This design comes from an exercise in tuning for small area, a short achievable clock period and few clock cycles per item on the open sky130 flow, not from production work. Only simulation tests tie the RTL to the original design; equivalence was not proved. Not every run is shown, and edits may drop behaviour that the tests do not exercise.

===== run.sh =====
#!/bin/bash
# synth_recipe.tcl (not shown) runs the flow's synth.tcl, then flattens the netlist and writes it again
# the make line also repeats each setting of config.mk as NAME=value (left out here)
make -C /OpenROAD-flow-scripts/flow DESIGN_CONFIG=/design/flow/config.mk WORK_HOME=/design/flow/orfs CLKGATE_MAP_FILE= SYNTH_SCRIPT=/design/flow/synth_recipe.tcl finish

===== config.mk =====
export PLATFORM = sky130hd
export DESIGN_NAME = geofence
export DESIGN_NICKNAME = geofence
export VERILOG_FILES = /design/flow/design.v
export SDC_FILE = /design/flow/constraint.sdc
export NUM_CORES = 4
export LEC_CHECK = 0
export ABC_AREA = 1
export CAP_MARGIN = 20
export CORE_MARGIN = 2
export CORE_UTILIZATION = 40
export SLEW_MARGIN = 20

===== constraint.sdc =====
create_clock -name core_clock -period 25.0 [get_ports {clk}]
set_input_delay 5.0000 -clock core_clock [delete_from_list [all_inputs] [get_ports {clk}]]
set_output_delay 5.0000 -clock core_clock [all_outputs]
set_load 0.01 [all_outputs]

===== design.v =====
module geofence (clk, reset, X, Y, R, valid, is_inside);
input clk;
input reset;
input [9:0] X;
input [9:0] Y;
input [10:0] R;
output reg valid;
output reg is_inside;
reg [5:0] n;                        
wire [5:0] n_n = (n == 6'd38) ? 6'd0 : n + 6'd1;
reg [2:0] g;                        
wire [2:0] g_n = (n == 6'd38 || g == 3'd5) ? 3'd0 : g + 3'd1;
reg inph;
reg [30:0] ring [0:5];              
reg [9:0] X0, Y0;
integer k;
always @(posedge clk) begin
    for (k = 0; k < 5; k = k + 1) ring[k] <= ring[k+1];
    ring[5] <= inph ? {X, Y, R} : ring[0];
    if (n == 6'd0) begin X0 <= X; Y0 <= Y; end
end
function [2:0] posof;               
    input [2:0] j;
    input [2:0] gg;
    reg [3:0] d;
    begin
        d = {1'b0, j} + 4'd6 - {1'b0, gg};
        posof = (d >= 4'd6) ? d[2:0] - 3'd6 : d[2:0];
    end
endfunction
reg [2:0] rk1, rk2, rk3, rk4, rk5;
wire [2:0] rf1, rf2, rf3, rf4, rf5;    
function [2:0] lsel;                
    input [2:0] r;
    begin
        lsel = (rf1 == r) ? 3'd1 : (rf2 == r) ? 3'd2 : (rf3 == r) ? 3'd3 :
               (rf4 == r) ? 3'd4 : 3'd5;
    end
endfunction
reg [2:0] posA, posB;
wire [30:0] pA = ring[posA];
wire [30:0] pB = ring[posB];
wire [9:0]  ax = pA[30:21], ay = pA[20:11];
wire [10:0] ar = pA[10:0];
wire [9:0]  bx = pB[30:21], by = pB[20:11];
wire [10:0] br = pB[10:0];
reg sload, smul, scmp, aph, sph, eph, uvl, aqsh, aacc, tsel, fin, radsum, radodd;
reg [2:0] asel;                     
function [5:0] pairof;
    input [5:0] nn;
    case (nn)
        6'd3:  pairof = {3'd1, 3'd2};
        6'd4:  pairof = {3'd1, 3'd3};
        6'd5:  pairof = {3'd2, 3'd3};
        6'd6:  pairof = {3'd1, 3'd4};
        6'd7:  pairof = {3'd2, 3'd4};
        6'd8:  pairof = {3'd3, 3'd4};
        6'd9:  pairof = {3'd1, 3'd5};
        6'd10: pairof = {3'd2, 3'd5};
        6'd11: pairof = {3'd3, 3'd5};
        default: pairof = {3'd4, 3'd5};
    endcase
endfunction
function [2:0] qsel;
    input [2:0] m;
    case (m)
        3'd1: qsel = lsel(3'd0);
        3'd2: qsel = lsel(3'd1);
        3'd3: qsel = lsel(3'd2);
        3'd4: qsel = lsel(3'd3);
        3'd5: qsel = lsel(3'd4);
        default: qsel = 3'd0;
    endcase
endfunction
wire [5:0] cn = n_n - 6'd15;        
reg  [2:0] kA_n;                    
reg  [2:0] jA_n, jB_n;
always @(*) begin
    kA_n = (cn <= 6'd5) ? cn[2:0] : cn[3:1] - 3'd3;
    if (n_n >= 6'd3 && n_n <= 6'd12) begin
        {jA_n, jB_n} = pairof(n_n);
    end else begin
        jA_n = qsel(kA_n);
        jB_n = qsel(kA_n + 3'd1);
    end
end
wire cph_n = (n_n >= 6'd15);
always @(posedge clk or posedge reset) begin
    if (reset) begin
        n <= 6'd0; g <= 3'd0; inph <= 1'b1; valid <= 1'b0;
    end else begin
        n <= n_n; g <= g_n;
        inph <= (n_n <= 6'd5);
        valid <= fin;
    end
end
always @(posedge clk) begin
    posA   <= posof(jA_n, g_n);
    posB   <= posof(jB_n, g_n);
    sload  <= (n_n >= 6'd3) && (n_n <= 6'd12);
    smul   <= (n_n >= 6'd4) && (n_n <= 6'd13);
    scmp   <= smul;
    aph    <= cph_n && (cn <= 6'd5);
    sph    <= cph_n && (cn >= 6'd6) && (cn <= 6'd16) && !cn[0];
    eph    <= cph_n && (cn >= 6'd7) && (cn <= 6'd17) && cn[0];
    uvl    <= cph_n && (cn >= 6'd11) && (cn <= 6'd21) && cn[0];
    aqsh   <= cph_n && (cn >= 6'd5) && (cn <= 6'd10);
    aacc   <= cph_n && (cn >= 6'd8) && (cn <= 6'd18) && !cn[0];
    tsel   <= cph_n && (cn >= 6'd12) && (cn <= 6'd22) && !cn[0];
    fin    <= cph_n && (cn == 6'd22);
    radsum <= (cn <= 6'd7);
    radodd <= cn[0];
    asel   <= (cn == 6'd6 || cn == 6'd16) ? 3'b001 : (cn == 6'd8 || cn == 6'd14) ? 3'b010 : 3'b100;
end
reg  [10:0] oa1, ob1, ob2;
reg  [11:0] oa2;
reg  [21:0] m1r;
reg  [21:0] A, T;
reg  [21:0] m2r;
wire [21:0] m1, m2;
mul_s11x11a u_m1 (.a(oa1), .b(ob1), .c(tsel ? T : 22'd0), .p(m1));    
mul_s12x11 u_m2 (.a(oa2), .b(ob2), .p(m2));
wire signed [21:0] sm1r = m1r, sm2r = m2r;
wire bef = sm1r > sm2r;             
always @(posedge clk) begin
    if (n <= 6'd3) begin
        rk1 <= 3'd0; rk2 <= 3'd0; rk3 <= 3'd0; rk4 <= 3'd0; rk5 <= 3'd0;
    end else begin
        rk1 <= rf1; rk2 <= rf2; rk3 <= rf3; rk4 <= rf4; rk5 <= rf5;
    end
end
wire [5:0] dij = pairof(n - 6'd2);  
wire [2:0] win = bef ? dij[2:0] : dij[5:3];     
assign rf1 = rk1 + {2'd0, scmp && win == 3'd1};
assign rf2 = rk2 + {2'd0, scmp && win == 3'd2};
assign rf3 = rk3 + {2'd0, scmp && win == 3'd3};
assign rf4 = rk4 + {2'd0, scmp && win == 3'd4};
assign rf5 = rk5 + {2'd0, scmp && win == 3'd5};
wire [19:0] rad = radsum ? (m1r[19:0] + m2r[19:0]) : (radodd ? m2r[19:0] : m1r[19:0]);
function [22:0] nrstep;    
    input [12:0] r;
    input [9:0]  q;
    input [1:0]  b;
    input [3:0]  j;
    reg [12:0] rn, m;
    begin
        if (!r[12]) rn = {r[10:0], b} - {1'b0, q, 2'b01};
        else        rn = {r[10:0], b} + {1'b0, q, 2'b11};
        m = 13'h1fff << (j + 1);
        rn = rn[j+1] ? (rn | m) : (rn & ~m);
        nrstep = {rn, q[8:0], !rn[12]};
    end
endfunction
reg [5:0]  q1r; reg [3:0] q1q; reg [11:0] q1rad;
reg [8:0]  q2r; reg [6:0] q2q; reg [5:0]  q2rad;
reg [9:0]  qout;
reg [22:0] s1, s2, s3;
always @(*) begin
    s1 = 23'd0;
    s1 = nrstep(s1[22:10], s1[9:0], rad[19:18], 4'd1);
    s1 = nrstep(s1[22:10], s1[9:0], rad[17:16], 4'd2);
    s1 = nrstep(s1[22:10], s1[9:0], rad[15:14], 4'd3);
    s1 = nrstep(s1[22:10], s1[9:0], rad[13:12], 4'd4);
    s2 = {{7{q1r[5]}}, q1r, 6'd0, q1q};
    s2 = nrstep(s2[22:10], s2[9:0], q1rad[11:10], 4'd5);
    s2 = nrstep(s2[22:10], s2[9:0], q1rad[9:8], 4'd6);
    s2 = nrstep(s2[22:10], s2[9:0], q1rad[7:6], 4'd7);
    s3 = {{4{q2r[8]}}, q2r, 3'd0, q2q};
    s3 = nrstep(s3[22:10], s3[9:0], q2rad[5:4], 4'd8);
    s3 = nrstep(s3[22:10], s3[9:0], q2rad[3:2], 4'd9);
    s3 = nrstep(s3[22:10], s3[9:0], q2rad[1:0], 4'd10);
end
always @(posedge clk) begin
    q1r <= s1[15:10]; q1q <= s1[3:0]; q1rad <= rad[11:0];
    q2r <= s2[18:10]; q2q <= s2[6:0]; q2rad <= q1rad[5:0];
    qout <= s3[9:0];
end
reg [9:0]  aq0, aq1, aq2;           
reg [10:0] e2r, e3r;
wire [9:0]  acur = asel[0] ? aq0 : asel[1] ? aq1 : aq2;
wire [12:0] ssum = {3'd0, acur} + {2'd0, ar} + {2'd0, br};
wire [9:0]  Sn = ssum[10:1];
wire [12:0] d1 = {2'd0, ar} + {2'd0, br} - {3'd0, acur};
wire [12:0] d2 = {3'd0, acur} + {2'd0, br} - {2'd0, ar};
wire [12:0] d3 = {3'd0, acur} + {2'd0, ar} + {2'd0, br[10], 10'd0} - {3'd0, br[9:0]};
wire [10:0] e1n = {d1[11] ^ ssum[11], d1[10:1]};
wire [10:0] e2n = {d2[11] ^ ssum[11], d2[10:1]};
wire [10:0] e3n = {d3[11] ^ ssum[11], d3[10:1]};
wire [10:0] dx = {1'b0, ax} - {1'b0, bx};
wire [10:0] dy = {1'b0, ay} - {1'b0, by};
always @(posedge clk) begin
    if (sload) begin
        oa1 <= {1'b0, ax} - {1'b0, X0};
        ob1 <= {1'b0, by} - {1'b0, Y0};
        oa2 <= {1'b0, ay} - {1'b0, Y0};
        ob2 <= {1'b0, bx} - {1'b0, X0};
    end
    if (aph) begin
        oa1 <= dx; ob1 <= dx; oa2 <= {dy[10], dy}; ob2 <= dy;
    end
    if (sph) begin
        oa1 <= {1'b0, Sn}; ob1 <= e1n;
        oa2 <= {2'b00, ax} + {2'b00, bx}; ob2 <= {1'b0, by} - {1'b0, ay};
        e2r <= e2n;
        e3r <= e3n;
    end
    if (eph) begin
        oa2 <= {e2r[10], e2r}; ob2 <= e3r;
    end
    if (uvl) begin
        oa1 <= {1'b0, qout}; ob1 <= {1'b0, s3[9:0]};
    end
    m1r <= m1[21:0];
    m2r <= m2[21:0];
    if (aqsh) begin aq0 <= qout; aq1 <= aq0; aq2 <= aq1; end
    if (n <= 6'd14) begin A <= 22'd0; T <= 22'd0; end
    else begin
        if (aacc) A <= A + m2r;
        if (tsel) T <= m1;
    end
    if (fin) is_inside <= ({1'b0, A[21:1]} >= m1);
end
endmodule
module mul_s11x11a (a, b, c, p);
input [10:0] a;
input [10:0] b;
input [21:0] c;
output [21:0] p;
wire w1, w2, w3, w4, w5, w6, w7, w8, w9, w10, w11, w12, w13, w14, w15, w16;
wire w17, w18, w19, w20, w21, w22, w23, w24, w25, w26, w27, w28, w29, w30, w31, w32;
wire w33, w34, w35, w36, w37, w38, w39, w40, w41, w42, w43, w44, w45, w46, w47, w48;
wire w49, w50, w51, w52, w53, w54, w55, w56, w57, w58, w59, w60, w61, w62, w63, w64;
wire w65, w66, w67, w68, w69, w70, w71, w72, w73, w74, w75, w76, w77, w78, w79, w80;
wire w81, w82, w83, w84, w85, w86, w87, w88, w89, w90, w91, w92, w93, w94, w95, w96;
wire w97, w98, w99, w100, w101, w102, w103, w104, w105, w106, w107, w108, w109, w110, w111, w112;
wire w113, w114, w115, w116, w117, w118, w119, w120, w121, w122, w123, w124, w125, w126, w127, w128;
wire w129, w130, w131, w132, w133, w134, w135, w136, w137, w138, w139, w140, w141, w142, w143, w144;
wire w145, w146, w147, w148, w149, w150, w151, w152, w153, w154, w155, w156, w157, w158, w159, w160;
wire w161, w162, w163, w164, w165, w166, w167, w168, w169, w170, w171, w172, w173, w174, w175, w176;
wire w177, w178, w179, w180, w181, w182, w183, w184, w185, w186, w187, w188, w189, w190, w191, w192;
wire w193, w194, w195, w196, w197, w198, w199, w200, w201, w202, w203, w204, w205, w206, w207, w208;
wire w209, w210, w211, w212, w213, w214, w215, w216, w217, w218, w219, w220, w221, w222;
assign w1 = (a[0] & b[8]) ^ (a[1] & b[7]);
assign w2 = (a[0] & b[8]) & (a[1] & b[7]);
assign w3 = (a[0] & b[9]) ^ (a[1] & b[8]) ^ (a[2] & b[7]);
assign w4 = ((a[0] & b[9]) & (a[1] & b[8])) | ((a[0] & b[9]) & (a[2] & b[7])) | ((a[1] & b[8]) & (a[2] & b[7]));
assign w5 = (a[3] & b[6]) ^ (a[4] & b[5]);
assign w6 = (a[3] & b[6]) & (a[4] & b[5]);
assign w7 = ~(a[0] & b[10]) ^ (a[1] & b[9]) ^ (a[2] & b[8]);
assign w8 = (~(a[0] & b[10]) & (a[1] & b[9])) | (~(a[0] & b[10]) & (a[2] & b[8])) | ((a[1] & b[9]) & (a[2] & b[8]));
assign w9 = (a[3] & b[7]) ^ (a[4] & b[6]) ^ (a[5] & b[5]);
assign w10 = ((a[3] & b[7]) & (a[4] & b[6])) | ((a[3] & b[7]) & (a[5] & b[5])) | ((a[4] & b[6]) & (a[5] & b[5]));
assign w11 = (a[6] & b[4]) ^ (a[7] & b[3]);
assign w12 = (a[6] & b[4]) & (a[7] & b[3]);
assign w13 = ~(a[1] & b[10]) ^ (a[2] & b[9]) ^ (a[3] & b[8]);
assign w14 = (~(a[1] & b[10]) & (a[2] & b[9])) | (~(a[1] & b[10]) & (a[3] & b[8])) | ((a[2] & b[9]) & (a[3] & b[8]));
assign w15 = (a[4] & b[7]) ^ (a[5] & b[6]) ^ (a[6] & b[5]);
assign w16 = ((a[4] & b[7]) & (a[5] & b[6])) | ((a[4] & b[7]) & (a[6] & b[5])) | ((a[5] & b[6]) & (a[6] & b[5]));
assign w17 = (a[7] & b[4]) ^ (a[8] & b[3]) ^ (a[9] & b[2]);
assign w18 = ((a[7] & b[4]) & (a[8] & b[3])) | ((a[7] & b[4]) & (a[9] & b[2])) | ((a[8] & b[3]) & (a[9] & b[2]));
assign w19 = ~(a[2] & b[10]) ^ (a[3] & b[9]) ^ (a[4] & b[8]);
assign w20 = (~(a[2] & b[10]) & (a[3] & b[9])) | (~(a[2] & b[10]) & (a[4] & b[8])) | ((a[3] & b[9]) & (a[4] & b[8]));
assign w21 = (a[5] & b[7]) ^ (a[6] & b[6]) ^ (a[7] & b[5]);
assign w22 = ((a[5] & b[7]) & (a[6] & b[6])) | ((a[5] & b[7]) & (a[7] & b[5])) | ((a[6] & b[6]) & (a[7] & b[5]));
assign w23 = ~(a[3] & b[10]) ^ (a[4] & b[9]) ^ (a[5] & b[8]);
assign w24 = (~(a[3] & b[10]) & (a[4] & b[9])) | (~(a[3] & b[10]) & (a[5] & b[8])) | ((a[4] & b[9]) & (a[5] & b[8]));
assign w25 = (a[0] & b[5]) ^ (a[1] & b[4]);
assign w26 = (a[0] & b[5]) & (a[1] & b[4]);
assign w27 = (a[0] & b[6]) ^ (a[1] & b[5]) ^ (a[2] & b[4]);
assign w28 = ((a[0] & b[6]) & (a[1] & b[5])) | ((a[0] & b[6]) & (a[2] & b[4])) | ((a[1] & b[5]) & (a[2] & b[4]));
assign w29 = (a[3] & b[3]) ^ (a[4] & b[2]);
assign w30 = (a[3] & b[3]) & (a[4] & b[2]);
assign w31 = (a[0] & b[7]) ^ (a[1] & b[6]) ^ (a[2] & b[5]);
assign w32 = ((a[0] & b[7]) & (a[1] & b[6])) | ((a[0] & b[7]) & (a[2] & b[5])) | ((a[1] & b[6]) & (a[2] & b[5]));
assign w33 = (a[3] & b[4]) ^ (a[4] & b[3]) ^ (a[5] & b[2]);
assign w34 = ((a[3] & b[4]) & (a[4] & b[3])) | ((a[3] & b[4]) & (a[5] & b[2])) | ((a[4] & b[3]) & (a[5] & b[2]));
assign w35 = (a[6] & b[1]) ^ (a[7] & b[0]);
assign w36 = (a[6] & b[1]) & (a[7] & b[0]);
assign w37 = (a[2] & b[6]) ^ (a[3] & b[5]) ^ (a[4] & b[4]);
assign w38 = ((a[2] & b[6]) & (a[3] & b[5])) | ((a[2] & b[6]) & (a[4] & b[4])) | ((a[3] & b[5]) & (a[4] & b[4]));
assign w39 = (a[5] & b[3]) ^ (a[6] & b[2]) ^ (a[7] & b[1]);
assign w40 = ((a[5] & b[3]) & (a[6] & b[2])) | ((a[5] & b[3]) & (a[7] & b[1])) | ((a[6] & b[2]) & (a[7] & b[1]));
assign w41 = (a[8] & b[0]) ^ c[8] ^ w1;
assign w42 = ((a[8] & b[0]) & c[8]) | ((a[8] & b[0]) & w1) | (c[8] & w1);
assign w43 = (a[5] & b[4]) ^ (a[6] & b[3]) ^ (a[7] & b[2]);
assign w44 = ((a[5] & b[4]) & (a[6] & b[3])) | ((a[5] & b[4]) & (a[7] & b[2])) | ((a[6] & b[3]) & (a[7] & b[2]));
assign w45 = (a[8] & b[1]) ^ (a[9] & b[0]) ^ c[9];
assign w46 = ((a[8] & b[1]) & (a[9] & b[0])) | ((a[8] & b[1]) & c[9]) | ((a[9] & b[0]) & c[9]);
assign w47 = w2 ^ w3 ^ w5;
assign w48 = (w2 & w3) | (w2 & w5) | (w3 & w5);
assign w49 = (a[8] & b[2]) ^ (a[9] & b[1]) ^ ~(a[10] & b[0]);
assign w50 = ((a[8] & b[2]) & (a[9] & b[1])) | ((a[8] & b[2]) & ~(a[10] & b[0])) | ((a[9] & b[1]) & ~(a[10] & b[0]));
assign w51 = c[10] ^ w4 ^ w6;
assign w52 = (c[10] & w4) | (c[10] & w6) | (w4 & w6);
assign w53 = w7 ^ w9 ^ w11;
assign w54 = (w7 & w9) | (w7 & w11) | (w9 & w11);
assign w55 = ~(a[10] & b[1]) ^ 1'b1 ^ c[11];
assign w56 = (~(a[10] & b[1]) & 1'b1) | (~(a[10] & b[1]) & c[11]) | (1'b1 & c[11]);
assign w57 = w8 ^ w10 ^ w12;
assign w58 = (w8 & w10) | (w8 & w12) | (w10 & w12);
assign w59 = w13 ^ w15 ^ w17;
assign w60 = (w13 & w15) | (w13 & w17) | (w15 & w17);
assign w61 = (a[8] & b[4]) ^ (a[9] & b[3]) ^ ~(a[10] & b[2]);
assign w62 = ((a[8] & b[4]) & (a[9] & b[3])) | ((a[8] & b[4]) & ~(a[10] & b[2])) | ((a[9] & b[3]) & ~(a[10] & b[2]));
assign w63 = c[12] ^ w14 ^ w16;
assign w64 = (c[12] & w14) | (c[12] & w16) | (w14 & w16);
assign w65 = w18 ^ w19 ^ w21;
assign w66 = (w18 & w19) | (w18 & w21) | (w19 & w21);
assign w67 = (a[6] & b[7]) ^ (a[7] & b[6]) ^ (a[8] & b[5]);
assign w68 = ((a[6] & b[7]) & (a[7] & b[6])) | ((a[6] & b[7]) & (a[8] & b[5])) | ((a[7] & b[6]) & (a[8] & b[5]));
assign w69 = (a[9] & b[4]) ^ ~(a[10] & b[3]) ^ c[13];
assign w70 = ((a[9] & b[4]) & ~(a[10] & b[3])) | ((a[9] & b[4]) & c[13]) | (~(a[10] & b[3]) & c[13]);
assign w71 = w20 ^ w22 ^ w23;
assign w72 = (w20 & w22) | (w20 & w23) | (w22 & w23);
assign w73 = ~(a[4] & b[10]) ^ (a[5] & b[9]) ^ (a[6] & b[8]);
assign w74 = (~(a[4] & b[10]) & (a[5] & b[9])) | (~(a[4] & b[10]) & (a[6] & b[8])) | ((a[5] & b[9]) & (a[6] & b[8]));
assign w75 = (a[7] & b[7]) ^ (a[8] & b[6]) ^ (a[9] & b[5]);
assign w76 = ((a[7] & b[7]) & (a[8] & b[6])) | ((a[7] & b[7]) & (a[9] & b[5])) | ((a[8] & b[6]) & (a[9] & b[5]));
assign w77 = ~(a[10] & b[4]) ^ c[14] ^ w24;
assign w78 = (~(a[10] & b[4]) & c[14]) | (~(a[10] & b[4]) & w24) | (c[14] & w24);
assign w79 = ~(a[5] & b[10]) ^ (a[6] & b[9]) ^ (a[7] & b[8]);
assign w80 = (~(a[5] & b[10]) & (a[6] & b[9])) | (~(a[5] & b[10]) & (a[7] & b[8])) | ((a[6] & b[9]) & (a[7] & b[8]));
assign w81 = (a[8] & b[7]) ^ (a[9] & b[6]) ^ ~(a[10] & b[5]);
assign w82 = ((a[8] & b[7]) & (a[9] & b[6])) | ((a[8] & b[7]) & ~(a[10] & b[5])) | ((a[9] & b[6]) & ~(a[10] & b[5]));
assign w83 = ~(a[6] & b[10]) ^ (a[7] & b[9]) ^ (a[8] & b[8]);
assign w84 = (~(a[6] & b[10]) & (a[7] & b[9])) | (~(a[6] & b[10]) & (a[8] & b[8])) | ((a[7] & b[9]) & (a[8] & b[8]));
assign w85 = (a[0] & b[3]) ^ (a[1] & b[2]);
assign w86 = (a[0] & b[3]) & (a[1] & b[2]);
assign w87 = (a[0] & b[4]) ^ (a[1] & b[3]) ^ (a[2] & b[2]);
assign w88 = ((a[0] & b[4]) & (a[1] & b[3])) | ((a[0] & b[4]) & (a[2] & b[2])) | ((a[1] & b[3]) & (a[2] & b[2]));
assign w89 = (a[3] & b[1]) ^ (a[4] & b[0]);
assign w90 = (a[3] & b[1]) & (a[4] & b[0]);
assign w91 = (a[2] & b[3]) ^ (a[3] & b[2]) ^ (a[4] & b[1]);
assign w92 = ((a[2] & b[3]) & (a[3] & b[2])) | ((a[2] & b[3]) & (a[4] & b[1])) | ((a[3] & b[2]) & (a[4] & b[1]));
assign w93 = (a[5] & b[0]) ^ c[5] ^ w25;
assign w94 = ((a[5] & b[0]) & c[5]) | ((a[5] & b[0]) & w25) | (c[5] & w25);
assign w95 = (a[5] & b[1]) ^ (a[6] & b[0]) ^ c[6];
assign w96 = ((a[5] & b[1]) & (a[6] & b[0])) | ((a[5] & b[1]) & c[6]) | ((a[6] & b[0]) & c[6]);
assign w97 = w26 ^ w27 ^ w29;
assign w98 = (w26 & w27) | (w26 & w29) | (w27 & w29);
assign w99 = c[7] ^ w28 ^ w30;
assign w100 = (c[7] & w28) | (c[7] & w30) | (w28 & w30);
assign w101 = w31 ^ w33 ^ w35;
assign w102 = (w31 & w33) | (w31 & w35) | (w33 & w35);
assign w103 = w32 ^ w34 ^ w36;
assign w104 = (w32 & w34) | (w32 & w36) | (w34 & w36);
assign w105 = w37 ^ w39 ^ w41;
assign w106 = (w37 & w39) | (w37 & w41) | (w39 & w41);
assign w107 = w38 ^ w40 ^ w42;
assign w108 = (w38 & w40) | (w38 & w42) | (w40 & w42);
assign w109 = w43 ^ w45 ^ w47;
assign w110 = (w43 & w45) | (w43 & w47) | (w45 & w47);
assign w111 = w44 ^ w46 ^ w48;
assign w112 = (w44 & w46) | (w44 & w48) | (w46 & w48);
assign w113 = w49 ^ w51 ^ w53;
assign w114 = (w49 & w51) | (w49 & w53) | (w51 & w53);
assign w115 = w50 ^ w52 ^ w54;
assign w116 = (w50 & w52) | (w50 & w54) | (w52 & w54);
assign w117 = w55 ^ w57 ^ w59;
assign w118 = (w55 & w57) | (w55 & w59) | (w57 & w59);
assign w119 = w56 ^ w58 ^ w60;
assign w120 = (w56 & w58) | (w56 & w60) | (w58 & w60);
assign w121 = w61 ^ w63 ^ w65;
assign w122 = (w61 & w63) | (w61 & w65) | (w63 & w65);
assign w123 = w62 ^ w64 ^ w66;
assign w124 = (w62 & w64) | (w62 & w66) | (w64 & w66);
assign w125 = w67 ^ w69 ^ w71;
assign w126 = (w67 & w69) | (w67 & w71) | (w69 & w71);
assign w127 = w68 ^ w70 ^ w72;
assign w128 = (w68 & w70) | (w68 & w72) | (w70 & w72);
assign w129 = w73 ^ w75 ^ w77;
assign w130 = (w73 & w75) | (w73 & w77) | (w75 & w77);
assign w131 = c[15] ^ w74 ^ w76;
assign w132 = (c[15] & w74) | (c[15] & w76) | (w74 & w76);
assign w133 = w78 ^ w79 ^ w81;
assign w134 = (w78 & w79) | (w78 & w81) | (w79 & w81);
assign w135 = (a[9] & b[7]) ^ ~(a[10] & b[6]) ^ c[16];
assign w136 = ((a[9] & b[7]) & ~(a[10] & b[6])) | ((a[9] & b[7]) & c[16]) | (~(a[10] & b[6]) & c[16]);
assign w137 = w80 ^ w82 ^ w83;
assign w138 = (w80 & w82) | (w80 & w83) | (w82 & w83);
assign w139 = ~(a[7] & b[10]) ^ (a[8] & b[9]) ^ (a[9] & b[8]);
assign w140 = (~(a[7] & b[10]) & (a[8] & b[9])) | (~(a[7] & b[10]) & (a[9] & b[8])) | ((a[8] & b[9]) & (a[9] & b[8]));
assign w141 = ~(a[10] & b[7]) ^ c[17] ^ w84;
assign w142 = (~(a[10] & b[7]) & c[17]) | (~(a[10] & b[7]) & w84) | (c[17] & w84);
assign w143 = ~(a[8] & b[10]) ^ (a[9] & b[9]) ^ ~(a[10] & b[8]);
assign w144 = (~(a[8] & b[10]) & (a[9] & b[9])) | (~(a[8] & b[10]) & ~(a[10] & b[8])) | ((a[9] & b[9]) & ~(a[10] & b[8]));
assign w145 = (a[0] & b[2]) ^ (a[1] & b[1]);
assign w146 = (a[0] & b[2]) & (a[1] & b[1]);
assign w147 = (a[2] & b[1]) ^ (a[3] & b[0]) ^ c[3];
assign w148 = ((a[2] & b[1]) & (a[3] & b[0])) | ((a[2] & b[1]) & c[3]) | ((a[3] & b[0]) & c[3]);
assign w149 = c[4] ^ w86 ^ w87;
assign w150 = (c[4] & w86) | (c[4] & w87) | (w86 & w87);
assign w151 = w88 ^ w90 ^ w91;
assign w152 = (w88 & w90) | (w88 & w91) | (w90 & w91);
assign w153 = w92 ^ w94 ^ w95;
assign w154 = (w92 & w94) | (w92 & w95) | (w94 & w95);
assign w155 = w96 ^ w98 ^ w99;
assign w156 = (w96 & w98) | (w96 & w99) | (w98 & w99);
assign w157 = w100 ^ w102 ^ w103;
assign w158 = (w100 & w102) | (w100 & w103) | (w102 & w103);
assign w159 = w104 ^ w106 ^ w107;
assign w160 = (w104 & w106) | (w104 & w107) | (w106 & w107);
assign w161 = w108 ^ w110 ^ w111;
assign w162 = (w108 & w110) | (w108 & w111) | (w110 & w111);
assign w163 = w112 ^ w114 ^ w115;
assign w164 = (w112 & w114) | (w112 & w115) | (w114 & w115);
assign w165 = w116 ^ w118 ^ w119;
assign w166 = (w116 & w118) | (w116 & w119) | (w118 & w119);
assign w167 = w120 ^ w122 ^ w123;
assign w168 = (w120 & w122) | (w120 & w123) | (w122 & w123);
assign w169 = w124 ^ w126 ^ w127;
assign w170 = (w124 & w126) | (w124 & w127) | (w126 & w127);
assign w171 = w128 ^ w130 ^ w131;
assign w172 = (w128 & w130) | (w128 & w131) | (w130 & w131);
assign w173 = w132 ^ w134 ^ w135;
assign w174 = (w132 & w134) | (w132 & w135) | (w134 & w135);
assign w175 = w136 ^ w138 ^ w139;
assign w176 = (w136 & w138) | (w136 & w139) | (w138 & w139);
assign w177 = c[18] ^ w140 ^ w142;
assign w178 = (c[18] & w140) | (c[18] & w142) | (w140 & w142);
assign w179 = ~(a[9] & b[10]) ^ ~(a[10] & b[9]) ^ c[19];
assign w180 = (~(a[9] & b[10]) & ~(a[10] & b[9])) | (~(a[9] & b[10]) & c[19]) | (~(a[10] & b[9]) & c[19]);
assign w181 = (a[0] & b[1]) ^ (a[1] & b[0]);
assign w182 = (a[0] & b[1]) & (a[1] & b[0]);
assign w183 = (a[2] & b[0]) ^ c[2] ^ w145;
assign w184 = ((a[2] & b[0]) & c[2]) | ((a[2] & b[0]) & w145) | (c[2] & w145);
assign w185 = w85 ^ w146 ^ w147;
assign w186 = (w85 & w146) | (w85 & w147) | (w146 & w147);
assign w187 = w89 ^ w148 ^ w149;
assign w188 = (w89 & w148) | (w89 & w149) | (w148 & w149);
assign w189 = w93 ^ w150 ^ w151;
assign w190 = (w93 & w150) | (w93 & w151) | (w150 & w151);
assign w191 = w97 ^ w152 ^ w153;
assign w192 = (w97 & w152) | (w97 & w153) | (w152 & w153);
assign w193 = w101 ^ w154 ^ w155;
assign w194 = (w101 & w154) | (w101 & w155) | (w154 & w155);
assign w195 = w105 ^ w156 ^ w157;
assign w196 = (w105 & w156) | (w105 & w157) | (w156 & w157);
assign w197 = w109 ^ w158 ^ w159;
assign w198 = (w109 & w158) | (w109 & w159) | (w158 & w159);
assign w199 = w113 ^ w160 ^ w161;
assign w200 = (w113 & w160) | (w113 & w161) | (w160 & w161);
assign w201 = w117 ^ w162 ^ w163;
assign w202 = (w117 & w162) | (w117 & w163) | (w162 & w163);
assign w203 = w121 ^ w164 ^ w165;
assign w204 = (w121 & w164) | (w121 & w165) | (w164 & w165);
assign w205 = w125 ^ w166 ^ w167;
assign w206 = (w125 & w166) | (w125 & w167) | (w166 & w167);
assign w207 = w129 ^ w168 ^ w169;
assign w208 = (w129 & w168) | (w129 & w169) | (w168 & w169);
assign w209 = w133 ^ w170 ^ w171;
assign w210 = (w133 & w170) | (w133 & w171) | (w170 & w171);
assign w211 = w137 ^ w172 ^ w173;
assign w212 = (w137 & w172) | (w137 & w173) | (w172 & w173);
assign w213 = w141 ^ w174 ^ w175;
assign w214 = (w141 & w174) | (w141 & w175) | (w174 & w175);
assign w215 = w143 ^ w176 ^ w177;
assign w216 = (w143 & w176) | (w143 & w177) | (w176 & w177);
assign w217 = w144 ^ w178 ^ w179;
assign w218 = (w144 & w178) | (w144 & w179) | (w178 & w179);
assign w219 = (a[10] & b[10]) ^ c[20] ^ w180;
assign w220 = ((a[10] & b[10]) & c[20]) | ((a[10] & b[10]) & w180) | (c[20] & w180);
assign w221 = 1'b1 ^ c[21];
assign w222 = 1'b1 & c[21];
wire [21:0] r0 = {w220, w218, w216, w214, w212, w210, w208, w206, w204, w202, w200, w198, w196, w194, w192, w190, w188, w186, w184, w182, c[1], (a[0] & b[0])};
wire [21:0] r1 = {w221, w219, w217, w215, w213, w211, w209, w207, w205, w203, w201, w199, w197, w195, w193, w191, w189, w187, w185, w183, w181, c[0]};
assign p = r0 + r1;
endmodule
module mul_s12x11 (a, b, p);
input [11:0] a;
input [10:0] b;
output [21:0] p;
wire w1, w2, w3, w4, w5, w6, w7, w8, w9, w10, w11, w12, w13, w14, w15, w16;
wire w17, w18, w19, w20, w21, w22, w23, w24, w25, w26, w27, w28, w29, w30, w31, w32;
wire w33, w34, w35, w36, w37, w38, w39, w40, w41, w42, w43, w44, w45, w46, w47, w48;
wire w49, w50, w51, w52, w53, w54, w55, w56, w57, w58, w59, w60, w61, w62, w63, w64;
wire w65, w66, w67, w68, w69, w70, w71, w72, w73, w74, w75, w76, w77, w78, w79, w80;
wire w81, w82, w83, w84, w85, w86, w87, w88, w89, w90, w91, w92, w93, w94, w95, w96;
wire w97, w98, w99, w100, w101, w102, w103, w104, w105, w106, w107, w108, w109, w110, w111, w112;
wire w113, w114, w115, w116, w117, w118, w119, w120, w121, w122, w123, w124, w125, w126, w127, w128;
wire w129, w130, w131, w132, w133, w134, w135, w136, w137, w138, w139, w140, w141, w142, w143, w144;
wire w145, w146, w147, w148, w149, w150, w151, w152, w153, w154, w155, w156, w157, w158, w159, w160;
wire w161, w162, w163, w164, w165, w166, w167, w168, w169, w170, w171, w172, w173, w174, w175, w176;
wire w177, w178, w179, w180, w181, w182, w183, w184, w185, w186, w187, w188, w189, w190, w191, w192;
wire w193, w194, w195, w196, w197, w198, w199, w200;
assign w1 = (a[0] & b[9]) ^ (a[1] & b[8]);
assign w2 = (a[0] & b[9]) & (a[1] & b[8]);
assign w3 = ~(a[0] & b[10]) ^ (a[1] & b[9]) ^ (a[2] & b[8]);
assign w4 = (~(a[0] & b[10]) & (a[1] & b[9])) | (~(a[0] & b[10]) & (a[2] & b[8])) | ((a[1] & b[9]) & (a[2] & b[8]));
assign w5 = (a[3] & b[7]) ^ (a[4] & b[6]) ^ (a[5] & b[5]);
assign w6 = ((a[3] & b[7]) & (a[4] & b[6])) | ((a[3] & b[7]) & (a[5] & b[5])) | ((a[4] & b[6]) & (a[5] & b[5]));
assign w7 = ~(a[1] & b[10]) ^ (a[2] & b[9]) ^ (a[3] & b[8]);
assign w8 = (~(a[1] & b[10]) & (a[2] & b[9])) | (~(a[1] & b[10]) & (a[3] & b[8])) | ((a[2] & b[9]) & (a[3] & b[8]));
assign w9 = (a[4] & b[7]) ^ (a[5] & b[6]) ^ (a[6] & b[5]);
assign w10 = ((a[4] & b[7]) & (a[5] & b[6])) | ((a[4] & b[7]) & (a[6] & b[5])) | ((a[5] & b[6]) & (a[6] & b[5]));
assign w11 = (a[7] & b[4]) ^ (a[8] & b[3]);
assign w12 = (a[7] & b[4]) & (a[8] & b[3]);
assign w13 = ~(a[2] & b[10]) ^ (a[3] & b[9]) ^ (a[4] & b[8]);
assign w14 = (~(a[2] & b[10]) & (a[3] & b[9])) | (~(a[2] & b[10]) & (a[4] & b[8])) | ((a[3] & b[9]) & (a[4] & b[8]));
assign w15 = (a[5] & b[7]) ^ (a[6] & b[6]) ^ (a[7] & b[5]);
assign w16 = ((a[5] & b[7]) & (a[6] & b[6])) | ((a[5] & b[7]) & (a[7] & b[5])) | ((a[6] & b[6]) & (a[7] & b[5]));
assign w17 = ~(a[3] & b[10]) ^ (a[4] & b[9]) ^ (a[5] & b[8]);
assign w18 = (~(a[3] & b[10]) & (a[4] & b[9])) | (~(a[3] & b[10]) & (a[5] & b[8])) | ((a[4] & b[9]) & (a[5] & b[8]));
assign w19 = (a[0] & b[6]) ^ (a[1] & b[5]);
assign w20 = (a[0] & b[6]) & (a[1] & b[5]);
assign w21 = (a[0] & b[7]) ^ (a[1] & b[6]) ^ (a[2] & b[5]);
assign w22 = ((a[0] & b[7]) & (a[1] & b[6])) | ((a[0] & b[7]) & (a[2] & b[5])) | ((a[1] & b[6]) & (a[2] & b[5]));
assign w23 = (a[3] & b[4]) ^ (a[4] & b[3]);
assign w24 = (a[3] & b[4]) & (a[4] & b[3]);
assign w25 = (a[0] & b[8]) ^ (a[1] & b[7]) ^ (a[2] & b[6]);
assign w26 = ((a[0] & b[8]) & (a[1] & b[7])) | ((a[0] & b[8]) & (a[2] & b[6])) | ((a[1] & b[7]) & (a[2] & b[6]));
assign w27 = (a[3] & b[5]) ^ (a[4] & b[4]) ^ (a[5] & b[3]);
assign w28 = ((a[3] & b[5]) & (a[4] & b[4])) | ((a[3] & b[5]) & (a[5] & b[3])) | ((a[4] & b[4]) & (a[5] & b[3]));
assign w29 = (a[6] & b[2]) ^ (a[7] & b[1]);
assign w30 = (a[6] & b[2]) & (a[7] & b[1]);
assign w31 = (a[2] & b[7]) ^ (a[3] & b[6]) ^ (a[4] & b[5]);
assign w32 = ((a[2] & b[7]) & (a[3] & b[6])) | ((a[2] & b[7]) & (a[4] & b[5])) | ((a[3] & b[6]) & (a[4] & b[5]));
assign w33 = (a[5] & b[4]) ^ (a[6] & b[3]) ^ (a[7] & b[2]);
assign w34 = ((a[5] & b[4]) & (a[6] & b[3])) | ((a[5] & b[4]) & (a[7] & b[2])) | ((a[6] & b[3]) & (a[7] & b[2]));
assign w35 = (a[8] & b[1]) ^ (a[9] & b[0]) ^ w1;
assign w36 = ((a[8] & b[1]) & (a[9] & b[0])) | ((a[8] & b[1]) & w1) | ((a[9] & b[0]) & w1);
assign w37 = (a[6] & b[4]) ^ (a[7] & b[3]) ^ (a[8] & b[2]);
assign w38 = ((a[6] & b[4]) & (a[7] & b[3])) | ((a[6] & b[4]) & (a[8] & b[2])) | ((a[7] & b[3]) & (a[8] & b[2]));
assign w39 = (a[9] & b[1]) ^ (a[10] & b[0]) ^ 1'b1;
assign w40 = ((a[9] & b[1]) & (a[10] & b[0])) | ((a[9] & b[1]) & 1'b1) | ((a[10] & b[0]) & 1'b1);
assign w41 = w2 ^ w3 ^ w5;
assign w42 = (w2 & w3) | (w2 & w5) | (w3 & w5);
assign w43 = (a[9] & b[2]) ^ (a[10] & b[1]) ^ ~(a[11] & b[0]);
assign w44 = ((a[9] & b[2]) & (a[10] & b[1])) | ((a[9] & b[2]) & ~(a[11] & b[0])) | ((a[10] & b[1]) & ~(a[11] & b[0]));
assign w45 = 1'b1 ^ w4 ^ w6;
assign w46 = (1'b1 & w4) | (1'b1 & w6) | (w4 & w6);
assign w47 = w7 ^ w9 ^ w11;
assign w48 = (w7 & w9) | (w7 & w11) | (w9 & w11);
assign w49 = (a[8] & b[4]) ^ (a[9] & b[3]) ^ (a[10] & b[2]);
assign w50 = ((a[8] & b[4]) & (a[9] & b[3])) | ((a[8] & b[4]) & (a[10] & b[2])) | ((a[9] & b[3]) & (a[10] & b[2]));
assign w51 = ~(a[11] & b[1]) ^ w8 ^ w10;
assign w52 = (~(a[11] & b[1]) & w8) | (~(a[11] & b[1]) & w10) | (w8 & w10);
assign w53 = w12 ^ w13 ^ w15;
assign w54 = (w12 & w13) | (w12 & w15) | (w13 & w15);
assign w55 = (a[6] & b[7]) ^ (a[7] & b[6]) ^ (a[8] & b[5]);
assign w56 = ((a[6] & b[7]) & (a[7] & b[6])) | ((a[6] & b[7]) & (a[8] & b[5])) | ((a[7] & b[6]) & (a[8] & b[5]));
assign w57 = (a[9] & b[4]) ^ (a[10] & b[3]) ^ ~(a[11] & b[2]);
assign w58 = ((a[9] & b[4]) & (a[10] & b[3])) | ((a[9] & b[4]) & ~(a[11] & b[2])) | ((a[10] & b[3]) & ~(a[11] & b[2]));
assign w59 = w14 ^ w16 ^ w17;
assign w60 = (w14 & w16) | (w14 & w17) | (w16 & w17);
assign w61 = ~(a[4] & b[10]) ^ (a[5] & b[9]) ^ (a[6] & b[8]);
assign w62 = (~(a[4] & b[10]) & (a[5] & b[9])) | (~(a[4] & b[10]) & (a[6] & b[8])) | ((a[5] & b[9]) & (a[6] & b[8]));
assign w63 = (a[7] & b[7]) ^ (a[8] & b[6]) ^ (a[9] & b[5]);
assign w64 = ((a[7] & b[7]) & (a[8] & b[6])) | ((a[7] & b[7]) & (a[9] & b[5])) | ((a[8] & b[6]) & (a[9] & b[5]));
assign w65 = (a[10] & b[4]) ^ ~(a[11] & b[3]) ^ w18;
assign w66 = ((a[10] & b[4]) & ~(a[11] & b[3])) | ((a[10] & b[4]) & w18) | (~(a[11] & b[3]) & w18);
assign w67 = ~(a[5] & b[10]) ^ (a[6] & b[9]) ^ (a[7] & b[8]);
assign w68 = (~(a[5] & b[10]) & (a[6] & b[9])) | (~(a[5] & b[10]) & (a[7] & b[8])) | ((a[6] & b[9]) & (a[7] & b[8]));
assign w69 = (a[8] & b[7]) ^ (a[9] & b[6]) ^ (a[10] & b[5]);
assign w70 = ((a[8] & b[7]) & (a[9] & b[6])) | ((a[8] & b[7]) & (a[10] & b[5])) | ((a[9] & b[6]) & (a[10] & b[5]));
assign w71 = ~(a[6] & b[10]) ^ (a[7] & b[9]) ^ (a[8] & b[8]);
assign w72 = (~(a[6] & b[10]) & (a[7] & b[9])) | (~(a[6] & b[10]) & (a[8] & b[8])) | ((a[7] & b[9]) & (a[8] & b[8]));
assign w73 = (a[0] & b[4]) ^ (a[1] & b[3]);
assign w74 = (a[0] & b[4]) & (a[1] & b[3]);
assign w75 = (a[0] & b[5]) ^ (a[1] & b[4]) ^ (a[2] & b[3]);
assign w76 = ((a[0] & b[5]) & (a[1] & b[4])) | ((a[0] & b[5]) & (a[2] & b[3])) | ((a[1] & b[4]) & (a[2] & b[3]));
assign w77 = (a[3] & b[2]) ^ (a[4] & b[1]);
assign w78 = (a[3] & b[2]) & (a[4] & b[1]);
assign w79 = (a[2] & b[4]) ^ (a[3] & b[3]) ^ (a[4] & b[2]);
assign w80 = ((a[2] & b[4]) & (a[3] & b[3])) | ((a[2] & b[4]) & (a[4] & b[2])) | ((a[3] & b[3]) & (a[4] & b[2]));
assign w81 = (a[5] & b[1]) ^ (a[6] & b[0]) ^ w19;
assign w82 = ((a[5] & b[1]) & (a[6] & b[0])) | ((a[5] & b[1]) & w19) | ((a[6] & b[0]) & w19);
assign w83 = (a[5] & b[2]) ^ (a[6] & b[1]) ^ (a[7] & b[0]);
assign w84 = ((a[5] & b[2]) & (a[6] & b[1])) | ((a[5] & b[2]) & (a[7] & b[0])) | ((a[6] & b[1]) & (a[7] & b[0]));
assign w85 = w20 ^ w21 ^ w23;
assign w86 = (w20 & w21) | (w20 & w23) | (w21 & w23);
assign w87 = (a[8] & b[0]) ^ w22 ^ w24;
assign w88 = ((a[8] & b[0]) & w22) | ((a[8] & b[0]) & w24) | (w22 & w24);
assign w89 = w25 ^ w27 ^ w29;
assign w90 = (w25 & w27) | (w25 & w29) | (w27 & w29);
assign w91 = w26 ^ w28 ^ w30;
assign w92 = (w26 & w28) | (w26 & w30) | (w28 & w30);
assign w93 = w31 ^ w33 ^ w35;
assign w94 = (w31 & w33) | (w31 & w35) | (w33 & w35);
assign w95 = w32 ^ w34 ^ w36;
assign w96 = (w32 & w34) | (w32 & w36) | (w34 & w36);
assign w97 = w37 ^ w39 ^ w41;
assign w98 = (w37 & w39) | (w37 & w41) | (w39 & w41);
assign w99 = w38 ^ w40 ^ w42;
assign w100 = (w38 & w40) | (w38 & w42) | (w40 & w42);
assign w101 = w43 ^ w45 ^ w47;
assign w102 = (w43 & w45) | (w43 & w47) | (w45 & w47);
assign w103 = w44 ^ w46 ^ w48;
assign w104 = (w44 & w46) | (w44 & w48) | (w46 & w48);
assign w105 = w49 ^ w51 ^ w53;
assign w106 = (w49 & w51) | (w49 & w53) | (w51 & w53);
assign w107 = w50 ^ w52 ^ w54;
assign w108 = (w50 & w52) | (w50 & w54) | (w52 & w54);
assign w109 = w55 ^ w57 ^ w59;
assign w110 = (w55 & w57) | (w55 & w59) | (w57 & w59);
assign w111 = w56 ^ w58 ^ w60;
assign w112 = (w56 & w58) | (w56 & w60) | (w58 & w60);
assign w113 = w61 ^ w63 ^ w65;
assign w114 = (w61 & w63) | (w61 & w65) | (w63 & w65);
assign w115 = ~(a[11] & b[4]) ^ w62 ^ w64;
assign w116 = (~(a[11] & b[4]) & w62) | (~(a[11] & b[4]) & w64) | (w62 & w64);
assign w117 = w66 ^ w67 ^ w69;
assign w118 = (w66 & w67) | (w66 & w69) | (w67 & w69);
assign w119 = (a[9] & b[7]) ^ (a[10] & b[6]) ^ ~(a[11] & b[5]);
assign w120 = ((a[9] & b[7]) & (a[10] & b[6])) | ((a[9] & b[7]) & ~(a[11] & b[5])) | ((a[10] & b[6]) & ~(a[11] & b[5]));
assign w121 = w68 ^ w70 ^ w71;
assign w122 = (w68 & w70) | (w68 & w71) | (w70 & w71);
assign w123 = ~(a[7] & b[10]) ^ (a[8] & b[9]) ^ (a[9] & b[8]);
assign w124 = (~(a[7] & b[10]) & (a[8] & b[9])) | (~(a[7] & b[10]) & (a[9] & b[8])) | ((a[8] & b[9]) & (a[9] & b[8]));
assign w125 = (a[10] & b[7]) ^ ~(a[11] & b[6]) ^ w72;
assign w126 = ((a[10] & b[7]) & ~(a[11] & b[6])) | ((a[10] & b[7]) & w72) | (~(a[11] & b[6]) & w72);
assign w127 = ~(a[8] & b[10]) ^ (a[9] & b[9]) ^ (a[10] & b[8]);
assign w128 = (~(a[8] & b[10]) & (a[9] & b[9])) | (~(a[8] & b[10]) & (a[10] & b[8])) | ((a[9] & b[9]) & (a[10] & b[8]));
assign w129 = (a[0] & b[3]) ^ (a[1] & b[2]);
assign w130 = (a[0] & b[3]) & (a[1] & b[2]);
assign w131 = (a[2] & b[2]) ^ (a[3] & b[1]) ^ (a[4] & b[0]);
assign w132 = ((a[2] & b[2]) & (a[3] & b[1])) | ((a[2] & b[2]) & (a[4] & b[0])) | ((a[3] & b[1]) & (a[4] & b[0]));
assign w133 = (a[5] & b[0]) ^ w74 ^ w75;
assign w134 = ((a[5] & b[0]) & w74) | ((a[5] & b[0]) & w75) | (w74 & w75);
assign w135 = w76 ^ w78 ^ w79;
assign w136 = (w76 & w78) | (w76 & w79) | (w78 & w79);
assign w137 = w80 ^ w82 ^ w83;
assign w138 = (w80 & w82) | (w80 & w83) | (w82 & w83);
assign w139 = w84 ^ w86 ^ w87;
assign w140 = (w84 & w86) | (w84 & w87) | (w86 & w87);
assign w141 = w88 ^ w90 ^ w91;
assign w142 = (w88 & w90) | (w88 & w91) | (w90 & w91);
assign w143 = w92 ^ w94 ^ w95;
assign w144 = (w92 & w94) | (w92 & w95) | (w94 & w95);
assign w145 = w96 ^ w98 ^ w99;
assign w146 = (w96 & w98) | (w96 & w99) | (w98 & w99);
assign w147 = w100 ^ w102 ^ w103;
assign w148 = (w100 & w102) | (w100 & w103) | (w102 & w103);
assign w149 = w104 ^ w106 ^ w107;
assign w150 = (w104 & w106) | (w104 & w107) | (w106 & w107);
assign w151 = w108 ^ w110 ^ w111;
assign w152 = (w108 & w110) | (w108 & w111) | (w110 & w111);
assign w153 = w112 ^ w114 ^ w115;
assign w154 = (w112 & w114) | (w112 & w115) | (w114 & w115);
assign w155 = w116 ^ w118 ^ w119;
assign w156 = (w116 & w118) | (w116 & w119) | (w118 & w119);
assign w157 = w120 ^ w122 ^ w123;
assign w158 = (w120 & w122) | (w120 & w123) | (w122 & w123);
assign w159 = ~(a[11] & b[7]) ^ w124 ^ w126;
assign w160 = (~(a[11] & b[7]) & w124) | (~(a[11] & b[7]) & w126) | (w124 & w126);
assign w161 = ~(a[9] & b[10]) ^ (a[10] & b[9]) ^ ~(a[11] & b[8]);
assign w162 = (~(a[9] & b[10]) & (a[10] & b[9])) | (~(a[9] & b[10]) & ~(a[11] & b[8])) | ((a[10] & b[9]) & ~(a[11] & b[8]));
assign w163 = (a[0] & b[2]) ^ (a[1] & b[1]);
assign w164 = (a[0] & b[2]) & (a[1] & b[1]);
assign w165 = (a[2] & b[1]) ^ (a[3] & b[0]) ^ w129;
assign w166 = ((a[2] & b[1]) & (a[3] & b[0])) | ((a[2] & b[1]) & w129) | ((a[3] & b[0]) & w129);
assign w167 = w73 ^ w130 ^ w131;
assign w168 = (w73 & w130) | (w73 & w131) | (w130 & w131);
assign w169 = w77 ^ w132 ^ w133;
assign w170 = (w77 & w132) | (w77 & w133) | (w132 & w133);
assign w171 = w81 ^ w134 ^ w135;
assign w172 = (w81 & w134) | (w81 & w135) | (w134 & w135);
assign w173 = w85 ^ w136 ^ w137;
assign w174 = (w85 & w136) | (w85 & w137) | (w136 & w137);
assign w175 = w89 ^ w138 ^ w139;
assign w176 = (w89 & w138) | (w89 & w139) | (w138 & w139);
assign w177 = w93 ^ w140 ^ w141;
assign w178 = (w93 & w140) | (w93 & w141) | (w140 & w141);
assign w179 = w97 ^ w142 ^ w143;
assign w180 = (w97 & w142) | (w97 & w143) | (w142 & w143);
assign w181 = w101 ^ w144 ^ w145;
assign w182 = (w101 & w144) | (w101 & w145) | (w144 & w145);
assign w183 = w105 ^ w146 ^ w147;
assign w184 = (w105 & w146) | (w105 & w147) | (w146 & w147);
assign w185 = w109 ^ w148 ^ w149;
assign w186 = (w109 & w148) | (w109 & w149) | (w148 & w149);
assign w187 = w113 ^ w150 ^ w151;
assign w188 = (w113 & w150) | (w113 & w151) | (w150 & w151);
assign w189 = w117 ^ w152 ^ w153;
assign w190 = (w117 & w152) | (w117 & w153) | (w152 & w153);
assign w191 = w121 ^ w154 ^ w155;
assign w192 = (w121 & w154) | (w121 & w155) | (w154 & w155);
assign w193 = w125 ^ w156 ^ w157;
assign w194 = (w125 & w156) | (w125 & w157) | (w156 & w157);
assign w195 = w127 ^ w158 ^ w159;
assign w196 = (w127 & w158) | (w127 & w159) | (w158 & w159);
assign w197 = w128 ^ w160 ^ w161;
assign w198 = (w128 & w160) | (w128 & w161) | (w160 & w161);
assign w199 = ~(a[10] & b[10]) ^ ~(a[11] & b[9]) ^ w162;
assign w200 = (~(a[10] & b[10]) & ~(a[11] & b[9])) | (~(a[10] & b[10]) & w162) | (~(a[11] & b[9]) & w162);
wire [21:0] r0 = {(a[11] & b[10]), w198, w196, w194, w192, w190, w188, w186, w184, w182, w180, w178, w176, w174, w172, w170, w168, w166, w164, (a[2] & b[0]), (a[0] & b[1]), (a[0] & b[0])};
wire [21:0] r1 = {w200, w199, w197, w195, w193, w191, w189, w187, w185, w183, w181, w179, w177, w175, w173, w171, w169, w167, w165, w163, (a[1] & b[0]), 1'b0};
assign p = r0 + r1;
endmodule

==> summary.md, run 1 <==
| Metric | Value |
|---|---|
| Worst setup EP type | output port |
| GP Congestion | 0.914 |
| Hold Crit Class | reg2reg |
| Avg Cell Area, Syn | 7.82 um2 |
| CP delay by family, top | buffers and inverters |
| WL/cell | 17.6 um |
| CTS Hold Bufs | 0 |
| Post-CTS Setup Bufs | 0 |
| Hpwl dp | roughly 85000 um |
| Vias in the first global route | 30700 |
| Initial core utilization | 40.5% |
| Clock root cell | clkbuf_16 |
| Synth area leaders | dfxtp_1 (19%), ha_1 (12%), fa_1 (12%) |
| CP max stage cell | clkdlybuf4s50_1 |
| Clock sink count | 490 |
| Die Span X | 314 um |
| Data arrival, critical path | 1.51 ns |
| Flops & latches, synth | 490 |
| Multi-input gate area | 23200 um2 |
| Most frequent cell after synthesis | inv_1 |
| Clock latency on the worst-skew pair | 0.69 ns |
| Setup TNS | 0 ns |
| Vias per cell | 5.12 |
| Pin count of the biggest net entering global routing | 63 |
| CP Class | reg2out |
| Layout Nets | between 5000 and 6000 |
| Residual DRC count | 0 |
| Worst-margin pin slew | 1.09 ns |
| Worst Path Max Fanout | 1 |
| Layout fillers | 9702 |
| TritonCTS Buffers | 55 |
| GRT Total Usage | a little over a fifth |
| Req. time, crit path | about 20 ns |
| Crit path launch type | flip-flop |
| Gates resized, CTS repair | 0 |
| Share of layout cells above drive strength 1 | 4.11% |
| Synthesized cell area | 38600 um2 |
| Placed cells | 6112 |
| YS warnings | 2 |
| Final hold violations | 0 |
| First-pass GRT wire length | ~170000 um |
| H-tree depth | 2 |
| F_max | ~150 MHz |
| Critical Path Max Stage Delay | 0.53 ns |
| ANT nets after route | 0 |
| Post-synth top cells | inv_1 (1006), nand2_1 (918), ha_1 (380) |
| Commonest non-fill, non-tap cells in the layout | inv_1 (1005), nand2_1 (918), ha_1 (380) |
| Cells along the critical path | clkdlybuf4s50_1 |
| CTS tree | yes |
| Post-synth top area share | between 10% and 20% |
| Synth area leader | dfxtp_1 |
| Final Max Slew Viols | 0 |
| Post-place setup slack | 18.61 ns |
| Hold WS | 0.324 ns |
| Synth cell types | 65 |
| P&R area growth vs syn | 8.74% |
| Inserted Diodes | 0 |
| Register area share after synthesis | 28.6% |
| Clock-pin slew on the worst setup and hold paths | 0.07 ns |
| Max Root-Sink Buffers | 3 |
| Mapped Cells | 4932 |
| Most common cell after layout, fill and taps aside | inv_1 |
| RSZ-0062 raised after global routing | no |
| CP bufs+invs | 1 |
| Period utilisation layout | a little over a quarter |
| Die footprint | 98900 um2 |
| Final worst path period need | 6.51 ns |
| Ys async rst share | 2.24% |
| Outcome | timing/DRC/antenna clean |
| Mapped Nets | 5570 |
| Normalized max-slew margin | a little over a quarter |
| Grt ovf | 0 |
| Final worst slack | ~18 ns |
| 1st-iter DRT viols | 2736 |
| Post-synth EDFFs | between 100 and 150 |
| Ys flop type | dfxtp_1 |
| Die Span Y | 314 um |
| Final setup fails | 0 |
| Clock skew after layout | 0.0918 ns |
| Detailed Routing Iterations Pass 1 | 6 |
| Initial antenna violation count | 0 |
| Max cap viols | 0 |
Testbench counts for the RTL of run 1, summed over its fixed seeds: cycles 62,400, items 1,600.
[run 1: routing by layer]
metal | up-vias | GRT usage (%) | share of wire, %
met5 | - | 0 | 0
met4 | 0 | 5.65 | 2.4
met3 | 141 | 2.38 | 5.5
met2 | 913 | 36.0 | 45
met1 | 14900 | 31.0 | 47
li1 | 15800 | - | -
[run 1: logic make-up after synthesis]
logic type               after synthesis  share of synthesized area (%)
AND/OR/NAND/NOR                     1492                           16.2
buffers and inverters               1163                           11.3
AO/OA/AOI/OAI                        965                           14.6
adder cells (fa/ha/maj)              605                           24.0
flip-flops                           490                           28.6
XOR/XNOR                             199                           4.64
multiplexers                          18                          0.526
[run 1: stage by stage]
step	instance area [um2]
after floorplan	38600
after global placement	40100
after detailed placement	40100
after CTS	41900
after global routing	41900
final	41900
[run 1: path summary, 6_finish.rpt]
kind | start | to | slack [ns] | cells past startpoint
min in group asynchronous | reset | g[0]$_DFF_PP0_ | 4.74 | 2
max in group asynchronous | reset | n[0]$_DFF_PP0_ | 19.82 | 2
hold reg to reg | ring[4][10]$_DFF_P_ | ring[3][10]$_DFF_P_ | 0.32 | 0
setup reg to reg | posA[1]$_DFF_P_ | ob1[10]$_SDFFE_PP0P_ | 18.50 | 35
setup / recovery | is_inside$_DFFE_PP_ | is_inside | 18.49 | 1
hold / removal | ring[4][10]$_DFF_P_ | ring[3][10]$_DFF_P_ | 0.32 | 0
[run 1: sequential cells by signal, indices dropped and copies added, names as in the netlist, 10 cells and up]
| signal | count |
|---|---|
| A | 22 |
| T | 22 |
| X0 | 10 |
| Y0 | 10 |
| aq0 | 10 |
| aq1 | 10 |
| aq2 | 10 |
| e2r | 11 |
| e3r | 11 |
| m1r | 22 |
| m2r | 22 |
| oa1 | 11 |
| oa2 | 12 |
| ob1 | 11 |
| ob2 | 11 |
| q1rad | 12 |
| qout | 10 |
| ring | 186 |
[run 1: final cells by class]
| class | instances | area share, % |
|---|---|---|
| clock inverter | 22 | 0.582 |
| inverter | 1025 | 9.18 |
| timing repair buffer | 53 | 1.15 |
| clock buffer | 75 | 3.70 |
| sequential | 490 | 26.3 |
| tap | 1265 | 3.78 |
| multi-input combinational | 3279 | 55.3 |
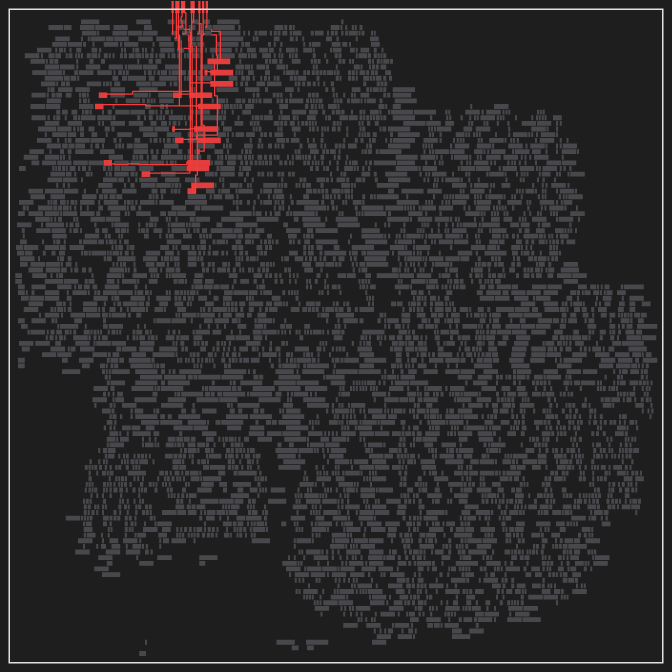
Fig. 1. Wires at chosen ports, followed through buffers (run 1).
| colour | port | bits | direction | end cells | buffers | wire |
|---|---|---|---|---|---|---|
| red | `X` | 10 | input | 20 | 10 | 839 um |
# port buffers: 34
total I/O pin count: 35

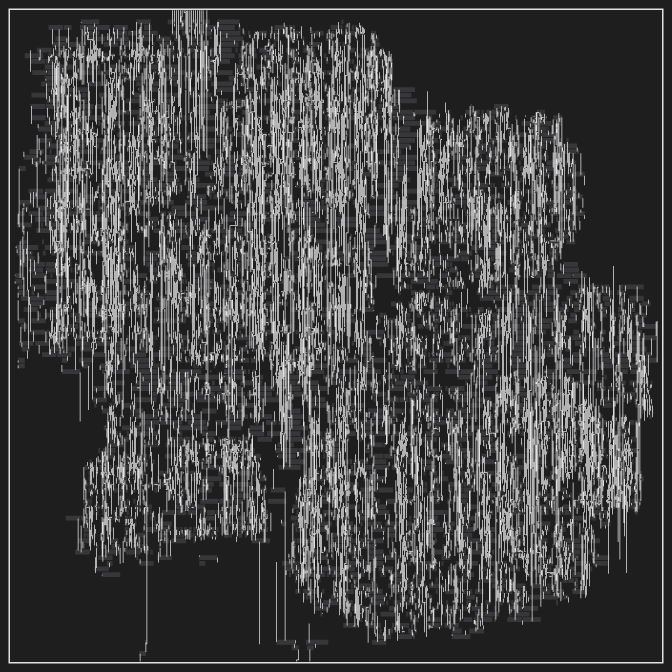
Fig. 2. Metal 2 (run 1).
wire length on this layer: 49.2 mm
share of all routed wire: 45%
nets with wire on the layer: 4309
main direction: vertical
longest straight run: 91.3 um
DR vias: 31800
WL final: 109000 um
routing usage on met2: 36.0%

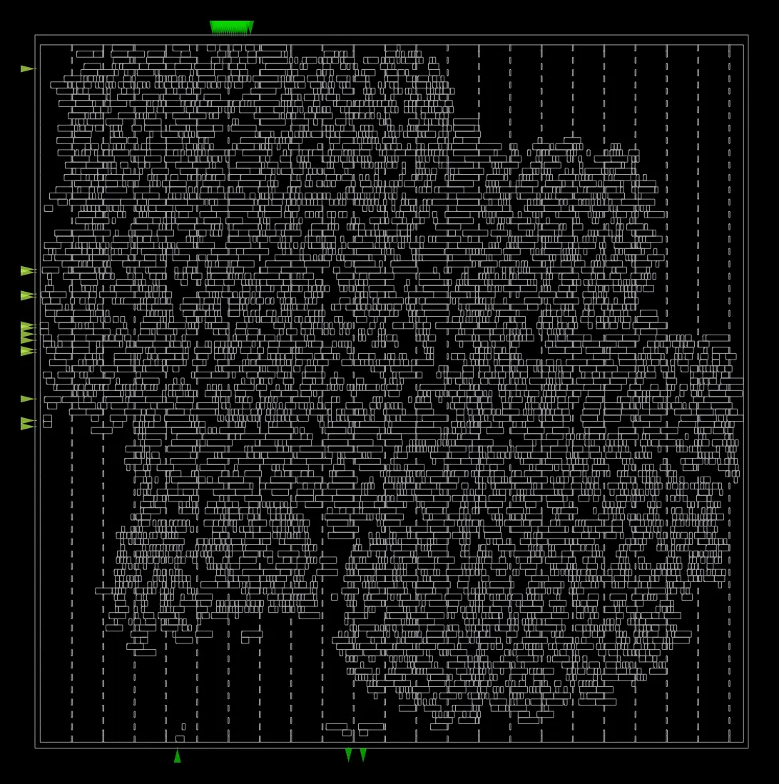
Fig. 3. Placed standard cells (run 1).
Tapcell Cnt: 1265
Non-Filler Instances: 6209
core area: 95300 um2
Util after Layout: 44.0%
Cell Rows: 113

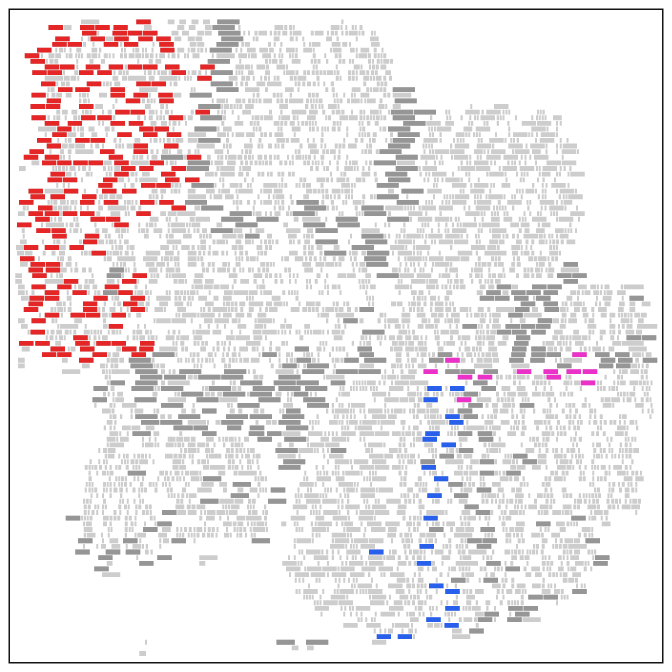
Fig. 4. Where the registers sit (run 1).
| colour | name in the netlist | sequential cells |
|---|---|---|
| blue | `T` | 22 |
| magenta | `q1rad` | 12 |
| red | `ring` | 186 |
not coloured: 270
Seq. cell area: 11000 um2

Fig. 5: run 1, M1 wires
Scale bar: 100 um. Supply wires on this layer in grey.
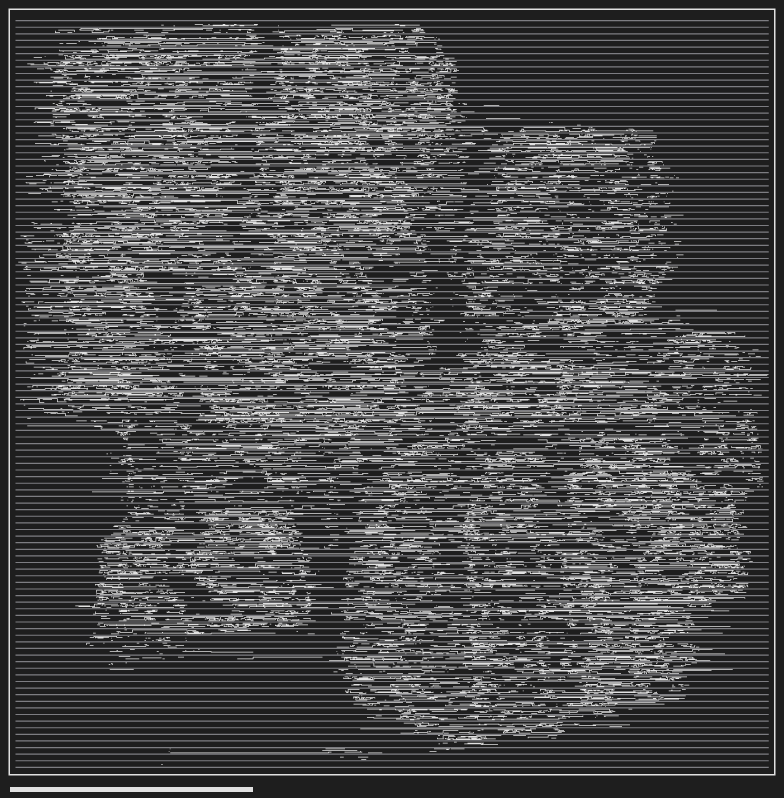

--- run 2 (diff from run 1) ---
==> flow/run.sh (new file) <==
#!/bin/bash
# Standard ORFS layout; the only change is the cell used to buffer the ports
# (a plain buf_2 instead of the delay buffer buffer_ports picks by default).
set -euo pipefail
export BUFFER_PORTS_ARGS="-buffer_cell sky130_fd_sc_hd__buf_2"
bash standard.sh > standard.log 2>&1
==> standard.sh (new file) <==
#!/bin/bash
# synth_recipe.tcl (not shown) runs the flow's synth.tcl, then flattens the netlist and writes it again
# the make line also repeats each setting of config.mk as NAME=value (left out here)
make -C /OpenROAD-flow-scripts/flow DESIGN_CONFIG=/design/flow/config.mk WORK_HOME=/design/flow/orfs CLKGATE_MAP_FILE= SYNTH_SCRIPT=/design/flow/synth_recipe.tcl "${@:-finish}"
removed: run.sh
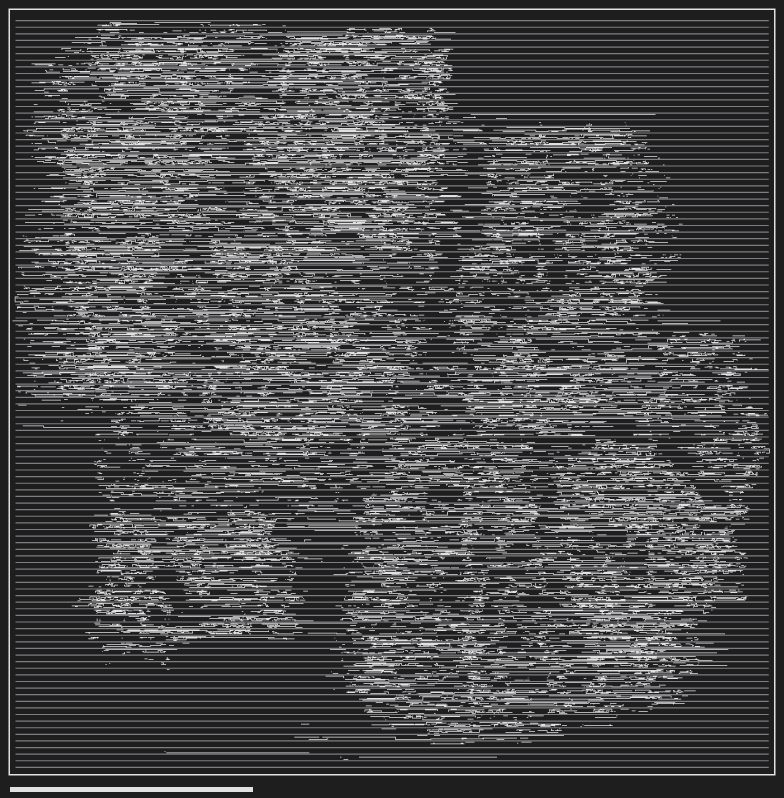
Fig. 6. M1 wires (run 2).
Scale bar: 100 um. Supply wires on this layer in grey.
wire length on this layer: 51.2 mm
longest straight run: 96.6 um
main direction: horizontal
nets with wire on the layer: 5267

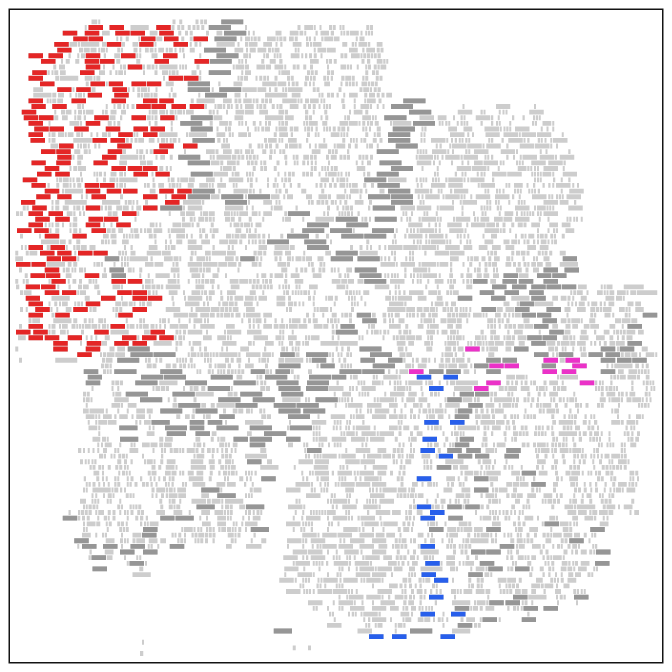
Fig. 7. Where the registers sit (run 2).
| colour | name in the netlist | sequential cells |
|---|---|---|
| red | `ring` | 186 |
| blue | `T` | 22 |
| magenta | `q1rad` | 12 |

==> run 2 against run 1 <==
Clock-buffer cell count decreased by 9. Synthesized area unchanged. Wire length increased by 0.60%. Synthesized cell count unchanged. Still clean on timing, DRC and antenna. Worst hold slack improved by 0.0063 ns. Utilization decreased by 0.059 points.
==> summary.md, run 2 <==
| Metric | Value |
|---|---|
| Cell Rows | 113 (unchanged) |
| Flop-to-flop setup slack | 17.81 ns (-0.69 ns) |
| Share of layout cells above drive strength 1 | 4.97% (+0.86 points) |
| Initial core utilization | 40.5% (unchanged) |
| Die Span Y | 314 um (unchanged) |
| Total I/O pin count | 35 (unchanged) |
| Synth cell types | 65 (unchanged) |
| Min-delay src | q1rad[0]$_DFF_P_ |
| Final Instance Area | 41900 um2 (-0.13%) |
| Worst setup EP type | flip-flop |
| CP most frequent cell | nand2_1 |
| Ys flop type | dfxtp_1 |
| Hold Crit Class | reg2reg |
| Worst-margin pin slew | 1.03 ns (-0.0530 ns) |
| GRT Total Usage | 22.0% (+0.033 points) |
| Layout Nets | 5541 (-0.018%) |
| Flops & latches, synth | 490 (unchanged) |
| Req. time, crit path | 25.58 ns (+5.58 ns) |
| CP Class | reg2reg |
| Hold WS | 0.330 ns (+0.00631 ns) |
| Clock skew after layout | 0.0480 ns (-0.0438 ns) |
| Vias per cell | 5.14 (+0.44%) |
| Die footprint | 98900 um2 (unchanged) |
| Gates resized, CTS repair | 0 (unchanged) |
| Outcome | timing/DRC/antenna clean |
| Setup TNS | 0 ns (unchanged) |
| Core area | 95300 um2 (unchanged) |
| RSZ-0062 raised after global routing | no |
| Clock sink count | 490 (unchanged) |
| CTS Hold Bufs | 0 (unchanged) |
| Residual DRC count | 0 (unchanged) |
| Final hold violations | 0 (unchanged) |
| Commonest non-fill, non-tap cells in the layout | inv_1 (1005), nand2_1 (918), ha_1 (380) |
| Most common cell after layout, fill and taps aside | inv_1 |
| Register area share after synthesis | 28.6% (unchanged) |
| Period utilisation layout | 28.8% (+2.7 points) |
| Ys async rst share | 2.24% (unchanged) |
| Die Span X | 314 um (unchanged) |
| Post-place setup slack | 18.06 ns (-0.556 ns) |
| CTS tree | yes |
| Largest Register | ring |
| Synth area leader | dfxtp_1 |
| Max reg flops | 186 (unchanged) |
| Final worst path period need | 7.19 ns (+0.678 ns) |
| Most frequent cell after synthesis | inv_1 |
| Vias in the first global route | 30700 (-0.20%) |
| H-tree depth | 2 (unchanged) |
| Worst Hold Depth | 0 (unchanged) |
| Final Max Slew Viols | 0 (unchanged) |
| Final worst slack | 17.81 ns (-0.678 ns) |
| Pin count of the biggest net entering global routing | 63 (unchanged) |
| Layout fillers | 9624 (-0.80%) |
| ANT nets after route | 0 (unchanged) |
| Post-CTS Setup Bufs | 0 (unchanged) |
| DR vias | 31900 (+0.52%) |
| Data arrival, critical path | 7.77 ns (+6.26 ns) |
| Max cap viols | 0 (unchanged) |
| P&R area growth vs syn | 8.59% |
| RR Endpoint | ob1[10]$_SDFFE_PP0P_ |
| Post-synth EDFFs | 116 (unchanged) |
| Synthesized cell area | 38600 um2 (unchanged) |
| Crit path launch type | flip-flop |
| Mapped Cells | 4932 (unchanged) |
| Normalized max-slew margin | 30.9% (+3.7 points) |
| Dpl cell area | 39900 um2 (-0.44%) |
| Clock latency on the worst-skew pair | 0.69 ns (about the same) |
| Grt ovf | 0 (unchanged) |
| Worst Path Max Fanout | 57 (+56) |
| Detailed Routing Iterations Pass 1 | 5 (-1) |
| 1st-iter DRT viols | 2705 (-1.1%) |
| YS warnings | 2 (unchanged) |
| GP Congestion | 0.936 (+2.3%) |
| F_max | 139 MHz (-9.4%) |
| Clock-pin slew on the worst setup and hold paths | 0.07 ns (about the same) |
| # port buffers | 34 (unchanged) |
| Inserted Diodes | 0 (unchanged) |
| Mapped Nets | 5570 (unchanged) |
| Post-synth top area share | 18.8% (unchanged) |
| Clock root cell | clkbuf_16 |
| Critical Path Max Stage Delay | 0.67 ns (+0.14 ns) |
| Max Root-Sink Buffers | 3 (unchanged) |
| Post-synth top cells | inv_1 (1006), nand2_1 (918), ha_1 (380) |
| Hpwl dp | 85600 um (+0.44%) |
| TritonCTS Buffers | 55 (unchanged) |
| First-pass GRT wire length | 171000 um (+0.17%) |
| RR Startpoint | posA[1]$_DFF_P_ |
| Final setup fails | 0 (unchanged) |
| Worst hold endpoint | q2rad[0]$_DFF_P_ |
| Synth area leaders | dfxtp_1 (19%), ha_1 (12%), fa_1 (12%) |
| WL/cell | 17.7 um (+0.52%) |
| WL final | 110000 um (+0.60%) |
| Avg Cell Area, Syn | 7.82 um2 (unchanged) |
| CP max stage cell | inv_1 |
| Initial antenna violation count | 0 (unchanged) |
| Worst reg2reg path depth | 35 (unchanged) |
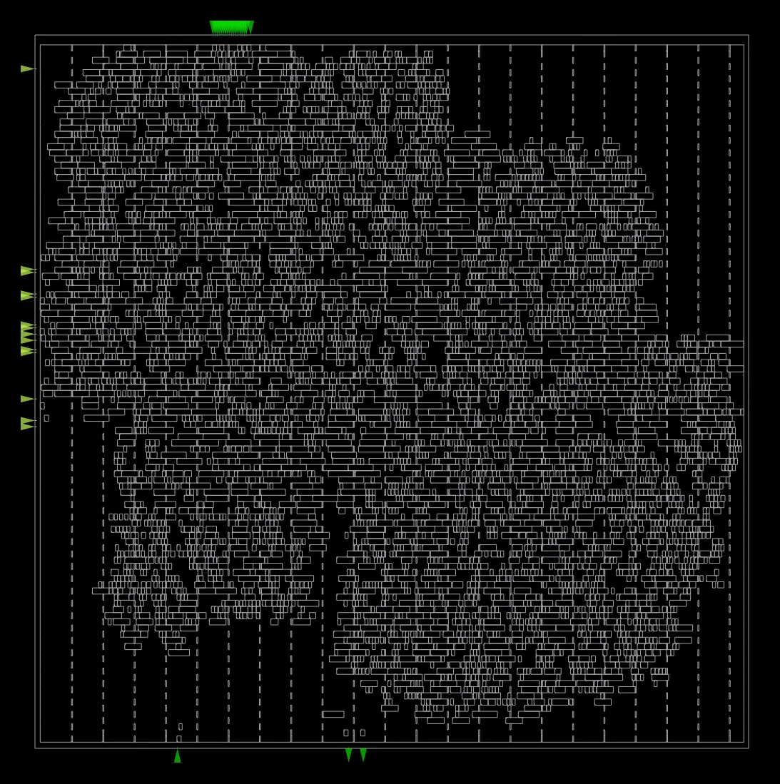
Fig. 8. Placed standard cells (run 2).
Util after Layout: 43.9%
Non-Filler Instances: 6214

## run 2: critical path, delay by kind of cell, from the launching register on
family / cells / cell delay (ns)
buf+inv: 8 / 1.55
fa+ha+maj: 3 / 0.93
xor+xnor: 1 / 0.22
flops: 1 / 0.33
simple gates: 14 / 2.40
compound gates: 9 / 1.63
## run 2: cell families (layout without fill, tap and decap cells)
family / count (synthesis) / in the layout / share of synthesized area, %
mux: 18 / 18 / 0.526
fa+ha+maj: 605 / 605 / 24.0
compound gates: 965 / 965 / 14.6
simple gates: 1492 / 1492 / 16.2
flops: 490 / 490 / 28.6
xor+xnor: 199 / 199 / 4.64
buf+inv: 1163 / 1180 / 11.3
## run 2: layout make-up
class	count	area, um2	share of cell area, %
Multi-Input combinational cell	3279	23200	55.4
Clock buffer	66	1530	3.66
Tap cell	1265	1580	3.78
Timing Repair Buffer	52	305	0.729
Inverter	1025	3850	9.20
Sequential cell	490	11000	26.3
Clock inverter	37	390	0.932
## run 2: worst max-delay path by stage
stage	start	end	slack (ns)	cells past startpoint
after global placement	posA[1]$_DFF_P_	ob1[10]$_SDFFE_PP0P_	18.21	35
after detailed placement	posA[1]$_DFF_P_	ob1[10]$_SDFFE_PP0P_	18.06	35
after floorplan	tsel$_DFF_P_	is_inside$_DFFE_PP_	19.49	32
after global routing	posA[1]$_DFF_P_	ob1[10]$_SDFFE_PP0P_	17.31	35
after CTS	posA[1]$_DFF_P_	ob1[10]$_SDFFE_PP0P_	17.99	35
final	posA[1]$_DFF_P_	ob1[10]$_SDFFE_PP0P_	17.81	35
## run 2: routing by layer
metal / global-route usage (%) / part of all wire [%]
met1: 30.7 / 47
met2: 35.4 / 45
met3: 2.94 / 5.7
met4: 6.74 / 2.9
met5: 0 / 0
## run 2: metrics by stage
stage | std cells | util, %
after floorplan | 4932 | -
after global placement | 6111 | 41.9
after detailed placement | 6111 | 41.9
after CTS | 6214 | 43.9
after global routing | 6214 | 43.9
final | 6214 | 43.9
Fig. 9: run 2, wires at chosen ports, followed through buffers
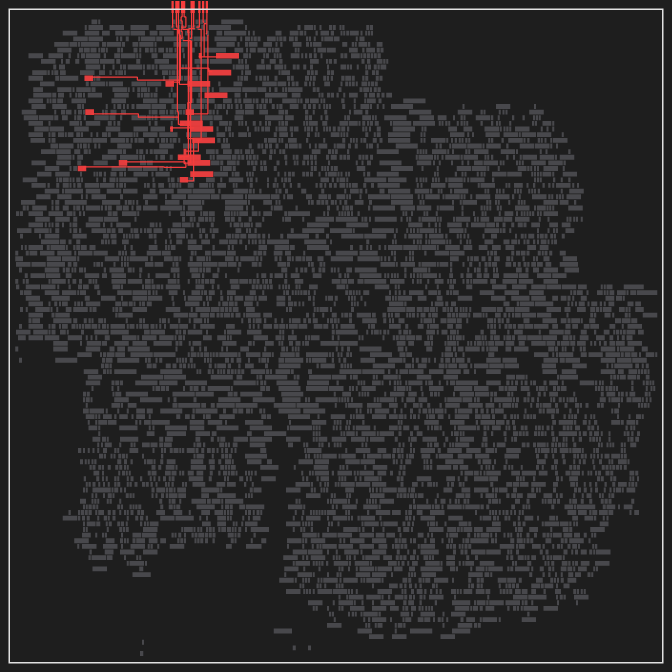

--- run 3 (diff from run 2) ---
--- a/design.v
+++ b/design.v
@@ -38,7 +38,14 @@
     end
 endfunction
-reg [2:0] posA, posB;
-wire [30:0] pA = ring[posA];
-wire [30:0] pB = ring[posB];
+reg [5:0] selA, selB;               
+reg [30:0] pA, pB;
+integer kk;
+always @(*) begin
+    pA = 31'd0; pB = 31'd0;
+    for (kk = 0; kk < 6; kk = kk + 1) begin
+        pA = pA | (ring[kk] & {31{selA[kk]}});
+        pB = pB | (ring[kk] & {31{selB[kk]}});
+    end
+end
 wire [9:0]  ax = pA[30:21], ay = pA[20:11];
 wire [10:0] ar = pA[10:0];
@@ -96,6 +103,6 @@
 end
 always @(posedge clk) begin
-    posA   <= posof(jA_n, g_n);
-    posB   <= posof(jB_n, g_n);
+    selA   <= 6'd1 << posof(jA_n, g_n);
+    selB   <= 6'd1 << posof(jB_n, g_n);
     sload  <= (n_n >= 6'd3) && (n_n <= 6'd12);
     smul   <= (n_n >= 6'd4) && (n_n <= 6'd13);
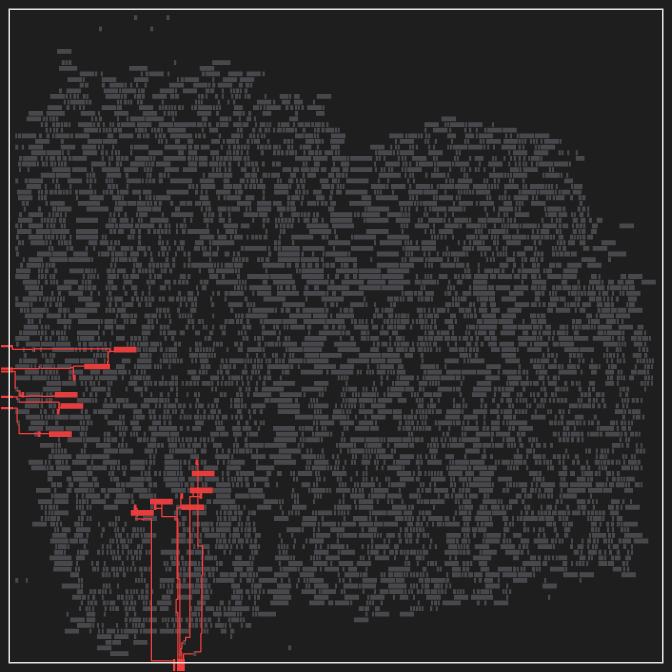
Fig. 10. Wires at chosen ports, followed through buffers (run 3).
| colour | port | bits | direction | end cells | buffers | wire |
|---|---|---|---|---|---|---|
| red | `X` | 10 | input | 20 | 10 | 678 um |

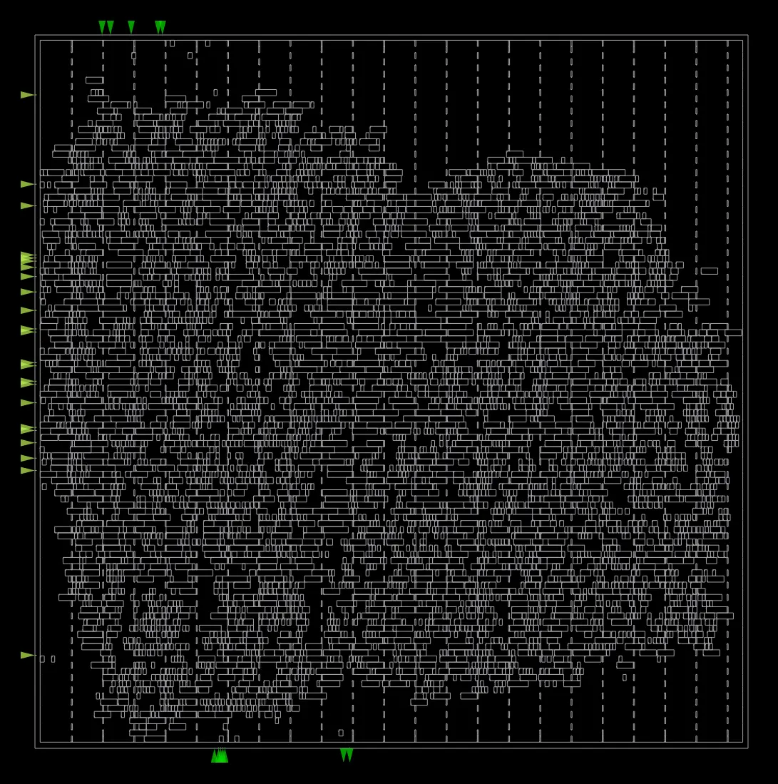
Fig. 11. Placed standard cells (run 3).
Cell Rows: 114
seq_cells: 496

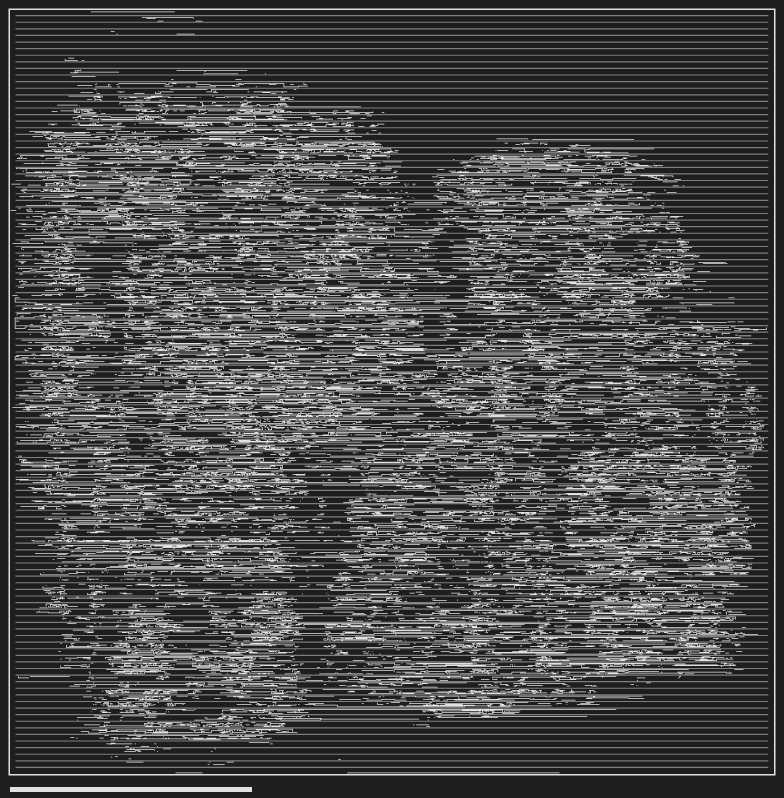
Fig. 12. M1 wires (run 3).
Scale bar: 100 um. Supply wires on this layer in grey.
wire length on this layer: 51.5 mm
share of all routed wire: 47%
nets with wire on the layer: 5382
longest straight run: 145 um

==> run 3 against run 2 <==
Flip-flop and latch count grew 6. First-iteration DRC count shrank 7.9%. Worst hold slack lost 0.011 ns. Synthesized cell count grew 2.9%. Utilization shrank 0.27 points. Register-to-register slack gained 0.94 ns. Largest cell class unchanged.
==> summary.md, run 3 <==
| Metric | Value |
|---|---|
| Outcome | timing/DRC/antenna clean |
| Flop-to-flop setup slack | 18.75 ns (+0.94 ns) |
| TritonCTS Buffers | 56 (+1.8%) |
| Final worst slack | 18.75 ns (+0.944 ns) |
| Hold Crit Class | reg2reg |
| Initial core utilization | 40.2% (-0.24 points) |
| Residual DRC count | 0 (unchanged) |
| Die Span X | 315 um (+0.22%) |
| Post-synth EDFFs | 116 (unchanged) |
| Post-place setup slack | 18.81 ns (+0.749 ns) |
| Cells along the critical path | nand2_1, fa_1, inv_1, fa_1, inv_1, fa_1, fa_1, fa_1, ha_1, nand2_1, nor4_1, nand4_1, nand3_1, inv_1, or2_2, nand2_1, inv_1, ha_1, a21oi_1, o21ai_0, o211ai_1, nand2_1, nand2_1, a21oi_1 |
| Mapped Nets | 5708 (+2.5%) |
| Total I/O pin count | 35 (unchanged) |
| CP max stage cell | dfxtp_1 |
| Die footprint | 99300 um2 (+0.44%) |
| # port buffers | 34 (unchanged) |
| RR Startpoint | ob1[10]$_SDFFE_PP0P_ |
| Largest Register | ring |
| Req. time, crit path | 25.37 ns (-0.21 ns) |
| Share of layout cells above drive strength 1 | 4.59% (-0.38 points) |
| Clock skew after layout | 0.0455 ns (-0.00245 ns) |
| H-tree depth | 2 (unchanged) |
| Max Root-Sink Buffers | 3 (unchanged) |
| Die Span Y | 315 um (+0.22%) |
| Synth area leaders | dfxtp_1 (19%), ha_1 (12%), fa_1 (12%) |
| Min-delay src | q1rad[3]$_DFF_P_ |
| Ys flop type | dfxtp_1 |
| Crit path launch type | flip-flop |
| CTS tree | yes |
| Mapped Cells | 5075 (+2.9%) |
| Most frequent cell after synthesis | nand2_1 |
| Hpwl dp | 84900 um (-0.83%) |
| 1st-iter DRT viols | 2491 (-7.9%) |
| Detailed Routing Iterations Pass 1 | 6 (+1) |
| Synth cell types | 65 (unchanged) |
| Initial antenna violation count | 1 (+1) |
| Vias in the first global route | 31100 (+1.3%) |
| Post-synth top cells | nand2_1 (1104), inv_1 (1026), ha_1 (375) |
| Most common cell after layout, fill and taps aside | nand2_1 |
| F_max | 160 MHz (+15%) |
| Pin count of the biggest net entering global routing | 63 (unchanged) |
| Final setup fails | 0 (unchanged) |
| CP Class | reg2reg |
| Data arrival, critical path | 6.62 ns (-1.15 ns) |
| Synth area leader | dfxtp_1 |
| Worst reg2reg path depth | 24 (-31%) |
| Worst Path Max Fanout | 12 (-79%) |
| Ys async rst share | 2.22% (-0.027 points) |
| WL final | 109000 um (-1.0%) |
| Final hold violations | 0 (unchanged) |
| Clock sink count | 496 (+1.2%) |
| WL/cell | 17.1 um (-3.5%) |
| RR Endpoint | is_inside$_DFFE_PP_ |
| Final Max Slew Viols | 0 (unchanged) |
| YS warnings | 2 (unchanged) |
| Max reg flops | 186 (unchanged) |
| Commonest non-fill, non-tap cells in the layout | nand2_1 (1104), inv_1 (1026), ha_1 (375) |
| GRT Total Usage | 21.9% (-0.16 points) |
| Worst setup EP type | flip-flop |
| Grt ovf | 0 (unchanged) |
| Clock latency on the worst-skew pair | 0.67 ns (-0.02 ns) |
| Register area share after synthesis | 28.8% (+0.18 points) |
| Critical Path Max Stage Delay | 0.69 ns (+0.02 ns) |
| CTS Hold Bufs | 0 (unchanged) |
| Core area | 96300 um2 (+1.0%) |
| Post-CTS Setup Bufs | 0 (unchanged) |
| Final worst path period need | 6.25 ns (-0.944 ns) |
| Setup TNS | 0 ns (unchanged) |
| Max cap viols | 0 (unchanged) |
| Normalized max-slew margin | 31.6% (+0.76 points) |
| First-pass GRT wire length | 172000 um (about the same) |
| P&R area growth vs syn | 8.57% (about the same) |
| GP Congestion | 0.945 (+0.95%) |
| ANT nets after route | 0 (unchanged) |
| Clock root cell | clkbuf_16 |
| Post-synth top area share | 19.1% (+0.23 points) |
| Avg Cell Area, Syn | 7.63 um2 (-2.4%) |
| Worst hold endpoint | q2rad[3]$_DFF_P_ |
| Period utilisation layout | 25.0% (-3.8 points) |
| Flops & latches, synth | 496 (+1.2%) |
| Worst-margin pin slew | 1.02 ns (-0.00990 ns) |
| Gates resized, CTS repair | 0 (unchanged) |
| RSZ-0062 raised after global routing | no |
| Util after Layout | 43.7% (-0.27 points) |
| DR vias | 32000 (+0.069%) |
| Layout Nets | 5680 (+2.5%) |
| Synthesized cell area | 38700 um2 (+0.44%) |
| Worst Hold Depth | 0 (unchanged) |
| Vias per cell | 5.02 (-2.4%) |
| Clock-pin slew on the worst setup and hold paths | 0.06 ns (about the same) |
Testbench counts for the RTL of run 3, summed over its fixed seeds: cycles 62,400, items 1,600.
==> run 3: cell types whose count changed after synthesis, moves of 13 or more <==
cell	change
o22ai_1	+26
nor2_1	-14
o21ai_0	-16
a31oi_1	-46
a221oi_1	-47
nor3_1	+53
a22oi_1	-13
o21ai_1	-14
nand2_1	+186
nand3_1	+35
mux2_2	-18
inv_1	+20
==> run 3: cell families after synthesis <==
kind of cell    share of synthesized area, %
simple gates                            19.0
buf+inv                                 11.5
compound gates                          12.4
fa+ha+maj                               23.7
flops                                   28.8
xor+xnor                                4.58
==> run 3: area by class of cell <==
type / count / area, um2
clock buffers: 74 / 1550
repair buffers: 58 / 350
flip-flops and latches: 496 / 11100
fillers: 9762 / 54200
well taps: 1276 / 1600
inverters: 1040 / 3910
multi-input cells: 3395 / 23100
clock inverters: 31 / 364
diodes: 1 / 2.50
==> run 3: routing by layer <==
layer	GRT usage (%)	vias to the layer above	wire length [um]
li1	-	16000	-
met1	31.0	14900	51500
met2	34.6	886	48100
met3	2.43	167	5650
met4	7.13	0	3460
met5	0	-	0
==> run 3: worst max path at each step <==
stage	start	end	slack (ns)	cells after the start
floorplan	tsel$_DFF_P_	is_inside$_DFFE_PP_	19.41	27
global placement	tsel$_DFF_P_	is_inside$_DFFE_PP_	18.88	24
detailed placement	q2q[0]$_DFF_P_	ob1[0]$_DFFE_PP_	18.81	35
CTS	ob1[10]$_SDFFE_PP0P_	is_inside$_DFFE_PP_	18.73	24
global route	q2q[0]$_DFF_P_	ob1[0]$_DFFE_PP_	18.13	36
finish	ob1[10]$_SDFFE_PP0P_	is_inside$_DFFE_PP_	18.75	24
==> run 3: stage by stage <==
| step | cells | hold WS (ns) | cell area, um2 |
|---|---|---|---|
| after global routing | 6370 | 0.323 | 42000 |
| final | 6371 | 0.319 | 42000 |
| after floorplan | 5075 | 0.310 | 38700 |
| after global placement | 6265 | 0.311 | 40100 |
| after detailed placement | 6265 | 0.319 | 40100 |
| after CTS | 6370 | 0.318 | 42000 |
==> run 3: worst max-delay path: cells and delay by family (launching register included) <==
| kind | cells | cell delay [ns] |
|---|---|---|
| compound gates | 4 | 0.46 |
| fa+ha+maj | 7 | 3.06 |
| buf+inv | 4 | 0.24 |
| flops | 1 | 0.69 |
| simple gates | 9 | 1.51 |
Fig. 13: run 3, where the registers sit
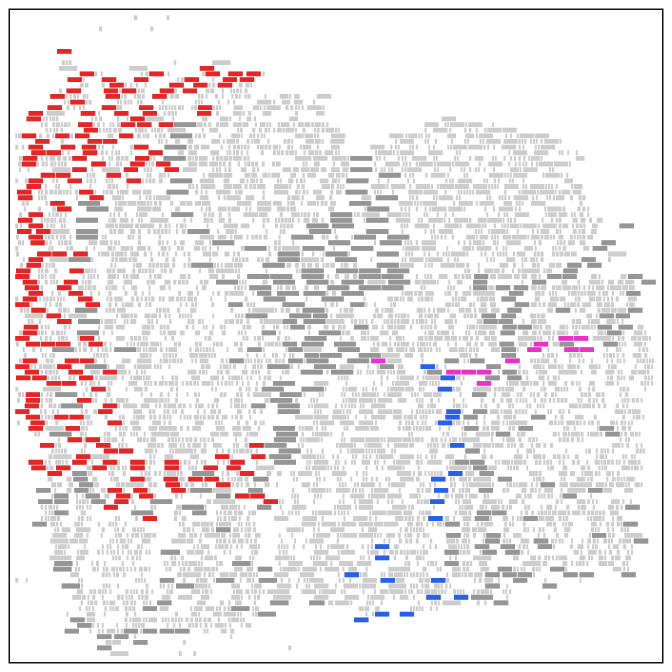

--- run 4 (diff from run 3) ---
==> run.sh (new file) <==
#!/bin/bash
# synth_recipe.tcl (not shown) runs the flow's synth.tcl, then flattens the netlist and writes it again
# the make line also repeats each setting of config.mk as NAME=value (left out here)
make -C /OpenROAD-flow-scripts/flow DESIGN_CONFIG=/design/flow/config.mk WORK_HOME=/design/flow/orfs CLKGATE_MAP_FILE= SYNTH_SCRIPT=/design/flow/synth_recipe.tcl finish
removed: flow/run.sh
removed: standard.sh
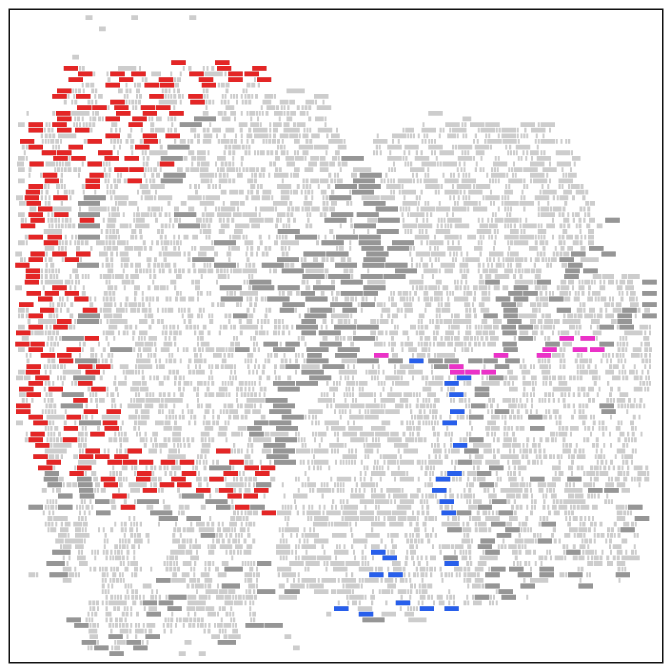
Fig. 14. Where the registers sit (run 4).
| colour | name in the netlist | sequential cells |
|---|---|---|
| blue | `T` | 22 |
| red | `ring` | 186 |
| magenta | `q1rad` | 12 |
not coloured: 276
Seq area share: 26.4%
Seq. cell area: 11100 um2
Util after Layout: 43.8%

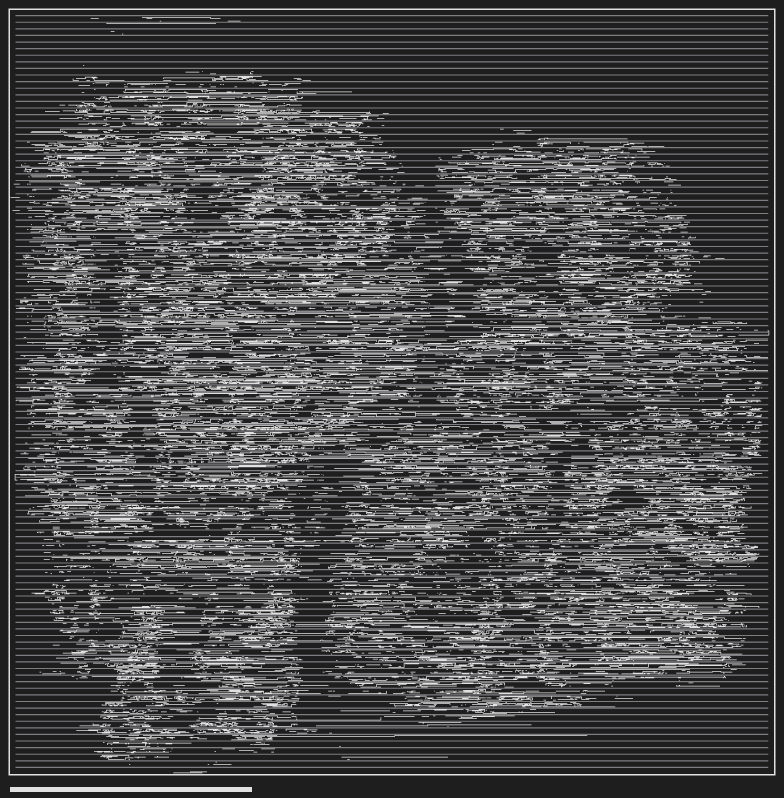
Fig. 15. M1 wires (run 4).
Scale bar: 100 um. Supply wires on this layer in grey.
share of all routed wire: 47%
longest straight run: 82.8 um
nets with wire on the layer: 5354
M1 GR Usage: 31.0%
DR vias: 31900
WL final: 108000 um

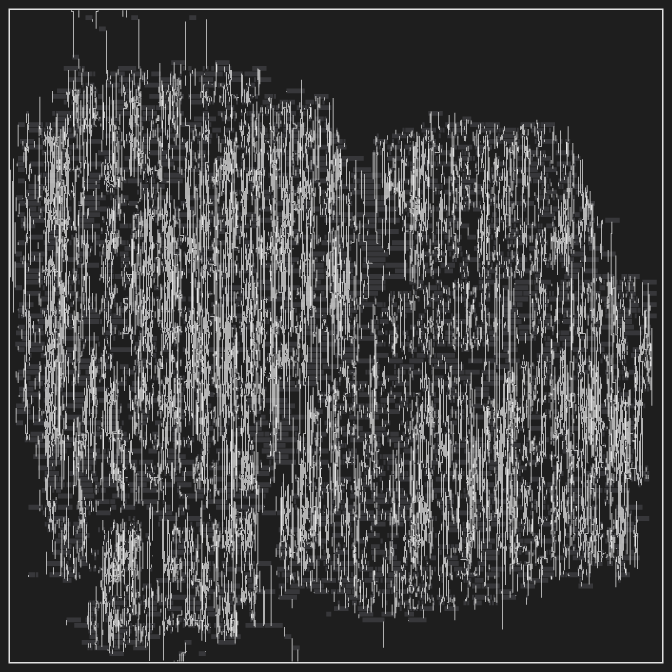
Fig. 16. Metal 2 (run 4).
share of all routed wire: 44%
wire length on this layer: 48.0 mm

==> run 4 against run 3 <==
Still clean on timing, DRC and antenna. Synthesized area is the same. Register-to-register slack worse by 0.10 ns. Clock skew grew 0.019 ns. Maximum frequency down 3.9%. Global-route usage up 0.076 points. Critical path type is now reg2out. Highest routed layer unchanged.
==> summary.md, run 4 <==
| Metric | Value |
|---|---|
| # port buffers | 34 (unchanged) |
| Dpl cell area | 40300 um2 (+0.41%) |
| Worst reg2reg path depth | 29 (+21%) |
| Req. time, crit path | 20.00 ns (-5.37 ns) |
| F_max | 154 MHz (-3.9%) |
| Worst-margin pin slew | 1.13 ns (+0.102 ns) |
| Residual DRC count | 0 (unchanged) |
| Post-CTS Setup Bufs | 0 (unchanged) |
| Pin count of the biggest net entering global routing | 63 (unchanged) |
| Share of layout cells above drive strength 1 | 4.01% (-0.59 points) |
| Cell Rows | 114 (unchanged) |
| GRT Total Usage | 21.9% (+0.076 points) |
| Max cap viols | 0 (unchanged) |
| Final Instance Area | 42200 um2 (+0.31%) |
| Max Root-Sink Buffers | 3 (unchanged) |
| Die Span X | 315 um (unchanged) |
| Final Max Slew Viols | 0 (unchanged) |
| Max reg flops | 186 (unchanged) |
| GP Congestion | 0.937 (-0.76%) |
| WL/cell | 17.0 um (-0.18%) |
| Worst hold endpoint | q2rad[5]$_DFF_P_ |
| Register area share after synthesis | 28.8% (unchanged) |
| Ys async rst share | 2.22% (unchanged) |
| Post-synth EDFFs | 116 (unchanged) |
| CP delay by family, top | buffers and inverters |
| First-pass GRT wire length | 172000 um (+0.32%) |
| Crit path launch type | flip-flop |
| Placed cells | 6264 (-0.016%) |
| Commonest non-fill, non-tap cells in the layout | nand2_1 (1104), inv_1 (1026), ha_1 (375) |
| Post-synth top area share | 19.1% (unchanged) |
| Clock root cell | clkbuf_16 |
| Non-Filler Instances | 6368 (-0.047%) |
| Outcome | timing/DRC/antenna clean |
| Hold WS | 0.327 ns (+0.00850 ns) |
| Largest Register | ring |
| Final hold violations | 0 (unchanged) |
| RR Startpoint | tsel$_DFF_P_ |
| Initial core utilization | 40.2% (unchanged) |
| Grt ovf | 0 (unchanged) |
| Worst Path Max Fanout | 1 (-11) |
| Clock latency on the worst-skew pair | 0.66 ns (about the same) |
| Flops & latches, synth | 496 (unchanged) |
| Critical Path Max Stage Delay | 0.54 ns (-0.15 ns) |
| Layout fillers | 9843 (+0.83%) |
| ANT nets after route | 0 (unchanged) |
| Synthesized cell area | 38700 um2 (unchanged) |
| CTS tree | yes |
| Flop-to-flop setup slack | 18.65 ns (-0.10 ns) |
| RR Endpoint | is_inside$_DFFE_PP_ |
| P&R area growth vs syn | 8.90% |
| Mapped Cells | 5075 (unchanged) |
| Layout Nets | 5678 (-0.035%) |
| Clock-pin slew on the worst setup and hold paths | 0.06 ns (about the same) |
| Most common cell after layout, fill and taps aside | nand2_1 |
| Synth area leader | dfxtp_1 |
| Initial antenna violation count | 0 (-1) |
| Core area | 96300 um2 (unchanged) |
| Gates resized, CTS repair | 0 (unchanged) |
| H-tree depth | 2 (unchanged) |
| Final worst slack | 18.50 ns (-0.251 ns) |
| Total I/O pin count | 35 (unchanged) |
| 1st-iter DRT viols | 2676 (+7.4%) |
| Final setup fails | 0 (unchanged) |
| Hpwl dp | 84900 um (about the same) |
| YS warnings | 2 (unchanged) |
| Detailed Routing Iterations Pass 1 | 6 (unchanged) |
| Worst setup EP type | output port |
| Multi-input gate area | 23100 um2 (unchanged) |
| Worst Hold Depth | 0 (unchanged) |
| TritonCTS Buffers | 55 (-1.8%) |
| CP max stage cell | clkdlybuf4s50_1 |
| Ys flop type | dfxtp_1 |
| Period utilisation layout | 26.0% (+1.0 points) |
| Clock skew after layout | 0.0647 ns (+0.0191 ns) |
| Most frequent cell after synthesis | nand2_1 |
| Setup TNS | 0 ns (unchanged) |
| Min-delay src | q1rad[5]$_DFF_P_ |
| Post-place setup slack | 18.70 ns (-0.105 ns) |
| CP Class | reg2out |
| Data arrival, critical path | 1.50 ns (-5.12 ns) |
| RSZ-0062 raised after global routing | no |
| Final worst path period need | 6.50 ns (+0.251 ns) |
| Normalized max-slew margin | 24.8% (-6.8 points) |
| Crit path from | is_inside$_DFFE_PP_ |
| Vias in the first global route | 31100 (+0.13%) |
| Clock sink count | 496 (unchanged) |
| Hold Crit Class | reg2reg |
| Avg Cell Area, Syn | 7.63 um2 (unchanged) |
| Cells along the critical path | clkdlybuf4s50_1 |
| Die footprint | 99300 um2 (unchanged) |
| Synth area leaders | dfxtp_1 (19%), ha_1 (12%), fa_1 (12%) |
| Die Span Y | 315 um (unchanged) |
| Mapped Nets | 5708 (unchanged) |
| Post-synth top cells | nand2_1 (1104), inv_1 (1026), ha_1 (375) |
| Synth cell types | 65 (unchanged) |
| CTS Hold Bufs | 0 (unchanged) |
| Vias per cell | 5.01 (-0.18%) |
| CP bufs+invs | 1 (-3) |
==> run 4: cell families after synthesis <==
| group | after synthesis | share of synthesized area [%] |
|---|---|---|
| xor+xnor | 199 | 4.58 |
| fa+ha+maj | 600 | 23.7 |
| compound gates | 842 | 12.4 |
| flops | 496 | 28.8 |
| simple gates | 1754 | 19.0 |
| buf+inv | 1184 | 11.5 |
==> run 4: cell type report <==
class	count	share of cell area [%]
timing repair buffer	57	1.22
clock inverter	22	0.570
multi-input combinational	3395	54.8
inverter	1040	9.26
antenna	1	0.00593
sequential	496	26.4
clock buffer	81	3.89
tap	1276	3.79
==> run 4: per-layer routing <==
metal | vias up | track usage [%] | wire [um]
li1 | 16000 | - | -
met1 | 14900 | 31.0 | 50900
met2 | 860 | 34.8 | 48000
met3 | 169 | 2.76 | 5980
met4 | 0 | 6.89 | 3540
met5 | - | 0 | 0
==> run 4: worst max path at each step <==
stage	end	slack [ns]	depth (start not counted)
4_1_cts	is_inside	18.43	1
5_1_grt	is_inside$_DFFE_PP_	18.12	30
2_1_floorplan	is_inside$_DFFE_PP_	19.41	27
3_3_place_gp	is_inside$_DFFE_PP_	18.82	24
3_5_place_dp	is_inside$_DFFE_PP_	18.70	29
6_report	is_inside	18.50	1
Fig. 17: run 4, placed standard cells
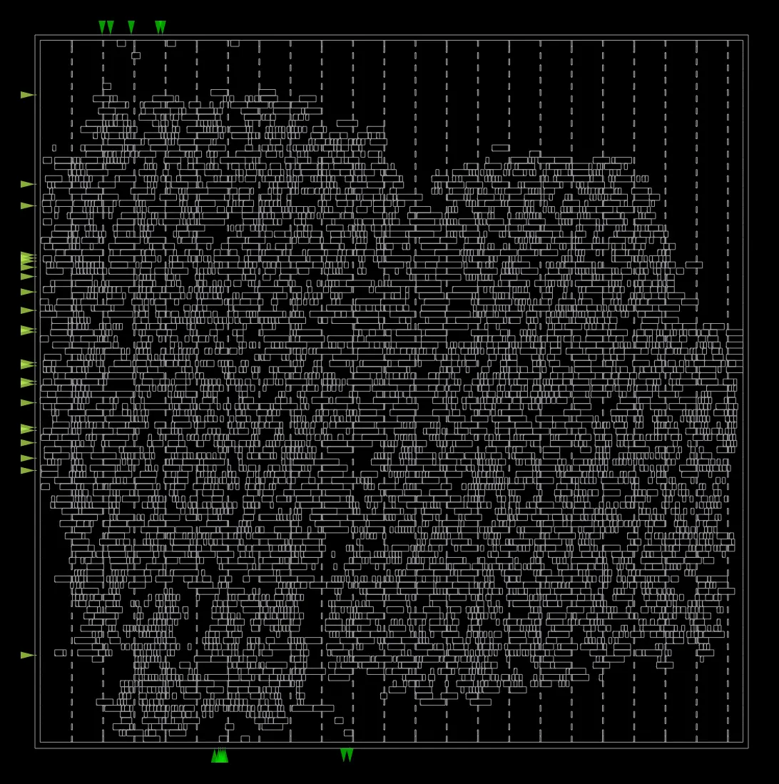

--- run 5 (diff from run 4) ---
==> flow/run.sh (new file) <==
#!/bin/bash
# Standard ORFS layout at the design's clock and constraints, with two changes:
# the ports are buffered with a plain buf_2 (instead of the delay buffer
# buffer_ports picks by default), and repair_timing is asked for 19 ns of
# setup margin so that it also works on paths that already meet the clock.
set -euo pipefail
export BUFFER_PORTS_ARGS="-buffer_cell sky130_fd_sc_hd__buf_2"
export SETUP_SLACK_MARGIN=19
bash standard.sh > standard.log 2>&1
==> standard.sh (new file) <==
#!/bin/bash
# synth_recipe.tcl (not shown) runs the flow's synth.tcl, then flattens the netlist and writes it again
# the make line also repeats each setting of config.mk as NAME=value (left out here)
make -C /OpenROAD-flow-scripts/flow DESIGN_CONFIG=/design/flow/config.mk WORK_HOME=/design/flow/orfs CLKGATE_MAP_FILE= SYNTH_SCRIPT=/design/flow/synth_recipe.tcl "${@:-finish}"
removed: run.sh
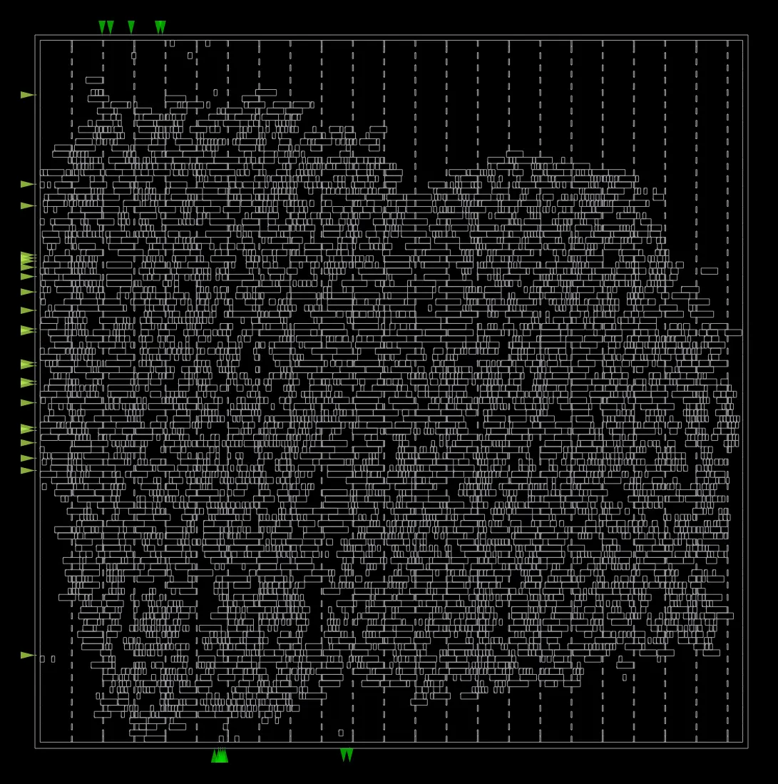
Fig. 18. Placed standard cells (run 5).
Layout fillers: 9706
core area: 96300 um2
Tapcell Cnt: 1276

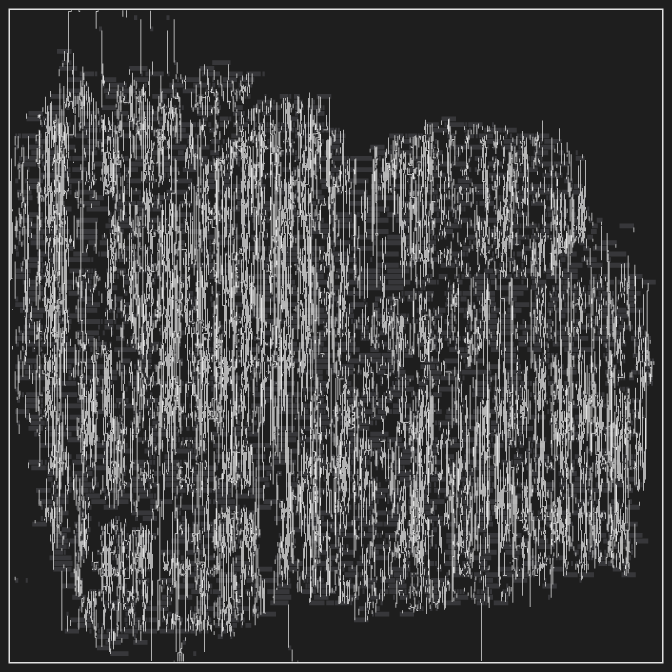
Fig. 19. Metal 2 (run 5).
main direction: vertical
nets with wire on the layer: 4444
wire length on this layer: 48.7 mm
longest straight run: 99.6 um

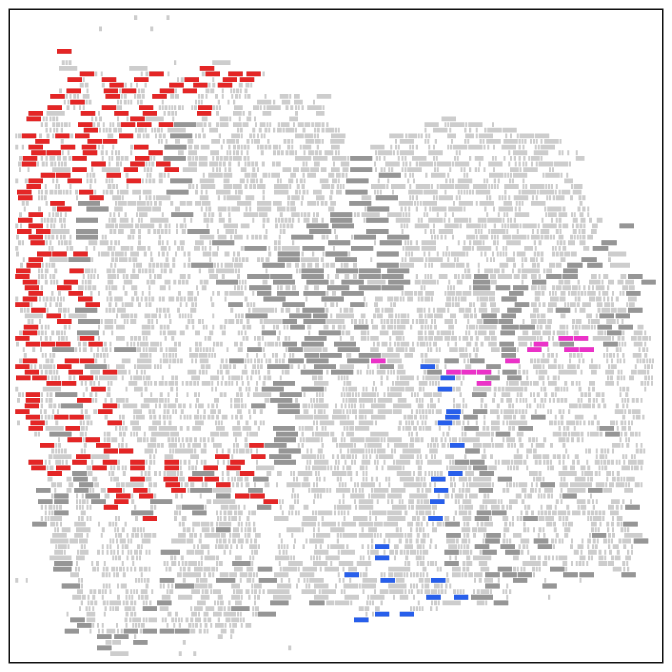
Fig. 20. Where the registers sit (run 5).
| colour | name in the netlist | sequential cells |
|---|---|---|
| red | `ring` | 186 |
| magenta | `q1rad` | 12 |
| blue | `T` | 22 |

==> run 5 against run 4 <==
Highest routed layer unchanged. Flip-flop and latch count did not move. Critical endpoint is now valid. Design area rose by 1.4%. Clock skew fell by 0.016 ns. Largest cell class unchanged. Utilization rose by 0.62 points.
==> summary.md, run 5 <==
| Metric | Value |
|---|---|
| Outcome | timing/DRC/antenna clean |
| RR Endpoint | is_inside$_DFFE_PP_ |
| Clock latency on the worst-skew pair | 0.67 ns (about the same) |
| Synthesized cell area | 38700 um2 (unchanged) |
| Detailed Routing Iterations Pass 1 | 6 (unchanged) |
| Final Max Slew Viols | 0 (unchanged) |
| H-tree depth | 2 (unchanged) |
| Mapped Nets | 5708 (unchanged) |
| Clock skew after layout | 0.0490 ns (-0.0156 ns) |
| CP delay by family, top | flip-flops |
| Worst reg2reg path depth | 25 (-14%) |
| Synth area leader | dfxtp_1 |
| Hold Crit Class | reg2reg |
| CTS Hold Bufs | 0 (unchanged) |
| YS warnings | 2 (unchanged) |
| Vias per cell | 5.04 (+0.61%) |
| ANT nets after route | 0 (unchanged) |
| Die footprint | 99300 um2 (unchanged) |
| Synth area leaders | dfxtp_1 (19%), ha_1 (12%), fa_1 (12%) |
| Placed cells | 6265 (+0.016%) |
| Period utilisation layout | 24.7% (-1.3 points) |
| Pin count of the biggest net entering global routing | 63 (unchanged) |
| Ys async rst share | 2.22% (unchanged) |
| Vias in the first global route | 31100 (-0.13%) |
| WL/cell | 17.1 um (+0.42%) |
| CP bufs+invs | 1 (unchanged) |
| Clock root cell | clkbuf_16 |
| GP Congestion | 0.945 (+0.77%) |
| RR Startpoint | oa1[2]$_DFFE_PP_ |
| Setup TNS | 0 ns (unchanged) |
| Met2 wire len | 48700 um (+1.4%) |
| Post-synth top area share | 19.1% (unchanged) |
| Clock sink count | 496 (unchanged) |
| Cell Rows | 114 (unchanged) |
| Largest Register | ring |
| Most frequent cell after synthesis | nand2_1 |
| Mapped Cells | 5075 (unchanged) |
| Flop-to-flop setup slack | 19.09 ns (+0.44 ns) |
| Inserted Diodes | 0 (-1) |
| Avg Cell Area, Syn | 7.63 um2 (unchanged) |
| Die Span Y | 315 um (unchanged) |
| Residual DRC count | 0 (unchanged) |
| CP max stage cell | dfrtp_1 |
| Normalized max-slew margin | 33.4% (+8.6 points) |
| Critical Path Max Stage Delay | 0.37 ns (-0.17 ns) |
| Seq. cell area | 11200 um2 (+0.26%) |
| Synth cell types | 65 (unchanged) |
| Post-synth top cells | nand2_1 (1104), inv_1 (1026), ha_1 (375) |
| DR vias | 32300 (+1.4%) |
| Initial antenna violation count | 1 (+1) |
| RSZ-0062 raised after global routing | yes |
| TritonCTS Buffers | 56 (+1.8%) |
| Max Root-Sink Buffers | 3 (unchanged) |
| First-pass GRT wire length | 172000 um (-0.28%) |
| Multi-input gate area | 23500 um2 (+1.5%) |
| Most common cell after layout, fill and taps aside | nand2_1 |
==> run 5: cell count changes in the layout (fill, tap and decap cells not counted), sizes merged <==
cell / change
bufinv: +4
diode: -1
clkinv: +11
buf: +80
clkdlybuf4s50: -34
clkbuf: -7
nand2: +1
inv: -6
==> run 5: cells by family (layout without fill, tap and decap cells) <==
group / after synthesis / after routing / share of synthesized area (%)
and+or+nand+nor: 1754 / 1755 / 19.0
adders and majority gates: 600 / 600 / 23.7
xor gates and xnor gates: 199 / 199 / 4.58
buffers and inverters: 1184 / 1248 / 11.5
AOI/OAI and AO/OA: 842 / 842 / 12.4
DFF: 496 / 496 / 28.8
==> run 5: how the worst max path moves through the flow <==
| stage | cells past startpoint | start | to |
|---|---|---|---|
| 6_report | 1 | valid$_DFF_PP0_ | valid |
| 3_3_place_gp | 24 | tsel$_DFF_P_ | is_inside$_DFFE_PP_ |
| 4_1_cts | 1 | valid$_DFF_PP0_ | valid |
| 2_1_floorplan | 27 | tsel$_DFF_P_ | is_inside$_DFFE_PP_ |
| 3_5_place_dp | 35 | q2q[0]$_DFF_P_ | ob1[0]$_DFFE_PP_ |
| 5_1_grt | 28 | oa1[1]$_DFFE_PP_ | is_inside$_DFFE_PP_ |
==> run 5: metrics by stage <==
step,hold WS [ns],setup WS [ns],cell area (um2)
final,0.317,18.83,42800
after detailed placement,0.319,18.81,40100
after CTS,0.318,18.79,42100
after global routing,0.323,18.74,42800
after floorplan,0.310,19.41,38700
after global placement,0.311,18.88,40100
==> run 5: repair_timing <==
item                                    CTS  global route
gates resized for setup                   9            80
pin swaps                                 1            13
buffers inserted                          1            44
hold endpoints to repair                  0             0
endpoints found under the setup margin    4            21
gates cloned                              0             1
==> run 5: cell type report <==
class / count / area share (%)
Multi-Input combinational cell: 3396 / 54.9
Sequential cell: 496 / 26.1
Inverter: 1040 / 9.14
Tap cell: 1276 / 3.73
Clock buffer: 74 / 3.63
Timing Repair Buffer: 103 / 1.64
Clock inverter: 31 / 0.851
==> run 5: layer usage <==
| metal | track usage, % | up-vias |
|---|---|---|
| li1 | - | 16100 |
| met5 | 0 | - |
| met3 | 2.43 | 163 |
| met1 | 31.0 | 15200 |
| met4 | 7.13 | 0 |
| met2 | 34.7 | 915 |
Fig. 21: run 5, M1 wires
Scale bar: 100 um. Supply wires on this layer in grey.
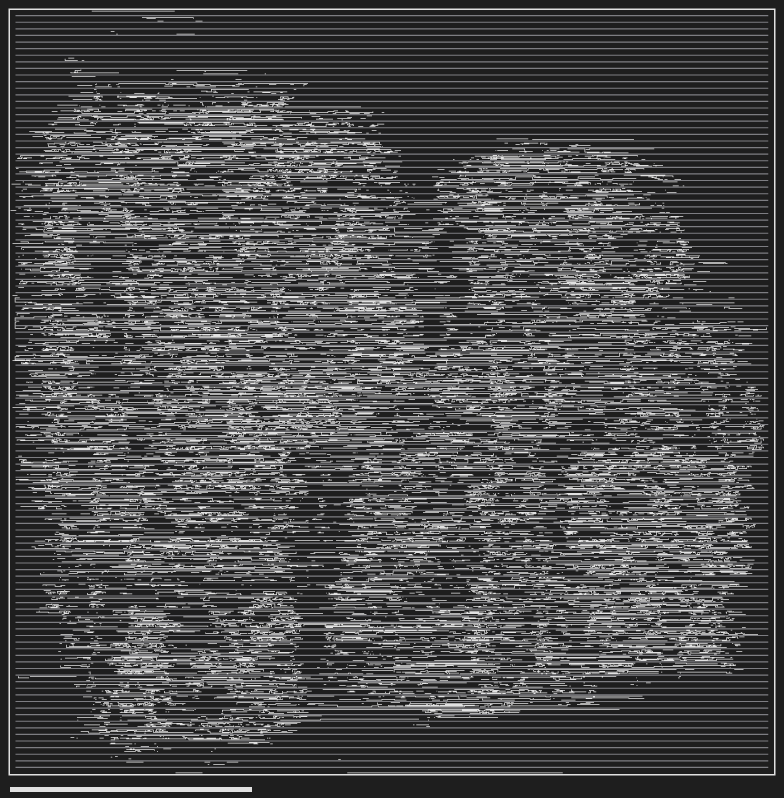

--- run 6 (diff from run 5) ---
--- a/design.v
+++ b/design.v
@@ -52,6 +52,6 @@
 wire [9:0]  bx = pB[30:21], by = pB[20:11];
 wire [10:0] br = pB[10:0];
-reg sload, smul, scmp, aph, sph, eph, uvl, aqsh, aacc, tsel, fin, radsum, radodd;
-reg [2:0] asel;                     
+reg rld, sload, smul, scmp, aph, sph, eph, uvl, aqsh, aacc, tsel, fin, radsum, radodd;
+reg [3:0] asel;                     
 function [5:0] pairof;
     input [5:0] nn;
@@ -84,5 +84,5 @@
 reg  [2:0] jA_n, jB_n;
 always @(*) begin
-    kA_n = (cn <= 6'd5) ? cn[2:0] : cn[3:1] - 3'd3;
+    kA_n = (cn <= 6'd5) ? cn[2:0] : cn[0] ? cn[3:1] - 3'd2 : cn[3:1] - 3'd3;
     if (n_n >= 6'd3 && n_n <= 6'd12) begin
         {jA_n, jB_n} = pairof(n_n);
@@ -106,4 +106,5 @@
     selB   <= 6'd1 << posof(jB_n, g_n);
     sload  <= (n_n >= 6'd3) && (n_n <= 6'd12);
+    rld    <= cph_n && ((cn == 6'd0) || ((cn >= 6'd7) && (cn <= 6'd15) && cn[0]));
     smul   <= (n_n >= 6'd4) && (n_n <= 6'd13);
     scmp   <= smul;
@@ -118,5 +119,10 @@
     radsum <= (cn <= 6'd7);
     radodd <= cn[0];
-    asel   <= (cn == 6'd6 || cn == 6'd16) ? 3'b001 : (cn == 6'd8 || cn == 6'd14) ? 3'b010 : 3'b100;
+    case (cn)
+        6'd6, 6'd16, 6'd17:        asel <= 4'b0001;
+        6'd7, 6'd8, 6'd14, 6'd15:  asel <= 4'b0010;
+        6'd9, 6'd10, 6'd12, 6'd13: asel <= 4'b0100;
+        default:                   asel <= 4'b1000;
+    endcase
 end
 reg  [10:0] oa1, ob1, ob2;
@@ -183,15 +189,12 @@
     qout <= s3[9:0];
 end
-reg [9:0]  aq0, aq1, aq2;           
-reg [10:0] e2r, e3r;
-wire [9:0]  acur = asel[0] ? aq0 : asel[1] ? aq1 : aq2;
-wire [12:0] ssum = {3'd0, acur} + {2'd0, ar} + {2'd0, br};
+reg [9:0]  aq0, aq1, aq2, aq3;      
+wire [9:0]  acur = asel[0] ? aq0 : asel[1] ? aq1 : asel[2] ? aq2 : aq3;
+reg  [10:0] ri, rj;                 
+wire [10:0] ssum = acur + ri + rj;
 wire [9:0]  Sn = ssum[10:1];
-wire [12:0] d1 = {2'd0, ar} + {2'd0, br} - {3'd0, acur};
-wire [12:0] d2 = {3'd0, acur} + {2'd0, br} - {2'd0, ar};
-wire [12:0] d3 = {3'd0, acur} + {2'd0, ar} + {2'd0, br[10], 10'd0} - {3'd0, br[9:0]};
-wire [10:0] e1n = {d1[11] ^ ssum[11], d1[10:1]};
-wire [10:0] e2n = {d2[11] ^ ssum[11], d2[10:1]};
-wire [10:0] e3n = {d3[11] ^ ssum[11], d3[10:1]};
+wire [10:0] e1n = {1'b0, Sn} - {1'b0, acur};
+wire [10:0] e2n = {1'b0, Sn} - ri;
+wire [10:0] e3n = {1'b0, Sn} - {1'b0, rj[9:0]};
 wire [10:0] dx = {1'b0, ax} - {1'b0, bx};
 wire [10:0] dy = {1'b0, ay} - {1'b0, by};
@@ -209,9 +212,7 @@
         oa1 <= {1'b0, Sn}; ob1 <= e1n;
         oa2 <= {2'b00, ax} + {2'b00, bx}; ob2 <= {1'b0, by} - {1'b0, ay};
-        e2r <= e2n;
-        e3r <= e3n;
     end
     if (eph) begin
-        oa2 <= {e2r[10], e2r}; ob2 <= e3r;
+        oa2 <= {e2n[10], e2n}; ob2 <= e3n;
     end
     if (uvl) begin
@@ -219,6 +220,7 @@
     end
     m1r <= m1[21:0];
+    if (rld) begin ri <= ar; rj <= br; end
     m2r <= m2[21:0];
-    if (aqsh) begin aq0 <= qout; aq1 <= aq0; aq2 <= aq1; end
+    if (aqsh) begin aq0 <= qout; aq1 <= aq0; aq2 <= aq1; aq3 <= aq2; end
     if (n <= 6'd14) begin A <= 22'd0; T <= 22'd0; end
     else begin
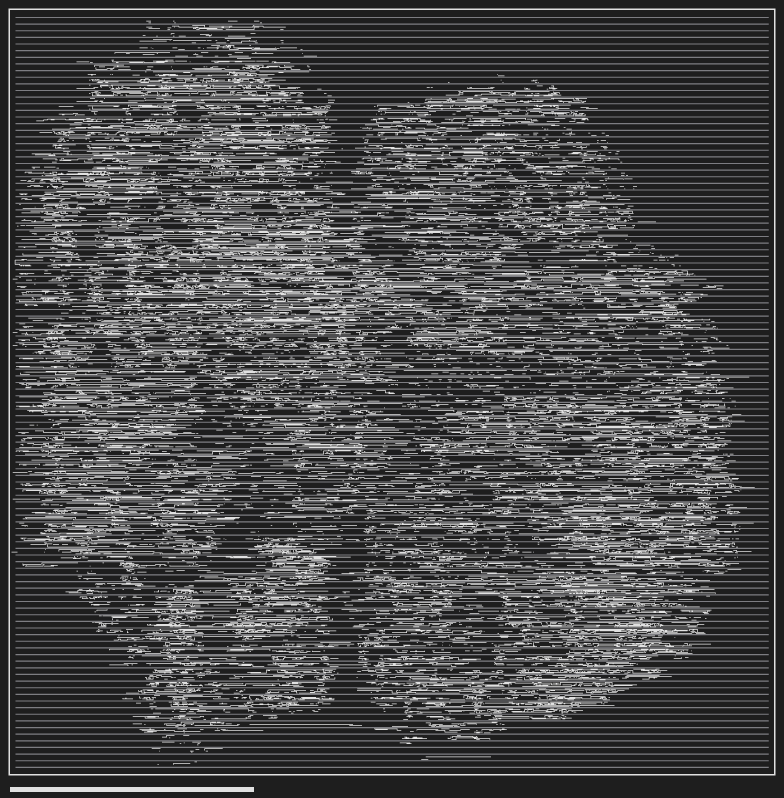
Fig. 22. M1 wires (run 6).
Scale bar: 100 um. Supply wires on this layer in grey.
share of all routed wire: 45%
nets with wire on the layer: 5306

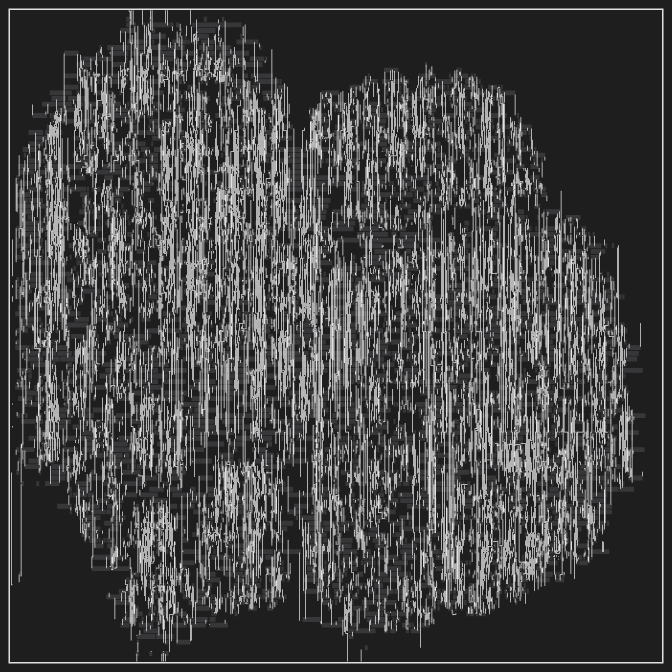
Fig. 23. Metal 2 (run 6).
longest straight run: 117 um
nets with wire on the layer: 4455
share of all routed wire: 47%

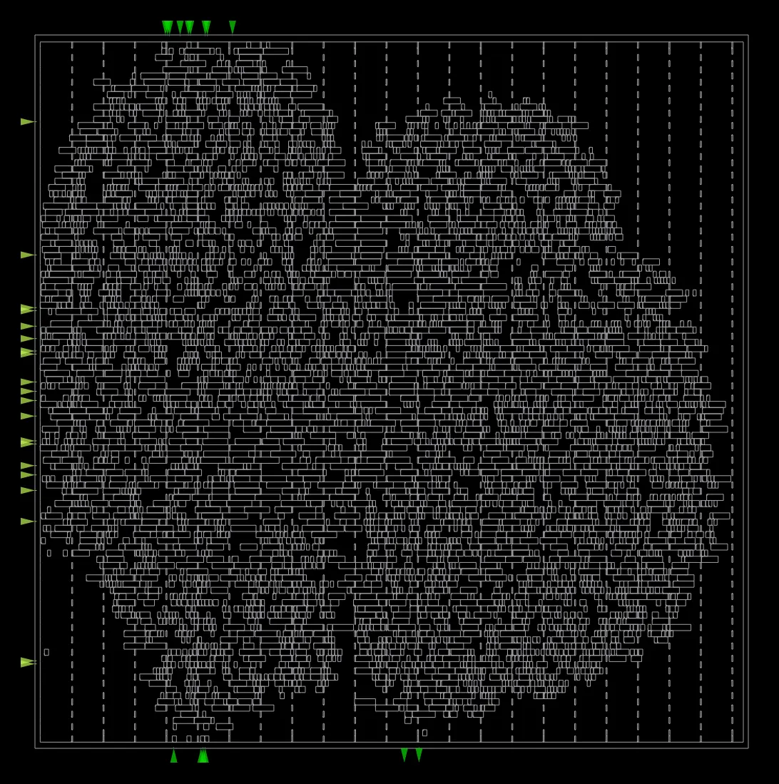
Fig. 24. Placed standard cells (run 6).
Tapcell Cnt: 1265
seq_cells: 508

==> run 6 against run 5 <==
Still clean on timing, DRC and antenna. Final cell count is 1.7% lower. Design area fell by 0.46%. Sequential share of layout area up 0.92 points. Critical endpoint is now is_inside. Highest routed layer is now met5.
==> summary.md, run 6 <==
| Metric | Value |
|---|---|
| Outcome | timing/DRC/antenna clean |
| Mapped Cells | 4975 (-2.0%) |
| F_max | 159 MHz |
| Post-synth top area share | 19.4% (+0.35 points) |
| Cells along the critical path | buf_2 |
| Initial core utilization | 40.3% |
| Post-synthesis mux area share | 0% (unchanged) |
| Data arrival, critical path | 1.31 ns |
| Clock root cell | clkbuf_16 |
| Post-synth top cells | nand2_1 (1082), inv_1 (979), dfxtp_1 (371) |
| Normalized max-slew margin | 31.0% (-2.4 points) |
| GP Congestion | 0.928 (-1.8%) |
| Max reg flops | 186 |
| Vias in the first global route | 30800 (-0.98%) |
| Vias per cell | 5.07 (+0.60%) |
| Die footprint | 98100 um2 (-1.3%) |
| Die Span Y | 313 um (-0.63%) |
| Worst reg2reg path depth | 27 (+8.0%) |
| Hpwl dp | roughly 82000 um |
| Clock skew after layout | 0.0541 ns (+0.00505 ns) |
| Final hold violations | 0 |
| Worst Path Max Fanout | 1 |
| Avg Cell Area, Syn | 7.68 um2 (+0.71%) |
| Layout fillers | 9513 (-2.0%) |
| Final worst path period need | 6.31 ns |
| Register area share after synthesis | 30.0% |
| Max cap viols | 0 |
| Residual DRC count | 0 (unchanged) |
| Worst Hold Depth | 0 |
| CP Class | reg2out |
| TritonCTS Buffers | 57 (+1.8%) |
| Main combinational cell family by area after synthesis | adder cells |
| Req. time, crit path | approximately 20 ns |
| Final setup fails | 0 |
| # port buffers | 34 |
| Final Instance Area | 42600 um2 (-0.46%) |
| Util after Layout | 44.9% |
| Final Max Slew Viols | 0 (unchanged) |
| DR vias | 32000 (-1.1%) |
| Placed cells | 6150 (-1.8%) |
| P&R area growth vs syn | 11.4% |
| Period utilisation layout | 25.2% (+0.54 points) |
| Detailed Routing Iterations Pass 1 | 6 (unchanged) |
| CP max stage cell | edfxtp_1 |
| Synthesized cell area | 38200 um2 (-1.3%) |
| Total I/O pin count | 35 |
| Crit path launch type | flip-flop |
| Flops & latches, synth | 508 |
| First-pass GRT wire length | 168000 um (-2.4%) |
| WL/cell | 16.9 um (-0.96%) |
| GRT Total Usage | 21.5% |
| Worst setup EP type | output port |
| Setup TNS | 0 ns (unchanged) |
| Clock sink count | 508 (+2.4%) |
| Initial antenna violation count | 4 (+3) |
| Pin count of the biggest net entering global routing | 66 (+4.8%) |
| Synth area leaders | dfxtp_1 (19%), ha_1 (12%), fa_1 (11%) |
| Cell Rows | 113 (-0.88%) |
| Hold Crit Class | reg2reg |
| ANT nets after route | 0 (unchanged) |
| RSZ-0062 raised after global routing | yes |
| Most frequent cell after synthesis | nand2_1 |
| Max Root-Sink Buffers | 3 (unchanged) |
| Post-Synth Simple-Gate Area | 18.9% (-0.16 points) |
| CP Depth | 1 (unchanged) |
| Share of layout cells above drive strength 1 | 7.24% |
| Layout Nets | 5592 |
| Clock-pin slew on the worst setup and hold paths | 0.06 ns |
| Synth cell types | 72 (+11%) |
| Core area | 94900 um2 (-1.5%) |
| Most common cell after layout, fill and taps aside | nand2_1 |
| CTS tree | yes |
| Worst-margin pin slew | between 1 and 1.5 ns |
| WL final | 107000 um |
| Final worst slack | 18.69 ns (-0.135 ns) |
| Mapped Nets | 5576 (-2.3%) |
| Die Span X | 313 um |
| H-tree depth | 2 (unchanged) |
| 1st-iter DRT viols | 2382 |
| Ys flop type | dfxtp_1 |
| Dpl cell area | 39600 um2 (-1.3%) |
| CP delay by family, top | flip-flops |
| Post-synthesis adder-cell area fraction | 22.8% (-0.94 points) |
| Grt ovf | 0 |
| Ys async rst share | 2.17% (-0.052 points) |
| Synth Area in XOR/XNOR | 4.17% (-0.41 points) |
| Commonest non-fill, non-tap cells in the layout | nand2_1 (1069), inv_1 (974), dfxtp_1 (356) |
| YS warnings | 2 (unchanged) |
| Synth Area in Compound Gates | 12.9% (+0.48 points) |
| Synth area leader | dfxtp_1 |
| Critical Path Max Stage Delay | 0.46 ns (+0.09 ns) |
| Largest Register | ring |
| Non-Filler Instances | 6307 |
| Clock latency on the worst-skew pair | 0.69 ns (+0.02 ns) |
| Post-place setup slack | 18.53 ns (-0.274 ns) |
| Post-synth EDFFs | 126 |
| CP bufs+invs | 1 (unchanged) |
Testbench counts for the RTL of run 6, summed over its fixed seeds: cycles 62,400, items 1,600.
==> run 6: cell types whose count changed after synthesis, moves of 13 or more <==
cell and delta:
inv_1 -47, nand3_1 +30, nand2_1 -22, o22ai_1 -18, ha_1 -22, nor3_1 -21
o21ai_0 -18, xor2_1 -13
==> run 6: worst paths after layout <==
path | start | end | slack [ns]
max in group asynchronous | reset | n[0]$_DFF_PP0_ | 20.23
worst min register to register | q1rad[2]$_DFF_P_ | q2rad[2]$_DFF_P_ | 0.33
worst max-delay path | is_inside$_DFFE_PP_ | is_inside | 18.69
worst min-delay path | q1rad[2]$_DFF_P_ | q2rad[2]$_DFF_P_ | 0.33
min in group asynchronous | reset | n[4]$_DFF_PP0_ | 4.36
worst max register to register | ob1[6]$_DFFE_PP_ | is_inside$_DFFE_PP_ | 19.24
==> run 6: repair_timing <==
item	4_1_cts	5_1_grt
hold buffers	0	0
pin swaps	1	36
setup buffers	22	25
setup endpoints to repair	16	19
resized for setup	13	104
==> run 6: cell type report <==
type / count / area, um2 / area share, %
clock buffers: 67 / 1520 / 3.56
multi-input cells: 3323 / 22900 / 53.9
diodes: 2 / 5.00 / 0.0118
clock inverters: 41 / 542 / 1.27
well taps: 1265 / 1580 / 3.72
flip-flops and latches: 508 / 11500 / 27.1
repair buffers: 104 / 707 / 1.66
inverters: 997 / 3750 / 8.81
==> run 6: cells by family (layout without fill, tap and decap cells) <==
group / count (synthesis) / after routing
other: 0 / 2
AOI/OAI and AO/OA: 851 / 851
xor gates and xnor gates: 178 / 178
adders and majority gates: 568 / 568
and+or+nand+nor: 1726 / 1726
buffers and inverters: 1144 / 1209
DFF: 508 / 508
==> run 6: per-layer routing <==
metal	vias up	routed length (um)	track usage [%]
li1	15900	-	-
met1	15100	48300	29.6
met2	809	50200	36.0
met3	145	5670	2.12
met4	2	2700	5.95
met5	-	13	0
==> run 6: per-stage QoR <==
step / hold WS (ns)
floorplan: 0.310
global placement: 0.313
detailed placement: 0.315
CTS: 0.326
global route: 0.336
finish: 0.326
Fig. 25: run 6, wires at chosen ports, followed through buffers
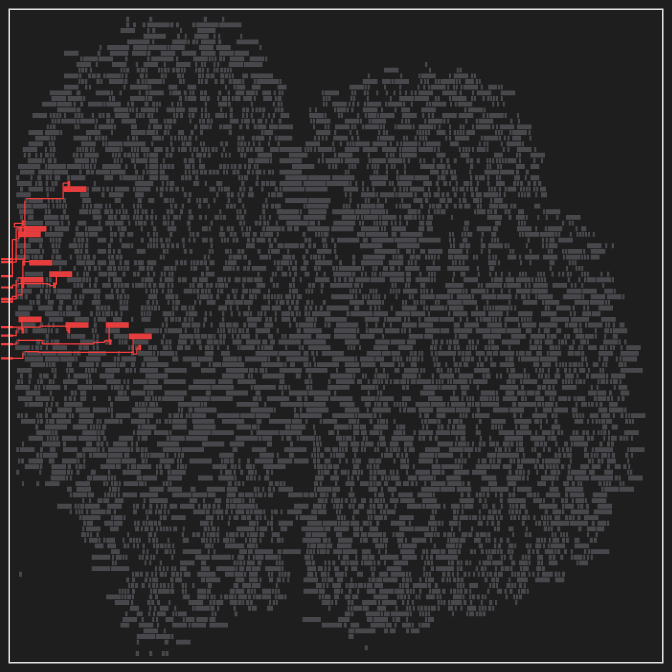

--- run 7 (diff from run 6) ---
--- a/config.mk
+++ b/config.mk
@@ -10,3 +10,4 @@
 export CORE_MARGIN = 2
 export CORE_UTILIZATION = 40
+export CTS_BUF_LIST = sky130_fd_sc_hd__clkbuf_8
 export SLEW_MARGIN = 20
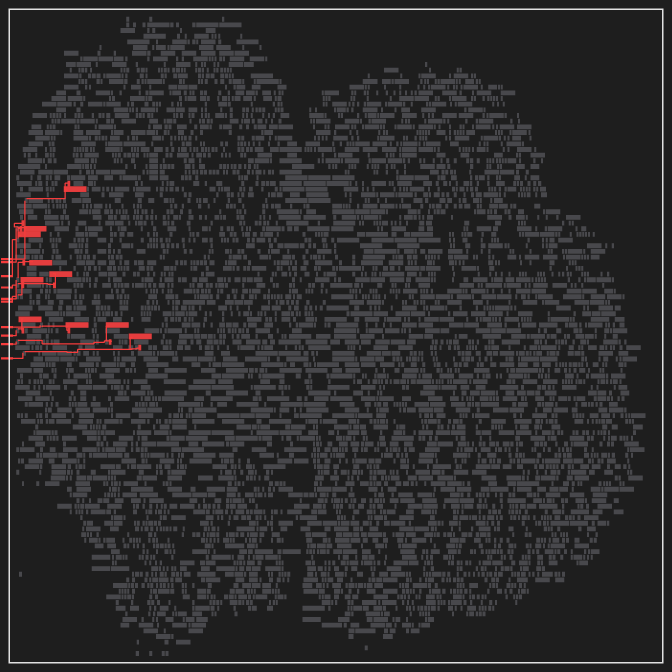
Fig. 26. Wires at chosen ports, followed through buffers (run 7).
| colour | port | bits | direction | end cells | buffers | wire |
|---|---|---|---|---|---|---|
| red | `X` | 10 | input | 20 | 10 | 367 um |

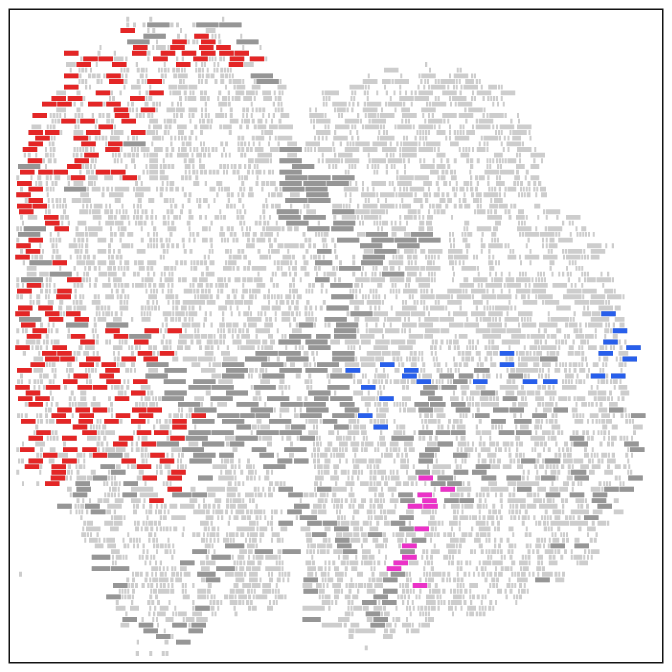
Fig. 27. Where the registers sit (run 7).
| colour | name in the netlist | sequential cells |
|---|---|---|
| blue | `T` | 22 |
| magenta | `q1rad` | 12 |
| red | `ring` | 186 |
not coloured: 288

==> run 7 against run 6 <==
Final cell count increased by 0.92%. Non-clock buffer count increased by 1. Critical endpoint unchanged. Critical path depth unchanged. Largest cell class unchanged. Clock-buffer cell count increased by 39. Highest routed layer unchanged. Setup slack got worse by 0.081 ns.
==> summary.md, run 7 <==
| Metric | Value |
|---|---|
| RR Startpoint | ob1[6]$_DFFE_PP_ |
| Max reg flops | 186 (unchanged) |
| WL final | 108000 um (+0.77%) |
| Flop-to-flop setup slack | 19.24 ns (about the same) |
| CTS tree | yes |
| Cell Rows | 113 (unchanged) |
| Initial antenna violation count | 4 (unchanged) |
| P&R area growth vs syn | 11.0% |
| Worst-margin pin slew | 1.04 ns (+0.0157 ns) |
| Final worst path period need | 6.39 ns (+0.0809 ns) |
| Ys flop type | dfxtp_1 |
| Ys async rst share | 2.17% (unchanged) |
| CP Depth | 1 (unchanged) |
| First-pass GRT wire length | 169000 um (+0.56%) |
| Hpwl dp | 82000 um (unchanged) |
| Crit path from | is_inside$_DFFE_PP_ |
| Die Span X | 313 um (unchanged) |
| Post-synth EDFFs | 126 (unchanged) |
| Clock-pin slew on the worst setup and hold paths | 0.06 ns (about the same) |
| Period utilisation layout | 25.5% (+0.32 points) |
| Crit path launch type | flip-flop |
| Setup TNS | 0 ns (unchanged) |
| Most common cell after layout, fill and taps aside | nand2_1 |
| F_max | 157 MHz (-1.3%) |
| GRT Total Usage | 21.7% (+0.17 points) |
| Flops & latches, synth | 508 (unchanged) |
| Most frequent cell after synthesis | nand2_1 |
| Detailed Routing Iterations Pass 1 | 5 (-1) |
| Grt ovf | 0 (unchanged) |
| Worst reg2reg path depth | 27 (unchanged) |
| Mapped Nets | 5576 (unchanged) |
| Worst setup EP type | output port |
| Post-synth top area share | 19.4% (unchanged) |
| 1st-iter DRT viols | 2371 (-0.46%) |
| Die footprint | 98100 um2 (unchanged) |
| Initial core utilization | 40.3% (unchanged) |
| Clock skew after layout | 0.0498 ns (-0.00431 ns) |
| CP Class | reg2out |
| # port buffers | 34 (unchanged) |
| Crit path to | is_inside |
| Clock root cell | clkbuf_8 |
| Synth cell types | 72 (unchanged) |
| Register area share after synthesis | 30.0% (unchanged) |
| Pin count of the biggest net entering global routing | 66 (unchanged) |
| Worst Path Max Fanout | 1 (unchanged) |
| ANT nets after route | 0 (unchanged) |
| Max Root-Sink Buffers | 3 (unchanged) |
| Critical Path Max Stage Delay | 0.45 ns (about the same) |
| Req. time, crit path | 20.00 ns (about the same) |
| Vias per cell | 5.05 (-0.32%) |
| Clock latency on the worst-skew pair | 0.77 ns (+0.08 ns) |
| Commonest non-fill, non-tap cells in the layout | nand2_1 (1070), inv_1 (1001), dfxtp_1 (355) |
| Data arrival, critical path | 1.39 ns (+0.08 ns) |
| Vias in the first global route | 31000 (+0.90%) |
| Cells along the critical path | buf_2 |
| Synthesized cell area | 38200 um2 (unchanged) |
| Layout Nets | 5625 (+0.59%) |
| Share of layout cells above drive strength 1 | 7.87% (+0.62 points) |
| Residual DRC count | 0 (unchanged) |
| Outcome | timing/DRC/antenna clean |
| Post-synth top cells | nand2_1 (1082), inv_1 (979), dfxtp_1 (371) |
| WL/cell | 16.9 um (-0.15%) |
| RSZ-0062 raised after global routing | yes |
| Total I/O pin count | 35 (unchanged) |
| Normalized max-slew margin | 29.9% (-1.1 points) |
| Largest Register | ring |
| Final Max Slew Viols | 0 (unchanged) |
| Clock sink count | 508 (unchanged) |
| Min-delay src | q1rad[0]$_DFF_P_ |
| H-tree depth | 3 (+1) |
| Mapped Cells | 4975 (unchanged) |
| CTS Hold Bufs | 0 (unchanged) |
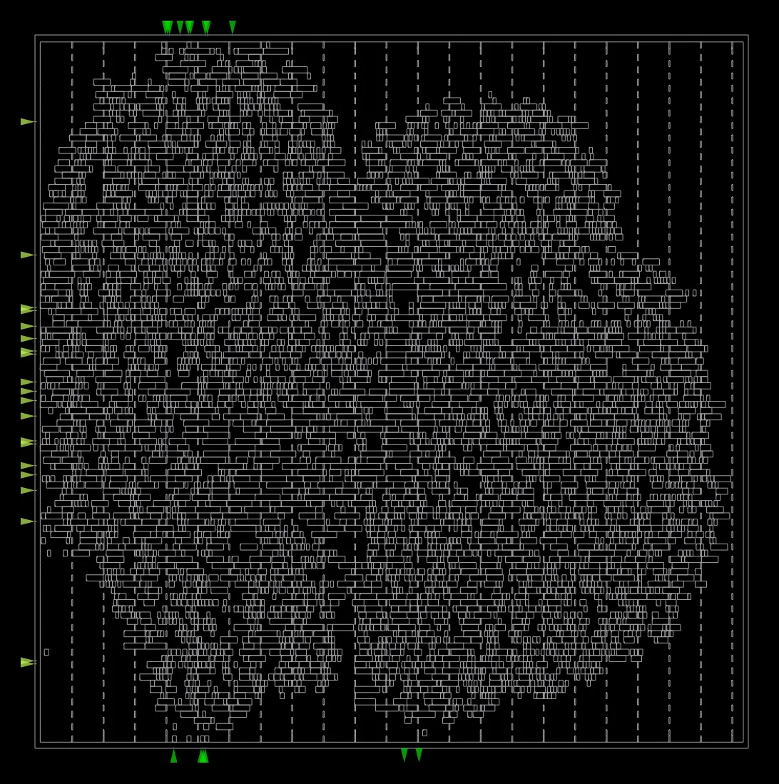
Fig. 28. Placed standard cells (run 7).
core area: 94900 um2
Layout fillers: 9580
Util after Layout: 44.7%

==> run 7: changes by cell type in the layout (fill, tap and decap cells not counted), moves of 3 or more <==
cell / change
clkbuf_16: -57
clkbuf_1: -4
clkinvlp_4: +3
inv_6: -5
clkbuf_8: +101
clkinv_4: -4
clkinv_2: +4
inv_1: +27
bufinv_16: -4
==> run 7: cells by family after synthesis <==
logic type / Yosys count / synth area share (%)
fa+ha+maj: 568 / 22.8
xor+xnor: 178 / 4.17
buf+inv: 1144 / 11.3
compound gates: 851 / 12.9
simple gates: 1726 / 18.9
flops: 508 / 30.0
==> run 7: worst min-delay path by stage <==
stage / endpoint / cells past startpoint / slack [ns]
global placement: q2rad[5]$_DFF_P_ / 0 / 0.31
floorplan: q2rad[0]$_DFF_P_ / 0 / 0.31
detailed placement: q2rad[4]$_DFF_P_ / 0 / 0.31
global route: q2rad[0]$_DFF_P_ / 0 / 0.32
CTS: q2rad[0]$_DFF_P_ / 0 / 0.33
finish: q2rad[0]$_DFF_P_ / 0 / 0.33
==> run 7: cell type report <==
| cell class | count | area, um2 |
|---|---|---|
| antenna | 2 | 5.00 |
| clock buffer | 106 | 1460 |
| clock inverter | 59 | 454 |
| fill | 9580 | 52400 |
| inverter | 997 | 3750 |
| multi-input combinational | 3323 | 23000 |
| sequential | 508 | 11500 |
| tap | 1265 | 1580 |
| timing repair buffer | 105 | 711 |
==> run 7: stage by stage <==
| stage | instances | utilization (%) | instance area, um2 | hold WS [ns] | setup slack [ns] |
|---|---|---|---|---|---|
| final | 6365 | 44.7 | 42400 | 0.326 | 18.61 |
| after global routing | 6364 | 44.7 | 42400 | 0.323 | 18.54 |
| after CTS | 6336 | 44.0 | 41700 | 0.329 | 18.51 |
| after detailed placement | 6150 | 41.7 | 39600 | 0.315 | 18.53 |
| after global placement | 6150 | 41.7 | 39600 | 0.313 | 18.60 |
| after floorplan | 4975 | - | 38200 | 0.310 | 19.28 |
==> run 7: metal layers <==
layer | share of wire (%) | GRT usage [%]
met5 | 0.012 | 0
met4 | 3.0 | 7.14
met3 | 5.0 | 2.48
met2 | 47 | 35.9
met1 | 45 | 29.4
==> run 7: repair_timing <==
item                                   in CTS  in global routing
gates resized for setup                    17                 98
pin swaps                                   1                 34
setup endpoints to repair                  16                 19
setup buffers                              21                 27
endpoints found under the hold margin       0                  0
Fig. 29: run 7, metal 2
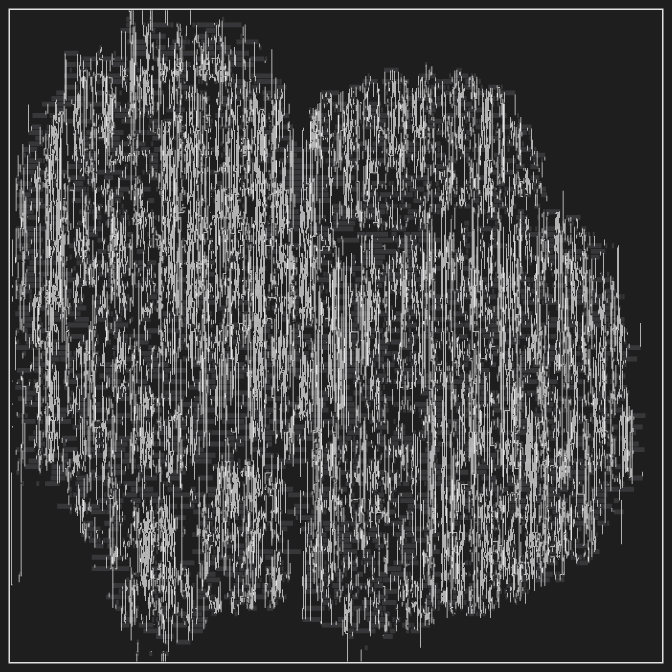

--- run 8 (diff from run 7) ---
--- a/config.mk
+++ b/config.mk
@@ -9,5 +9,5 @@
 export CAP_MARGIN = 20
 export CORE_MARGIN = 2
-export CORE_UTILIZATION = 40
+export CORE_UTILIZATION = 55
 export CTS_BUF_LIST = sky130_fd_sc_hd__clkbuf_8
 export SLEW_MARGIN = 20
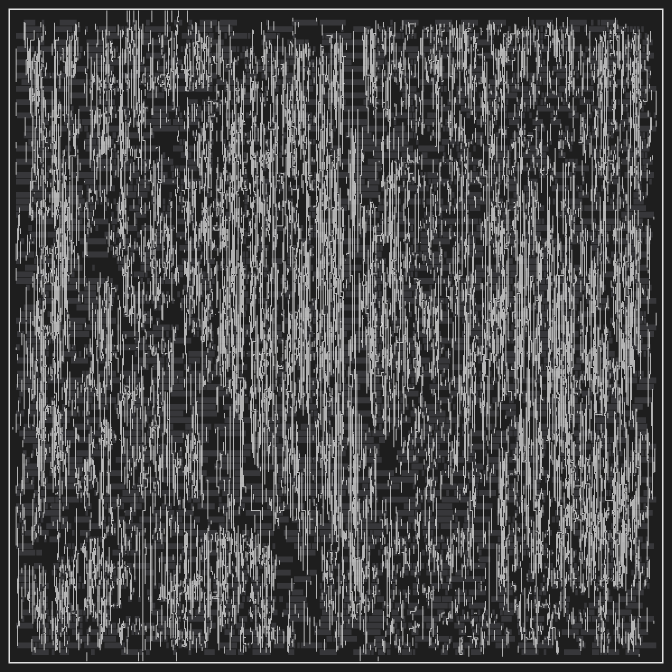
Fig. 30. Metal 2 (run 8).
main direction: vertical
share of all routed wire: 45%
wire length on this layer: 48.8 mm
longest straight run: 83.3 um
DR vias: 32300
WL final: 108000 um

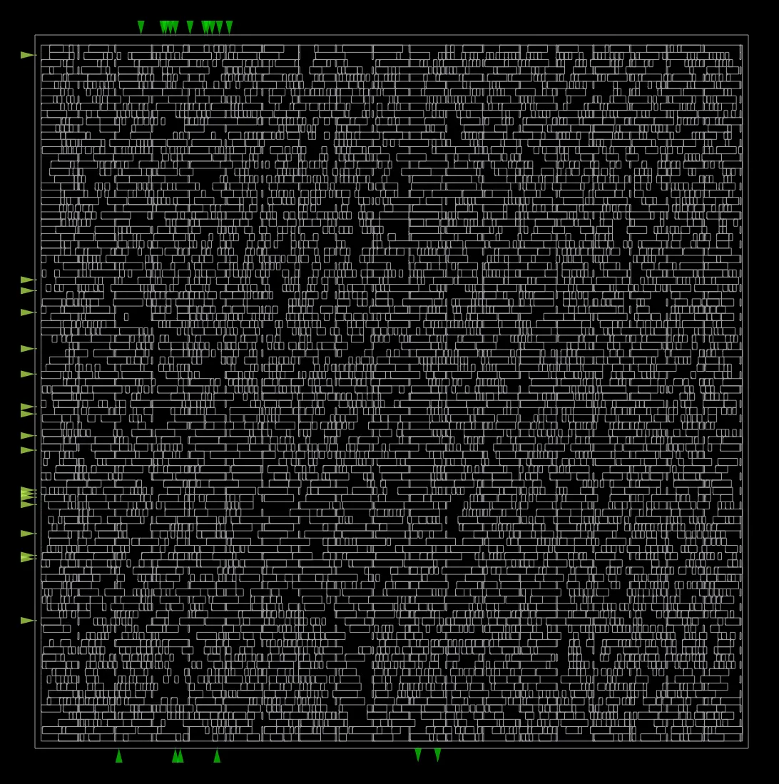
Fig. 31. Placed standard cells (run 8).
Non-Filler Instances: 6033
Seq area share: 27.3%
Util after Layout: 61.4%
Tapcell Cnt: 931

==> run 8 against run 7 <==
Synthesized area unchanged. Critical path type unchanged. Still clean. Clock-buffer cell count decreased by 2. Largest cell class unchanged. Worst hold slack improved by 0.0020 ns. Critical endpoint unchanged. Clock skew increased by 0.0060 ns.
==> summary.md, run 8 <==
| Metric | Value |
|---|---|
| Outcome | timing/DRC/antenna clean |
| Ys flop type | dfxtp_1 |
| P&R area growth vs syn | 10.4% |
| Most common cell after layout, fill and taps aside | nand2_1 |
| Largest Register | ring |
| Synth cell types | 72 (unchanged) |
| Clock skew after layout | 0.0557 ns (+0.00595 ns) |
| First-pass GRT wire length | 168000 um (-0.38%) |
| Detailed Routing Iterations Pass 1 | 8 (+3) |
| Post-synth EDFFs | 126 (unchanged) |
| Max Root-Sink Buffers | 3 (unchanged) |
| CP Class | reg2out |
| # port buffers | 34 (unchanged) |
| RR Startpoint | q2q[0]$_DFF_P_ |
| Max reg flops | 186 (unchanged) |
| Post-synth top area share | 19.4% (unchanged) |
| Setup TNS | 0 ns (unchanged) |
| Commonest non-fill, non-tap cells in the layout | nand2_1 (1065), inv_1 (996), dfxtp_1 (351) |
| Critical Path Max Stage Delay | 0.43 ns (-0.02 ns) |
| Most frequent cell after synthesis | nand2_1 |
| H-tree depth | 3 (unchanged) |
| Worst setup EP type | output port |
| Cells along the critical path | buf_6 |
| Req. time, crit path | 20.00 ns (about the same) |
| Hpwl dp | 82000 um (about the same) |
| Clock sink count | 508 (unchanged) |
| F_max | 159 MHz (+1.6%) |
| Register area share after synthesis | 30.0% (unchanged) |
| Layout Nets | 5632 (+0.12%) |
| Hold WS | 0.328 ns (+0.00200 ns) |
| Post-synth top cells | nand2_1 (1082), inv_1 (979), dfxtp_1 (371) |
| RSZ-0062 raised after global routing | yes |
| Share of layout cells above drive strength 1 | 8.63% (+0.76 points) |
| Total I/O pin count | 35 (unchanged) |
| Crit path launch type | flip-flop |
| ANT nets after route | 0 (unchanged) |
| Initial core utilization | 55.6% (+15 points) |
| Period utilisation layout | 25.1% (-0.41 points) |
| Vias per cell | 5.35 (+6.0%) |
| Cell Rows | 96 (-15%) |
| Data arrival, critical path | 1.29 ns (-0.10 ns) |
| Layout fillers | 6544 (-32%) |
| Grt ovf | 0 (unchanged) |
| Mapped Nets | 5576 (unchanged) |
| 1st-iter DRT viols | 2165 (-8.7%) |
| Vias in the first global route | 30900 (-0.46%) |
| Clock-pin slew on the worst setup and hold paths | 0.06 ns (about the same) |
| Crit path from | is_inside$_DFFE_PP_ |
| Ys async rst share | 2.17% (unchanged) |
| GRT Total Usage | 30.1% (+8.4 points) |
| Pin count of the biggest net entering global routing | 66 (unchanged) |
| Final worst path period need | 6.29 ns (-0.101 ns) |
| Worst-margin pin slew | 0.915 ns (-0.129 ns) |
| Final Max Slew Viols | 0 (unchanged) |
| Core area | 68700 um2 (-28%) |
| Die footprint | 71600 um2 (-27%) |
| Flops & latches, synth | 508 (unchanged) |
| Synthesized cell area | 38200 um2 (unchanged) |
| CTS tree | yes |
| Worst Path Max Fanout | 1 (unchanged) |
| Min-delay src | q1rad[2]$_DFF_P_ |
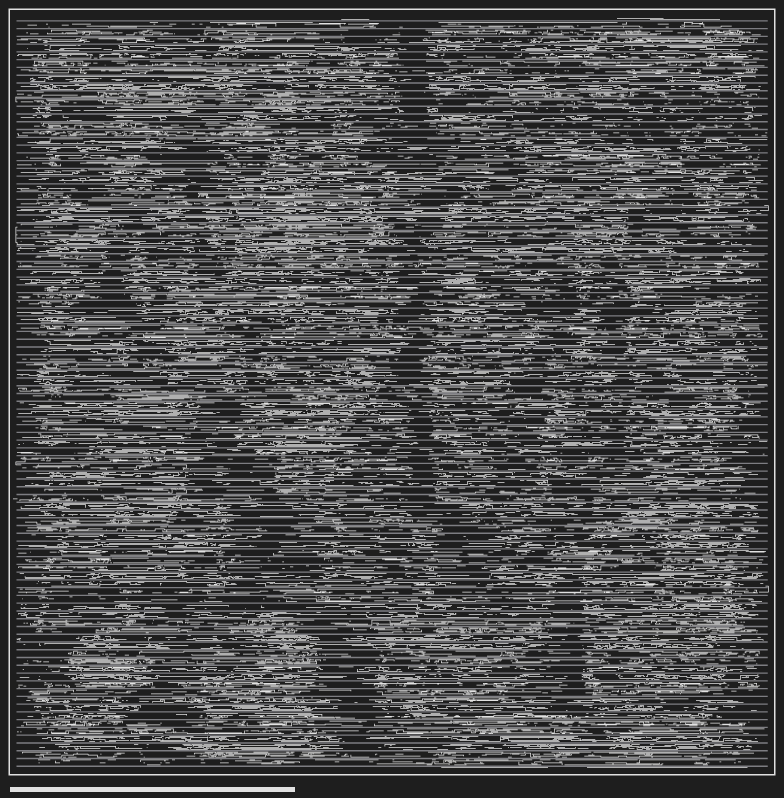
Fig. 32. M1 wires (run 8).
Scale bar: 100 um. Supply wires on this layer in grey.
wire length on this layer: 48.5 mm
share of all routed wire: 45%
main direction: horizontal
longest straight run: 72.2 um
M1 GR Usage: 40.3%

-- run 8: layout make-up --
type / instances / area, um2 / area share [%]
diodes: 1 / 2.50 / 0.00593
clock buffers: 104 / 1430 / 3.39
clock inverters: 55 / 364 / 0.863
inverters: 997 / 3750 / 8.89
multi-input cells: 3323 / 23200 / 54.9
flip-flops and latches: 508 / 11500 / 27.3
well taps: 931 / 1160 / 2.76
repair buffers: 114 / 785 / 1.86
-- run 8: logic make-up (layout without fill, tap and decap cells) --
kind of cell	count (synthesis)	after routing	share of synthesized area [%]
AOI/OAI and AO/OA	851	851	12.9
DFF	508	508	30.0
xor gates and xnor gates	178	178	4.17
other	0	1	0
adders and majority gates	568	568	22.8
and+or+nand+nor	1726	1726	18.9
buffers and inverters	1144	1270	11.3
-- run 8: timing repair --
item / in CTS / in global routing
resized for setup: 17 / 155
setup buffers: 29 / 27
hold buffers: 0 / 0
pin swaps: 3 / 49
setup endpoints to repair: 17 / 19
-- run 8: path summary, 6_finish.rpt --
path	cells past startpoint	endpoint	slack, ns
max in group asynchronous	2	n[0]$_DFF_PP0_	20.32
setup / recovery	1	is_inside	18.71
min in group asynchronous	2	n[4]$_DFF_PP0_	4.31
hold / removal	0	q2rad[2]$_DFF_P_	0.33
setup reg to reg	33	ob1[0]$_DFFE_PP_	19.12
hold reg to reg	0	q2rad[2]$_DFF_P_	0.33
-- run 8: per-layer routing --
| layer | share of wire [%] | vias up | global-route usage [%] |
|---|---|---|---|
| li1 | - | 16000 | - |
| met1 | 45 | 15200 | 40.3 |
| met2 | 45 | 908 | 48.7 |
| met3 | 5.3 | 211 | 3.84 |
| met4 | 4.4 | 4 | 13.5 |
| met5 | 0.029 | - | 0 |
-- run 8: per-stage QoR --
step	area, um2	setup slack, ns
2_1_floorplan	38200	19.28
3_3_place_gp	39200	18.52
3_5_place_dp	39200	18.49
4_1_cts	41300	18.63
5_1_grt	42200	18.66
6_report	42200	18.71
Fig. 33: run 8, wires at chosen ports, followed through buffers
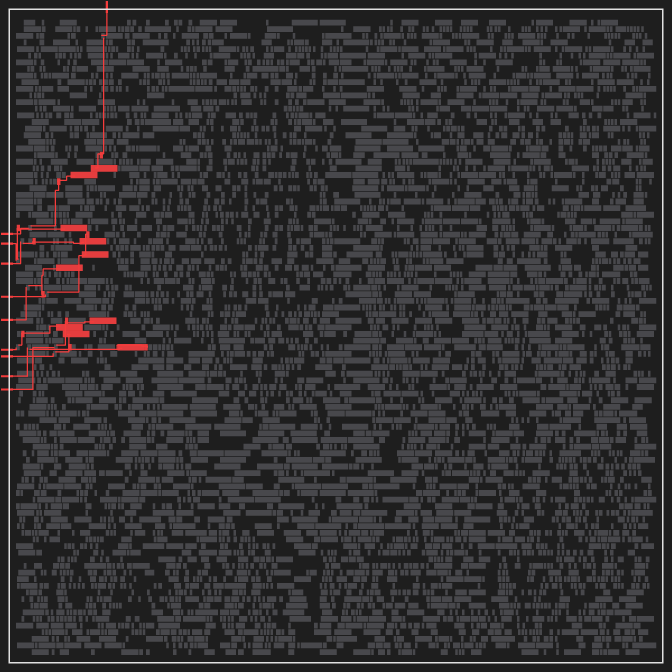

--- run 9 (diff from run 8) ---
==> flow/run.sh (replaced) <==
#!/bin/bash
# Standard ORFS layout; the only change is the cell used to buffer the ports
# (a plain buf_2 instead of the delay buffer buffer_ports picks by default).
set -euo pipefail
export BUFFER_PORTS_ARGS="-buffer_cell sky130_fd_sc_hd__buf_2"
bash standard.sh > standard.log 2>&1
--- a/config.mk
+++ b/config.mk
@@ -9,5 +9,4 @@
 export CAP_MARGIN = 20
 export CORE_MARGIN = 2
-export CORE_UTILIZATION = 55
-export CTS_BUF_LIST = sky130_fd_sc_hd__clkbuf_8
+export CORE_UTILIZATION = 40
 export SLEW_MARGIN = 20
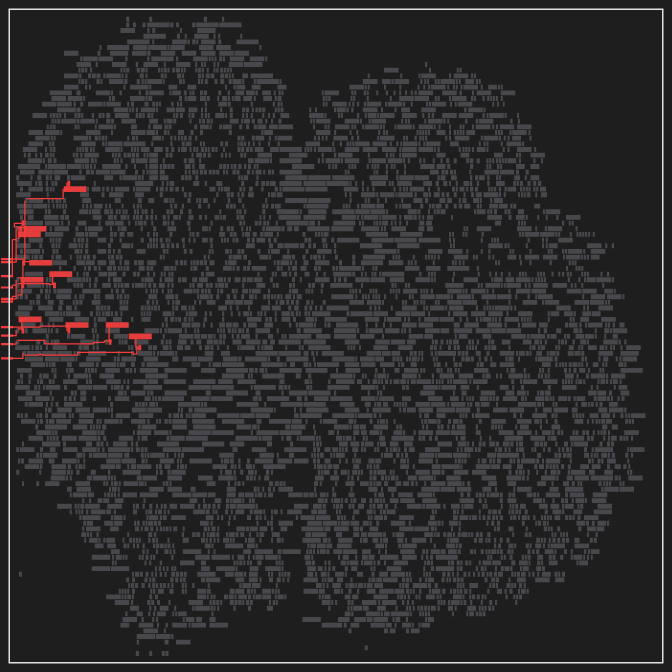
Fig. 34. Wires at chosen ports, followed through buffers (run 9).
| colour | port | bits | direction | end cells | buffers | wire |
|---|---|---|---|---|---|---|
| red | `X` | 10 | input | 20 | 10 | 367 um |

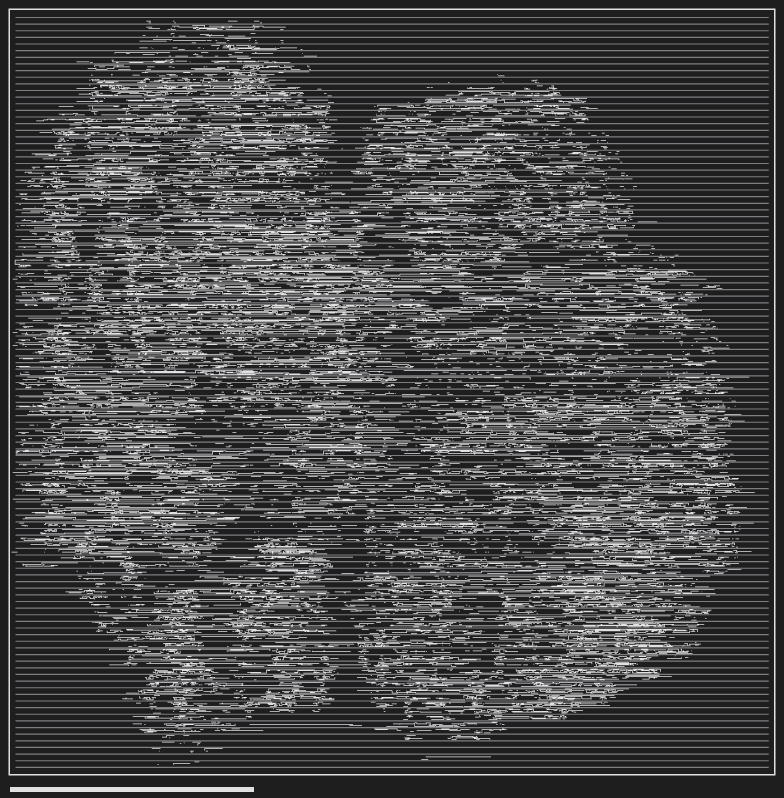
Fig. 35. M1 wires (run 9).
Scale bar: 100 um. Supply wires on this layer in grey.
longest straight run: 76.8 um
nets with wire on the layer: 5256
WL final: 106000 um
M1 GR Usage: 29.4%
DR vias: 31700

==> run 9 against run 8 <==
Still clean on timing, DRC and antenna. Synthesized cell count unchanged. First-iteration DRC count is 16% higher. Die area up 37%. Global-route usage decreased by 8.7 points. Final cell count is 3.7% higher. Clock-buffer cell count decreased by 37.
==> summary.md, run 9 <==
| Metric | Value |
|---|---|
| Worst Path Max Fanout | 10 (+9) |
| Detailed Routing Iterations Pass 1 | 5 (-3) |
| Final setup fails | 0 |
| Outcome | timing/DRC/antenna clean |
| Routed wl met3 | 5510 um (-4.1%) |
| Register area share after synthesis | 30.0% (unchanged) |
| Layout Nets | 5545 (-1.5%) |
| M1 WL | 48200 um (-0.64%) |
| Largest Register | ring |
| TritonCTS Buffers | 57 |
| # port buffers | 34 (unchanged) |
| Post-synthesis adder-cell area fraction | 22.8% (unchanged) |
| Flops & latches, synth | 508 (unchanged) |
| Synth Area in Compound Gates | 12.9% (unchanged) |
| Mapped Nets | 5576 (unchanged) |
| Share of layout cells above drive strength 1 | 4.47% (-4.2 points) |
| Synth area leaders | dfxtp_1 (19%), ha_1 (12%), fa_1 (11%) |
| Die Span Y | 313 um |
| Top sig layer | met4 |
| Post-synth EDFFs | 126 (unchanged) |
| Worst-margin pin slew | 1.04 ns (+0.128 ns) |
| Ys flop type | dfxtp_1 |
| Synthesized cell area | 38200 um2 (unchanged) |
| Die Span X | 313 um |
| Data arrival, critical path | 7.18 ns (+5.89 ns) |
| WL/cell | 16.9 um |
| Final hold violations | 0 |
| F_max | 152 MHz (-4.2%) |
| Clock-pin slew on the worst setup and hold paths | 0.06 ns (about the same) |
| Period utilisation layout | 26.3% (+1.1 points) |
| YS warnings | 2 |
| Post-synth top cells | nand2_1 (1082), inv_1 (979), dfxtp_1 (371) |
| Clock root cell | clkbuf_16 |
| Setup TNS | 0 ns (unchanged) |
| Clock sink count | 508 (unchanged) |
| Clock latency on the worst-skew pair | ~0.69 ns |
| Post-Synth Simple-Gate Area | 18.9% (unchanged) |
| Total I/O pin count | 35 (unchanged) |
| Clock skew after layout | 0.0577 ns (+0.00199 ns) |
| Core area | 94900 um2 (+38%) |
| CP bufs+invs | 10 |
| CTS Hold Bufs | 0 (unchanged) |
| Max reg flops | 186 (unchanged) |
| 1st-iter DRT viols | 2515 (+16%) |
| Cell Rows | 113 (+18%) |
| Req. time, crit path | 25.62 ns (+5.62 ns) |
| Vias in the first global route | 30700 (-0.70%) |
| Post-CTS Setup Bufs | 0 (-100%) |
| Avg Cell Area, Syn | 7.68 um2 |
| Hpwl dp | 82000 um (about the same) |
| P&R area growth vs syn | 8.99% |
| Residual DRC count | 0 |
| ANT nets after route | 0 (unchanged) |
| Ys async rst share | 2.17% (unchanged) |
| Hold Crit Class | reg2reg |
| Min-delay src | q1rad[2]$_DFF_P_ |
| Grt ovf | 0 (unchanged) |
| Commonest non-fill, non-tap cells in the layout | nand2_1 (1082), inv_1 (979), dfxtp_1 (370) |
| Met2 wire len | 49300 um (+1.1%) |
| Initial core utilization | 40.3% (-15 points) |
| CTS tree | yes |
| Synth area leader | dfxtp_1 |
| Initial antenna violation count | 4 |
| Final worst path period need | 6.56 ns (+0.279 ns) |
| First-pass GRT wire length | 167000 um (-0.56%) |
| Synth cell types | 72 (unchanged) |
| Most frequent cell after synthesis | nand2_1 |
| Die footprint | 98100 um2 (+37%) |
| Synth Area in XOR/XNOR | 4.17% (unchanged) |
| Main combinational cell family by area after synthesis | adder cells |
| Critical Path Max Stage Delay | 0.55 ns (+0.12 ns) |
| Mapped Cells | between 4000 and 5000 |
| Most common cell after layout, fill and taps aside | nand2_1 |
| CP delay by family, top | simple AND/OR/NAND/NOR gates |
| GP Congestion | 0.928 |
| CP most frequent cell | inv_1 |
| Worst setup EP type | flip-flop |
| Max cap viols | 0 |
| CP max stage cell | dfrtp_1 |
| Normalized max-slew margin | ~30% |
| H-tree depth | 2 (-1) |
| Pin count of the biggest net entering global routing | 66 (unchanged) |
| RR Startpoint | n[0]$_DFF_PP0_ |
| Gates resized, CTS repair | 0 (-17) |
| Final Max Slew Viols | 0 (unchanged) |
| Post-synth top area share | 19.4% (unchanged) |
| Post-synthesis mux area share | 0% (unchanged) |
| Crit path launch type | flip-flop |
| Vias per cell | 5.06 (-5.4%) |
| Crit path from | n[0]$_DFF_PP0_ |
| RSZ-0062 raised after global routing | no |
| CP Class | reg2reg |
| GRT Total Usage | 21.4% (-8.7 points) |
| Max Root-Sink Buffers | 3 (unchanged) |
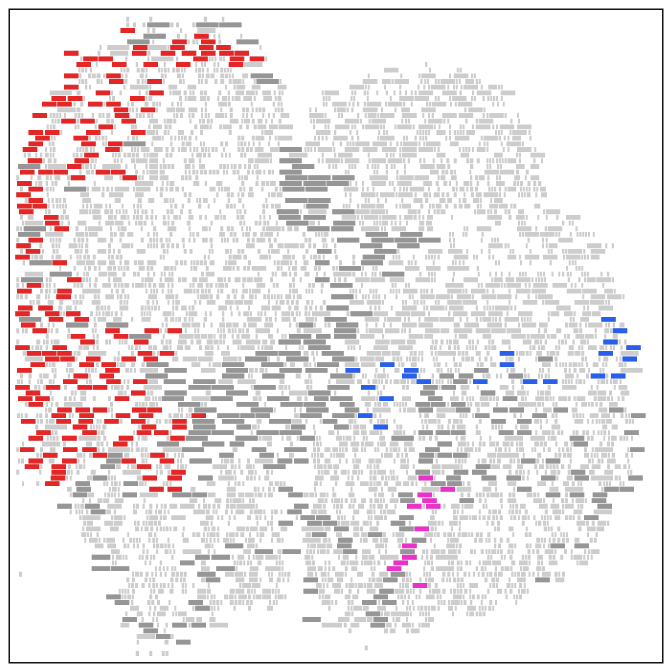
Fig. 36. Where the registers sit (run 9).
| colour | name in the netlist | sequential cells |
|---|---|---|
| red | `ring` | 186 |
| blue | `T` | 22 |
| magenta | `q1rad` | 12 |
Seq. cell area: 11500 um2
Util after Layout: 43.9%
Seq area share: 27.6%

==> run 9: path summary, 6_finish.rpt <==
check / slack (ns) / cells after the start / end
worst min register to register: 0.32 / 0 / q2rad[2]$_DFF_P_
worst max register to register: 18.44 / 37 / selB[2]$_SDFF_PP0_
worst min-delay path: 0.32 / 0 / q2rad[2]$_DFF_P_
min in group asynchronous: 4.36 / 2 / n[4]$_DFF_PP0_
max in group asynchronous: 20.24 / 2 / n[5]$_DFF_PP0_
worst max-delay path: 18.44 / 37 / selB[2]$_SDFF_PP0_
==> run 9: cell type report <==
cell class / count / area [um2]
Fill cell: 9577 / 53200
Multi-Input combinational cell: 3323 / 22400
Sequential cell: 508 / 11500
Inverter: 997 / 3740
Tap cell: 1265 / 1580
Clock buffer: 67 / 1520
Clock inverter: 41 / 542
Timing Repair Buffer: 57 / 343
Antenna cell: 1 / 2.50
==> run 9: routing by layer <==
metal / vias to the layer above / track usage, %
li1: 15800 / -
met1: 15000 / 29.4
met2: 778 / 35.9
met3: 138 / 2.05
met4: 0 / 5.92
met5: - / 0
==> run 9: stage by stage <==
step                hold slack, ns  setup slack [ns]  cell area [um2]  util, %  std cells
floorplan                    0.310             19.28            38200        -       4975
global placement             0.313             18.60            39600     41.7       6150
detailed placement           0.315             18.53            39600     41.7       6150
CTS                          0.326             18.50            41700     43.9       6258
global route                 0.336             17.90            41700     43.9       6258
finish                       0.322             18.44            41700     43.9       6259
==> run 9: cells by family (layout without fill, tap and decap cells) <==
family | Yosys count | count (layout)
buffers and inverters | 1144 | 1162
xor gates and xnor gates | 178 | 178
adders and majority gates | 568 | 568
DFF | 508 | 508
AOI/OAI and AO/OA | 851 | 851
and+or+nand+nor | 1726 | 1726
other | 0 | 1
Fig. 37: run 9, placed standard cells
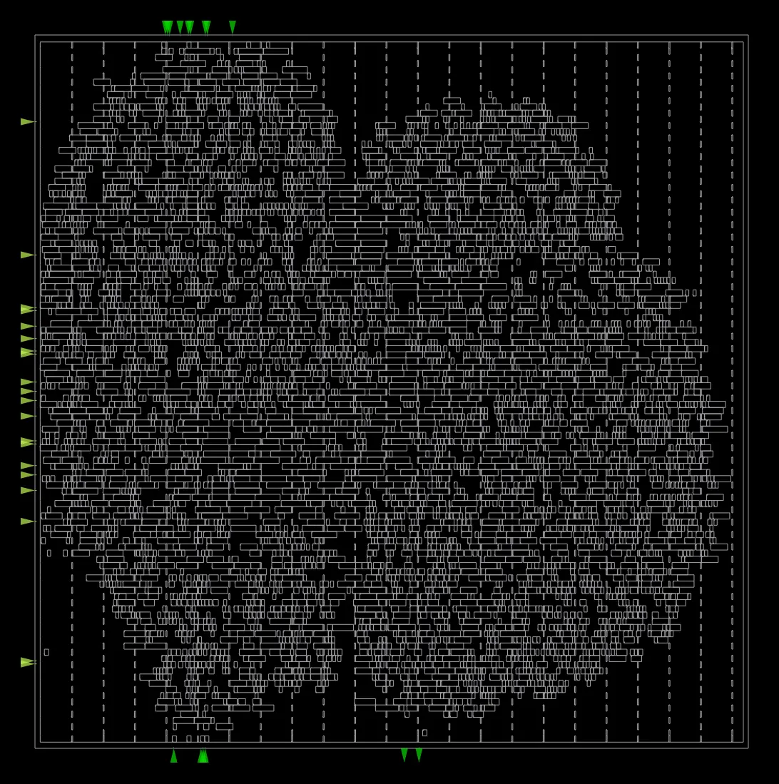

--- run 10 (diff from run 9) ---
--- a/design.v
+++ b/design.v
@@ -81,15 +81,21 @@
 endfunction
 wire [5:0] cn = n_n - 6'd15;        
-reg  [2:0] kA_n;                    
-reg  [2:0] jA_n, jB_n;
+wire [5:0] n_nn = (n_n == 6'd38) ? 6'd0 : n_n + 6'd1;
+wire [5:0] cn2 = n_nn - 6'd15;
+reg  [2:0] kA2;
+reg  [2:0] mA, mB;                  
+reg  [5:0] prn;                     
+reg        srtn;
 always @(*) begin
-    kA_n = (cn <= 6'd5) ? cn[2:0] : cn[0] ? cn[3:1] - 3'd2 : cn[3:1] - 3'd3;
-    if (n_n >= 6'd3 && n_n <= 6'd12) begin
-        {jA_n, jB_n} = pairof(n_n);
-    end else begin
-        jA_n = qsel(kA_n);
-        jB_n = qsel(kA_n + 3'd1);
-    end
+    kA2 = (cn2 <= 6'd5) ? cn2[2:0] : cn2[0] ? cn2[3:1] - 3'd2 : cn2[3:1] - 3'd3;
+end
+always @(posedge clk) begin
+    mA <= kA2;
+    mB <= kA2 + 3'd1;
+    prn <= pairof(n_nn);
+    srtn <= (n_nn >= 6'd3) && (n_nn <= 6'd12);
 end
+wire [2:0] jA_n = srtn ? prn[5:3] : qsel(mA);
+wire [2:0] jB_n = srtn ? prn[2:0] : qsel(mB);
 wire cph_n = (n_n >= 6'd15);
 always @(posedge clk or posedge reset) begin
@@ -132,5 +138,5 @@
 reg  [21:0] m2r;
 wire [21:0] m1, m2;
-mul_s11x11a u_m1 (.a(oa1), .b(ob1), .c(tsel ? T : 22'd0), .p(m1));    
+mul_s11x11a u_m1 (.a(oa1), .b(tsel ? {1'b0, qout} : ob1), .c(tsel ? T : 22'd0), .p(m1));    
 mul_s12x11 u_m2 (.a(oa2), .b(ob2), .p(m2));
 wire signed [21:0] sm1r = m1r, sm2r = m2r;
@@ -217,5 +223,5 @@
     end
     if (uvl) begin
-        oa1 <= {1'b0, qout}; ob1 <= {1'b0, s3[9:0]};
+        oa1 <= {1'b0, qout};
     end
     m1r <= m1[21:0];
==> flow/run.sh (replaced) <==
#!/bin/bash
# Standard ORFS layout at the design's clock and constraints, with two changes:
# the ports are buffered with a plain buf_2 (instead of the delay buffer
# buffer_ports picks by default), and repair_timing is asked for 19 ns of
# setup margin so that it also works on paths that already meet the clock.
set -euo pipefail
export BUFFER_PORTS_ARGS="-buffer_cell sky130_fd_sc_hd__buf_2"
export SETUP_SLACK_MARGIN=19
bash standard.sh > standard.log 2>&1
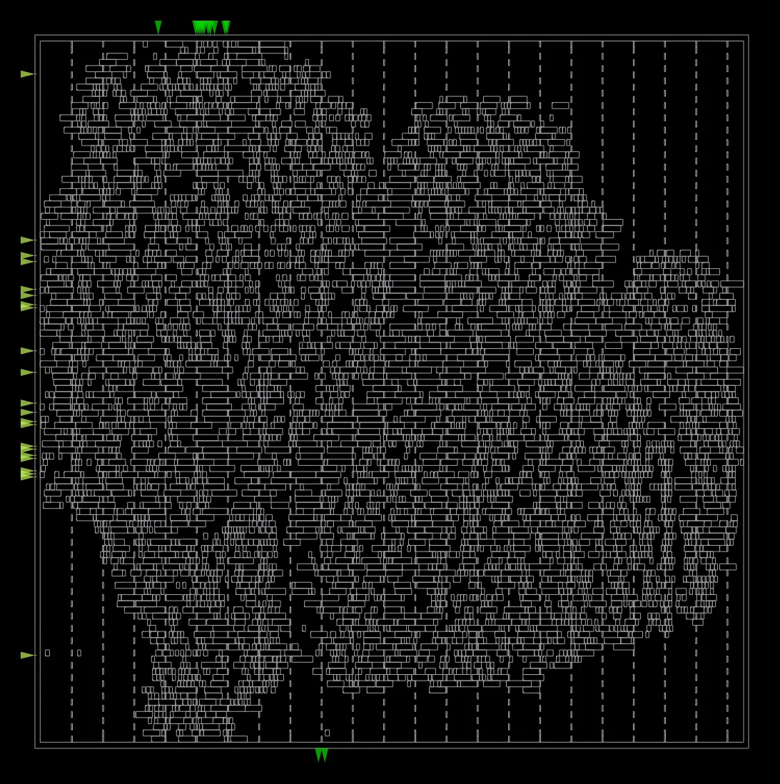
Fig. 38. Placed standard cells (run 10).
Seq area share: 27.4%
Layout fillers: 9843
Util after Layout: 44.7%
core area: 96400 um2
Non-Filler Instances: 6421

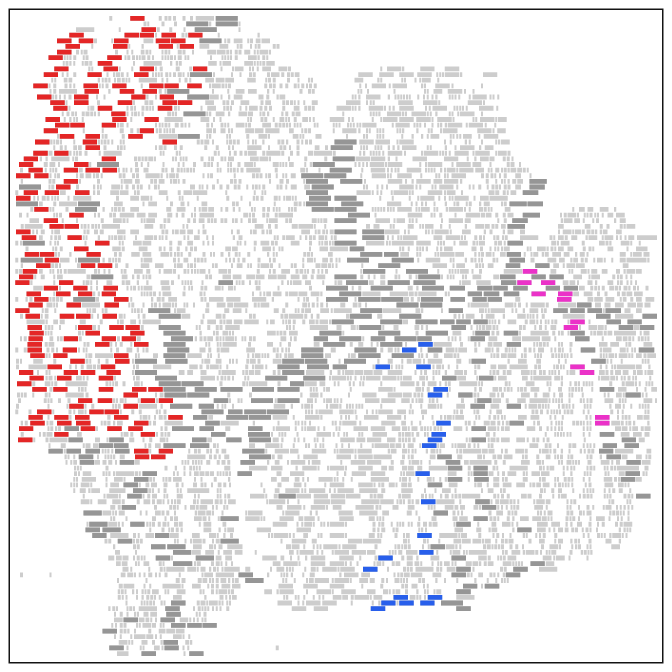
Fig. 39. Where the registers sit (run 10).
| colour | name in the netlist | sequential cells |
|---|---|---|
| red | `ring` | 186 |
| blue | `T` | 22 |
| magenta | `q1rad` | 12 |
not coloured: 301
Seq. cell area: 11800 um2

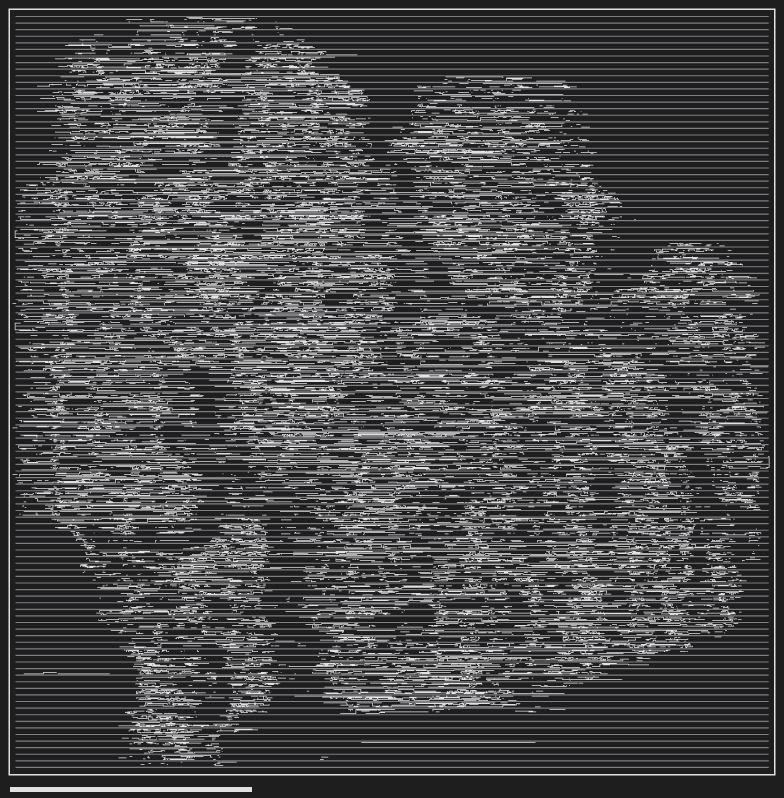
Fig. 40. M1 wires (run 10).
Scale bar: 100 um. Supply wires on this layer in grey.
wire length on this layer: 49.8 mm
longest straight run: 71.8 um
share of all routed wire: 45%
main direction: horizontal

==> run 10 against run 9 <==
Design area up 3.4%. Setup slack better by 0.29 ns. Clock skew up 0.0018 ns. Synthesized cell count up 2.2%. Sequential share of layout area down 0.19 points. Flip-flop and latch count up 13. First-iteration DRC count down 18%. Via count up 3.1%. Critical path type is now reg2out. Critical endpoint is now is_inside. Highest routed layer unchanged.
==> summary.md, run 10 <==
| Metric | Value |
|---|---|
| Synth cell types | 69 (-4.2%) |
| Ys flop type | dfxtp_1 |
| M1 WL | 49800 um (+3.5%) |
| Final Max Slew Viols | 0 (unchanged) |
| Data arrival, critical path | 1.27 ns (-5.91 ns) |
| Synth area leaders | dfxtp_1 (20%), ha_1 (11%), fa_1 (11%) |
| Layout Nets | 5685 (+2.5%) |
| Post-synth EDFFs | 127 (+0.79%) |
| CTS Hold Bufs | 0 (unchanged) |
| Initial core utilization | 40.2% (-0.051 points) |
| H-tree depth | 2 (unchanged) |
| Final setup fails | 0 (unchanged) |
| Vias per cell | 5.09 (+0.55%) |
| F_max | 159 MHz (+4.6%) |
| Max Root-Sink Buffers | 3 (unchanged) |
| Max reg flops | 186 (unchanged) |
| Worst reg2reg path depth | 32 (-14%) |
| TritonCTS Buffers | 58 (+1.8%) |
| Largest Register | ring |
| Total I/O pin count | 35 (unchanged) |
| RSZ-0062 raised after global routing | yes |
| Critical Path Max Stage Delay | 0.46 ns (-0.09 ns) |
| Final worst path period need | 6.27 ns (-0.291 ns) |
| Vias in the first global route | 31700 (+3.3%) |
| Mapped Nets | 5677 (+1.8%) |
| GRT Total Usage | 21.9% (+0.54 points) |
| Avg Cell Area, Syn | 7.63 um2 (-0.71%) |
| DR vias | 32700 (+3.1%) |
| Clock sink count | 521 (+2.6%) |
| Cells along the critical path | buf_2 |
| Most common cell after layout, fill and taps aside | nand2_1 |
| Initial antenna violation count | 6 (+2) |
| Clock skew after layout | 0.0596 ns (+0.00183 ns) |
| Synth area leader | dfxtp_1 |
| Ys async rst share | 2.11% (-0.054 points) |
| GP Congestion | 0.965 (+4.0%) |
| Worst hold endpoint | ring[3][9]$_DFF_P_ |
| Worst setup EP type | output port |
| Die Span X | 315 um (+0.74%) |
| Min-delay src | ring[4][9]$_DFF_P_ |
| Setup TNS | 0 ns (unchanged) |
| Grt ovf | 0 (unchanged) |
| Top sig layer | met4 |
| 1st-iter DRT viols | 2066 (-18%) |
| CP bufs+invs | 1 (-9) |
| Commonest non-fill, non-tap cells in the layout | nand2_1 (1111), inv_1 (943), dfxtp_1 (361) |
| CP delay by family, top | flip-flops |
| CP Class | reg2out |
| RR Endpoint | is_inside$_DFFE_PP_ |
| Synthesized cell area | 38800 um2 (+1.5%) |
| Post-synth top cells | nand2_1 (1121), inv_1 (953), dfxtp_1 (383) |
| Max cap viols | 0 (unchanged) |
| RR Startpoint | tsel$_DFF_P_ |
| Die Span Y | 315 um (+0.74%) |
| Residual DRC count | 0 (unchanged) |
| Post-synth top area share | 19.8% (+0.33 points) |
| Normalized max-slew margin | 28.4% (-1.6 points) |
| Worst-margin pin slew | 1.07 ns (+0.0296 ns) |
| Clock root cell | clkbuf_16 |
| Pin count of the biggest net entering global routing | 63 (-4.5%) |
| Clock latency on the worst-skew pair | 0.69 ns (about the same) |
| Detailed Routing Iterations Pass 1 | 5 (unchanged) |
| Most frequent cell after synthesis | nand2_1 |
| P&R area growth vs syn | 11.0% |
| Met2 wire len | 51100 um (+3.6%) |
| Cell Rows | 114 (+0.88%) |
| Routed wl met3 | 5590 um (+1.5%) |
| Crit path launch type | flip-flop |
| # port buffers | 34 (unchanged) |
| Share of layout cells above drive strength 1 | 7.23% (+2.8 points) |
| Register area share after synthesis | 30.3% (+0.25 points) |
| WL/cell | 17.2 um (+1.8%) |
| Mapped Cells | 5086 (+2.2%) |
| Final hold violations | 0 (unchanged) |
| Hold WS | 0.325 ns (+0.00289 ns) |
| Outcome | timing/DRC/antenna clean |
| First-pass GRT wire length | 173000 um (+3.4%) |
| Flop-to-flop setup slack | 18.79 ns (+0.35 ns) |
| Req. time, crit path | 20.00 ns (-5.62 ns) |
| YS warnings | 2 (unchanged) |
| WL final | 110000 um (+4.4%) |
| Hpwl dp | 86100 um (+4.9%) |
| Period utilisation layout | 25.1% (-1.2 points) |
| Clock-pin slew on the worst setup and hold paths | 0.06 ns (about the same) |
| Hold Crit Class | reg2reg |
| Die footprint | 99500 um2 (+1.5%) |
| Flops & latches, synth | 521 (+2.6%) |
| Worst Path Max Fanout | 1 (-9) |
| ANT nets after route | 0 (unchanged) |
| Worst Hold Depth | 0 (unchanged) |
| CTS tree | yes |
| CP max stage cell | edfxtp_1 |
Testbench counts for the RTL of run 10, summed over its fixed seeds: cycles 62,400, items 1,600.
-- run 10: worst max-delay path by stage --
stage | startpoint | endpoint | cells after the start
2_1_floorplan | tsel$_DFF_P_ | is_inside$_DFFE_PP_ | 31
3_3_place_gp | tsel$_DFF_P_ | is_inside$_DFFE_PP_ | 33
3_5_place_dp | tsel$_DFF_P_ | is_inside$_DFFE_PP_ | 33
4_1_cts | is_inside$_DFFE_PP_ | is_inside | 1
5_1_grt | tsel$_DFF_P_ | is_inside$_DFFE_PP_ | 31
6_report | is_inside$_DFFE_PP_ | is_inside | 1
-- run 10: kinds of logic after synthesis --
group,share of synthesized area (%)
AND/OR/NAND/NOR,19.8
adder cells (fa/ha/maj),22.1
AO/OA/AOI/OAI,13.0
flip-flops,30.3
XOR/XNOR,4.05
buffers and inverters,10.7
-- run 10: layout make-up --
cell class	count	area (um2)	area share [%]
flip-flops and latches	521	11800	27.4
multi-input cells	3460	23400	54.3
inverters	974	3680	8.54
well taps	1276	1600	3.70
diodes	1	2.50	0.00581
clock inverters	33	380	0.883
repair buffers	79	583	1.35
clock buffers	77	1650	3.83
-- run 10: layer usage --
| metal | GRT usage (%) | up-vias |
|---|---|---|
| li1 | - | 16300 |
| met1 | 29.2 | 15400 |
| met2 | 36.8 | 806 |
| met3 | 2.85 | 190 |
| met4 | 7.41 | 0 |
| met5 | 0 | - |
-- run 10: per-stage QoR --
step / instances / utilization, % / worst slack, ns / area, um2
CTS: 6407 / 44.0 / 18.66 / 42500
floorplan: 5086 / - / 19.01 / 38800
detailed placement: 6288 / 41.8 / 17.46 / 40300
global route: 6420 / 44.7 / 18.55 / 43100
finish: 6421 / 44.7 / 18.73 / 43100
global placement: 6288 / 41.8 / 17.54 / 40300
-- run 10: repair_timing --
item | in CTS | in global routing
endpoints found under the hold margin | 0 | 0
setup buffers | 9 | 13
gates resized for setup | 21 | 127
setup endpoints to repair | 25 | 19
pin swaps | 7 | 40
Fig. 41: run 10, metal 2
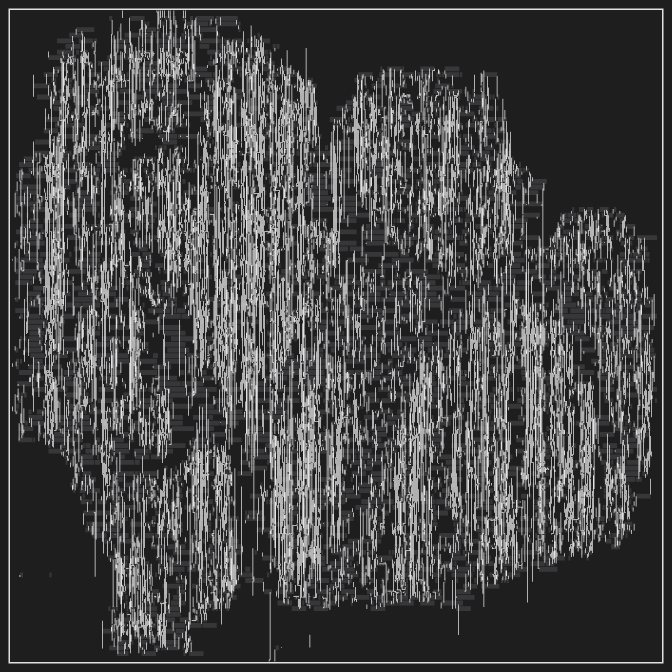

--- run 11 (diff from run 10) ---
--- a/design.v
+++ b/design.v
@@ -81,21 +81,15 @@
 endfunction
 wire [5:0] cn = n_n - 6'd15;        
-wire [5:0] n_nn = (n_n == 6'd38) ? 6'd0 : n_n + 6'd1;
-wire [5:0] cn2 = n_nn - 6'd15;
-reg  [2:0] kA2;
-reg  [2:0] mA, mB;                  
-reg  [5:0] prn;                     
-reg        srtn;
+reg  [2:0] kA_n;                    
+reg  [2:0] jA_n, jB_n;
 always @(*) begin
-    kA2 = (cn2 <= 6'd5) ? cn2[2:0] : cn2[0] ? cn2[3:1] - 3'd2 : cn2[3:1] - 3'd3;
-end
-always @(posedge clk) begin
-    mA <= kA2;
-    mB <= kA2 + 3'd1;
-    prn <= pairof(n_nn);
-    srtn <= (n_nn >= 6'd3) && (n_nn <= 6'd12);
+    kA_n = (cn <= 6'd5) ? cn[2:0] : cn[0] ? cn[3:1] - 3'd2 : cn[3:1] - 3'd3;
+    if (n_n >= 6'd3 && n_n <= 6'd12) begin
+        {jA_n, jB_n} = pairof(n_n);
+    end else begin
+        jA_n = qsel(kA_n);
+        jB_n = qsel(kA_n + 3'd1);
+    end
 end
-wire [2:0] jA_n = srtn ? prn[5:3] : qsel(mA);
-wire [2:0] jB_n = srtn ? prn[2:0] : qsel(mB);
 wire cph_n = (n_n >= 6'd15);
 always @(posedge clk or posedge reset) begin
@@ -138,5 +132,5 @@
 reg  [21:0] m2r;
 wire [21:0] m1, m2;
-mul_s11x11a u_m1 (.a(oa1), .b(tsel ? {1'b0, qout} : ob1), .c(tsel ? T : 22'd0), .p(m1));    
+mul_s11x11a u_m1 (.a(oa1), .b(ob1), .c(tsel ? T : 22'd0), .p(m1));    
 mul_s12x11 u_m2 (.a(oa2), .b(ob2), .p(m2));
 wire signed [21:0] sm1r = m1r, sm2r = m2r;
@@ -156,5 +150,7 @@
 assign rf4 = rk4 + {2'd0, scmp && win == 3'd4};
 assign rf5 = rk5 + {2'd0, scmp && win == 3'd5};
-wire [19:0] rad = radsum ? (m1r[19:0] + m2r[19:0]) : (radodd ? m2r[19:0] : m1r[19:0]);
+wire [19:0] radsq;
+bk20 u_rad (.a(m1r[19:0]), .b(m2r[19:0]), .cin(1'b0), .s(radsq), .co());
+wire [19:0] rad = radsum ? radsq : (radodd ? m2r[19:0] : m1r[19:0]);
 function [22:0] nrstep;    
     input [12:0] r;
@@ -198,17 +194,28 @@
 wire [9:0]  acur = asel[0] ? aq0 : asel[1] ? aq1 : asel[2] ? aq2 : aq3;
 reg  [10:0] ri, rj;                 
-wire [10:0] ssum = acur + ri + rj;
+wire [10:0] cs_s = {1'b0, acur} ^ ri ^ rj;
+wire [10:0] cs_c = ({1'b0, acur} & ri) | ({1'b0, acur} & rj) | (ri & rj);
+wire [10:0] ssum, e1n, e2n, e3n, dx, dy, rax, rby, ray, rbx, shy;
+wire [11:0] shx;
+wire [21:0] Asum;
+wire        ge;
+bk11 u_ss (.a(cs_s), .b({cs_c[9:0], 1'b0}), .cin(1'b0), .s(ssum), .co());
 wire [9:0]  Sn = ssum[10:1];
-wire [10:0] e1n = {1'b0, Sn} - {1'b0, acur};
-wire [10:0] e2n = {1'b0, Sn} - ri;
-wire [10:0] e3n = {1'b0, Sn} - {1'b0, rj[9:0]};
-wire [10:0] dx = {1'b0, ax} - {1'b0, bx};
-wire [10:0] dy = {1'b0, ay} - {1'b0, by};
+bk11 u_e1 (.a({1'b0, Sn}), .b(~{1'b0, acur}),    .cin(1'b1), .s(e1n), .co());
+bk11 u_e2 (.a({1'b0, Sn}), .b(~ri),              .cin(1'b1), .s(e2n), .co());
+bk11 u_e3 (.a({1'b0, Sn}), .b(~{1'b0, rj[9:0]}), .cin(1'b1), .s(e3n), .co());
+bk11 u_dx (.a({1'b0, ax}), .b(~{1'b0, bx}), .cin(1'b1), .s(dx), .co());
+bk11 u_dy (.a({1'b0, ay}), .b(~{1'b0, by}), .cin(1'b1), .s(dy), .co());
+bk11 u_rax (.a({1'b0, ax}), .b(~{1'b0, X0}), .cin(1'b1), .s(rax), .co());
+bk11 u_rby (.a({1'b0, by}), .b(~{1'b0, Y0}), .cin(1'b1), .s(rby), .co());
+bk11 u_ray (.a({1'b0, ay}), .b(~{1'b0, Y0}), .cin(1'b1), .s(ray), .co());
+bk11 u_rbx (.a({1'b0, bx}), .b(~{1'b0, X0}), .cin(1'b1), .s(rbx), .co());
+bk12 u_shx (.a({2'b00, ax}), .b({2'b00, bx}), .cin(1'b0), .s(shx), .co());
+bk11 u_shy (.a({1'b0, by}), .b(~{1'b0, ay}), .cin(1'b1), .s(shy), .co());
+bk22 u_A (.a(A), .b(m2r), .cin(1'b0), .s(Asum), .co());
+bk22 u_ge (.a({1'b0, A[21:1]}), .b(~m1), .cin(1'b1), .s(), .co(ge));
 always @(posedge clk) begin
     if (sload) begin
-        oa1 <= {1'b0, ax} - {1'b0, X0};
-        ob1 <= {1'b0, by} - {1'b0, Y0};
-        oa2 <= {1'b0, ay} - {1'b0, Y0};
-        ob2 <= {1'b0, bx} - {1'b0, X0};
+        oa1 <= rax; ob1 <= rby; oa2 <= {ray[10], ray}; ob2 <= rbx;
     end
     if (aph) begin
@@ -217,5 +224,5 @@
     if (sph) begin
         oa1 <= {1'b0, Sn}; ob1 <= e1n;
-        oa2 <= {2'b00, ax} + {2'b00, bx}; ob2 <= {1'b0, by} - {1'b0, ay};
+        oa2 <= shx; ob2 <= shy;
     end
     if (eph) begin
@@ -223,5 +230,5 @@
     end
     if (uvl) begin
-        oa1 <= {1'b0, qout};
+        oa1 <= {1'b0, qout}; ob1 <= {1'b0, s3[9:0]};
     end
     m1r <= m1[21:0];
@@ -231,8 +238,8 @@
     if (n <= 6'd14) begin A <= 22'd0; T <= 22'd0; end
     else begin
-        if (aacc) A <= A + m2r;
+        if (aacc) A <= Asum;
         if (tsel) T <= m1;
     end
-    if (fin) is_inside <= ({1'b0, A[21:1]} >= m1);
+    is_inside <= ge;                 
 end
 endmodule
@@ -480,5 +487,5 @@
 wire [21:0] r0 = {w220, w218, w216, w214, w212, w210, w208, w206, w204, w202, w200, w198, w196, w194, w192, w190, w188, w186, w184, w182, c[1], (a[0] & b[0])};
 wire [21:0] r1 = {w221, w219, w217, w215, w213, w211, w209, w207, w205, w203, w201, w199, w197, w195, w193, w191, w189, w187, w185, w183, w181, c[0]};
-assign p = r0 + r1;
+bk22 u_fa (.a(r0), .b(r1), .cin(1'b0), .s(p), .co());
 endmodule
 module mul_s12x11 (a, b, p);
@@ -701,4 +708,264 @@
 wire [21:0] r0 = {(a[11] & b[10]), w198, w196, w194, w192, w190, w188, w186, w184, w182, w180, w178, w176, w174, w172, w170, w168, w166, w164, (a[2] & b[0]), (a[0] & b[1]), (a[0] & b[0])};
 wire [21:0] r1 = {w200, w199, w197, w195, w193, w191, w189, w187, w185, w183, w181, w179, w177, w175, w173, w171, w169, w167, w165, w163, (a[1] & b[0]), 1'b0};
-assign p = r0 + r1;
+bk22 u_fa (.a(r0), .b(r1), .cin(1'b0), .s(p), .co());
+endmodule
+module bk11 (a, b, cin, s, co);
+input [10:0] a;
+input [10:0] b;
+input cin;
+output [10:0] s;
+output co;
+wire [10:0] p = a ^ b;
+wire [10:0] g = a & b;
+wire G1 = g[0] | (p[0] & cin);
+wire P1 = p[0] & 1'b0;
+wire G2 = g[2] | (p[2] & g[1]);
+wire P2 = p[2] & p[1];
+wire G3 = g[4] | (p[4] & g[3]);
+wire P3 = p[4] & p[3];
+wire G4 = g[6] | (p[6] & g[5]);
+wire P4 = p[6] & p[5];
+wire G5 = g[8] | (p[8] & g[7]);
+wire P5 = p[8] & p[7];
+wire G6 = g[10] | (p[10] & g[9]);
+wire P6 = p[10] & p[9];
+wire G7 = G2 | (P2 & G1);
+wire P7 = P2 & P1;
+wire G8 = G4 | (P4 & G3);
+wire P8 = P4 & P3;
+wire G9 = G6 | (P6 & G5);
+wire P9 = P6 & P5;
+wire G10 = G8 | (P8 & G7);
+wire P10 = P8 & P7;
+wire G11 = G9 | (P9 & G10);
+wire P11 = P9 & P10;
+wire G12 = G3 | (P3 & G7);
+wire P12 = P3 & P7;
+wire G13 = G5 | (P5 & G10);
+wire P13 = P5 & P10;
+wire G14 = g[1] | (p[1] & G1);
+wire P14 = p[1] & P1;
+wire G15 = g[3] | (p[3] & G7);
+wire P15 = p[3] & P7;
+wire G16 = g[5] | (p[5] & G12);
+wire P16 = p[5] & P12;
+wire G17 = g[7] | (p[7] & G10);
+wire P17 = p[7] & P10;
+wire G18 = g[9] | (p[9] & G13);
+wire P18 = p[9] & P13;
+assign s = p ^ {G18, G13, G17, G10, G16, G12, G15, G7, G14, G1, cin};
+assign co = G11;
+endmodule
+module bk12 (a, b, cin, s, co);
+input [11:0] a;
+input [11:0] b;
+input cin;
+output [11:0] s;
+output co;
+wire [11:0] p = a ^ b;
+wire [11:0] g = a & b;
+wire G1 = g[0] | (p[0] & cin);
+wire P1 = p[0] & 1'b0;
+wire G2 = g[2] | (p[2] & g[1]);
+wire P2 = p[2] & p[1];
+wire G3 = g[4] | (p[4] & g[3]);
+wire P3 = p[4] & p[3];
+wire G4 = g[6] | (p[6] & g[5]);
+wire P4 = p[6] & p[5];
+wire G5 = g[8] | (p[8] & g[7]);
+wire P5 = p[8] & p[7];
+wire G6 = g[10] | (p[10] & g[9]);
+wire P6 = p[10] & p[9];
+wire G7 = G2 | (P2 & G1);
+wire P7 = P2 & P1;
+wire G8 = G4 | (P4 & G3);
+wire P8 = P4 & P3;
+wire G9 = G6 | (P6 & G5);
+wire P9 = P6 & P5;
+wire G10 = G8 | (P8 & G7);
+wire P10 = P8 & P7;
+wire G11 = G9 | (P9 & G10);
+wire P11 = P9 & P10;
+wire G12 = G3 | (P3 & G7);
+wire P12 = P3 & P7;
+wire G13 = G5 | (P5 & G10);
+wire P13 = P5 & P10;
+wire G14 = g[1] | (p[1] & G1);
+wire P14 = p[1] & P1;
+wire G15 = g[3] | (p[3] & G7);
+wire P15 = p[3] & P7;
+wire G16 = g[5] | (p[5] & G12);
+wire P16 = p[5] & P12;
+wire G17 = g[7] | (p[7] & G10);
+wire P17 = p[7] & P10;
+wire G18 = g[9] | (p[9] & G13);
+wire P18 = p[9] & P13;
+wire G19 = g[11] | (p[11] & G11);
+wire P19 = p[11] & P11;
+assign s = p ^ {G11, G18, G13, G17, G10, G16, G12, G15, G7, G14, G1, cin};
+assign co = G19;
+endmodule
+module bk20 (a, b, cin, s, co);
+input [19:0] a;
+input [19:0] b;
+input cin;
+output [19:0] s;
+output co;
+wire [19:0] p = a ^ b;
+wire [19:0] g = a & b;
+wire G1 = g[0] | (p[0] & cin);
+wire P1 = p[0] & 1'b0;
+wire G2 = g[2] | (p[2] & g[1]);
+wire P2 = p[2] & p[1];
+wire G3 = g[4] | (p[4] & g[3]);
+wire P3 = p[4] & p[3];
+wire G4 = g[6] | (p[6] & g[5]);
+wire P4 = p[6] & p[5];
+wire G5 = g[8] | (p[8] & g[7]);
+wire P5 = p[8] & p[7];
+wire G6 = g[10] | (p[10] & g[9]);
+wire P6 = p[10] & p[9];
+wire G7 = g[12] | (p[12] & g[11]);
+wire P7 = p[12] & p[11];
+wire G8 = g[14] | (p[14] & g[13]);
+wire P8 = p[14] & p[13];
+wire G9 = g[16] | (p[16] & g[15]);
+wire P9 = p[16] & p[15];
+wire G10 = g[18] | (p[18] & g[17]);
+wire P10 = p[18] & p[17];
+wire G11 = G2 | (P2 & G1);
+wire P11 = P2 & P1;
+wire G12 = G4 | (P4 & G3);
+wire P12 = P4 & P3;
+wire G13 = G6 | (P6 & G5);
+wire P13 = P6 & P5;
+wire G14 = G8 | (P8 & G7);
+wire P14 = P8 & P7;
+wire G15 = G10 | (P10 & G9);
+wire P15 = P10 & P9;
+wire G16 = G12 | (P12 & G11);
+wire P16 = P12 & P11;
+wire G17 = G14 | (P14 & G13);
+wire P17 = P14 & P13;
+wire G18 = G17 | (P17 & G16);
+wire P18 = P17 & P16;
+wire G19 = G13 | (P13 & G16);
+wire P19 = P13 & P16;
+wire G20 = G15 | (P15 & G18);
+wire P20 = P15 & P18;
+wire G21 = G3 | (P3 & G11);
+wire P21 = P3 & P11;
+wire G22 = G5 | (P5 & G16);
+wire P22 = P5 & P16;
+wire G23 = G7 | (P7 & G19);
+wire P23 = P7 & P19;
+wire G24 = G9 | (P9 & G18);
+wire P24 = P9 & P18;
+wire G25 = g[1] | (p[1] & G1);
+wire P25 = p[1] & P1;
+wire G26 = g[3] | (p[3] & G11);
+wire P26 = p[3] & P11;
+wire G27 = g[5] | (p[5] & G21);
+wire P27 = p[5] & P21;
+wire G28 = g[7] | (p[7] & G16);
+wire P28 = p[7] & P16;
+wire G29 = g[9] | (p[9] & G22);
+wire P29 = p[9] & P22;
+wire G30 = g[11] | (p[11] & G19);
+wire P30 = p[11] & P19;
+wire G31 = g[13] | (p[13] & G23);
+wire P31 = p[13] & P23;
+wire G32 = g[15] | (p[15] & G18);
+wire P32 = p[15] & P18;
+wire G33 = g[17] | (p[17] & G24);
+wire P33 = p[17] & P24;
+wire G34 = g[19] | (p[19] & G20);
+wire P34 = p[19] & P20;
+assign s = p ^ {G20, G33, G24, G32, G18, G31, G23, G30, G19, G29, G22, G28, G16, G27, G21, G26, G11, G25, G1, cin};
+assign co = G34;
+endmodule
+module bk22 (a, b, cin, s, co);
+input [21:0] a;
+input [21:0] b;
+input cin;
+output [21:0] s;
+output co;
+wire [21:0] p = a ^ b;
+wire [21:0] g = a & b;
+wire G1 = g[0] | (p[0] & cin);
+wire P1 = p[0] & 1'b0;
+wire G2 = g[2] | (p[2] & g[1]);
+wire P2 = p[2] & p[1];
+wire G3 = g[4] | (p[4] & g[3]);
+wire P3 = p[4] & p[3];
+wire G4 = g[6] | (p[6] & g[5]);
+wire P4 = p[6] & p[5];
+wire G5 = g[8] | (p[8] & g[7]);
+wire P5 = p[8] & p[7];
+wire G6 = g[10] | (p[10] & g[9]);
+wire P6 = p[10] & p[9];
+wire G7 = g[12] | (p[12] & g[11]);
+wire P7 = p[12] & p[11];
+wire G8 = g[14] | (p[14] & g[13]);
+wire P8 = p[14] & p[13];
+wire G9 = g[16] | (p[16] & g[15]);
+wire P9 = p[16] & p[15];
+wire G10 = g[18] | (p[18] & g[17]);
+wire P10 = p[18] & p[17];
+wire G11 = g[20] | (p[20] & g[19]);
+wire P11 = p[20] & p[19];
+wire G12 = G2 | (P2 & G1);
+wire P12 = P2 & P1;
+wire G13 = G4 | (P4 & G3);
+wire P13 = P4 & P3;
+wire G14 = G6 | (P6 & G5);
+wire P14 = P6 & P5;
+wire G15 = G8 | (P8 & G7);
+wire P15 = P8 & P7;
+wire G16 = G10 | (P10 & G9);
+wire P16 = P10 & P9;
+wire G17 = G13 | (P13 & G12);
+wire P17 = P13 & P12;
+wire G18 = G15 | (P15 & G14);
+wire P18 = P15 & P14;
+wire G19 = G18 | (P18 & G17);
+wire P19 = P18 & P17;
+wire G20 = G14 | (P14 & G17);
+wire P20 = P14 & P17;
+wire G21 = G16 | (P16 & G19);
+wire P21 = P16 & P19;
+wire G22 = G3 | (P3 & G12);
+wire P22 = P3 & P12;
+wire G23 = G5 | (P5 & G17);
+wire P23 = P5 & P17;
+wire G24 = G7 | (P7 & G20);
+wire P24 = P7 & P20;
+wire G25 = G9 | (P9 & G19);
+wire P25 = P9 & P19;
+wire G26 = G11 | (P11 & G21);
+wire P26 = P11 & P21;
+wire G27 = g[1] | (p[1] & G1);
+wire P27 = p[1] & P1;
+wire G28 = g[3] | (p[3] & G12);
+wire P28 = p[3] & P12;
+wire G29 = g[5] | (p[5] & G22);
+wire P29 = p[5] & P22;
+wire G30 = g[7] | (p[7] & G17);
+wire P30 = p[7] & P17;
+wire G31 = g[9] | (p[9] & G23);
+wire P31 = p[9] & P23;
+wire G32 = g[11] | (p[11] & G20);
+wire P32 = p[11] & P20;
+wire G33 = g[13] | (p[13] & G24);
+wire P33 = p[13] & P24;
+wire G34 = g[15] | (p[15] & G19);
+wire P34 = p[15] & P19;
+wire G35 = g[17] | (p[17] & G25);
+wire P35 = p[17] & P25;
+wire G36 = g[19] | (p[19] & G21);
+wire P36 = p[19] & P21;
+wire G37 = g[21] | (p[21] & G26);
+wire P37 = p[21] & P26;
+assign s = p ^ {G26, G36, G21, G35, G25, G34, G19, G33, G24, G32, G20, G31, G23, G30, G17, G29, G22, G28, G12, G27, G1, cin};
+assign co = G37;
 endmodule
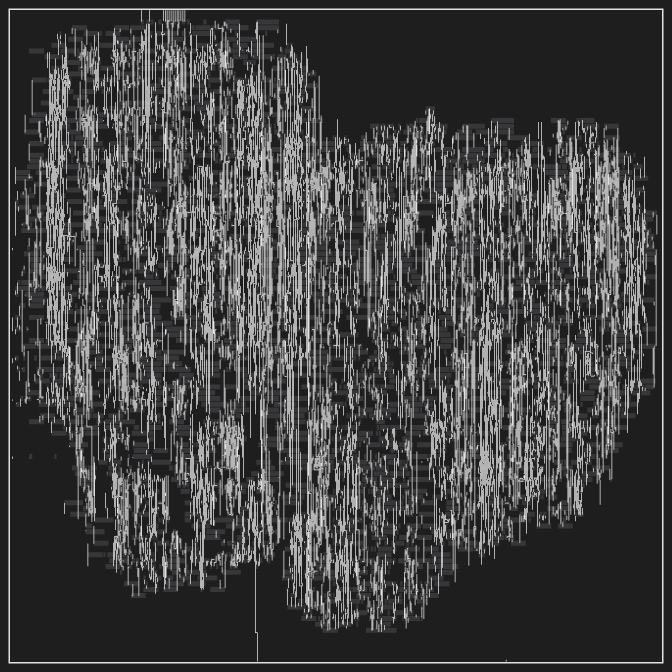
Fig. 42. Metal 2 (run 11).
share of all routed wire: 47%
nets with wire on the layer: 3916
main direction: vertical
DR vias: 27900
routing usage on met2: 34.5%
WL final: 96500 um

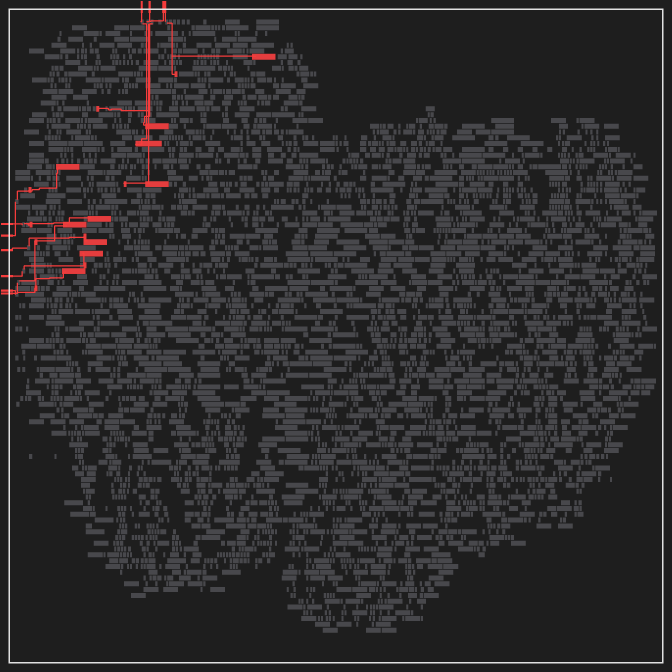
Fig. 43. Wires at chosen ports, followed through buffers (run 11).
| colour | port | bits | direction | end cells | buffers | wire |
|---|---|---|---|---|---|---|
| red | `X` | 10 | input | 20 | 10 | 601 um |

==> run 11 against run 10 <==
Still clean. Synthesized area is 5.9% lower. Via count is 15% lower. Non-clock buffer count is 19 higher. Clock-buffer cell count is 2 lower. Critical path depth stayed put. Largest cell class unchanged.
==> summary.md, run 11 <==
| Metric | Value |
|---|---|
| Outcome | timing/DRC/antenna clean |
| Worst setup EP type | output port |
| Cells along the critical path | buf_6 |
| F_max | 163 MHz (+2.0%) |
| WL/cell | 17.3 um (+0.34%) |
| Synthesized cell area | 36500 um2 (-5.9%) |
| Detailed Routing Iterations Pass 1 | 5 (unchanged) |
| Die footprint | 93700 um2 (-5.8%) |
| Ys flop type | dfxtp_1 |
| TritonCTS Buffers | 55 (-5.2%) |
| Non-Filler Instances | 5593 (-13%) |
| Clock root cell | clkbuf_16 |
| Flop-to-flop setup slack | 19.31 ns (+0.52 ns) |
| Ys async rst share | 2.17% (+0.054 points) |
| CP delay by family, top | flip-flops |
| Worst-margin pin slew | 1.08 ns (+0.0107 ns) |
| Flops & latches, synth | 508 (-2.5%) |
| P&R area growth vs syn | 10.3% |
| Max Root-Sink Buffers | 3 (unchanged) |
| Synth area leader | dfxtp_1 |
| Critical Path Max Stage Delay | 0.38 ns (-0.08 ns) |
| Core area | 90300 um2 (-6.4%) |
| Avg Cell Area, Syn | 8.39 um2 (+9.9%) |
| Synth area leaders | dfxtp_1 (20%), fa_1 (16%), ha_1 (11%) |
| Clock skew after layout | 0.0635 ns (+0.00398 ns) |
| Vias per cell | 4.99 (-2.1%) |
| Cell Rows | 110 (-3.5%) |
| Final worst path period need | 6.15 ns (-0.124 ns) |
| Post-synth top cells | inv_1 (904), nand2_1 (892), dfxtp_1 (372) |
| Data arrival, critical path | 1.15 ns (-0.12 ns) |
| GP Congestion | 0.917 (-5.0%) |
| Total I/O pin count | 35 (unchanged) |
| Normalized max-slew margin | 27.7% (-0.73 points) |
| Clock latency on the worst-skew pair | 0.67 ns (-0.02 ns) |
| CTS Hold Bufs | 0 (unchanged) |
| Hpwl dp | 74000 um (-14%) |
| Share of layout cells above drive strength 1 | 6.81% (-0.42 points) |
| ANT nets after route | 0 (unchanged) |
| Final Max Slew Viols | 0 (unchanged) |
| CP max stage cell | dfrtp_1 |
| Crit path launch type | flip-flop |
| CP bufs+invs | 1 (unchanged) |
| First-pass GRT wire length | 154000 um (-11%) |
| Most common cell after layout, fill and taps aside | inv_1 |
| Die Span Y | 306 um (-2.9%) |
| Die Span X | 306 um (-2.9%) |
| Clock-pin slew on the worst setup and hold paths | 0.06 ns (about the same) |
| Worst Path Max Fanout | 1 (unchanged) |
| Initial core utilization | 40.5% (+0.21 points) |
| CTS tree | yes |
| # port buffers | 34 (unchanged) |
| Register area share after synthesis | 31.4% (+1.1 points) |
| Most frequent cell after synthesis | inv_1 |
| H-tree depth | 2 (unchanged) |
| Clock sink count | 508 (-2.5%) |
| Max reg flops | 186 (unchanged) |
| Residual DRC count | 0 (unchanged) |
| Period utilisation layout | 24.6% (-0.50 points) |
| Pin count of the biggest net entering global routing | 63 (unchanged) |
| Layout Nets | 5034 (-11%) |
| GRT Total Usage | 20.7% (-1.2 points) |
| Synth cell types | 64 (-7.2%) |
| Vias in the first global route | 27700 (-13%) |
| Initial antenna violation count | 5 (-1) |
| Final setup fails | 0 (unchanged) |
| CP Class | reg2out |
| Post-synth EDFFs | 125 (-1.6%) |
| Placed cells | 5449 (-13%) |
| Setup TNS | 0 ns (unchanged) |
| Grt ovf | 0 (unchanged) |
| Hold Crit Class | reg2reg |
| Req. time, crit path | 20.00 ns (about the same) |
| Largest Register | ring |
| Final hold violations | 0 (unchanged) |
| Mapped Nets | 5019 (-12%) |
| YS warnings | 2 (unchanged) |
| Post-synth top area share | 20.4% (+0.63 points) |
| 1st-iter DRT viols | 1986 (-3.9%) |
| Max cap viols | 0 (unchanged) |
| RSZ-0062 raised after global routing | yes |
| Mapped Cells | 4355 (-14%) |
| Inserted Diodes | 0 (-1) |
| Commonest non-fill, non-tap cells in the layout | inv_1 (902), nand2_1 (890), dfxtp_1 (351) |
Testbench counts for the RTL of run 11, summed over its fixed seeds: cycles 62,400, items 1,600.
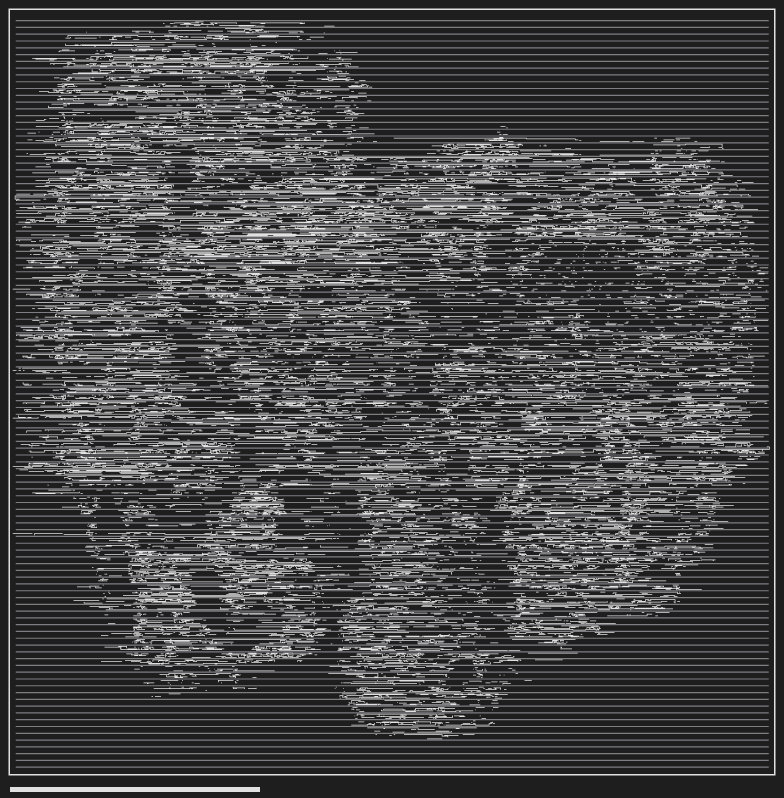
Fig. 44. M1 wires (run 11).
Scale bar: 100 um. Supply wires on this layer in grey.
main direction: horizontal
nets with wire on the layer: 4755
longest straight run: 81.4 um
share of all routed wire: 45%
wire length on this layer: 43.1 mm

-- run 11: cell types whose count changed after synthesis, moves of 13 or more --
cell	previous run	this run
xor2_1	103	76
inv_1	953	904
nor2_1	341	153
nand3_1	206	130
clkbuf_1	121	134
a21oi_1	334	252
o31ai_1	26	8
o21ai_0	266	195
fa_1	214	298
o211ai_1	50	21
nand2_1	1121	892
xnor2_1	70	85
-- run 11: cell type report --
type / count / area (um2)
well taps: 1176 / 1470
flip-flops and latches: 508 / 11500
clock buffers: 75 / 1580
repair buffers: 98 / 663
fillers: 8926 / 50000
clock inverters: 29 / 305
inverters: 913 / 3440
multi-input cells: 2794 / 21300
-- run 11: what timing repair did --
item                                    CTS  global route
setup buffers                             0            40
resized for setup                         7            65
pin swaps                                 0             7
endpoints found under the setup margin    6            21
-- run 11: path summary, 6_finish.rpt --
path                                  start                end  cells past startpoint
max                         valid$_DFF_PP0_              valid                      1
min                        q1rad[2]$_DFF_P_   q2rad[2]$_DFF_P_                      0
max reg2reg                ob1[7]$_DFFE_PP_  is_inside$_DFF_P_                     24
min reg2reg                q1rad[2]$_DFF_P_   q2rad[2]$_DFF_P_                      0
max in group asynchronous             reset     n[0]$_DFF_PP0_                      2
min in group asynchronous             reset     n[5]$_DFF_PP0_                      2
-- run 11: logic make-up (layout without fill, tap and decap cells) --
family          Yosys count  count (layout)  synth area share, %
compound gates          679             679                 10.8
xor+xnor                164             164                 3.99
fa+ha+maj               632             632                 27.8
buf+inv                1053            1115                 10.9
flops                   508             508                 31.4
simple gates           1319            1319                 15.1
-- run 11: layer usage --
layer,up-vias,GRT usage (%),wire length (um)
met3,157,2.73,5050
met2,717,34.5,45000
li1,13800,-,-
met4,4,7.06,3320
met1,13300,27.8,43100
met5,-,0,23
-- run 11: per-stage QoR --
step           area [um2]  worst slack, ns  utilization (%)  hold slack (ns)
2_1_floorplan       36500            19.62                -            0.310
3_3_place_gp        37800            18.97             41.9            0.313
3_5_place_dp        37800            18.88             41.9            0.319
4_1_cts             39700            18.80             44.0            0.336
5_1_grt             40300            18.81             44.6            0.341
6_report            40300            18.85             44.6            0.334
Fig. 45: run 11, placed standard cells
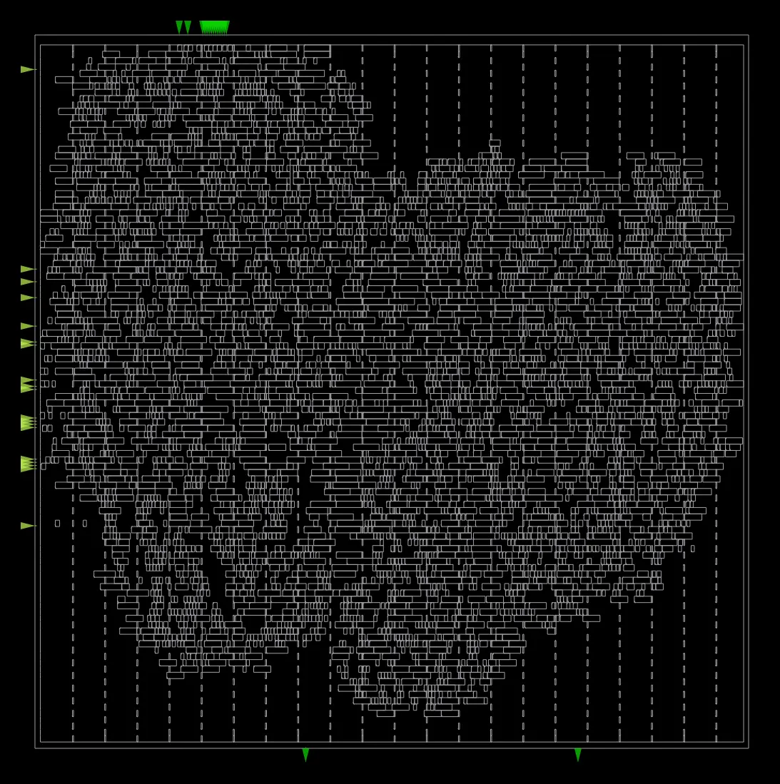

--- run 12 (diff from run 11) ---
--- a/config.mk
+++ b/config.mk
@@ -10,3 +10,5 @@
 export CORE_MARGIN = 2
 export CORE_UTILIZATION = 40
+export CTS_CLUSTER_DIAMETER = 100
+export CTS_CLUSTER_SIZE = 20
 export SLEW_MARGIN = 20
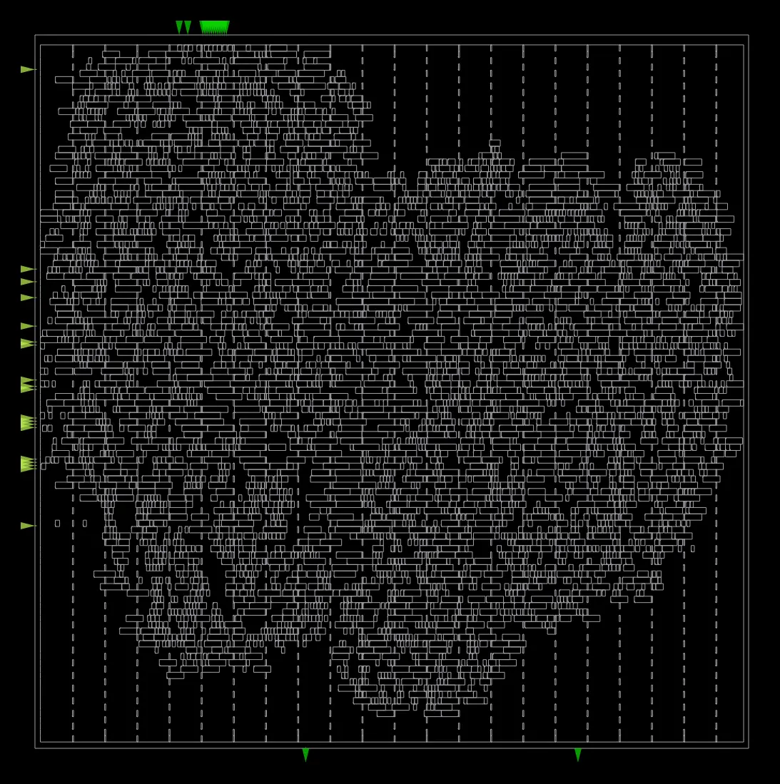
Fig. 46. Placed standard cells (run 12).
Layout fillers: 9009
Non-Filler Instances: 5531
Tapcell Cnt: 1176
Cell Rows: 110
Seq area share: 29.3%

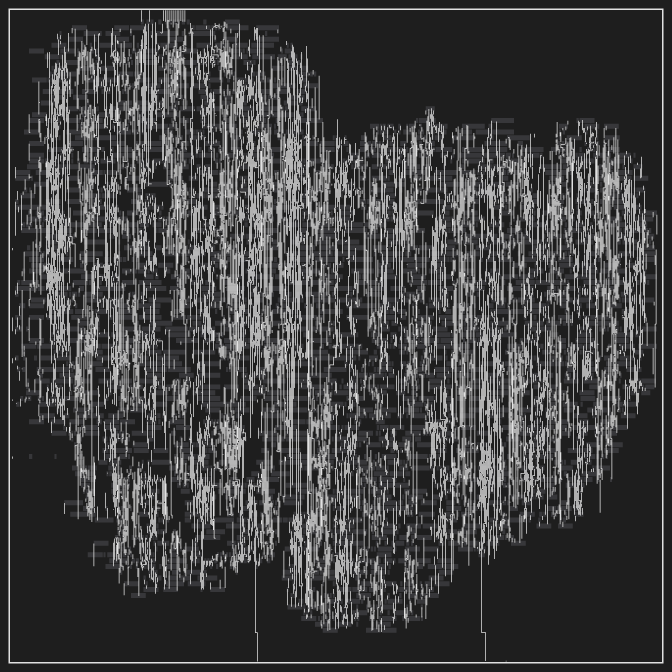
Fig. 47. Metal 2 (run 12).
share of all routed wire: 47%
longest straight run: 118 um
wire length on this layer: 44.8 mm
WL final: 95400 um
DR vias: 27700

==> run 12 against run 11 <==
Highest routed layer is now met4. Register-to-register slack got worse by 0.03 ns. Clock skew fell by 0.016 ns. Critical endpoint unchanged. Setup slack improved by 0.0016 ns. Synthesized cell count did not move. Still clean on timing, DRC and antenna. Sequential share of layout area rose by 0.76 points.
==> summary.md, run 12 <==
| Metric | Value |
|---|---|
| Outcome | timing/DRC/antenna clean |
| Inserted Diodes | 0 (unchanged) |
| H-tree depth | 1 (-1) |
| Clock root cell | clkbuf_16 |
| Final Max Slew Viols | 0 (unchanged) |
| # port buffers | 34 (unchanged) |
| CP Depth | 1 (unchanged) |
| First-pass GRT wire length | 152000 um (-0.91%) |
| Ys flop type | dfxtp_1 |
| Normalized max-slew margin | 26.4% (-1.3 points) |
| Worst reg2reg path depth | 22 (-8.3%) |
| Ys async rst share | 2.17% (unchanged) |
| Clock-pin slew on the worst setup and hold paths | 0.08 ns (+0.02 ns) |
| Commonest non-fill, non-tap cells in the layout | inv_1 (902), nand2_1 (889), dfxtp_1 (349) |
| Max reg flops | 186 (unchanged) |
| Core area | 90300 um2 (unchanged) |
| Total I/O pin count | 35 (unchanged) |
| 1st-iter DRT viols | 1875 (-5.6%) |
| Mapped Nets | 5019 (unchanged) |
| GRT Total Usage | 20.4% (-0.29 points) |
| Final hold violations | 0 (unchanged) |
| Pin count of the biggest net entering global routing | 63 (unchanged) |
| Post-synth top area share | 20.4% (unchanged) |
| Residual DRC count | 0 (unchanged) |
| Final worst path period need | 6.15 ns (-0.00160 ns) |
| Worst Hold Depth | 0 (unchanged) |
| YS warnings | 2 (unchanged) |
| Vias in the first global route | 27500 (-0.93%) |
| Die footprint | 93700 um2 (unchanged) |
| Flop-to-flop setup slack | 19.28 ns (-0.03 ns) |
| Die Span Y | 306 um (unchanged) |
| Most frequent cell after synthesis | inv_1 |
| Vias per cell | 5.00 (+0.34%) |
| Hpwl dp | 74000 um (unchanged) |
| Post-synth top cells | inv_1 (904), nand2_1 (892), dfxtp_1 (372) |
| Period utilisation layout | 24.6% (about the same) |
| Largest Register | ring |
| RSZ-0062 raised after global routing | yes |
| CTS tree | yes |
| Worst Path Max Fanout | 1 (unchanged) |
| Max Root-Sink Buffers | 3 (unchanged) |
| Synthesized cell area | 36500 um2 (unchanged) |
| CP Class | reg2out |
| Clock skew after layout | 0.0479 ns (-0.0156 ns) |
| Seq. cell area | 11500 um2 (about the same) |
| CP max stage cell | dfrtp_1 |
| Data arrival, critical path | 1.15 ns (about the same) |
| Grt ovf | 0 (unchanged) |
| Detailed Routing Iterations Pass 1 | 6 (+1) |
| Register area share after synthesis | 31.4% (unchanged) |
| Req. time, crit path | 20.00 ns (about the same) |
| Synth area leaders | dfxtp_1 (20%), fa_1 (16%), ha_1 (11%) |
| P&R area growth vs syn | 7.48% |
| Hold Crit Class | reg2reg |
| Most common cell after layout, fill and taps aside | inv_1 |
| Final setup fails | 0 (unchanged) |
| Clock sink count | 508 (unchanged) |
| Avg Cell Area, Syn | 8.39 um2 (unchanged) |
| Post-synth EDFFs | 125 (unchanged) |
| Synth cell types | 64 (unchanged) |
| Max cap viols | 0 (unchanged) |
| Die Span X | 306 um (unchanged) |
| WL/cell | 17.2 um (about the same) |
| Crit path launch type | flip-flop |
| Multi-input gate area | 21300 um2 (about the same) |
| Worst setup EP type | output port |
| Initial core utilization | 40.5% (unchanged) |
| GP Congestion | 0.917 (unchanged) |
| Critical Path Max Stage Delay | 0.39 ns (about the same) |
| Worst-margin pin slew | 1.10 ns (+0.0194 ns) |
| TritonCTS Buffers | 31 (-44%) |
| Hold WS | 0.338 ns (+0.00428 ns) |
| ANT nets after route | 0 (unchanged) |
| Mapped Cells | 4355 (unchanged) |
| Flops & latches, synth | 508 (unchanged) |
| CP bufs+invs | 1 (unchanged) |
| F_max | 163 MHz (about the same) |
| Initial antenna violation count | 2 (-3) |
| Setup TNS | 0 ns (unchanged) |
| Share of layout cells above drive strength 1 | 5.51% (-1.3 points) |
| CP delay by family, top | flip-flops |
| Layout Nets | 4997 (-0.74%) |
| Synth area leader | dfxtp_1 |
| Cells along the critical path | buf_6 |
| Clock latency on the worst-skew pair | 0.66 ns (about the same) |
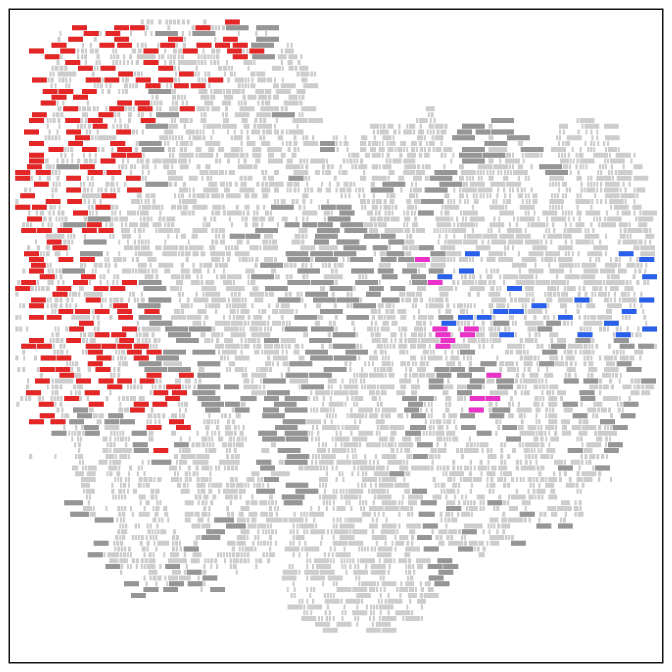
Fig. 48. Where the registers sit (run 12).
| colour | name in the netlist | sequential cells |
|---|---|---|
| magenta | `q1rad` | 12 |
| red | `ring` | 186 |
| blue | `T` | 22 |
not coloured: 288

[run 12: cell counts after synthesis]
Identical to the previous run, type by type.
[run 12: worst paths after layout]
| kind | start | to |
|---|---|---|
| max | valid$_DFF_PP0_ | valid |
| min | smul$_DFF_P_ | scmp$_DFF_P_ |
| max reg2reg | oa1[9]$_DFFE_PP_ | is_inside$_DFF_P_ |
| min reg2reg | smul$_DFF_P_ | scmp$_DFF_P_ |
| max in group asynchronous | reset | n[1]$_DFF_PP0_ |
| min in group asynchronous | reset | g[1]$_DFF_PP0_ |
[run 12: cell type report]
cell class	count	area share, %
Clock buffer	47	2.16
Inverter	913	8.77
Multi-Input combinational cell	2794	54.3
Tap cell	1176	3.75
Timing Repair Buffer	85	1.44
Sequential cell	508	29.3
Clock inverter	8	0.217
[run 12: cell families after synthesis]
group / Yosys count / share of synthesized area, %
flip-flops: 508 / 31.4
AO/OA/AOI/OAI: 679 / 10.8
AND/OR/NAND/NOR: 1319 / 15.1
adder cells (fa/ha/maj): 632 / 27.8
buffers and inverters: 1053 / 10.9
XOR/XNOR: 164 / 3.99
[run 12: metal layers]
metal	GRT usage, %	vias up	part of all wire (%)
li1	-	13700	-
met4	5.95	0	3.1
met5	0	-	0
met2	34.5	666	47
met3	2.01	133	5.0
met1	27.8	13200	45
[run 12: what timing repair did]
item / CTS / global route
setup buffers: 0 / 27
resized for setup: 7 / 69
pin swaps: 0 / 4
setup endpoints to repair: 6 / 21
hold buffers: 0 / 0
[run 12: metrics by stage]
step | instances | instance area (um2) | setup slack [ns] | utilization, %
2_1_floorplan | 4355 | 36500 | 19.62 | -
3_3_place_gp | 5449 | 37800 | 18.97 | 41.9
3_5_place_dp | 5449 | 37800 | 18.88 | 41.9
4_1_cts | 5504 | 38800 | 18.81 | 42.9
5_1_grt | 5531 | 39300 | 18.81 | 43.5
6_report | 5531 | 39300 | 18.85 | 43.5
Fig. 49: run 12, M1 wires
Scale bar: 100 um. Supply wires on this layer in grey.
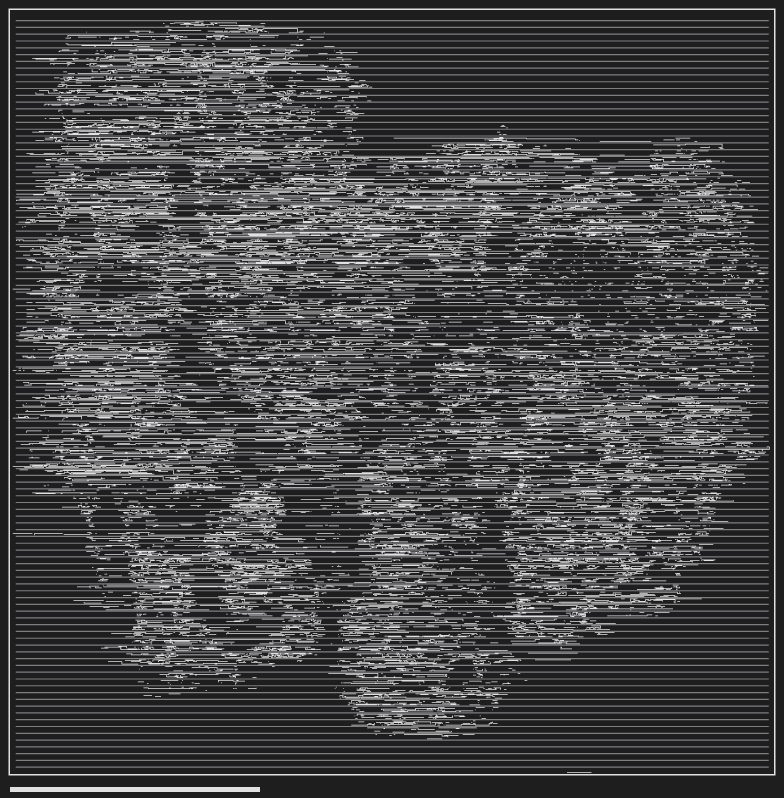

--- run 13 (diff from run 12) ---
==> flow/run.sh (replaced) <==
#!/bin/bash
# Standard ORFS layout at the design's clock and constraints, with two changes:
# the ports are buffered with a plain buf_2 (instead of the delay buffer
# buffer_ports picks by default), and repair_timing is asked for 18.85 ns of
# setup margin so that it also works on paths that already meet the clock.
set -euo pipefail
export BUFFER_PORTS_ARGS="-buffer_cell sky130_fd_sc_hd__buf_2"
export SETUP_SLACK_MARGIN=18.85
bash standard.sh > standard.log 2>&1
--- a/config.mk
+++ b/config.mk
@@ -10,5 +10,4 @@
 export CORE_MARGIN = 2
 export CORE_UTILIZATION = 40
-export CTS_CLUSTER_DIAMETER = 100
-export CTS_CLUSTER_SIZE = 20
+export GPL_TIMING_DRIVEN = 0
 export SLEW_MARGIN = 20
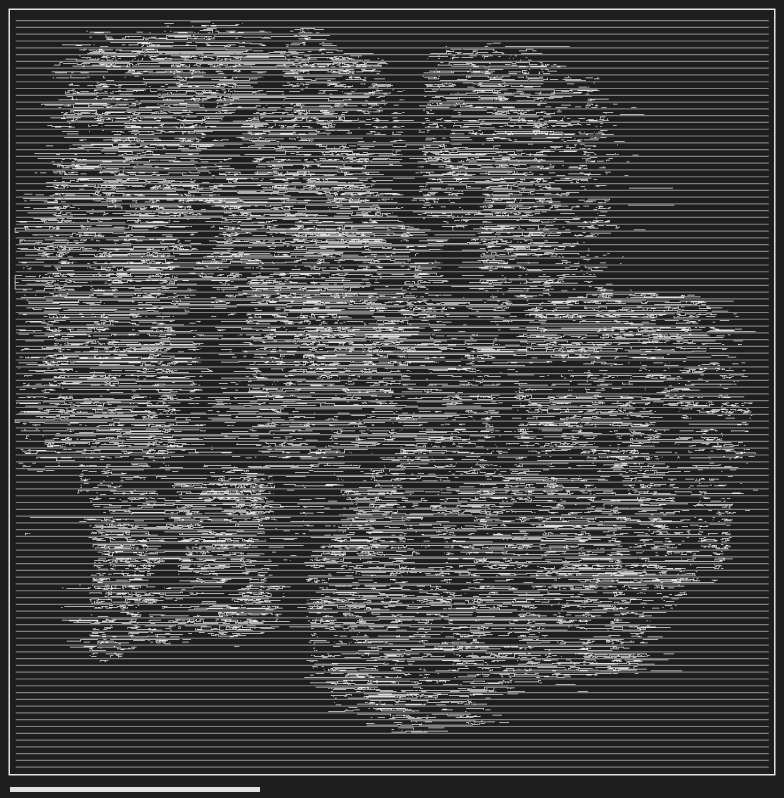
Fig. 50. M1 wires (run 13).
Scale bar: 100 um. Supply wires on this layer in grey.
share of all routed wire: 45%
longest straight run: 94.8 um
nets with wire on the layer: 4882
M1 GR Usage: 28.8%
DR vias: 28500
WL final: 98900 um

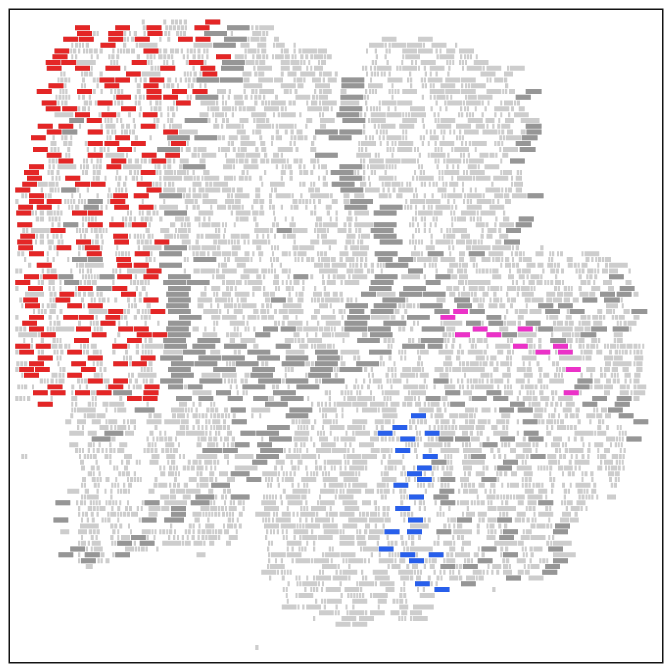
Fig. 51. Where the registers sit (run 13).
| colour | name in the netlist | sequential cells |
|---|---|---|
| red | `ring` | 186 |
| magenta | `q1rad` | 12 |
| blue | `T` | 22 |
Seq. cell area: 11500 um2
Seq area share: 28.4%

==> run 13 against run 12 <==
Sequential share of layout area shrank 0.95 points. Largest cell class unchanged. First-iteration DRC count rose by 13%. Still clean. Synthesized area unchanged. Synthesized cell count did not move.
==> summary.md, run 13 <==
| Metric | Value |
|---|---|
| Cell Rows | 110 (unchanged) |
| Residual DRC count | 0 (unchanged) |
| RR Endpoint | is_inside$_DFF_P_ |
| Synthesized cell area | 36500 um2 (unchanged) |
| Clock-pin slew on the worst setup and hold paths | 0.06 ns (-0.02 ns) |
| Critical Path Max Stage Delay | 0.40 ns (about the same) |
| Max reg flops | 186 (unchanged) |
| Max Root-Sink Buffers | 3 (unchanged) |
| Die footprint | 93700 um2 (unchanged) |
| Flop-to-flop setup slack | 19.17 ns (-0.11 ns) |
| Grt ovf | 0 (unchanged) |
| Post-synth EDFFs | 125 (unchanged) |
| Synth area leader | dfxtp_1 |
| CP Class | reg2out |
| Commonest non-fill, non-tap cells in the layout | inv_1 (901), nand2_1 (890), dfxtp_1 (355) |
| Crit path launch type | flip-flop |
| P&R area growth vs syn | 10.9% |
| Hold Crit Class | reg2reg |
| Data arrival, critical path | 1.20 ns (+0.05 ns) |
| Clock latency on the worst-skew pair | 0.66 ns (about the same) |
| Post-synth top cells | inv_1 (904), nand2_1 (892), dfxtp_1 (372) |
| ANT nets after route | 0 (unchanged) |
| Worst Path Max Fanout | 1 (unchanged) |
| H-tree depth | 2 (+1) |
| GRT Total Usage | 21.2% (+0.80 points) |
| Min-delay src | q1rad[4]$_DFF_P_ |
| Period utilisation layout | 24.8% (+0.20 points) |
| RSZ-0062 raised after global routing | yes |
| Req. time, crit path | 20.00 ns (about the same) |
| Post-synth top area share | 20.4% (unchanged) |
| Worst setup EP type | output port |
| Clock sink count | 508 (unchanged) |
| Initial antenna violation count | 0 (-2) |
| Largest Register | ring |
| Inserted Diodes | 0 (unchanged) |
| Layout Nets | 5125 (+2.6%) |
| CP Depth | 1 (unchanged) |
| Initial core utilization | 40.5% (unchanged) |
| Setup TNS | 0 ns (unchanged) |
| Vias per cell | 5.01 (+0.19%) |
| CTS Hold Bufs | 0 (unchanged) |
| Worst-margin pin slew | 1.13 ns (+0.0307 ns) |
| CTS tree | yes |
| TritonCTS Buffers | 56 (+81%) |
| WL/cell | 17.4 um (+0.95%) |
| Cells along the critical path | buf_2 |
| CP bufs+invs | 1 (unchanged) |
| Avg Cell Area, Syn | 8.39 um2 (unchanged) |
| Ys async rst share | 2.17% (unchanged) |
| Hpwl dp | 78800 um (+6.4%) |
| Detailed Routing Iterations Pass 1 | 5 (-1) |
| Die Span X | 306 um (unchanged) |
| # port buffers | 34 (unchanged) |
| Synth area leaders | dfxtp_1 (20%), fa_1 (16%), ha_1 (11%) |
| Final hold violations | 0 (unchanged) |
| CP delay by family, top | flip-flops |
| Outcome | timing/DRC/antenna clean |
| F_max | 161 MHz (-0.79%) |
| Crit path from | valid$_DFF_PP0_ |
| Final setup fails | 0 (unchanged) |
| Placed cells | 5566 (+2.1%) |
| Register area share after synthesis | 31.4% (unchanged) |
| Clock skew after layout | 0.0765 ns (+0.0285 ns) |
| First-pass GRT wire length | 157000 um (+2.8%) |
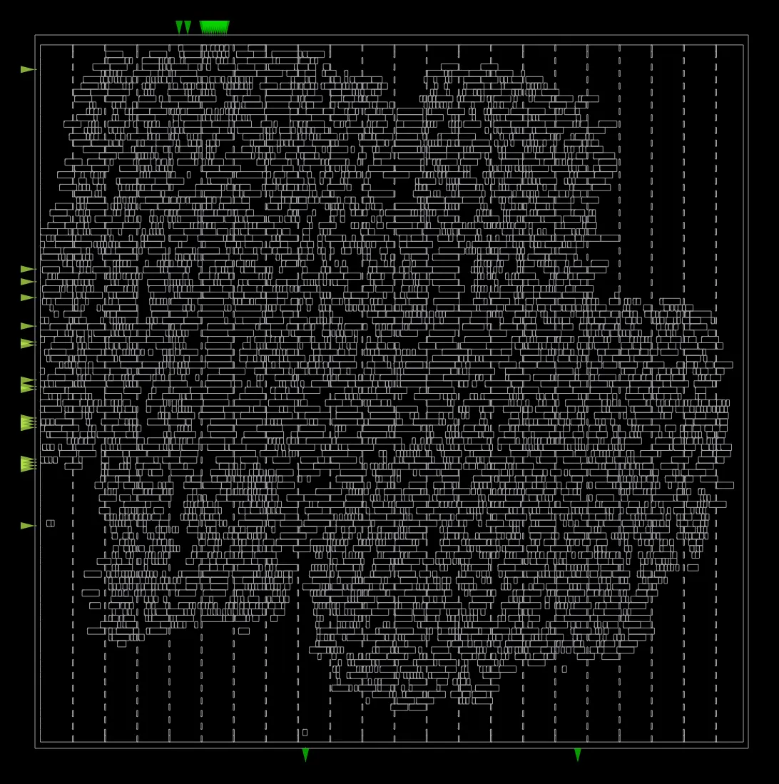
Fig. 52. Placed standard cells (run 13).
Non-Filler Instances: 5683
core area: 90300 um2
Layout fillers: 8897
Util after Layout: 44.9%

-- run 13: cell counts after synthesis --
No cell type changed its count.
-- run 13: cell type report --
type,count,area (um2)
Clock inverter,34,434
Multi-Input combinational cell,2794,21300
Fill cell,8897,49800
Inverter,913,3440
Tap cell,1176,1470
Sequential cell,508,11500
Clock buffer,70,1530
Timing Repair Buffer,48,288
Buffer,140,577
-- run 13: per-stage QoR --
step / utilization, % / hold WS [ns] / setup WS (ns) / cell area (um2)
after floorplan: - / 0.310 / 19.62 / 36500
after global placement: 42.3 / 0.312 / 18.51 / 38200
after detailed placement: 42.3 / 0.312 / 18.52 / 38200
after CTS: 44.5 / 0.325 / 18.72 / 40200
after global routing: 44.9 / 0.331 / 18.74 / 40500
final: 44.9 / 0.324 / 18.80 / 40500
-- run 13: worst max-delay path by stage --
stage	endpoint	slack (ns)
after detailed placement	selB[3]$_SDFF_PP0_	18.52
after global routing	valid	18.74
after CTS	valid	18.72
final	valid	18.80
after global placement	selB[3]$_SDFF_PP0_	18.51
after floorplan	is_inside$_DFF_P_	19.62
-- run 13: routing by layer --
metal,share of wire (%),GRT usage (%),vias up
met5,0,0,-
li1,-,-,14000
met1,45,28.8,13600
met3,5.8,2.52,121
met4,2.8,6.36,0
met2,46,35.5,817
-- run 13: cell families after synthesis --
| group | after synthesis | synth area share (%) |
|---|---|---|
| buf+inv | 1053 | 10.9 |
| compound gates | 679 | 10.8 |
| xor+xnor | 164 | 3.99 |
| fa+ha+maj | 632 | 27.8 |
| simple gates | 1319 | 15.1 |
| flops | 508 | 31.4 |
-- run 13: timing repair --
action | CTS | global route
pin swaps | 0 | 4
setup endpoints to repair | 14 | 21
gates resized for setup | 13 | 88
buffers inserted | 0 | 13
Fig. 53: run 13, metal 2
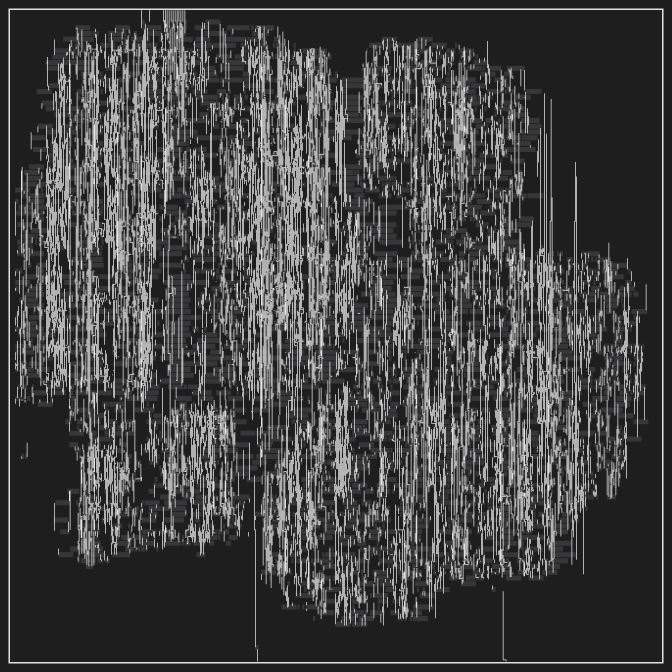

--- run 14 (diff from run 13) ---
--- a/design.v
+++ b/design.v
@@ -8,7 +8,7 @@
 output reg is_inside;
 reg [5:0] n;                        
-wire [5:0] n_n = (n == 6'd38) ? 6'd0 : n + 6'd1;
+wire [5:0] n_n = (n == 6'd37) ? 6'd0 : n + 6'd1;
 reg [2:0] g;                        
-wire [2:0] g_n = (n == 6'd38 || g == 3'd5) ? 3'd0 : g + 3'd1;
+wire [2:0] g_n = (n == 6'd37 || g == 3'd5) ? 3'd0 : g + 3'd1;
 reg inph;
 reg [30:0] ring [0:5];              
@@ -39,4 +39,8 @@
 endfunction
 reg [5:0] selA, selB;               
+reg       amb;                      
+wire      bef;
+wire       sw = amb & ~bef;
+wire [5:0] selBe = {selB[5:4], selB[3] | sw, selB[2] & ~sw, selB[1:0]};
 reg [30:0] pA, pB;
 integer kk;
@@ -45,5 +49,5 @@
     for (kk = 0; kk < 6; kk = kk + 1) begin
         pA = pA | (ring[kk] & {31{selA[kk]}});
-        pB = pB | (ring[kk] & {31{selB[kk]}});
+        pB = pB | (ring[kk] & {31{selBe[kk]}});
     end
 end
@@ -80,5 +84,5 @@
     endcase
 endfunction
-wire [5:0] cn = n_n - 6'd15;        
+wire [5:0] cn = n_n - 6'd14;        
 reg  [2:0] kA_n;                    
 reg  [2:0] jA_n, jB_n;
@@ -92,5 +96,5 @@
     end
 end
-wire cph_n = (n_n >= 6'd15);
+wire cph_n = (n_n >= 6'd14);
 always @(posedge clk or posedge reset) begin
     if (reset) begin
@@ -105,4 +109,5 @@
     selA   <= 6'd1 << posof(jA_n, g_n);
     selB   <= 6'd1 << posof(jB_n, g_n);
+    amb    <= (n_n == 6'd14) && (rf4 == 3'd0) && (rf5 == 3'd0);
     sload  <= (n_n >= 6'd3) && (n_n <= 6'd12);
     rld    <= cph_n && ((cn == 6'd0) || ((cn >= 6'd7) && (cn <= 6'd15) && cn[0]));
@@ -135,5 +140,5 @@
 mul_s12x11 u_m2 (.a(oa2), .b(ob2), .p(m2));
 wire signed [21:0] sm1r = m1r, sm2r = m2r;
-wire bef = sm1r > sm2r;             
+assign bef = sm1r > sm2r;             
 always @(posedge clk) begin
     if (n <= 6'd3) begin
@@ -236,5 +241,5 @@
     m2r <= m2[21:0];
     if (aqsh) begin aq0 <= qout; aq1 <= aq0; aq2 <= aq1; aq3 <= aq2; end
-    if (n <= 6'd14) begin A <= 22'd0; T <= 22'd0; end
+    if (n <= 6'd13) begin A <= 22'd0; T <= 22'd0; end
     else begin
         if (aacc) A <= Asum;
==> flow/run.sh (replaced) <==
#!/bin/bash
# Standard ORFS layout at the design's clock and constraints, with two changes:
# the ports are buffered with a plain buf_2 (instead of the delay buffer
# buffer_ports picks by default), and repair_timing is asked for 19 ns of
# setup margin so that it also works on paths that already meet the clock.
set -euo pipefail
export BUFFER_PORTS_ARGS="-buffer_cell sky130_fd_sc_hd__buf_2"
export SETUP_SLACK_MARGIN=19
bash standard.sh > standard.log 2>&1
--- a/config.mk
+++ b/config.mk
@@ -10,4 +10,3 @@
 export CORE_MARGIN = 2
 export CORE_UTILIZATION = 40
-export GPL_TIMING_DRIVEN = 0
 export SLEW_MARGIN = 20
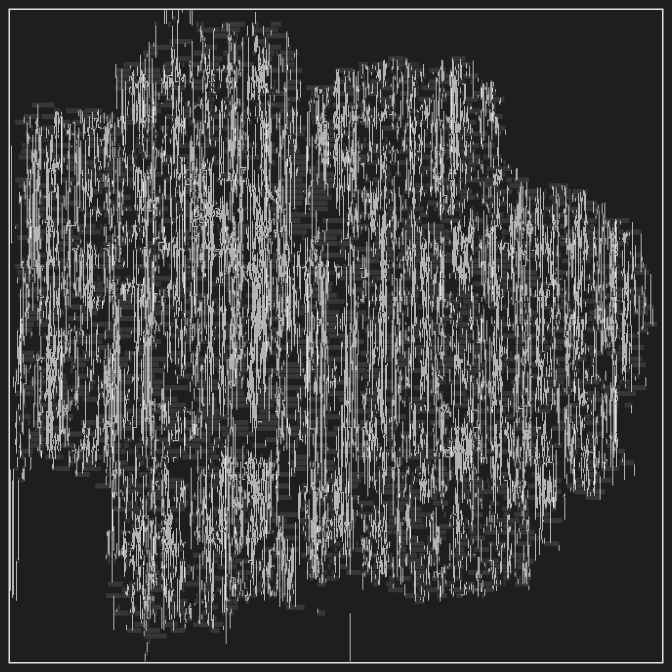
Fig. 54. Metal 2 (run 14).
wire length on this layer: 43.8 mm
nets with wire on the layer: 3993
share of all routed wire: 45%
longest straight run: 121 um
main direction: vertical
routing usage on met2: 33.0%
DR vias: 28300
WL final: 97100 um

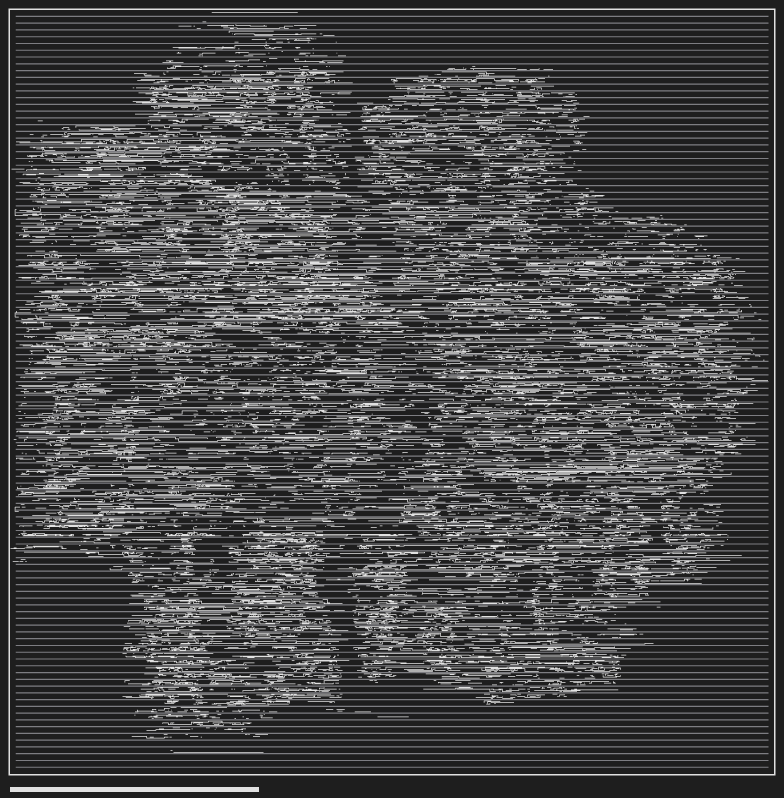
Fig. 55. M1 wires (run 14).
Scale bar: 100 um. Supply wires on this layer in grey.
wire length on this layer: 43.1 mm
main direction: horizontal
M1 GR Usage: 27.6%

==> run 14 against run 13 <==
Still clean on timing, DRC and antenna. Die area rose by 0.68%. Utilization decreased by 0.21 points. Register-to-register slack got worse by 0.03 ns. Clock-buffer cell count increased by 16. Critical path depth unchanged. Critical path type unchanged. Highest routed layer is now met5.
==> summary.md, run 14 <==
| Metric | Value |
|---|---|
| Period utilisation layout | 24.4% (-0.37 points) |
| Synth area leader | dfxtp_1 |
| Initial antenna violation count | 1 (+1) |
| Outcome | timing/DRC/antenna clean |
| Final worst path period need | 6.11 ns |
| Final hold violations | 0 (unchanged) |
| Die Span X | 307 um (+0.34%) |
| Largest Register | ring |
| F_max | 164 MHz (+1.5%) |
| GRT Total Usage | 20.6% (-0.65 points) |
| H-tree depth | 2 (unchanged) |
| Worst Path Max Fanout | 1 (unchanged) |
| Layout fillers | 8908 (+0.12%) |
| CP delay by family, top | flip-flops |
| ANT nets after route | 0 (unchanged) |
| Normalized max-slew margin | 30.4% |
| Hold WS | 0.327 ns (+0.00285 ns) |
| Clock root cell | clkbuf_16 |
| RR Endpoint | is_inside$_DFF_P_ |
| First-pass GRT wire length | 153000 um (-2.2%) |
| RSZ-0062 raised after global routing | yes |
| Hold Crit Class | reg2reg |
| Avg Cell Area, Syn | 8.40 um2 (+0.16%) |
| Synthesized cell area | 36800 um2 (+0.69%) |
| Data arrival, critical path | 1.11 ns (-0.09 ns) |
| Crit path to | is_inside |
| Layout Nets | 5069 (-1.1%) |
| Cells along the critical path | buf_6 |
| # port buffers | 34 (unchanged) |
| 1st-iter DRT viols | 2002 |
| Worst setup EP type | output port |
| Synth area leaders | dfxtp_1 (20%), fa_1 (16%), ha_1 (11%) |
| Non-Filler Instances | 5635 (-0.84%) |
| Most frequent cell after synthesis | nand2_1 |
| Post-synth EDFFs | 125 (unchanged) |
| Die footprint | 94400 um2 (+0.68%) |
| Flop-to-flop setup slack | 19.14 ns (-0.03 ns) |
| Worst hold endpoint | q2rad[2]$_DFF_P_ |
| Share of layout cells above drive strength 1 | under 10% |
| Crit path from | is_inside$_DFF_P_ |
| Worst-margin pin slew | 1.04 ns (-0.0913 ns) |
| CP max stage cell | dfxtp_4 |
| Setup TNS | 0 ns (unchanged) |
| WL/cell | 17.2 um (-1.0%) |
| Most common cell after layout, fill and taps aside | nand2_1 |
| GP Congestion | ~0.94 |
| Post-synth top area share | 20.5% (+0.078 points) |
| Vias in the first global route | 27800 |
| Inserted Diodes | 0 (unchanged) |
| Max cap viols | 0 |
| Flops & latches, synth | about 510 |
| GR Util met3 | 3.19% (+0.66 points) |
| Req. time, crit path | 20.00 ns (about the same) |
| Max reg flops | 186 (unchanged) |
| Vias per cell | 5.01 (about the same) |
| P&R area growth vs syn | 11.0% (about the same) |
| RR Startpoint | ob1[9]$_DFFE_PP_ |
| Crit path launch type | flip-flop |
| Final Max Slew Viols | 0 |
| Mapped Nets | 5044 |
| Placed cells | 5486 (-1.4%) |
| Commonest non-fill, non-tap cells in the layout | nand2_1 (899), inv_1 (883), dfxtp_1 (356) |
| Total I/O pin count | 35 |
| Ys flop type | dfxtp_1 |
| Final worst slack | 18.89 ns (+0.0924 ns) |
| CP Class | reg2out |
| CTS tree | yes |
| YS warnings | 2 |
| Post-synth top cells | nand2_1 (908), inv_1 (890), dfxtp_1 (376) |
| Max Root-Sink Buffers | 3 (unchanged) |
| Grt peak-use layer | met2 |
| CP bufs+invs | 1 (unchanged) |
| Die Span Y | around 300 um |
| Hpwl dp | 74400 um (-5.6%) |
| Pin count of the biggest net entering global routing | 63 |
| Detailed Routing Iterations Pass 1 | 6 (+1) |
| Synth cell types | 66 |
| Worst Hold Depth | 0 |
| Critical Path Max Stage Delay | 0.36 ns (-0.04 ns) |
| Clock latency on the worst-skew pair | 0.66 ns (about the same) |
| Initial core utilization | 40.2% (-0.21 points) |
| Final setup fails | 0 (unchanged) |
| Mapped Cells | about 4400 |
| Clock skew after layout | 0.0544 ns (-0.0221 ns) |
| CP Depth | 1 (unchanged) |
| Clock-pin slew on the worst setup and hold paths | 0.06 ns (about the same) |
| Min-delay src | q1rad[2]$_DFF_P_ |
| Ys async rst share | 2.15% (-0.017 points) |
| Residual DRC count | 0 (unchanged) |
| TritonCTS Buffers | 56 (unchanged) |
| Register area share after synthesis | 31.4% (about the same) |
| Cell Rows | 111 (+0.91%) |
| Worst reg2reg path depth | 24 |
| Post-place setup slack | 18.92 ns (+0.397 ns) |
| Clock sink count | 512 (+0.79%) |
| Grt ovf | 0 (unchanged) |
Testbench counts for the RTL of run 14, summed over its fixed seeds: cycles 60,800, items 1,600.
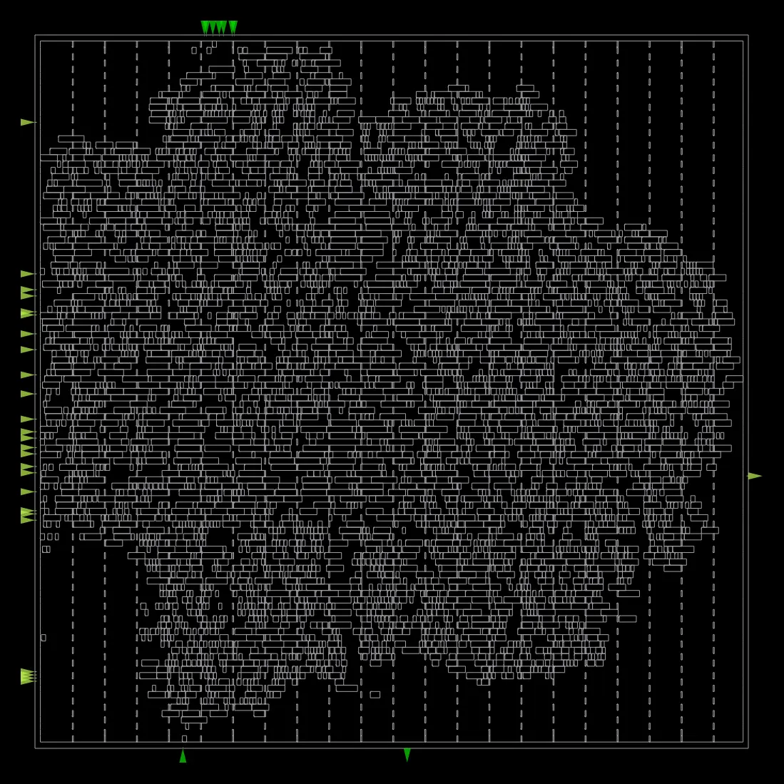
Fig. 56. Placed standard cells (run 14).
Util after Layout: 44.7%
core area: 91400 um2

-- run 14: changes by cell type in the layout (fill, tap and decap cells not counted), moves of 9 or more --
cell      before  now
clkbuf_1     121   13
buf_4         13   64
a21oi_1      249  221
nor3_1        63   36
a221oi_1      24   47
nor2_1       151  171
inv_1        901  883
clkbuf_2      16    2
o22ai_1       50   38
nand3_1      130  140
clkbuf_8       5   14
nand2_1      890  899
nand2_2        9   18
or2_2          8   17
-- run 14: metrics by stage --
step                utilization (%)  cell area [um2]
floorplan                         -            36800
global placement               41.7            38100
detailed placement             41.7            38100
CTS                            44.0            40200
global route                   44.7            40800
finish                         44.7            40800
-- run 14: kinds of logic after synthesis --
group / after synthesis / share of synthesized area [%]
simple gates: 1368 / 15.7
buf+inv: 1038 / 10.7
compound gates: 667 / 10.8
fa+ha+maj: 634 / 27.6
flops: 512 / 31.4
xor+xnor: 159 / 3.79
-- run 14: routing by layer --
metal	share of wire, %	up-vias
li1	-	13900
met3	6.1	170
met2	45	814
met5	0.0082	-
met1	44	13400
met4	4.4	2
-- run 14: final cells by class --
type	count	area, um2	share of cell area [%]
inverter	902	3400	8.32
sequential	512	11600	28.4
timing repair buffer	103	707	1.73
tap	1186	1480	3.64
multi-input combinational	2828	21600	52.9
clock buffer	86	1720	4.21
clock inverter	18	315	0.772
-- run 14: timing repair --
| item | 4_1_cts | 5_1_grt |
|---|---|---|
| hold buffers | 0 | 0 |
| gates cloned | 0 | 0 |
| setup buffers | 7 | 38 |
| endpoints found under the setup margin | 7 | 30 |
| gates resized for setup | 7 | 94 |
| pin swaps | 0 | 25 |

## port drivers added, routing unchanged
The results above use ideal ports. As a check the final layouts listed here were re-extracted and re-timed, cells and wires unchanged. Step 1 (the two cells are an assumption about what drives the block):
set clk [get_ports {clk}]
set_driving_cell -lib_cell sky130_fd_sc_hd__clkbuf_16 $clk
set_driving_cell -lib_cell sky130_fd_sc_hd__buf_2 [delete_from_list [all_inputs] $clk]
Step 2, shift: input delay + t, output delay - t, t = (earliest + latest rising clock arrival at the registers) / 2. This alone moves slack from input paths to output paths. Slacks: ideal ports / drivers / drivers and shift; pairs: ideal ports / drivers.
| run | t (ns) | setup WS [ns] | worst setup path after step 2 | worst register clock-pin slew, ns | cell pins on the clock port's net |
|---|---|---|---|---|---|
| run 1 | 0.721 | 18.488 / 18.410 / 18.497 | register to register | 0.07 / 0.07 | 1 |
| run 2 | 0.734 | 17.810 / 17.810 / 17.810 | register to register | 0.08 / 0.08 | 1 |
| run 3 | 0.713 | 18.753 / 18.753 / 18.753 | register to register | 0.07 / 0.07 | 1 |
| run 4 | 0.701 | 18.502 / 18.431 / 18.649 | register to register | 0.07 / 0.07 | 1 |
| run 5 | 0.718 | 18.828 / 18.760 / 19.085 | register to register | 0.07 / 0.07 | 1 |
| run 6 | 0.726 | 18.693 / 18.625 / 19.239 | register to register | 0.07 / 0.07 | 1 |
| run 7 | 0.810 | 18.613 / 18.546 / 19.243 | register to register | 0.08 / 0.08 | 1 |
| run 8 | 0.750 | 18.714 / 18.647 / 19.116 | register to register | 0.07 / 0.07 | 1 |
| run 9 | 0.726 | 18.435 / 18.435 / 18.435 | register to register | 0.07 / 0.07 | 1 |
| run 10 | 0.734 | 18.726 / 18.653 / 18.794 | register to register | 0.07 / 0.07 | 1 |
| run 11 | 0.698 | 18.850 / 18.786 / 19.306 | register to register | 0.07 / 0.07 | 1 |
| run 12 | 0.704 | 18.851 / 18.784 / 19.275 | register to register | 0.10 / 0.10 | 1 |
| run 13 | 0.688 | 18.802 / 18.734 / 19.167 | register to register | 0.08 / 0.08 | 1 |
| run 14 | 0.702 | 18.895 / 18.829 / 19.144 | register to register | 0.06 / 0.06 | 1 |
After both steps setup and hold are still met in every run listed.
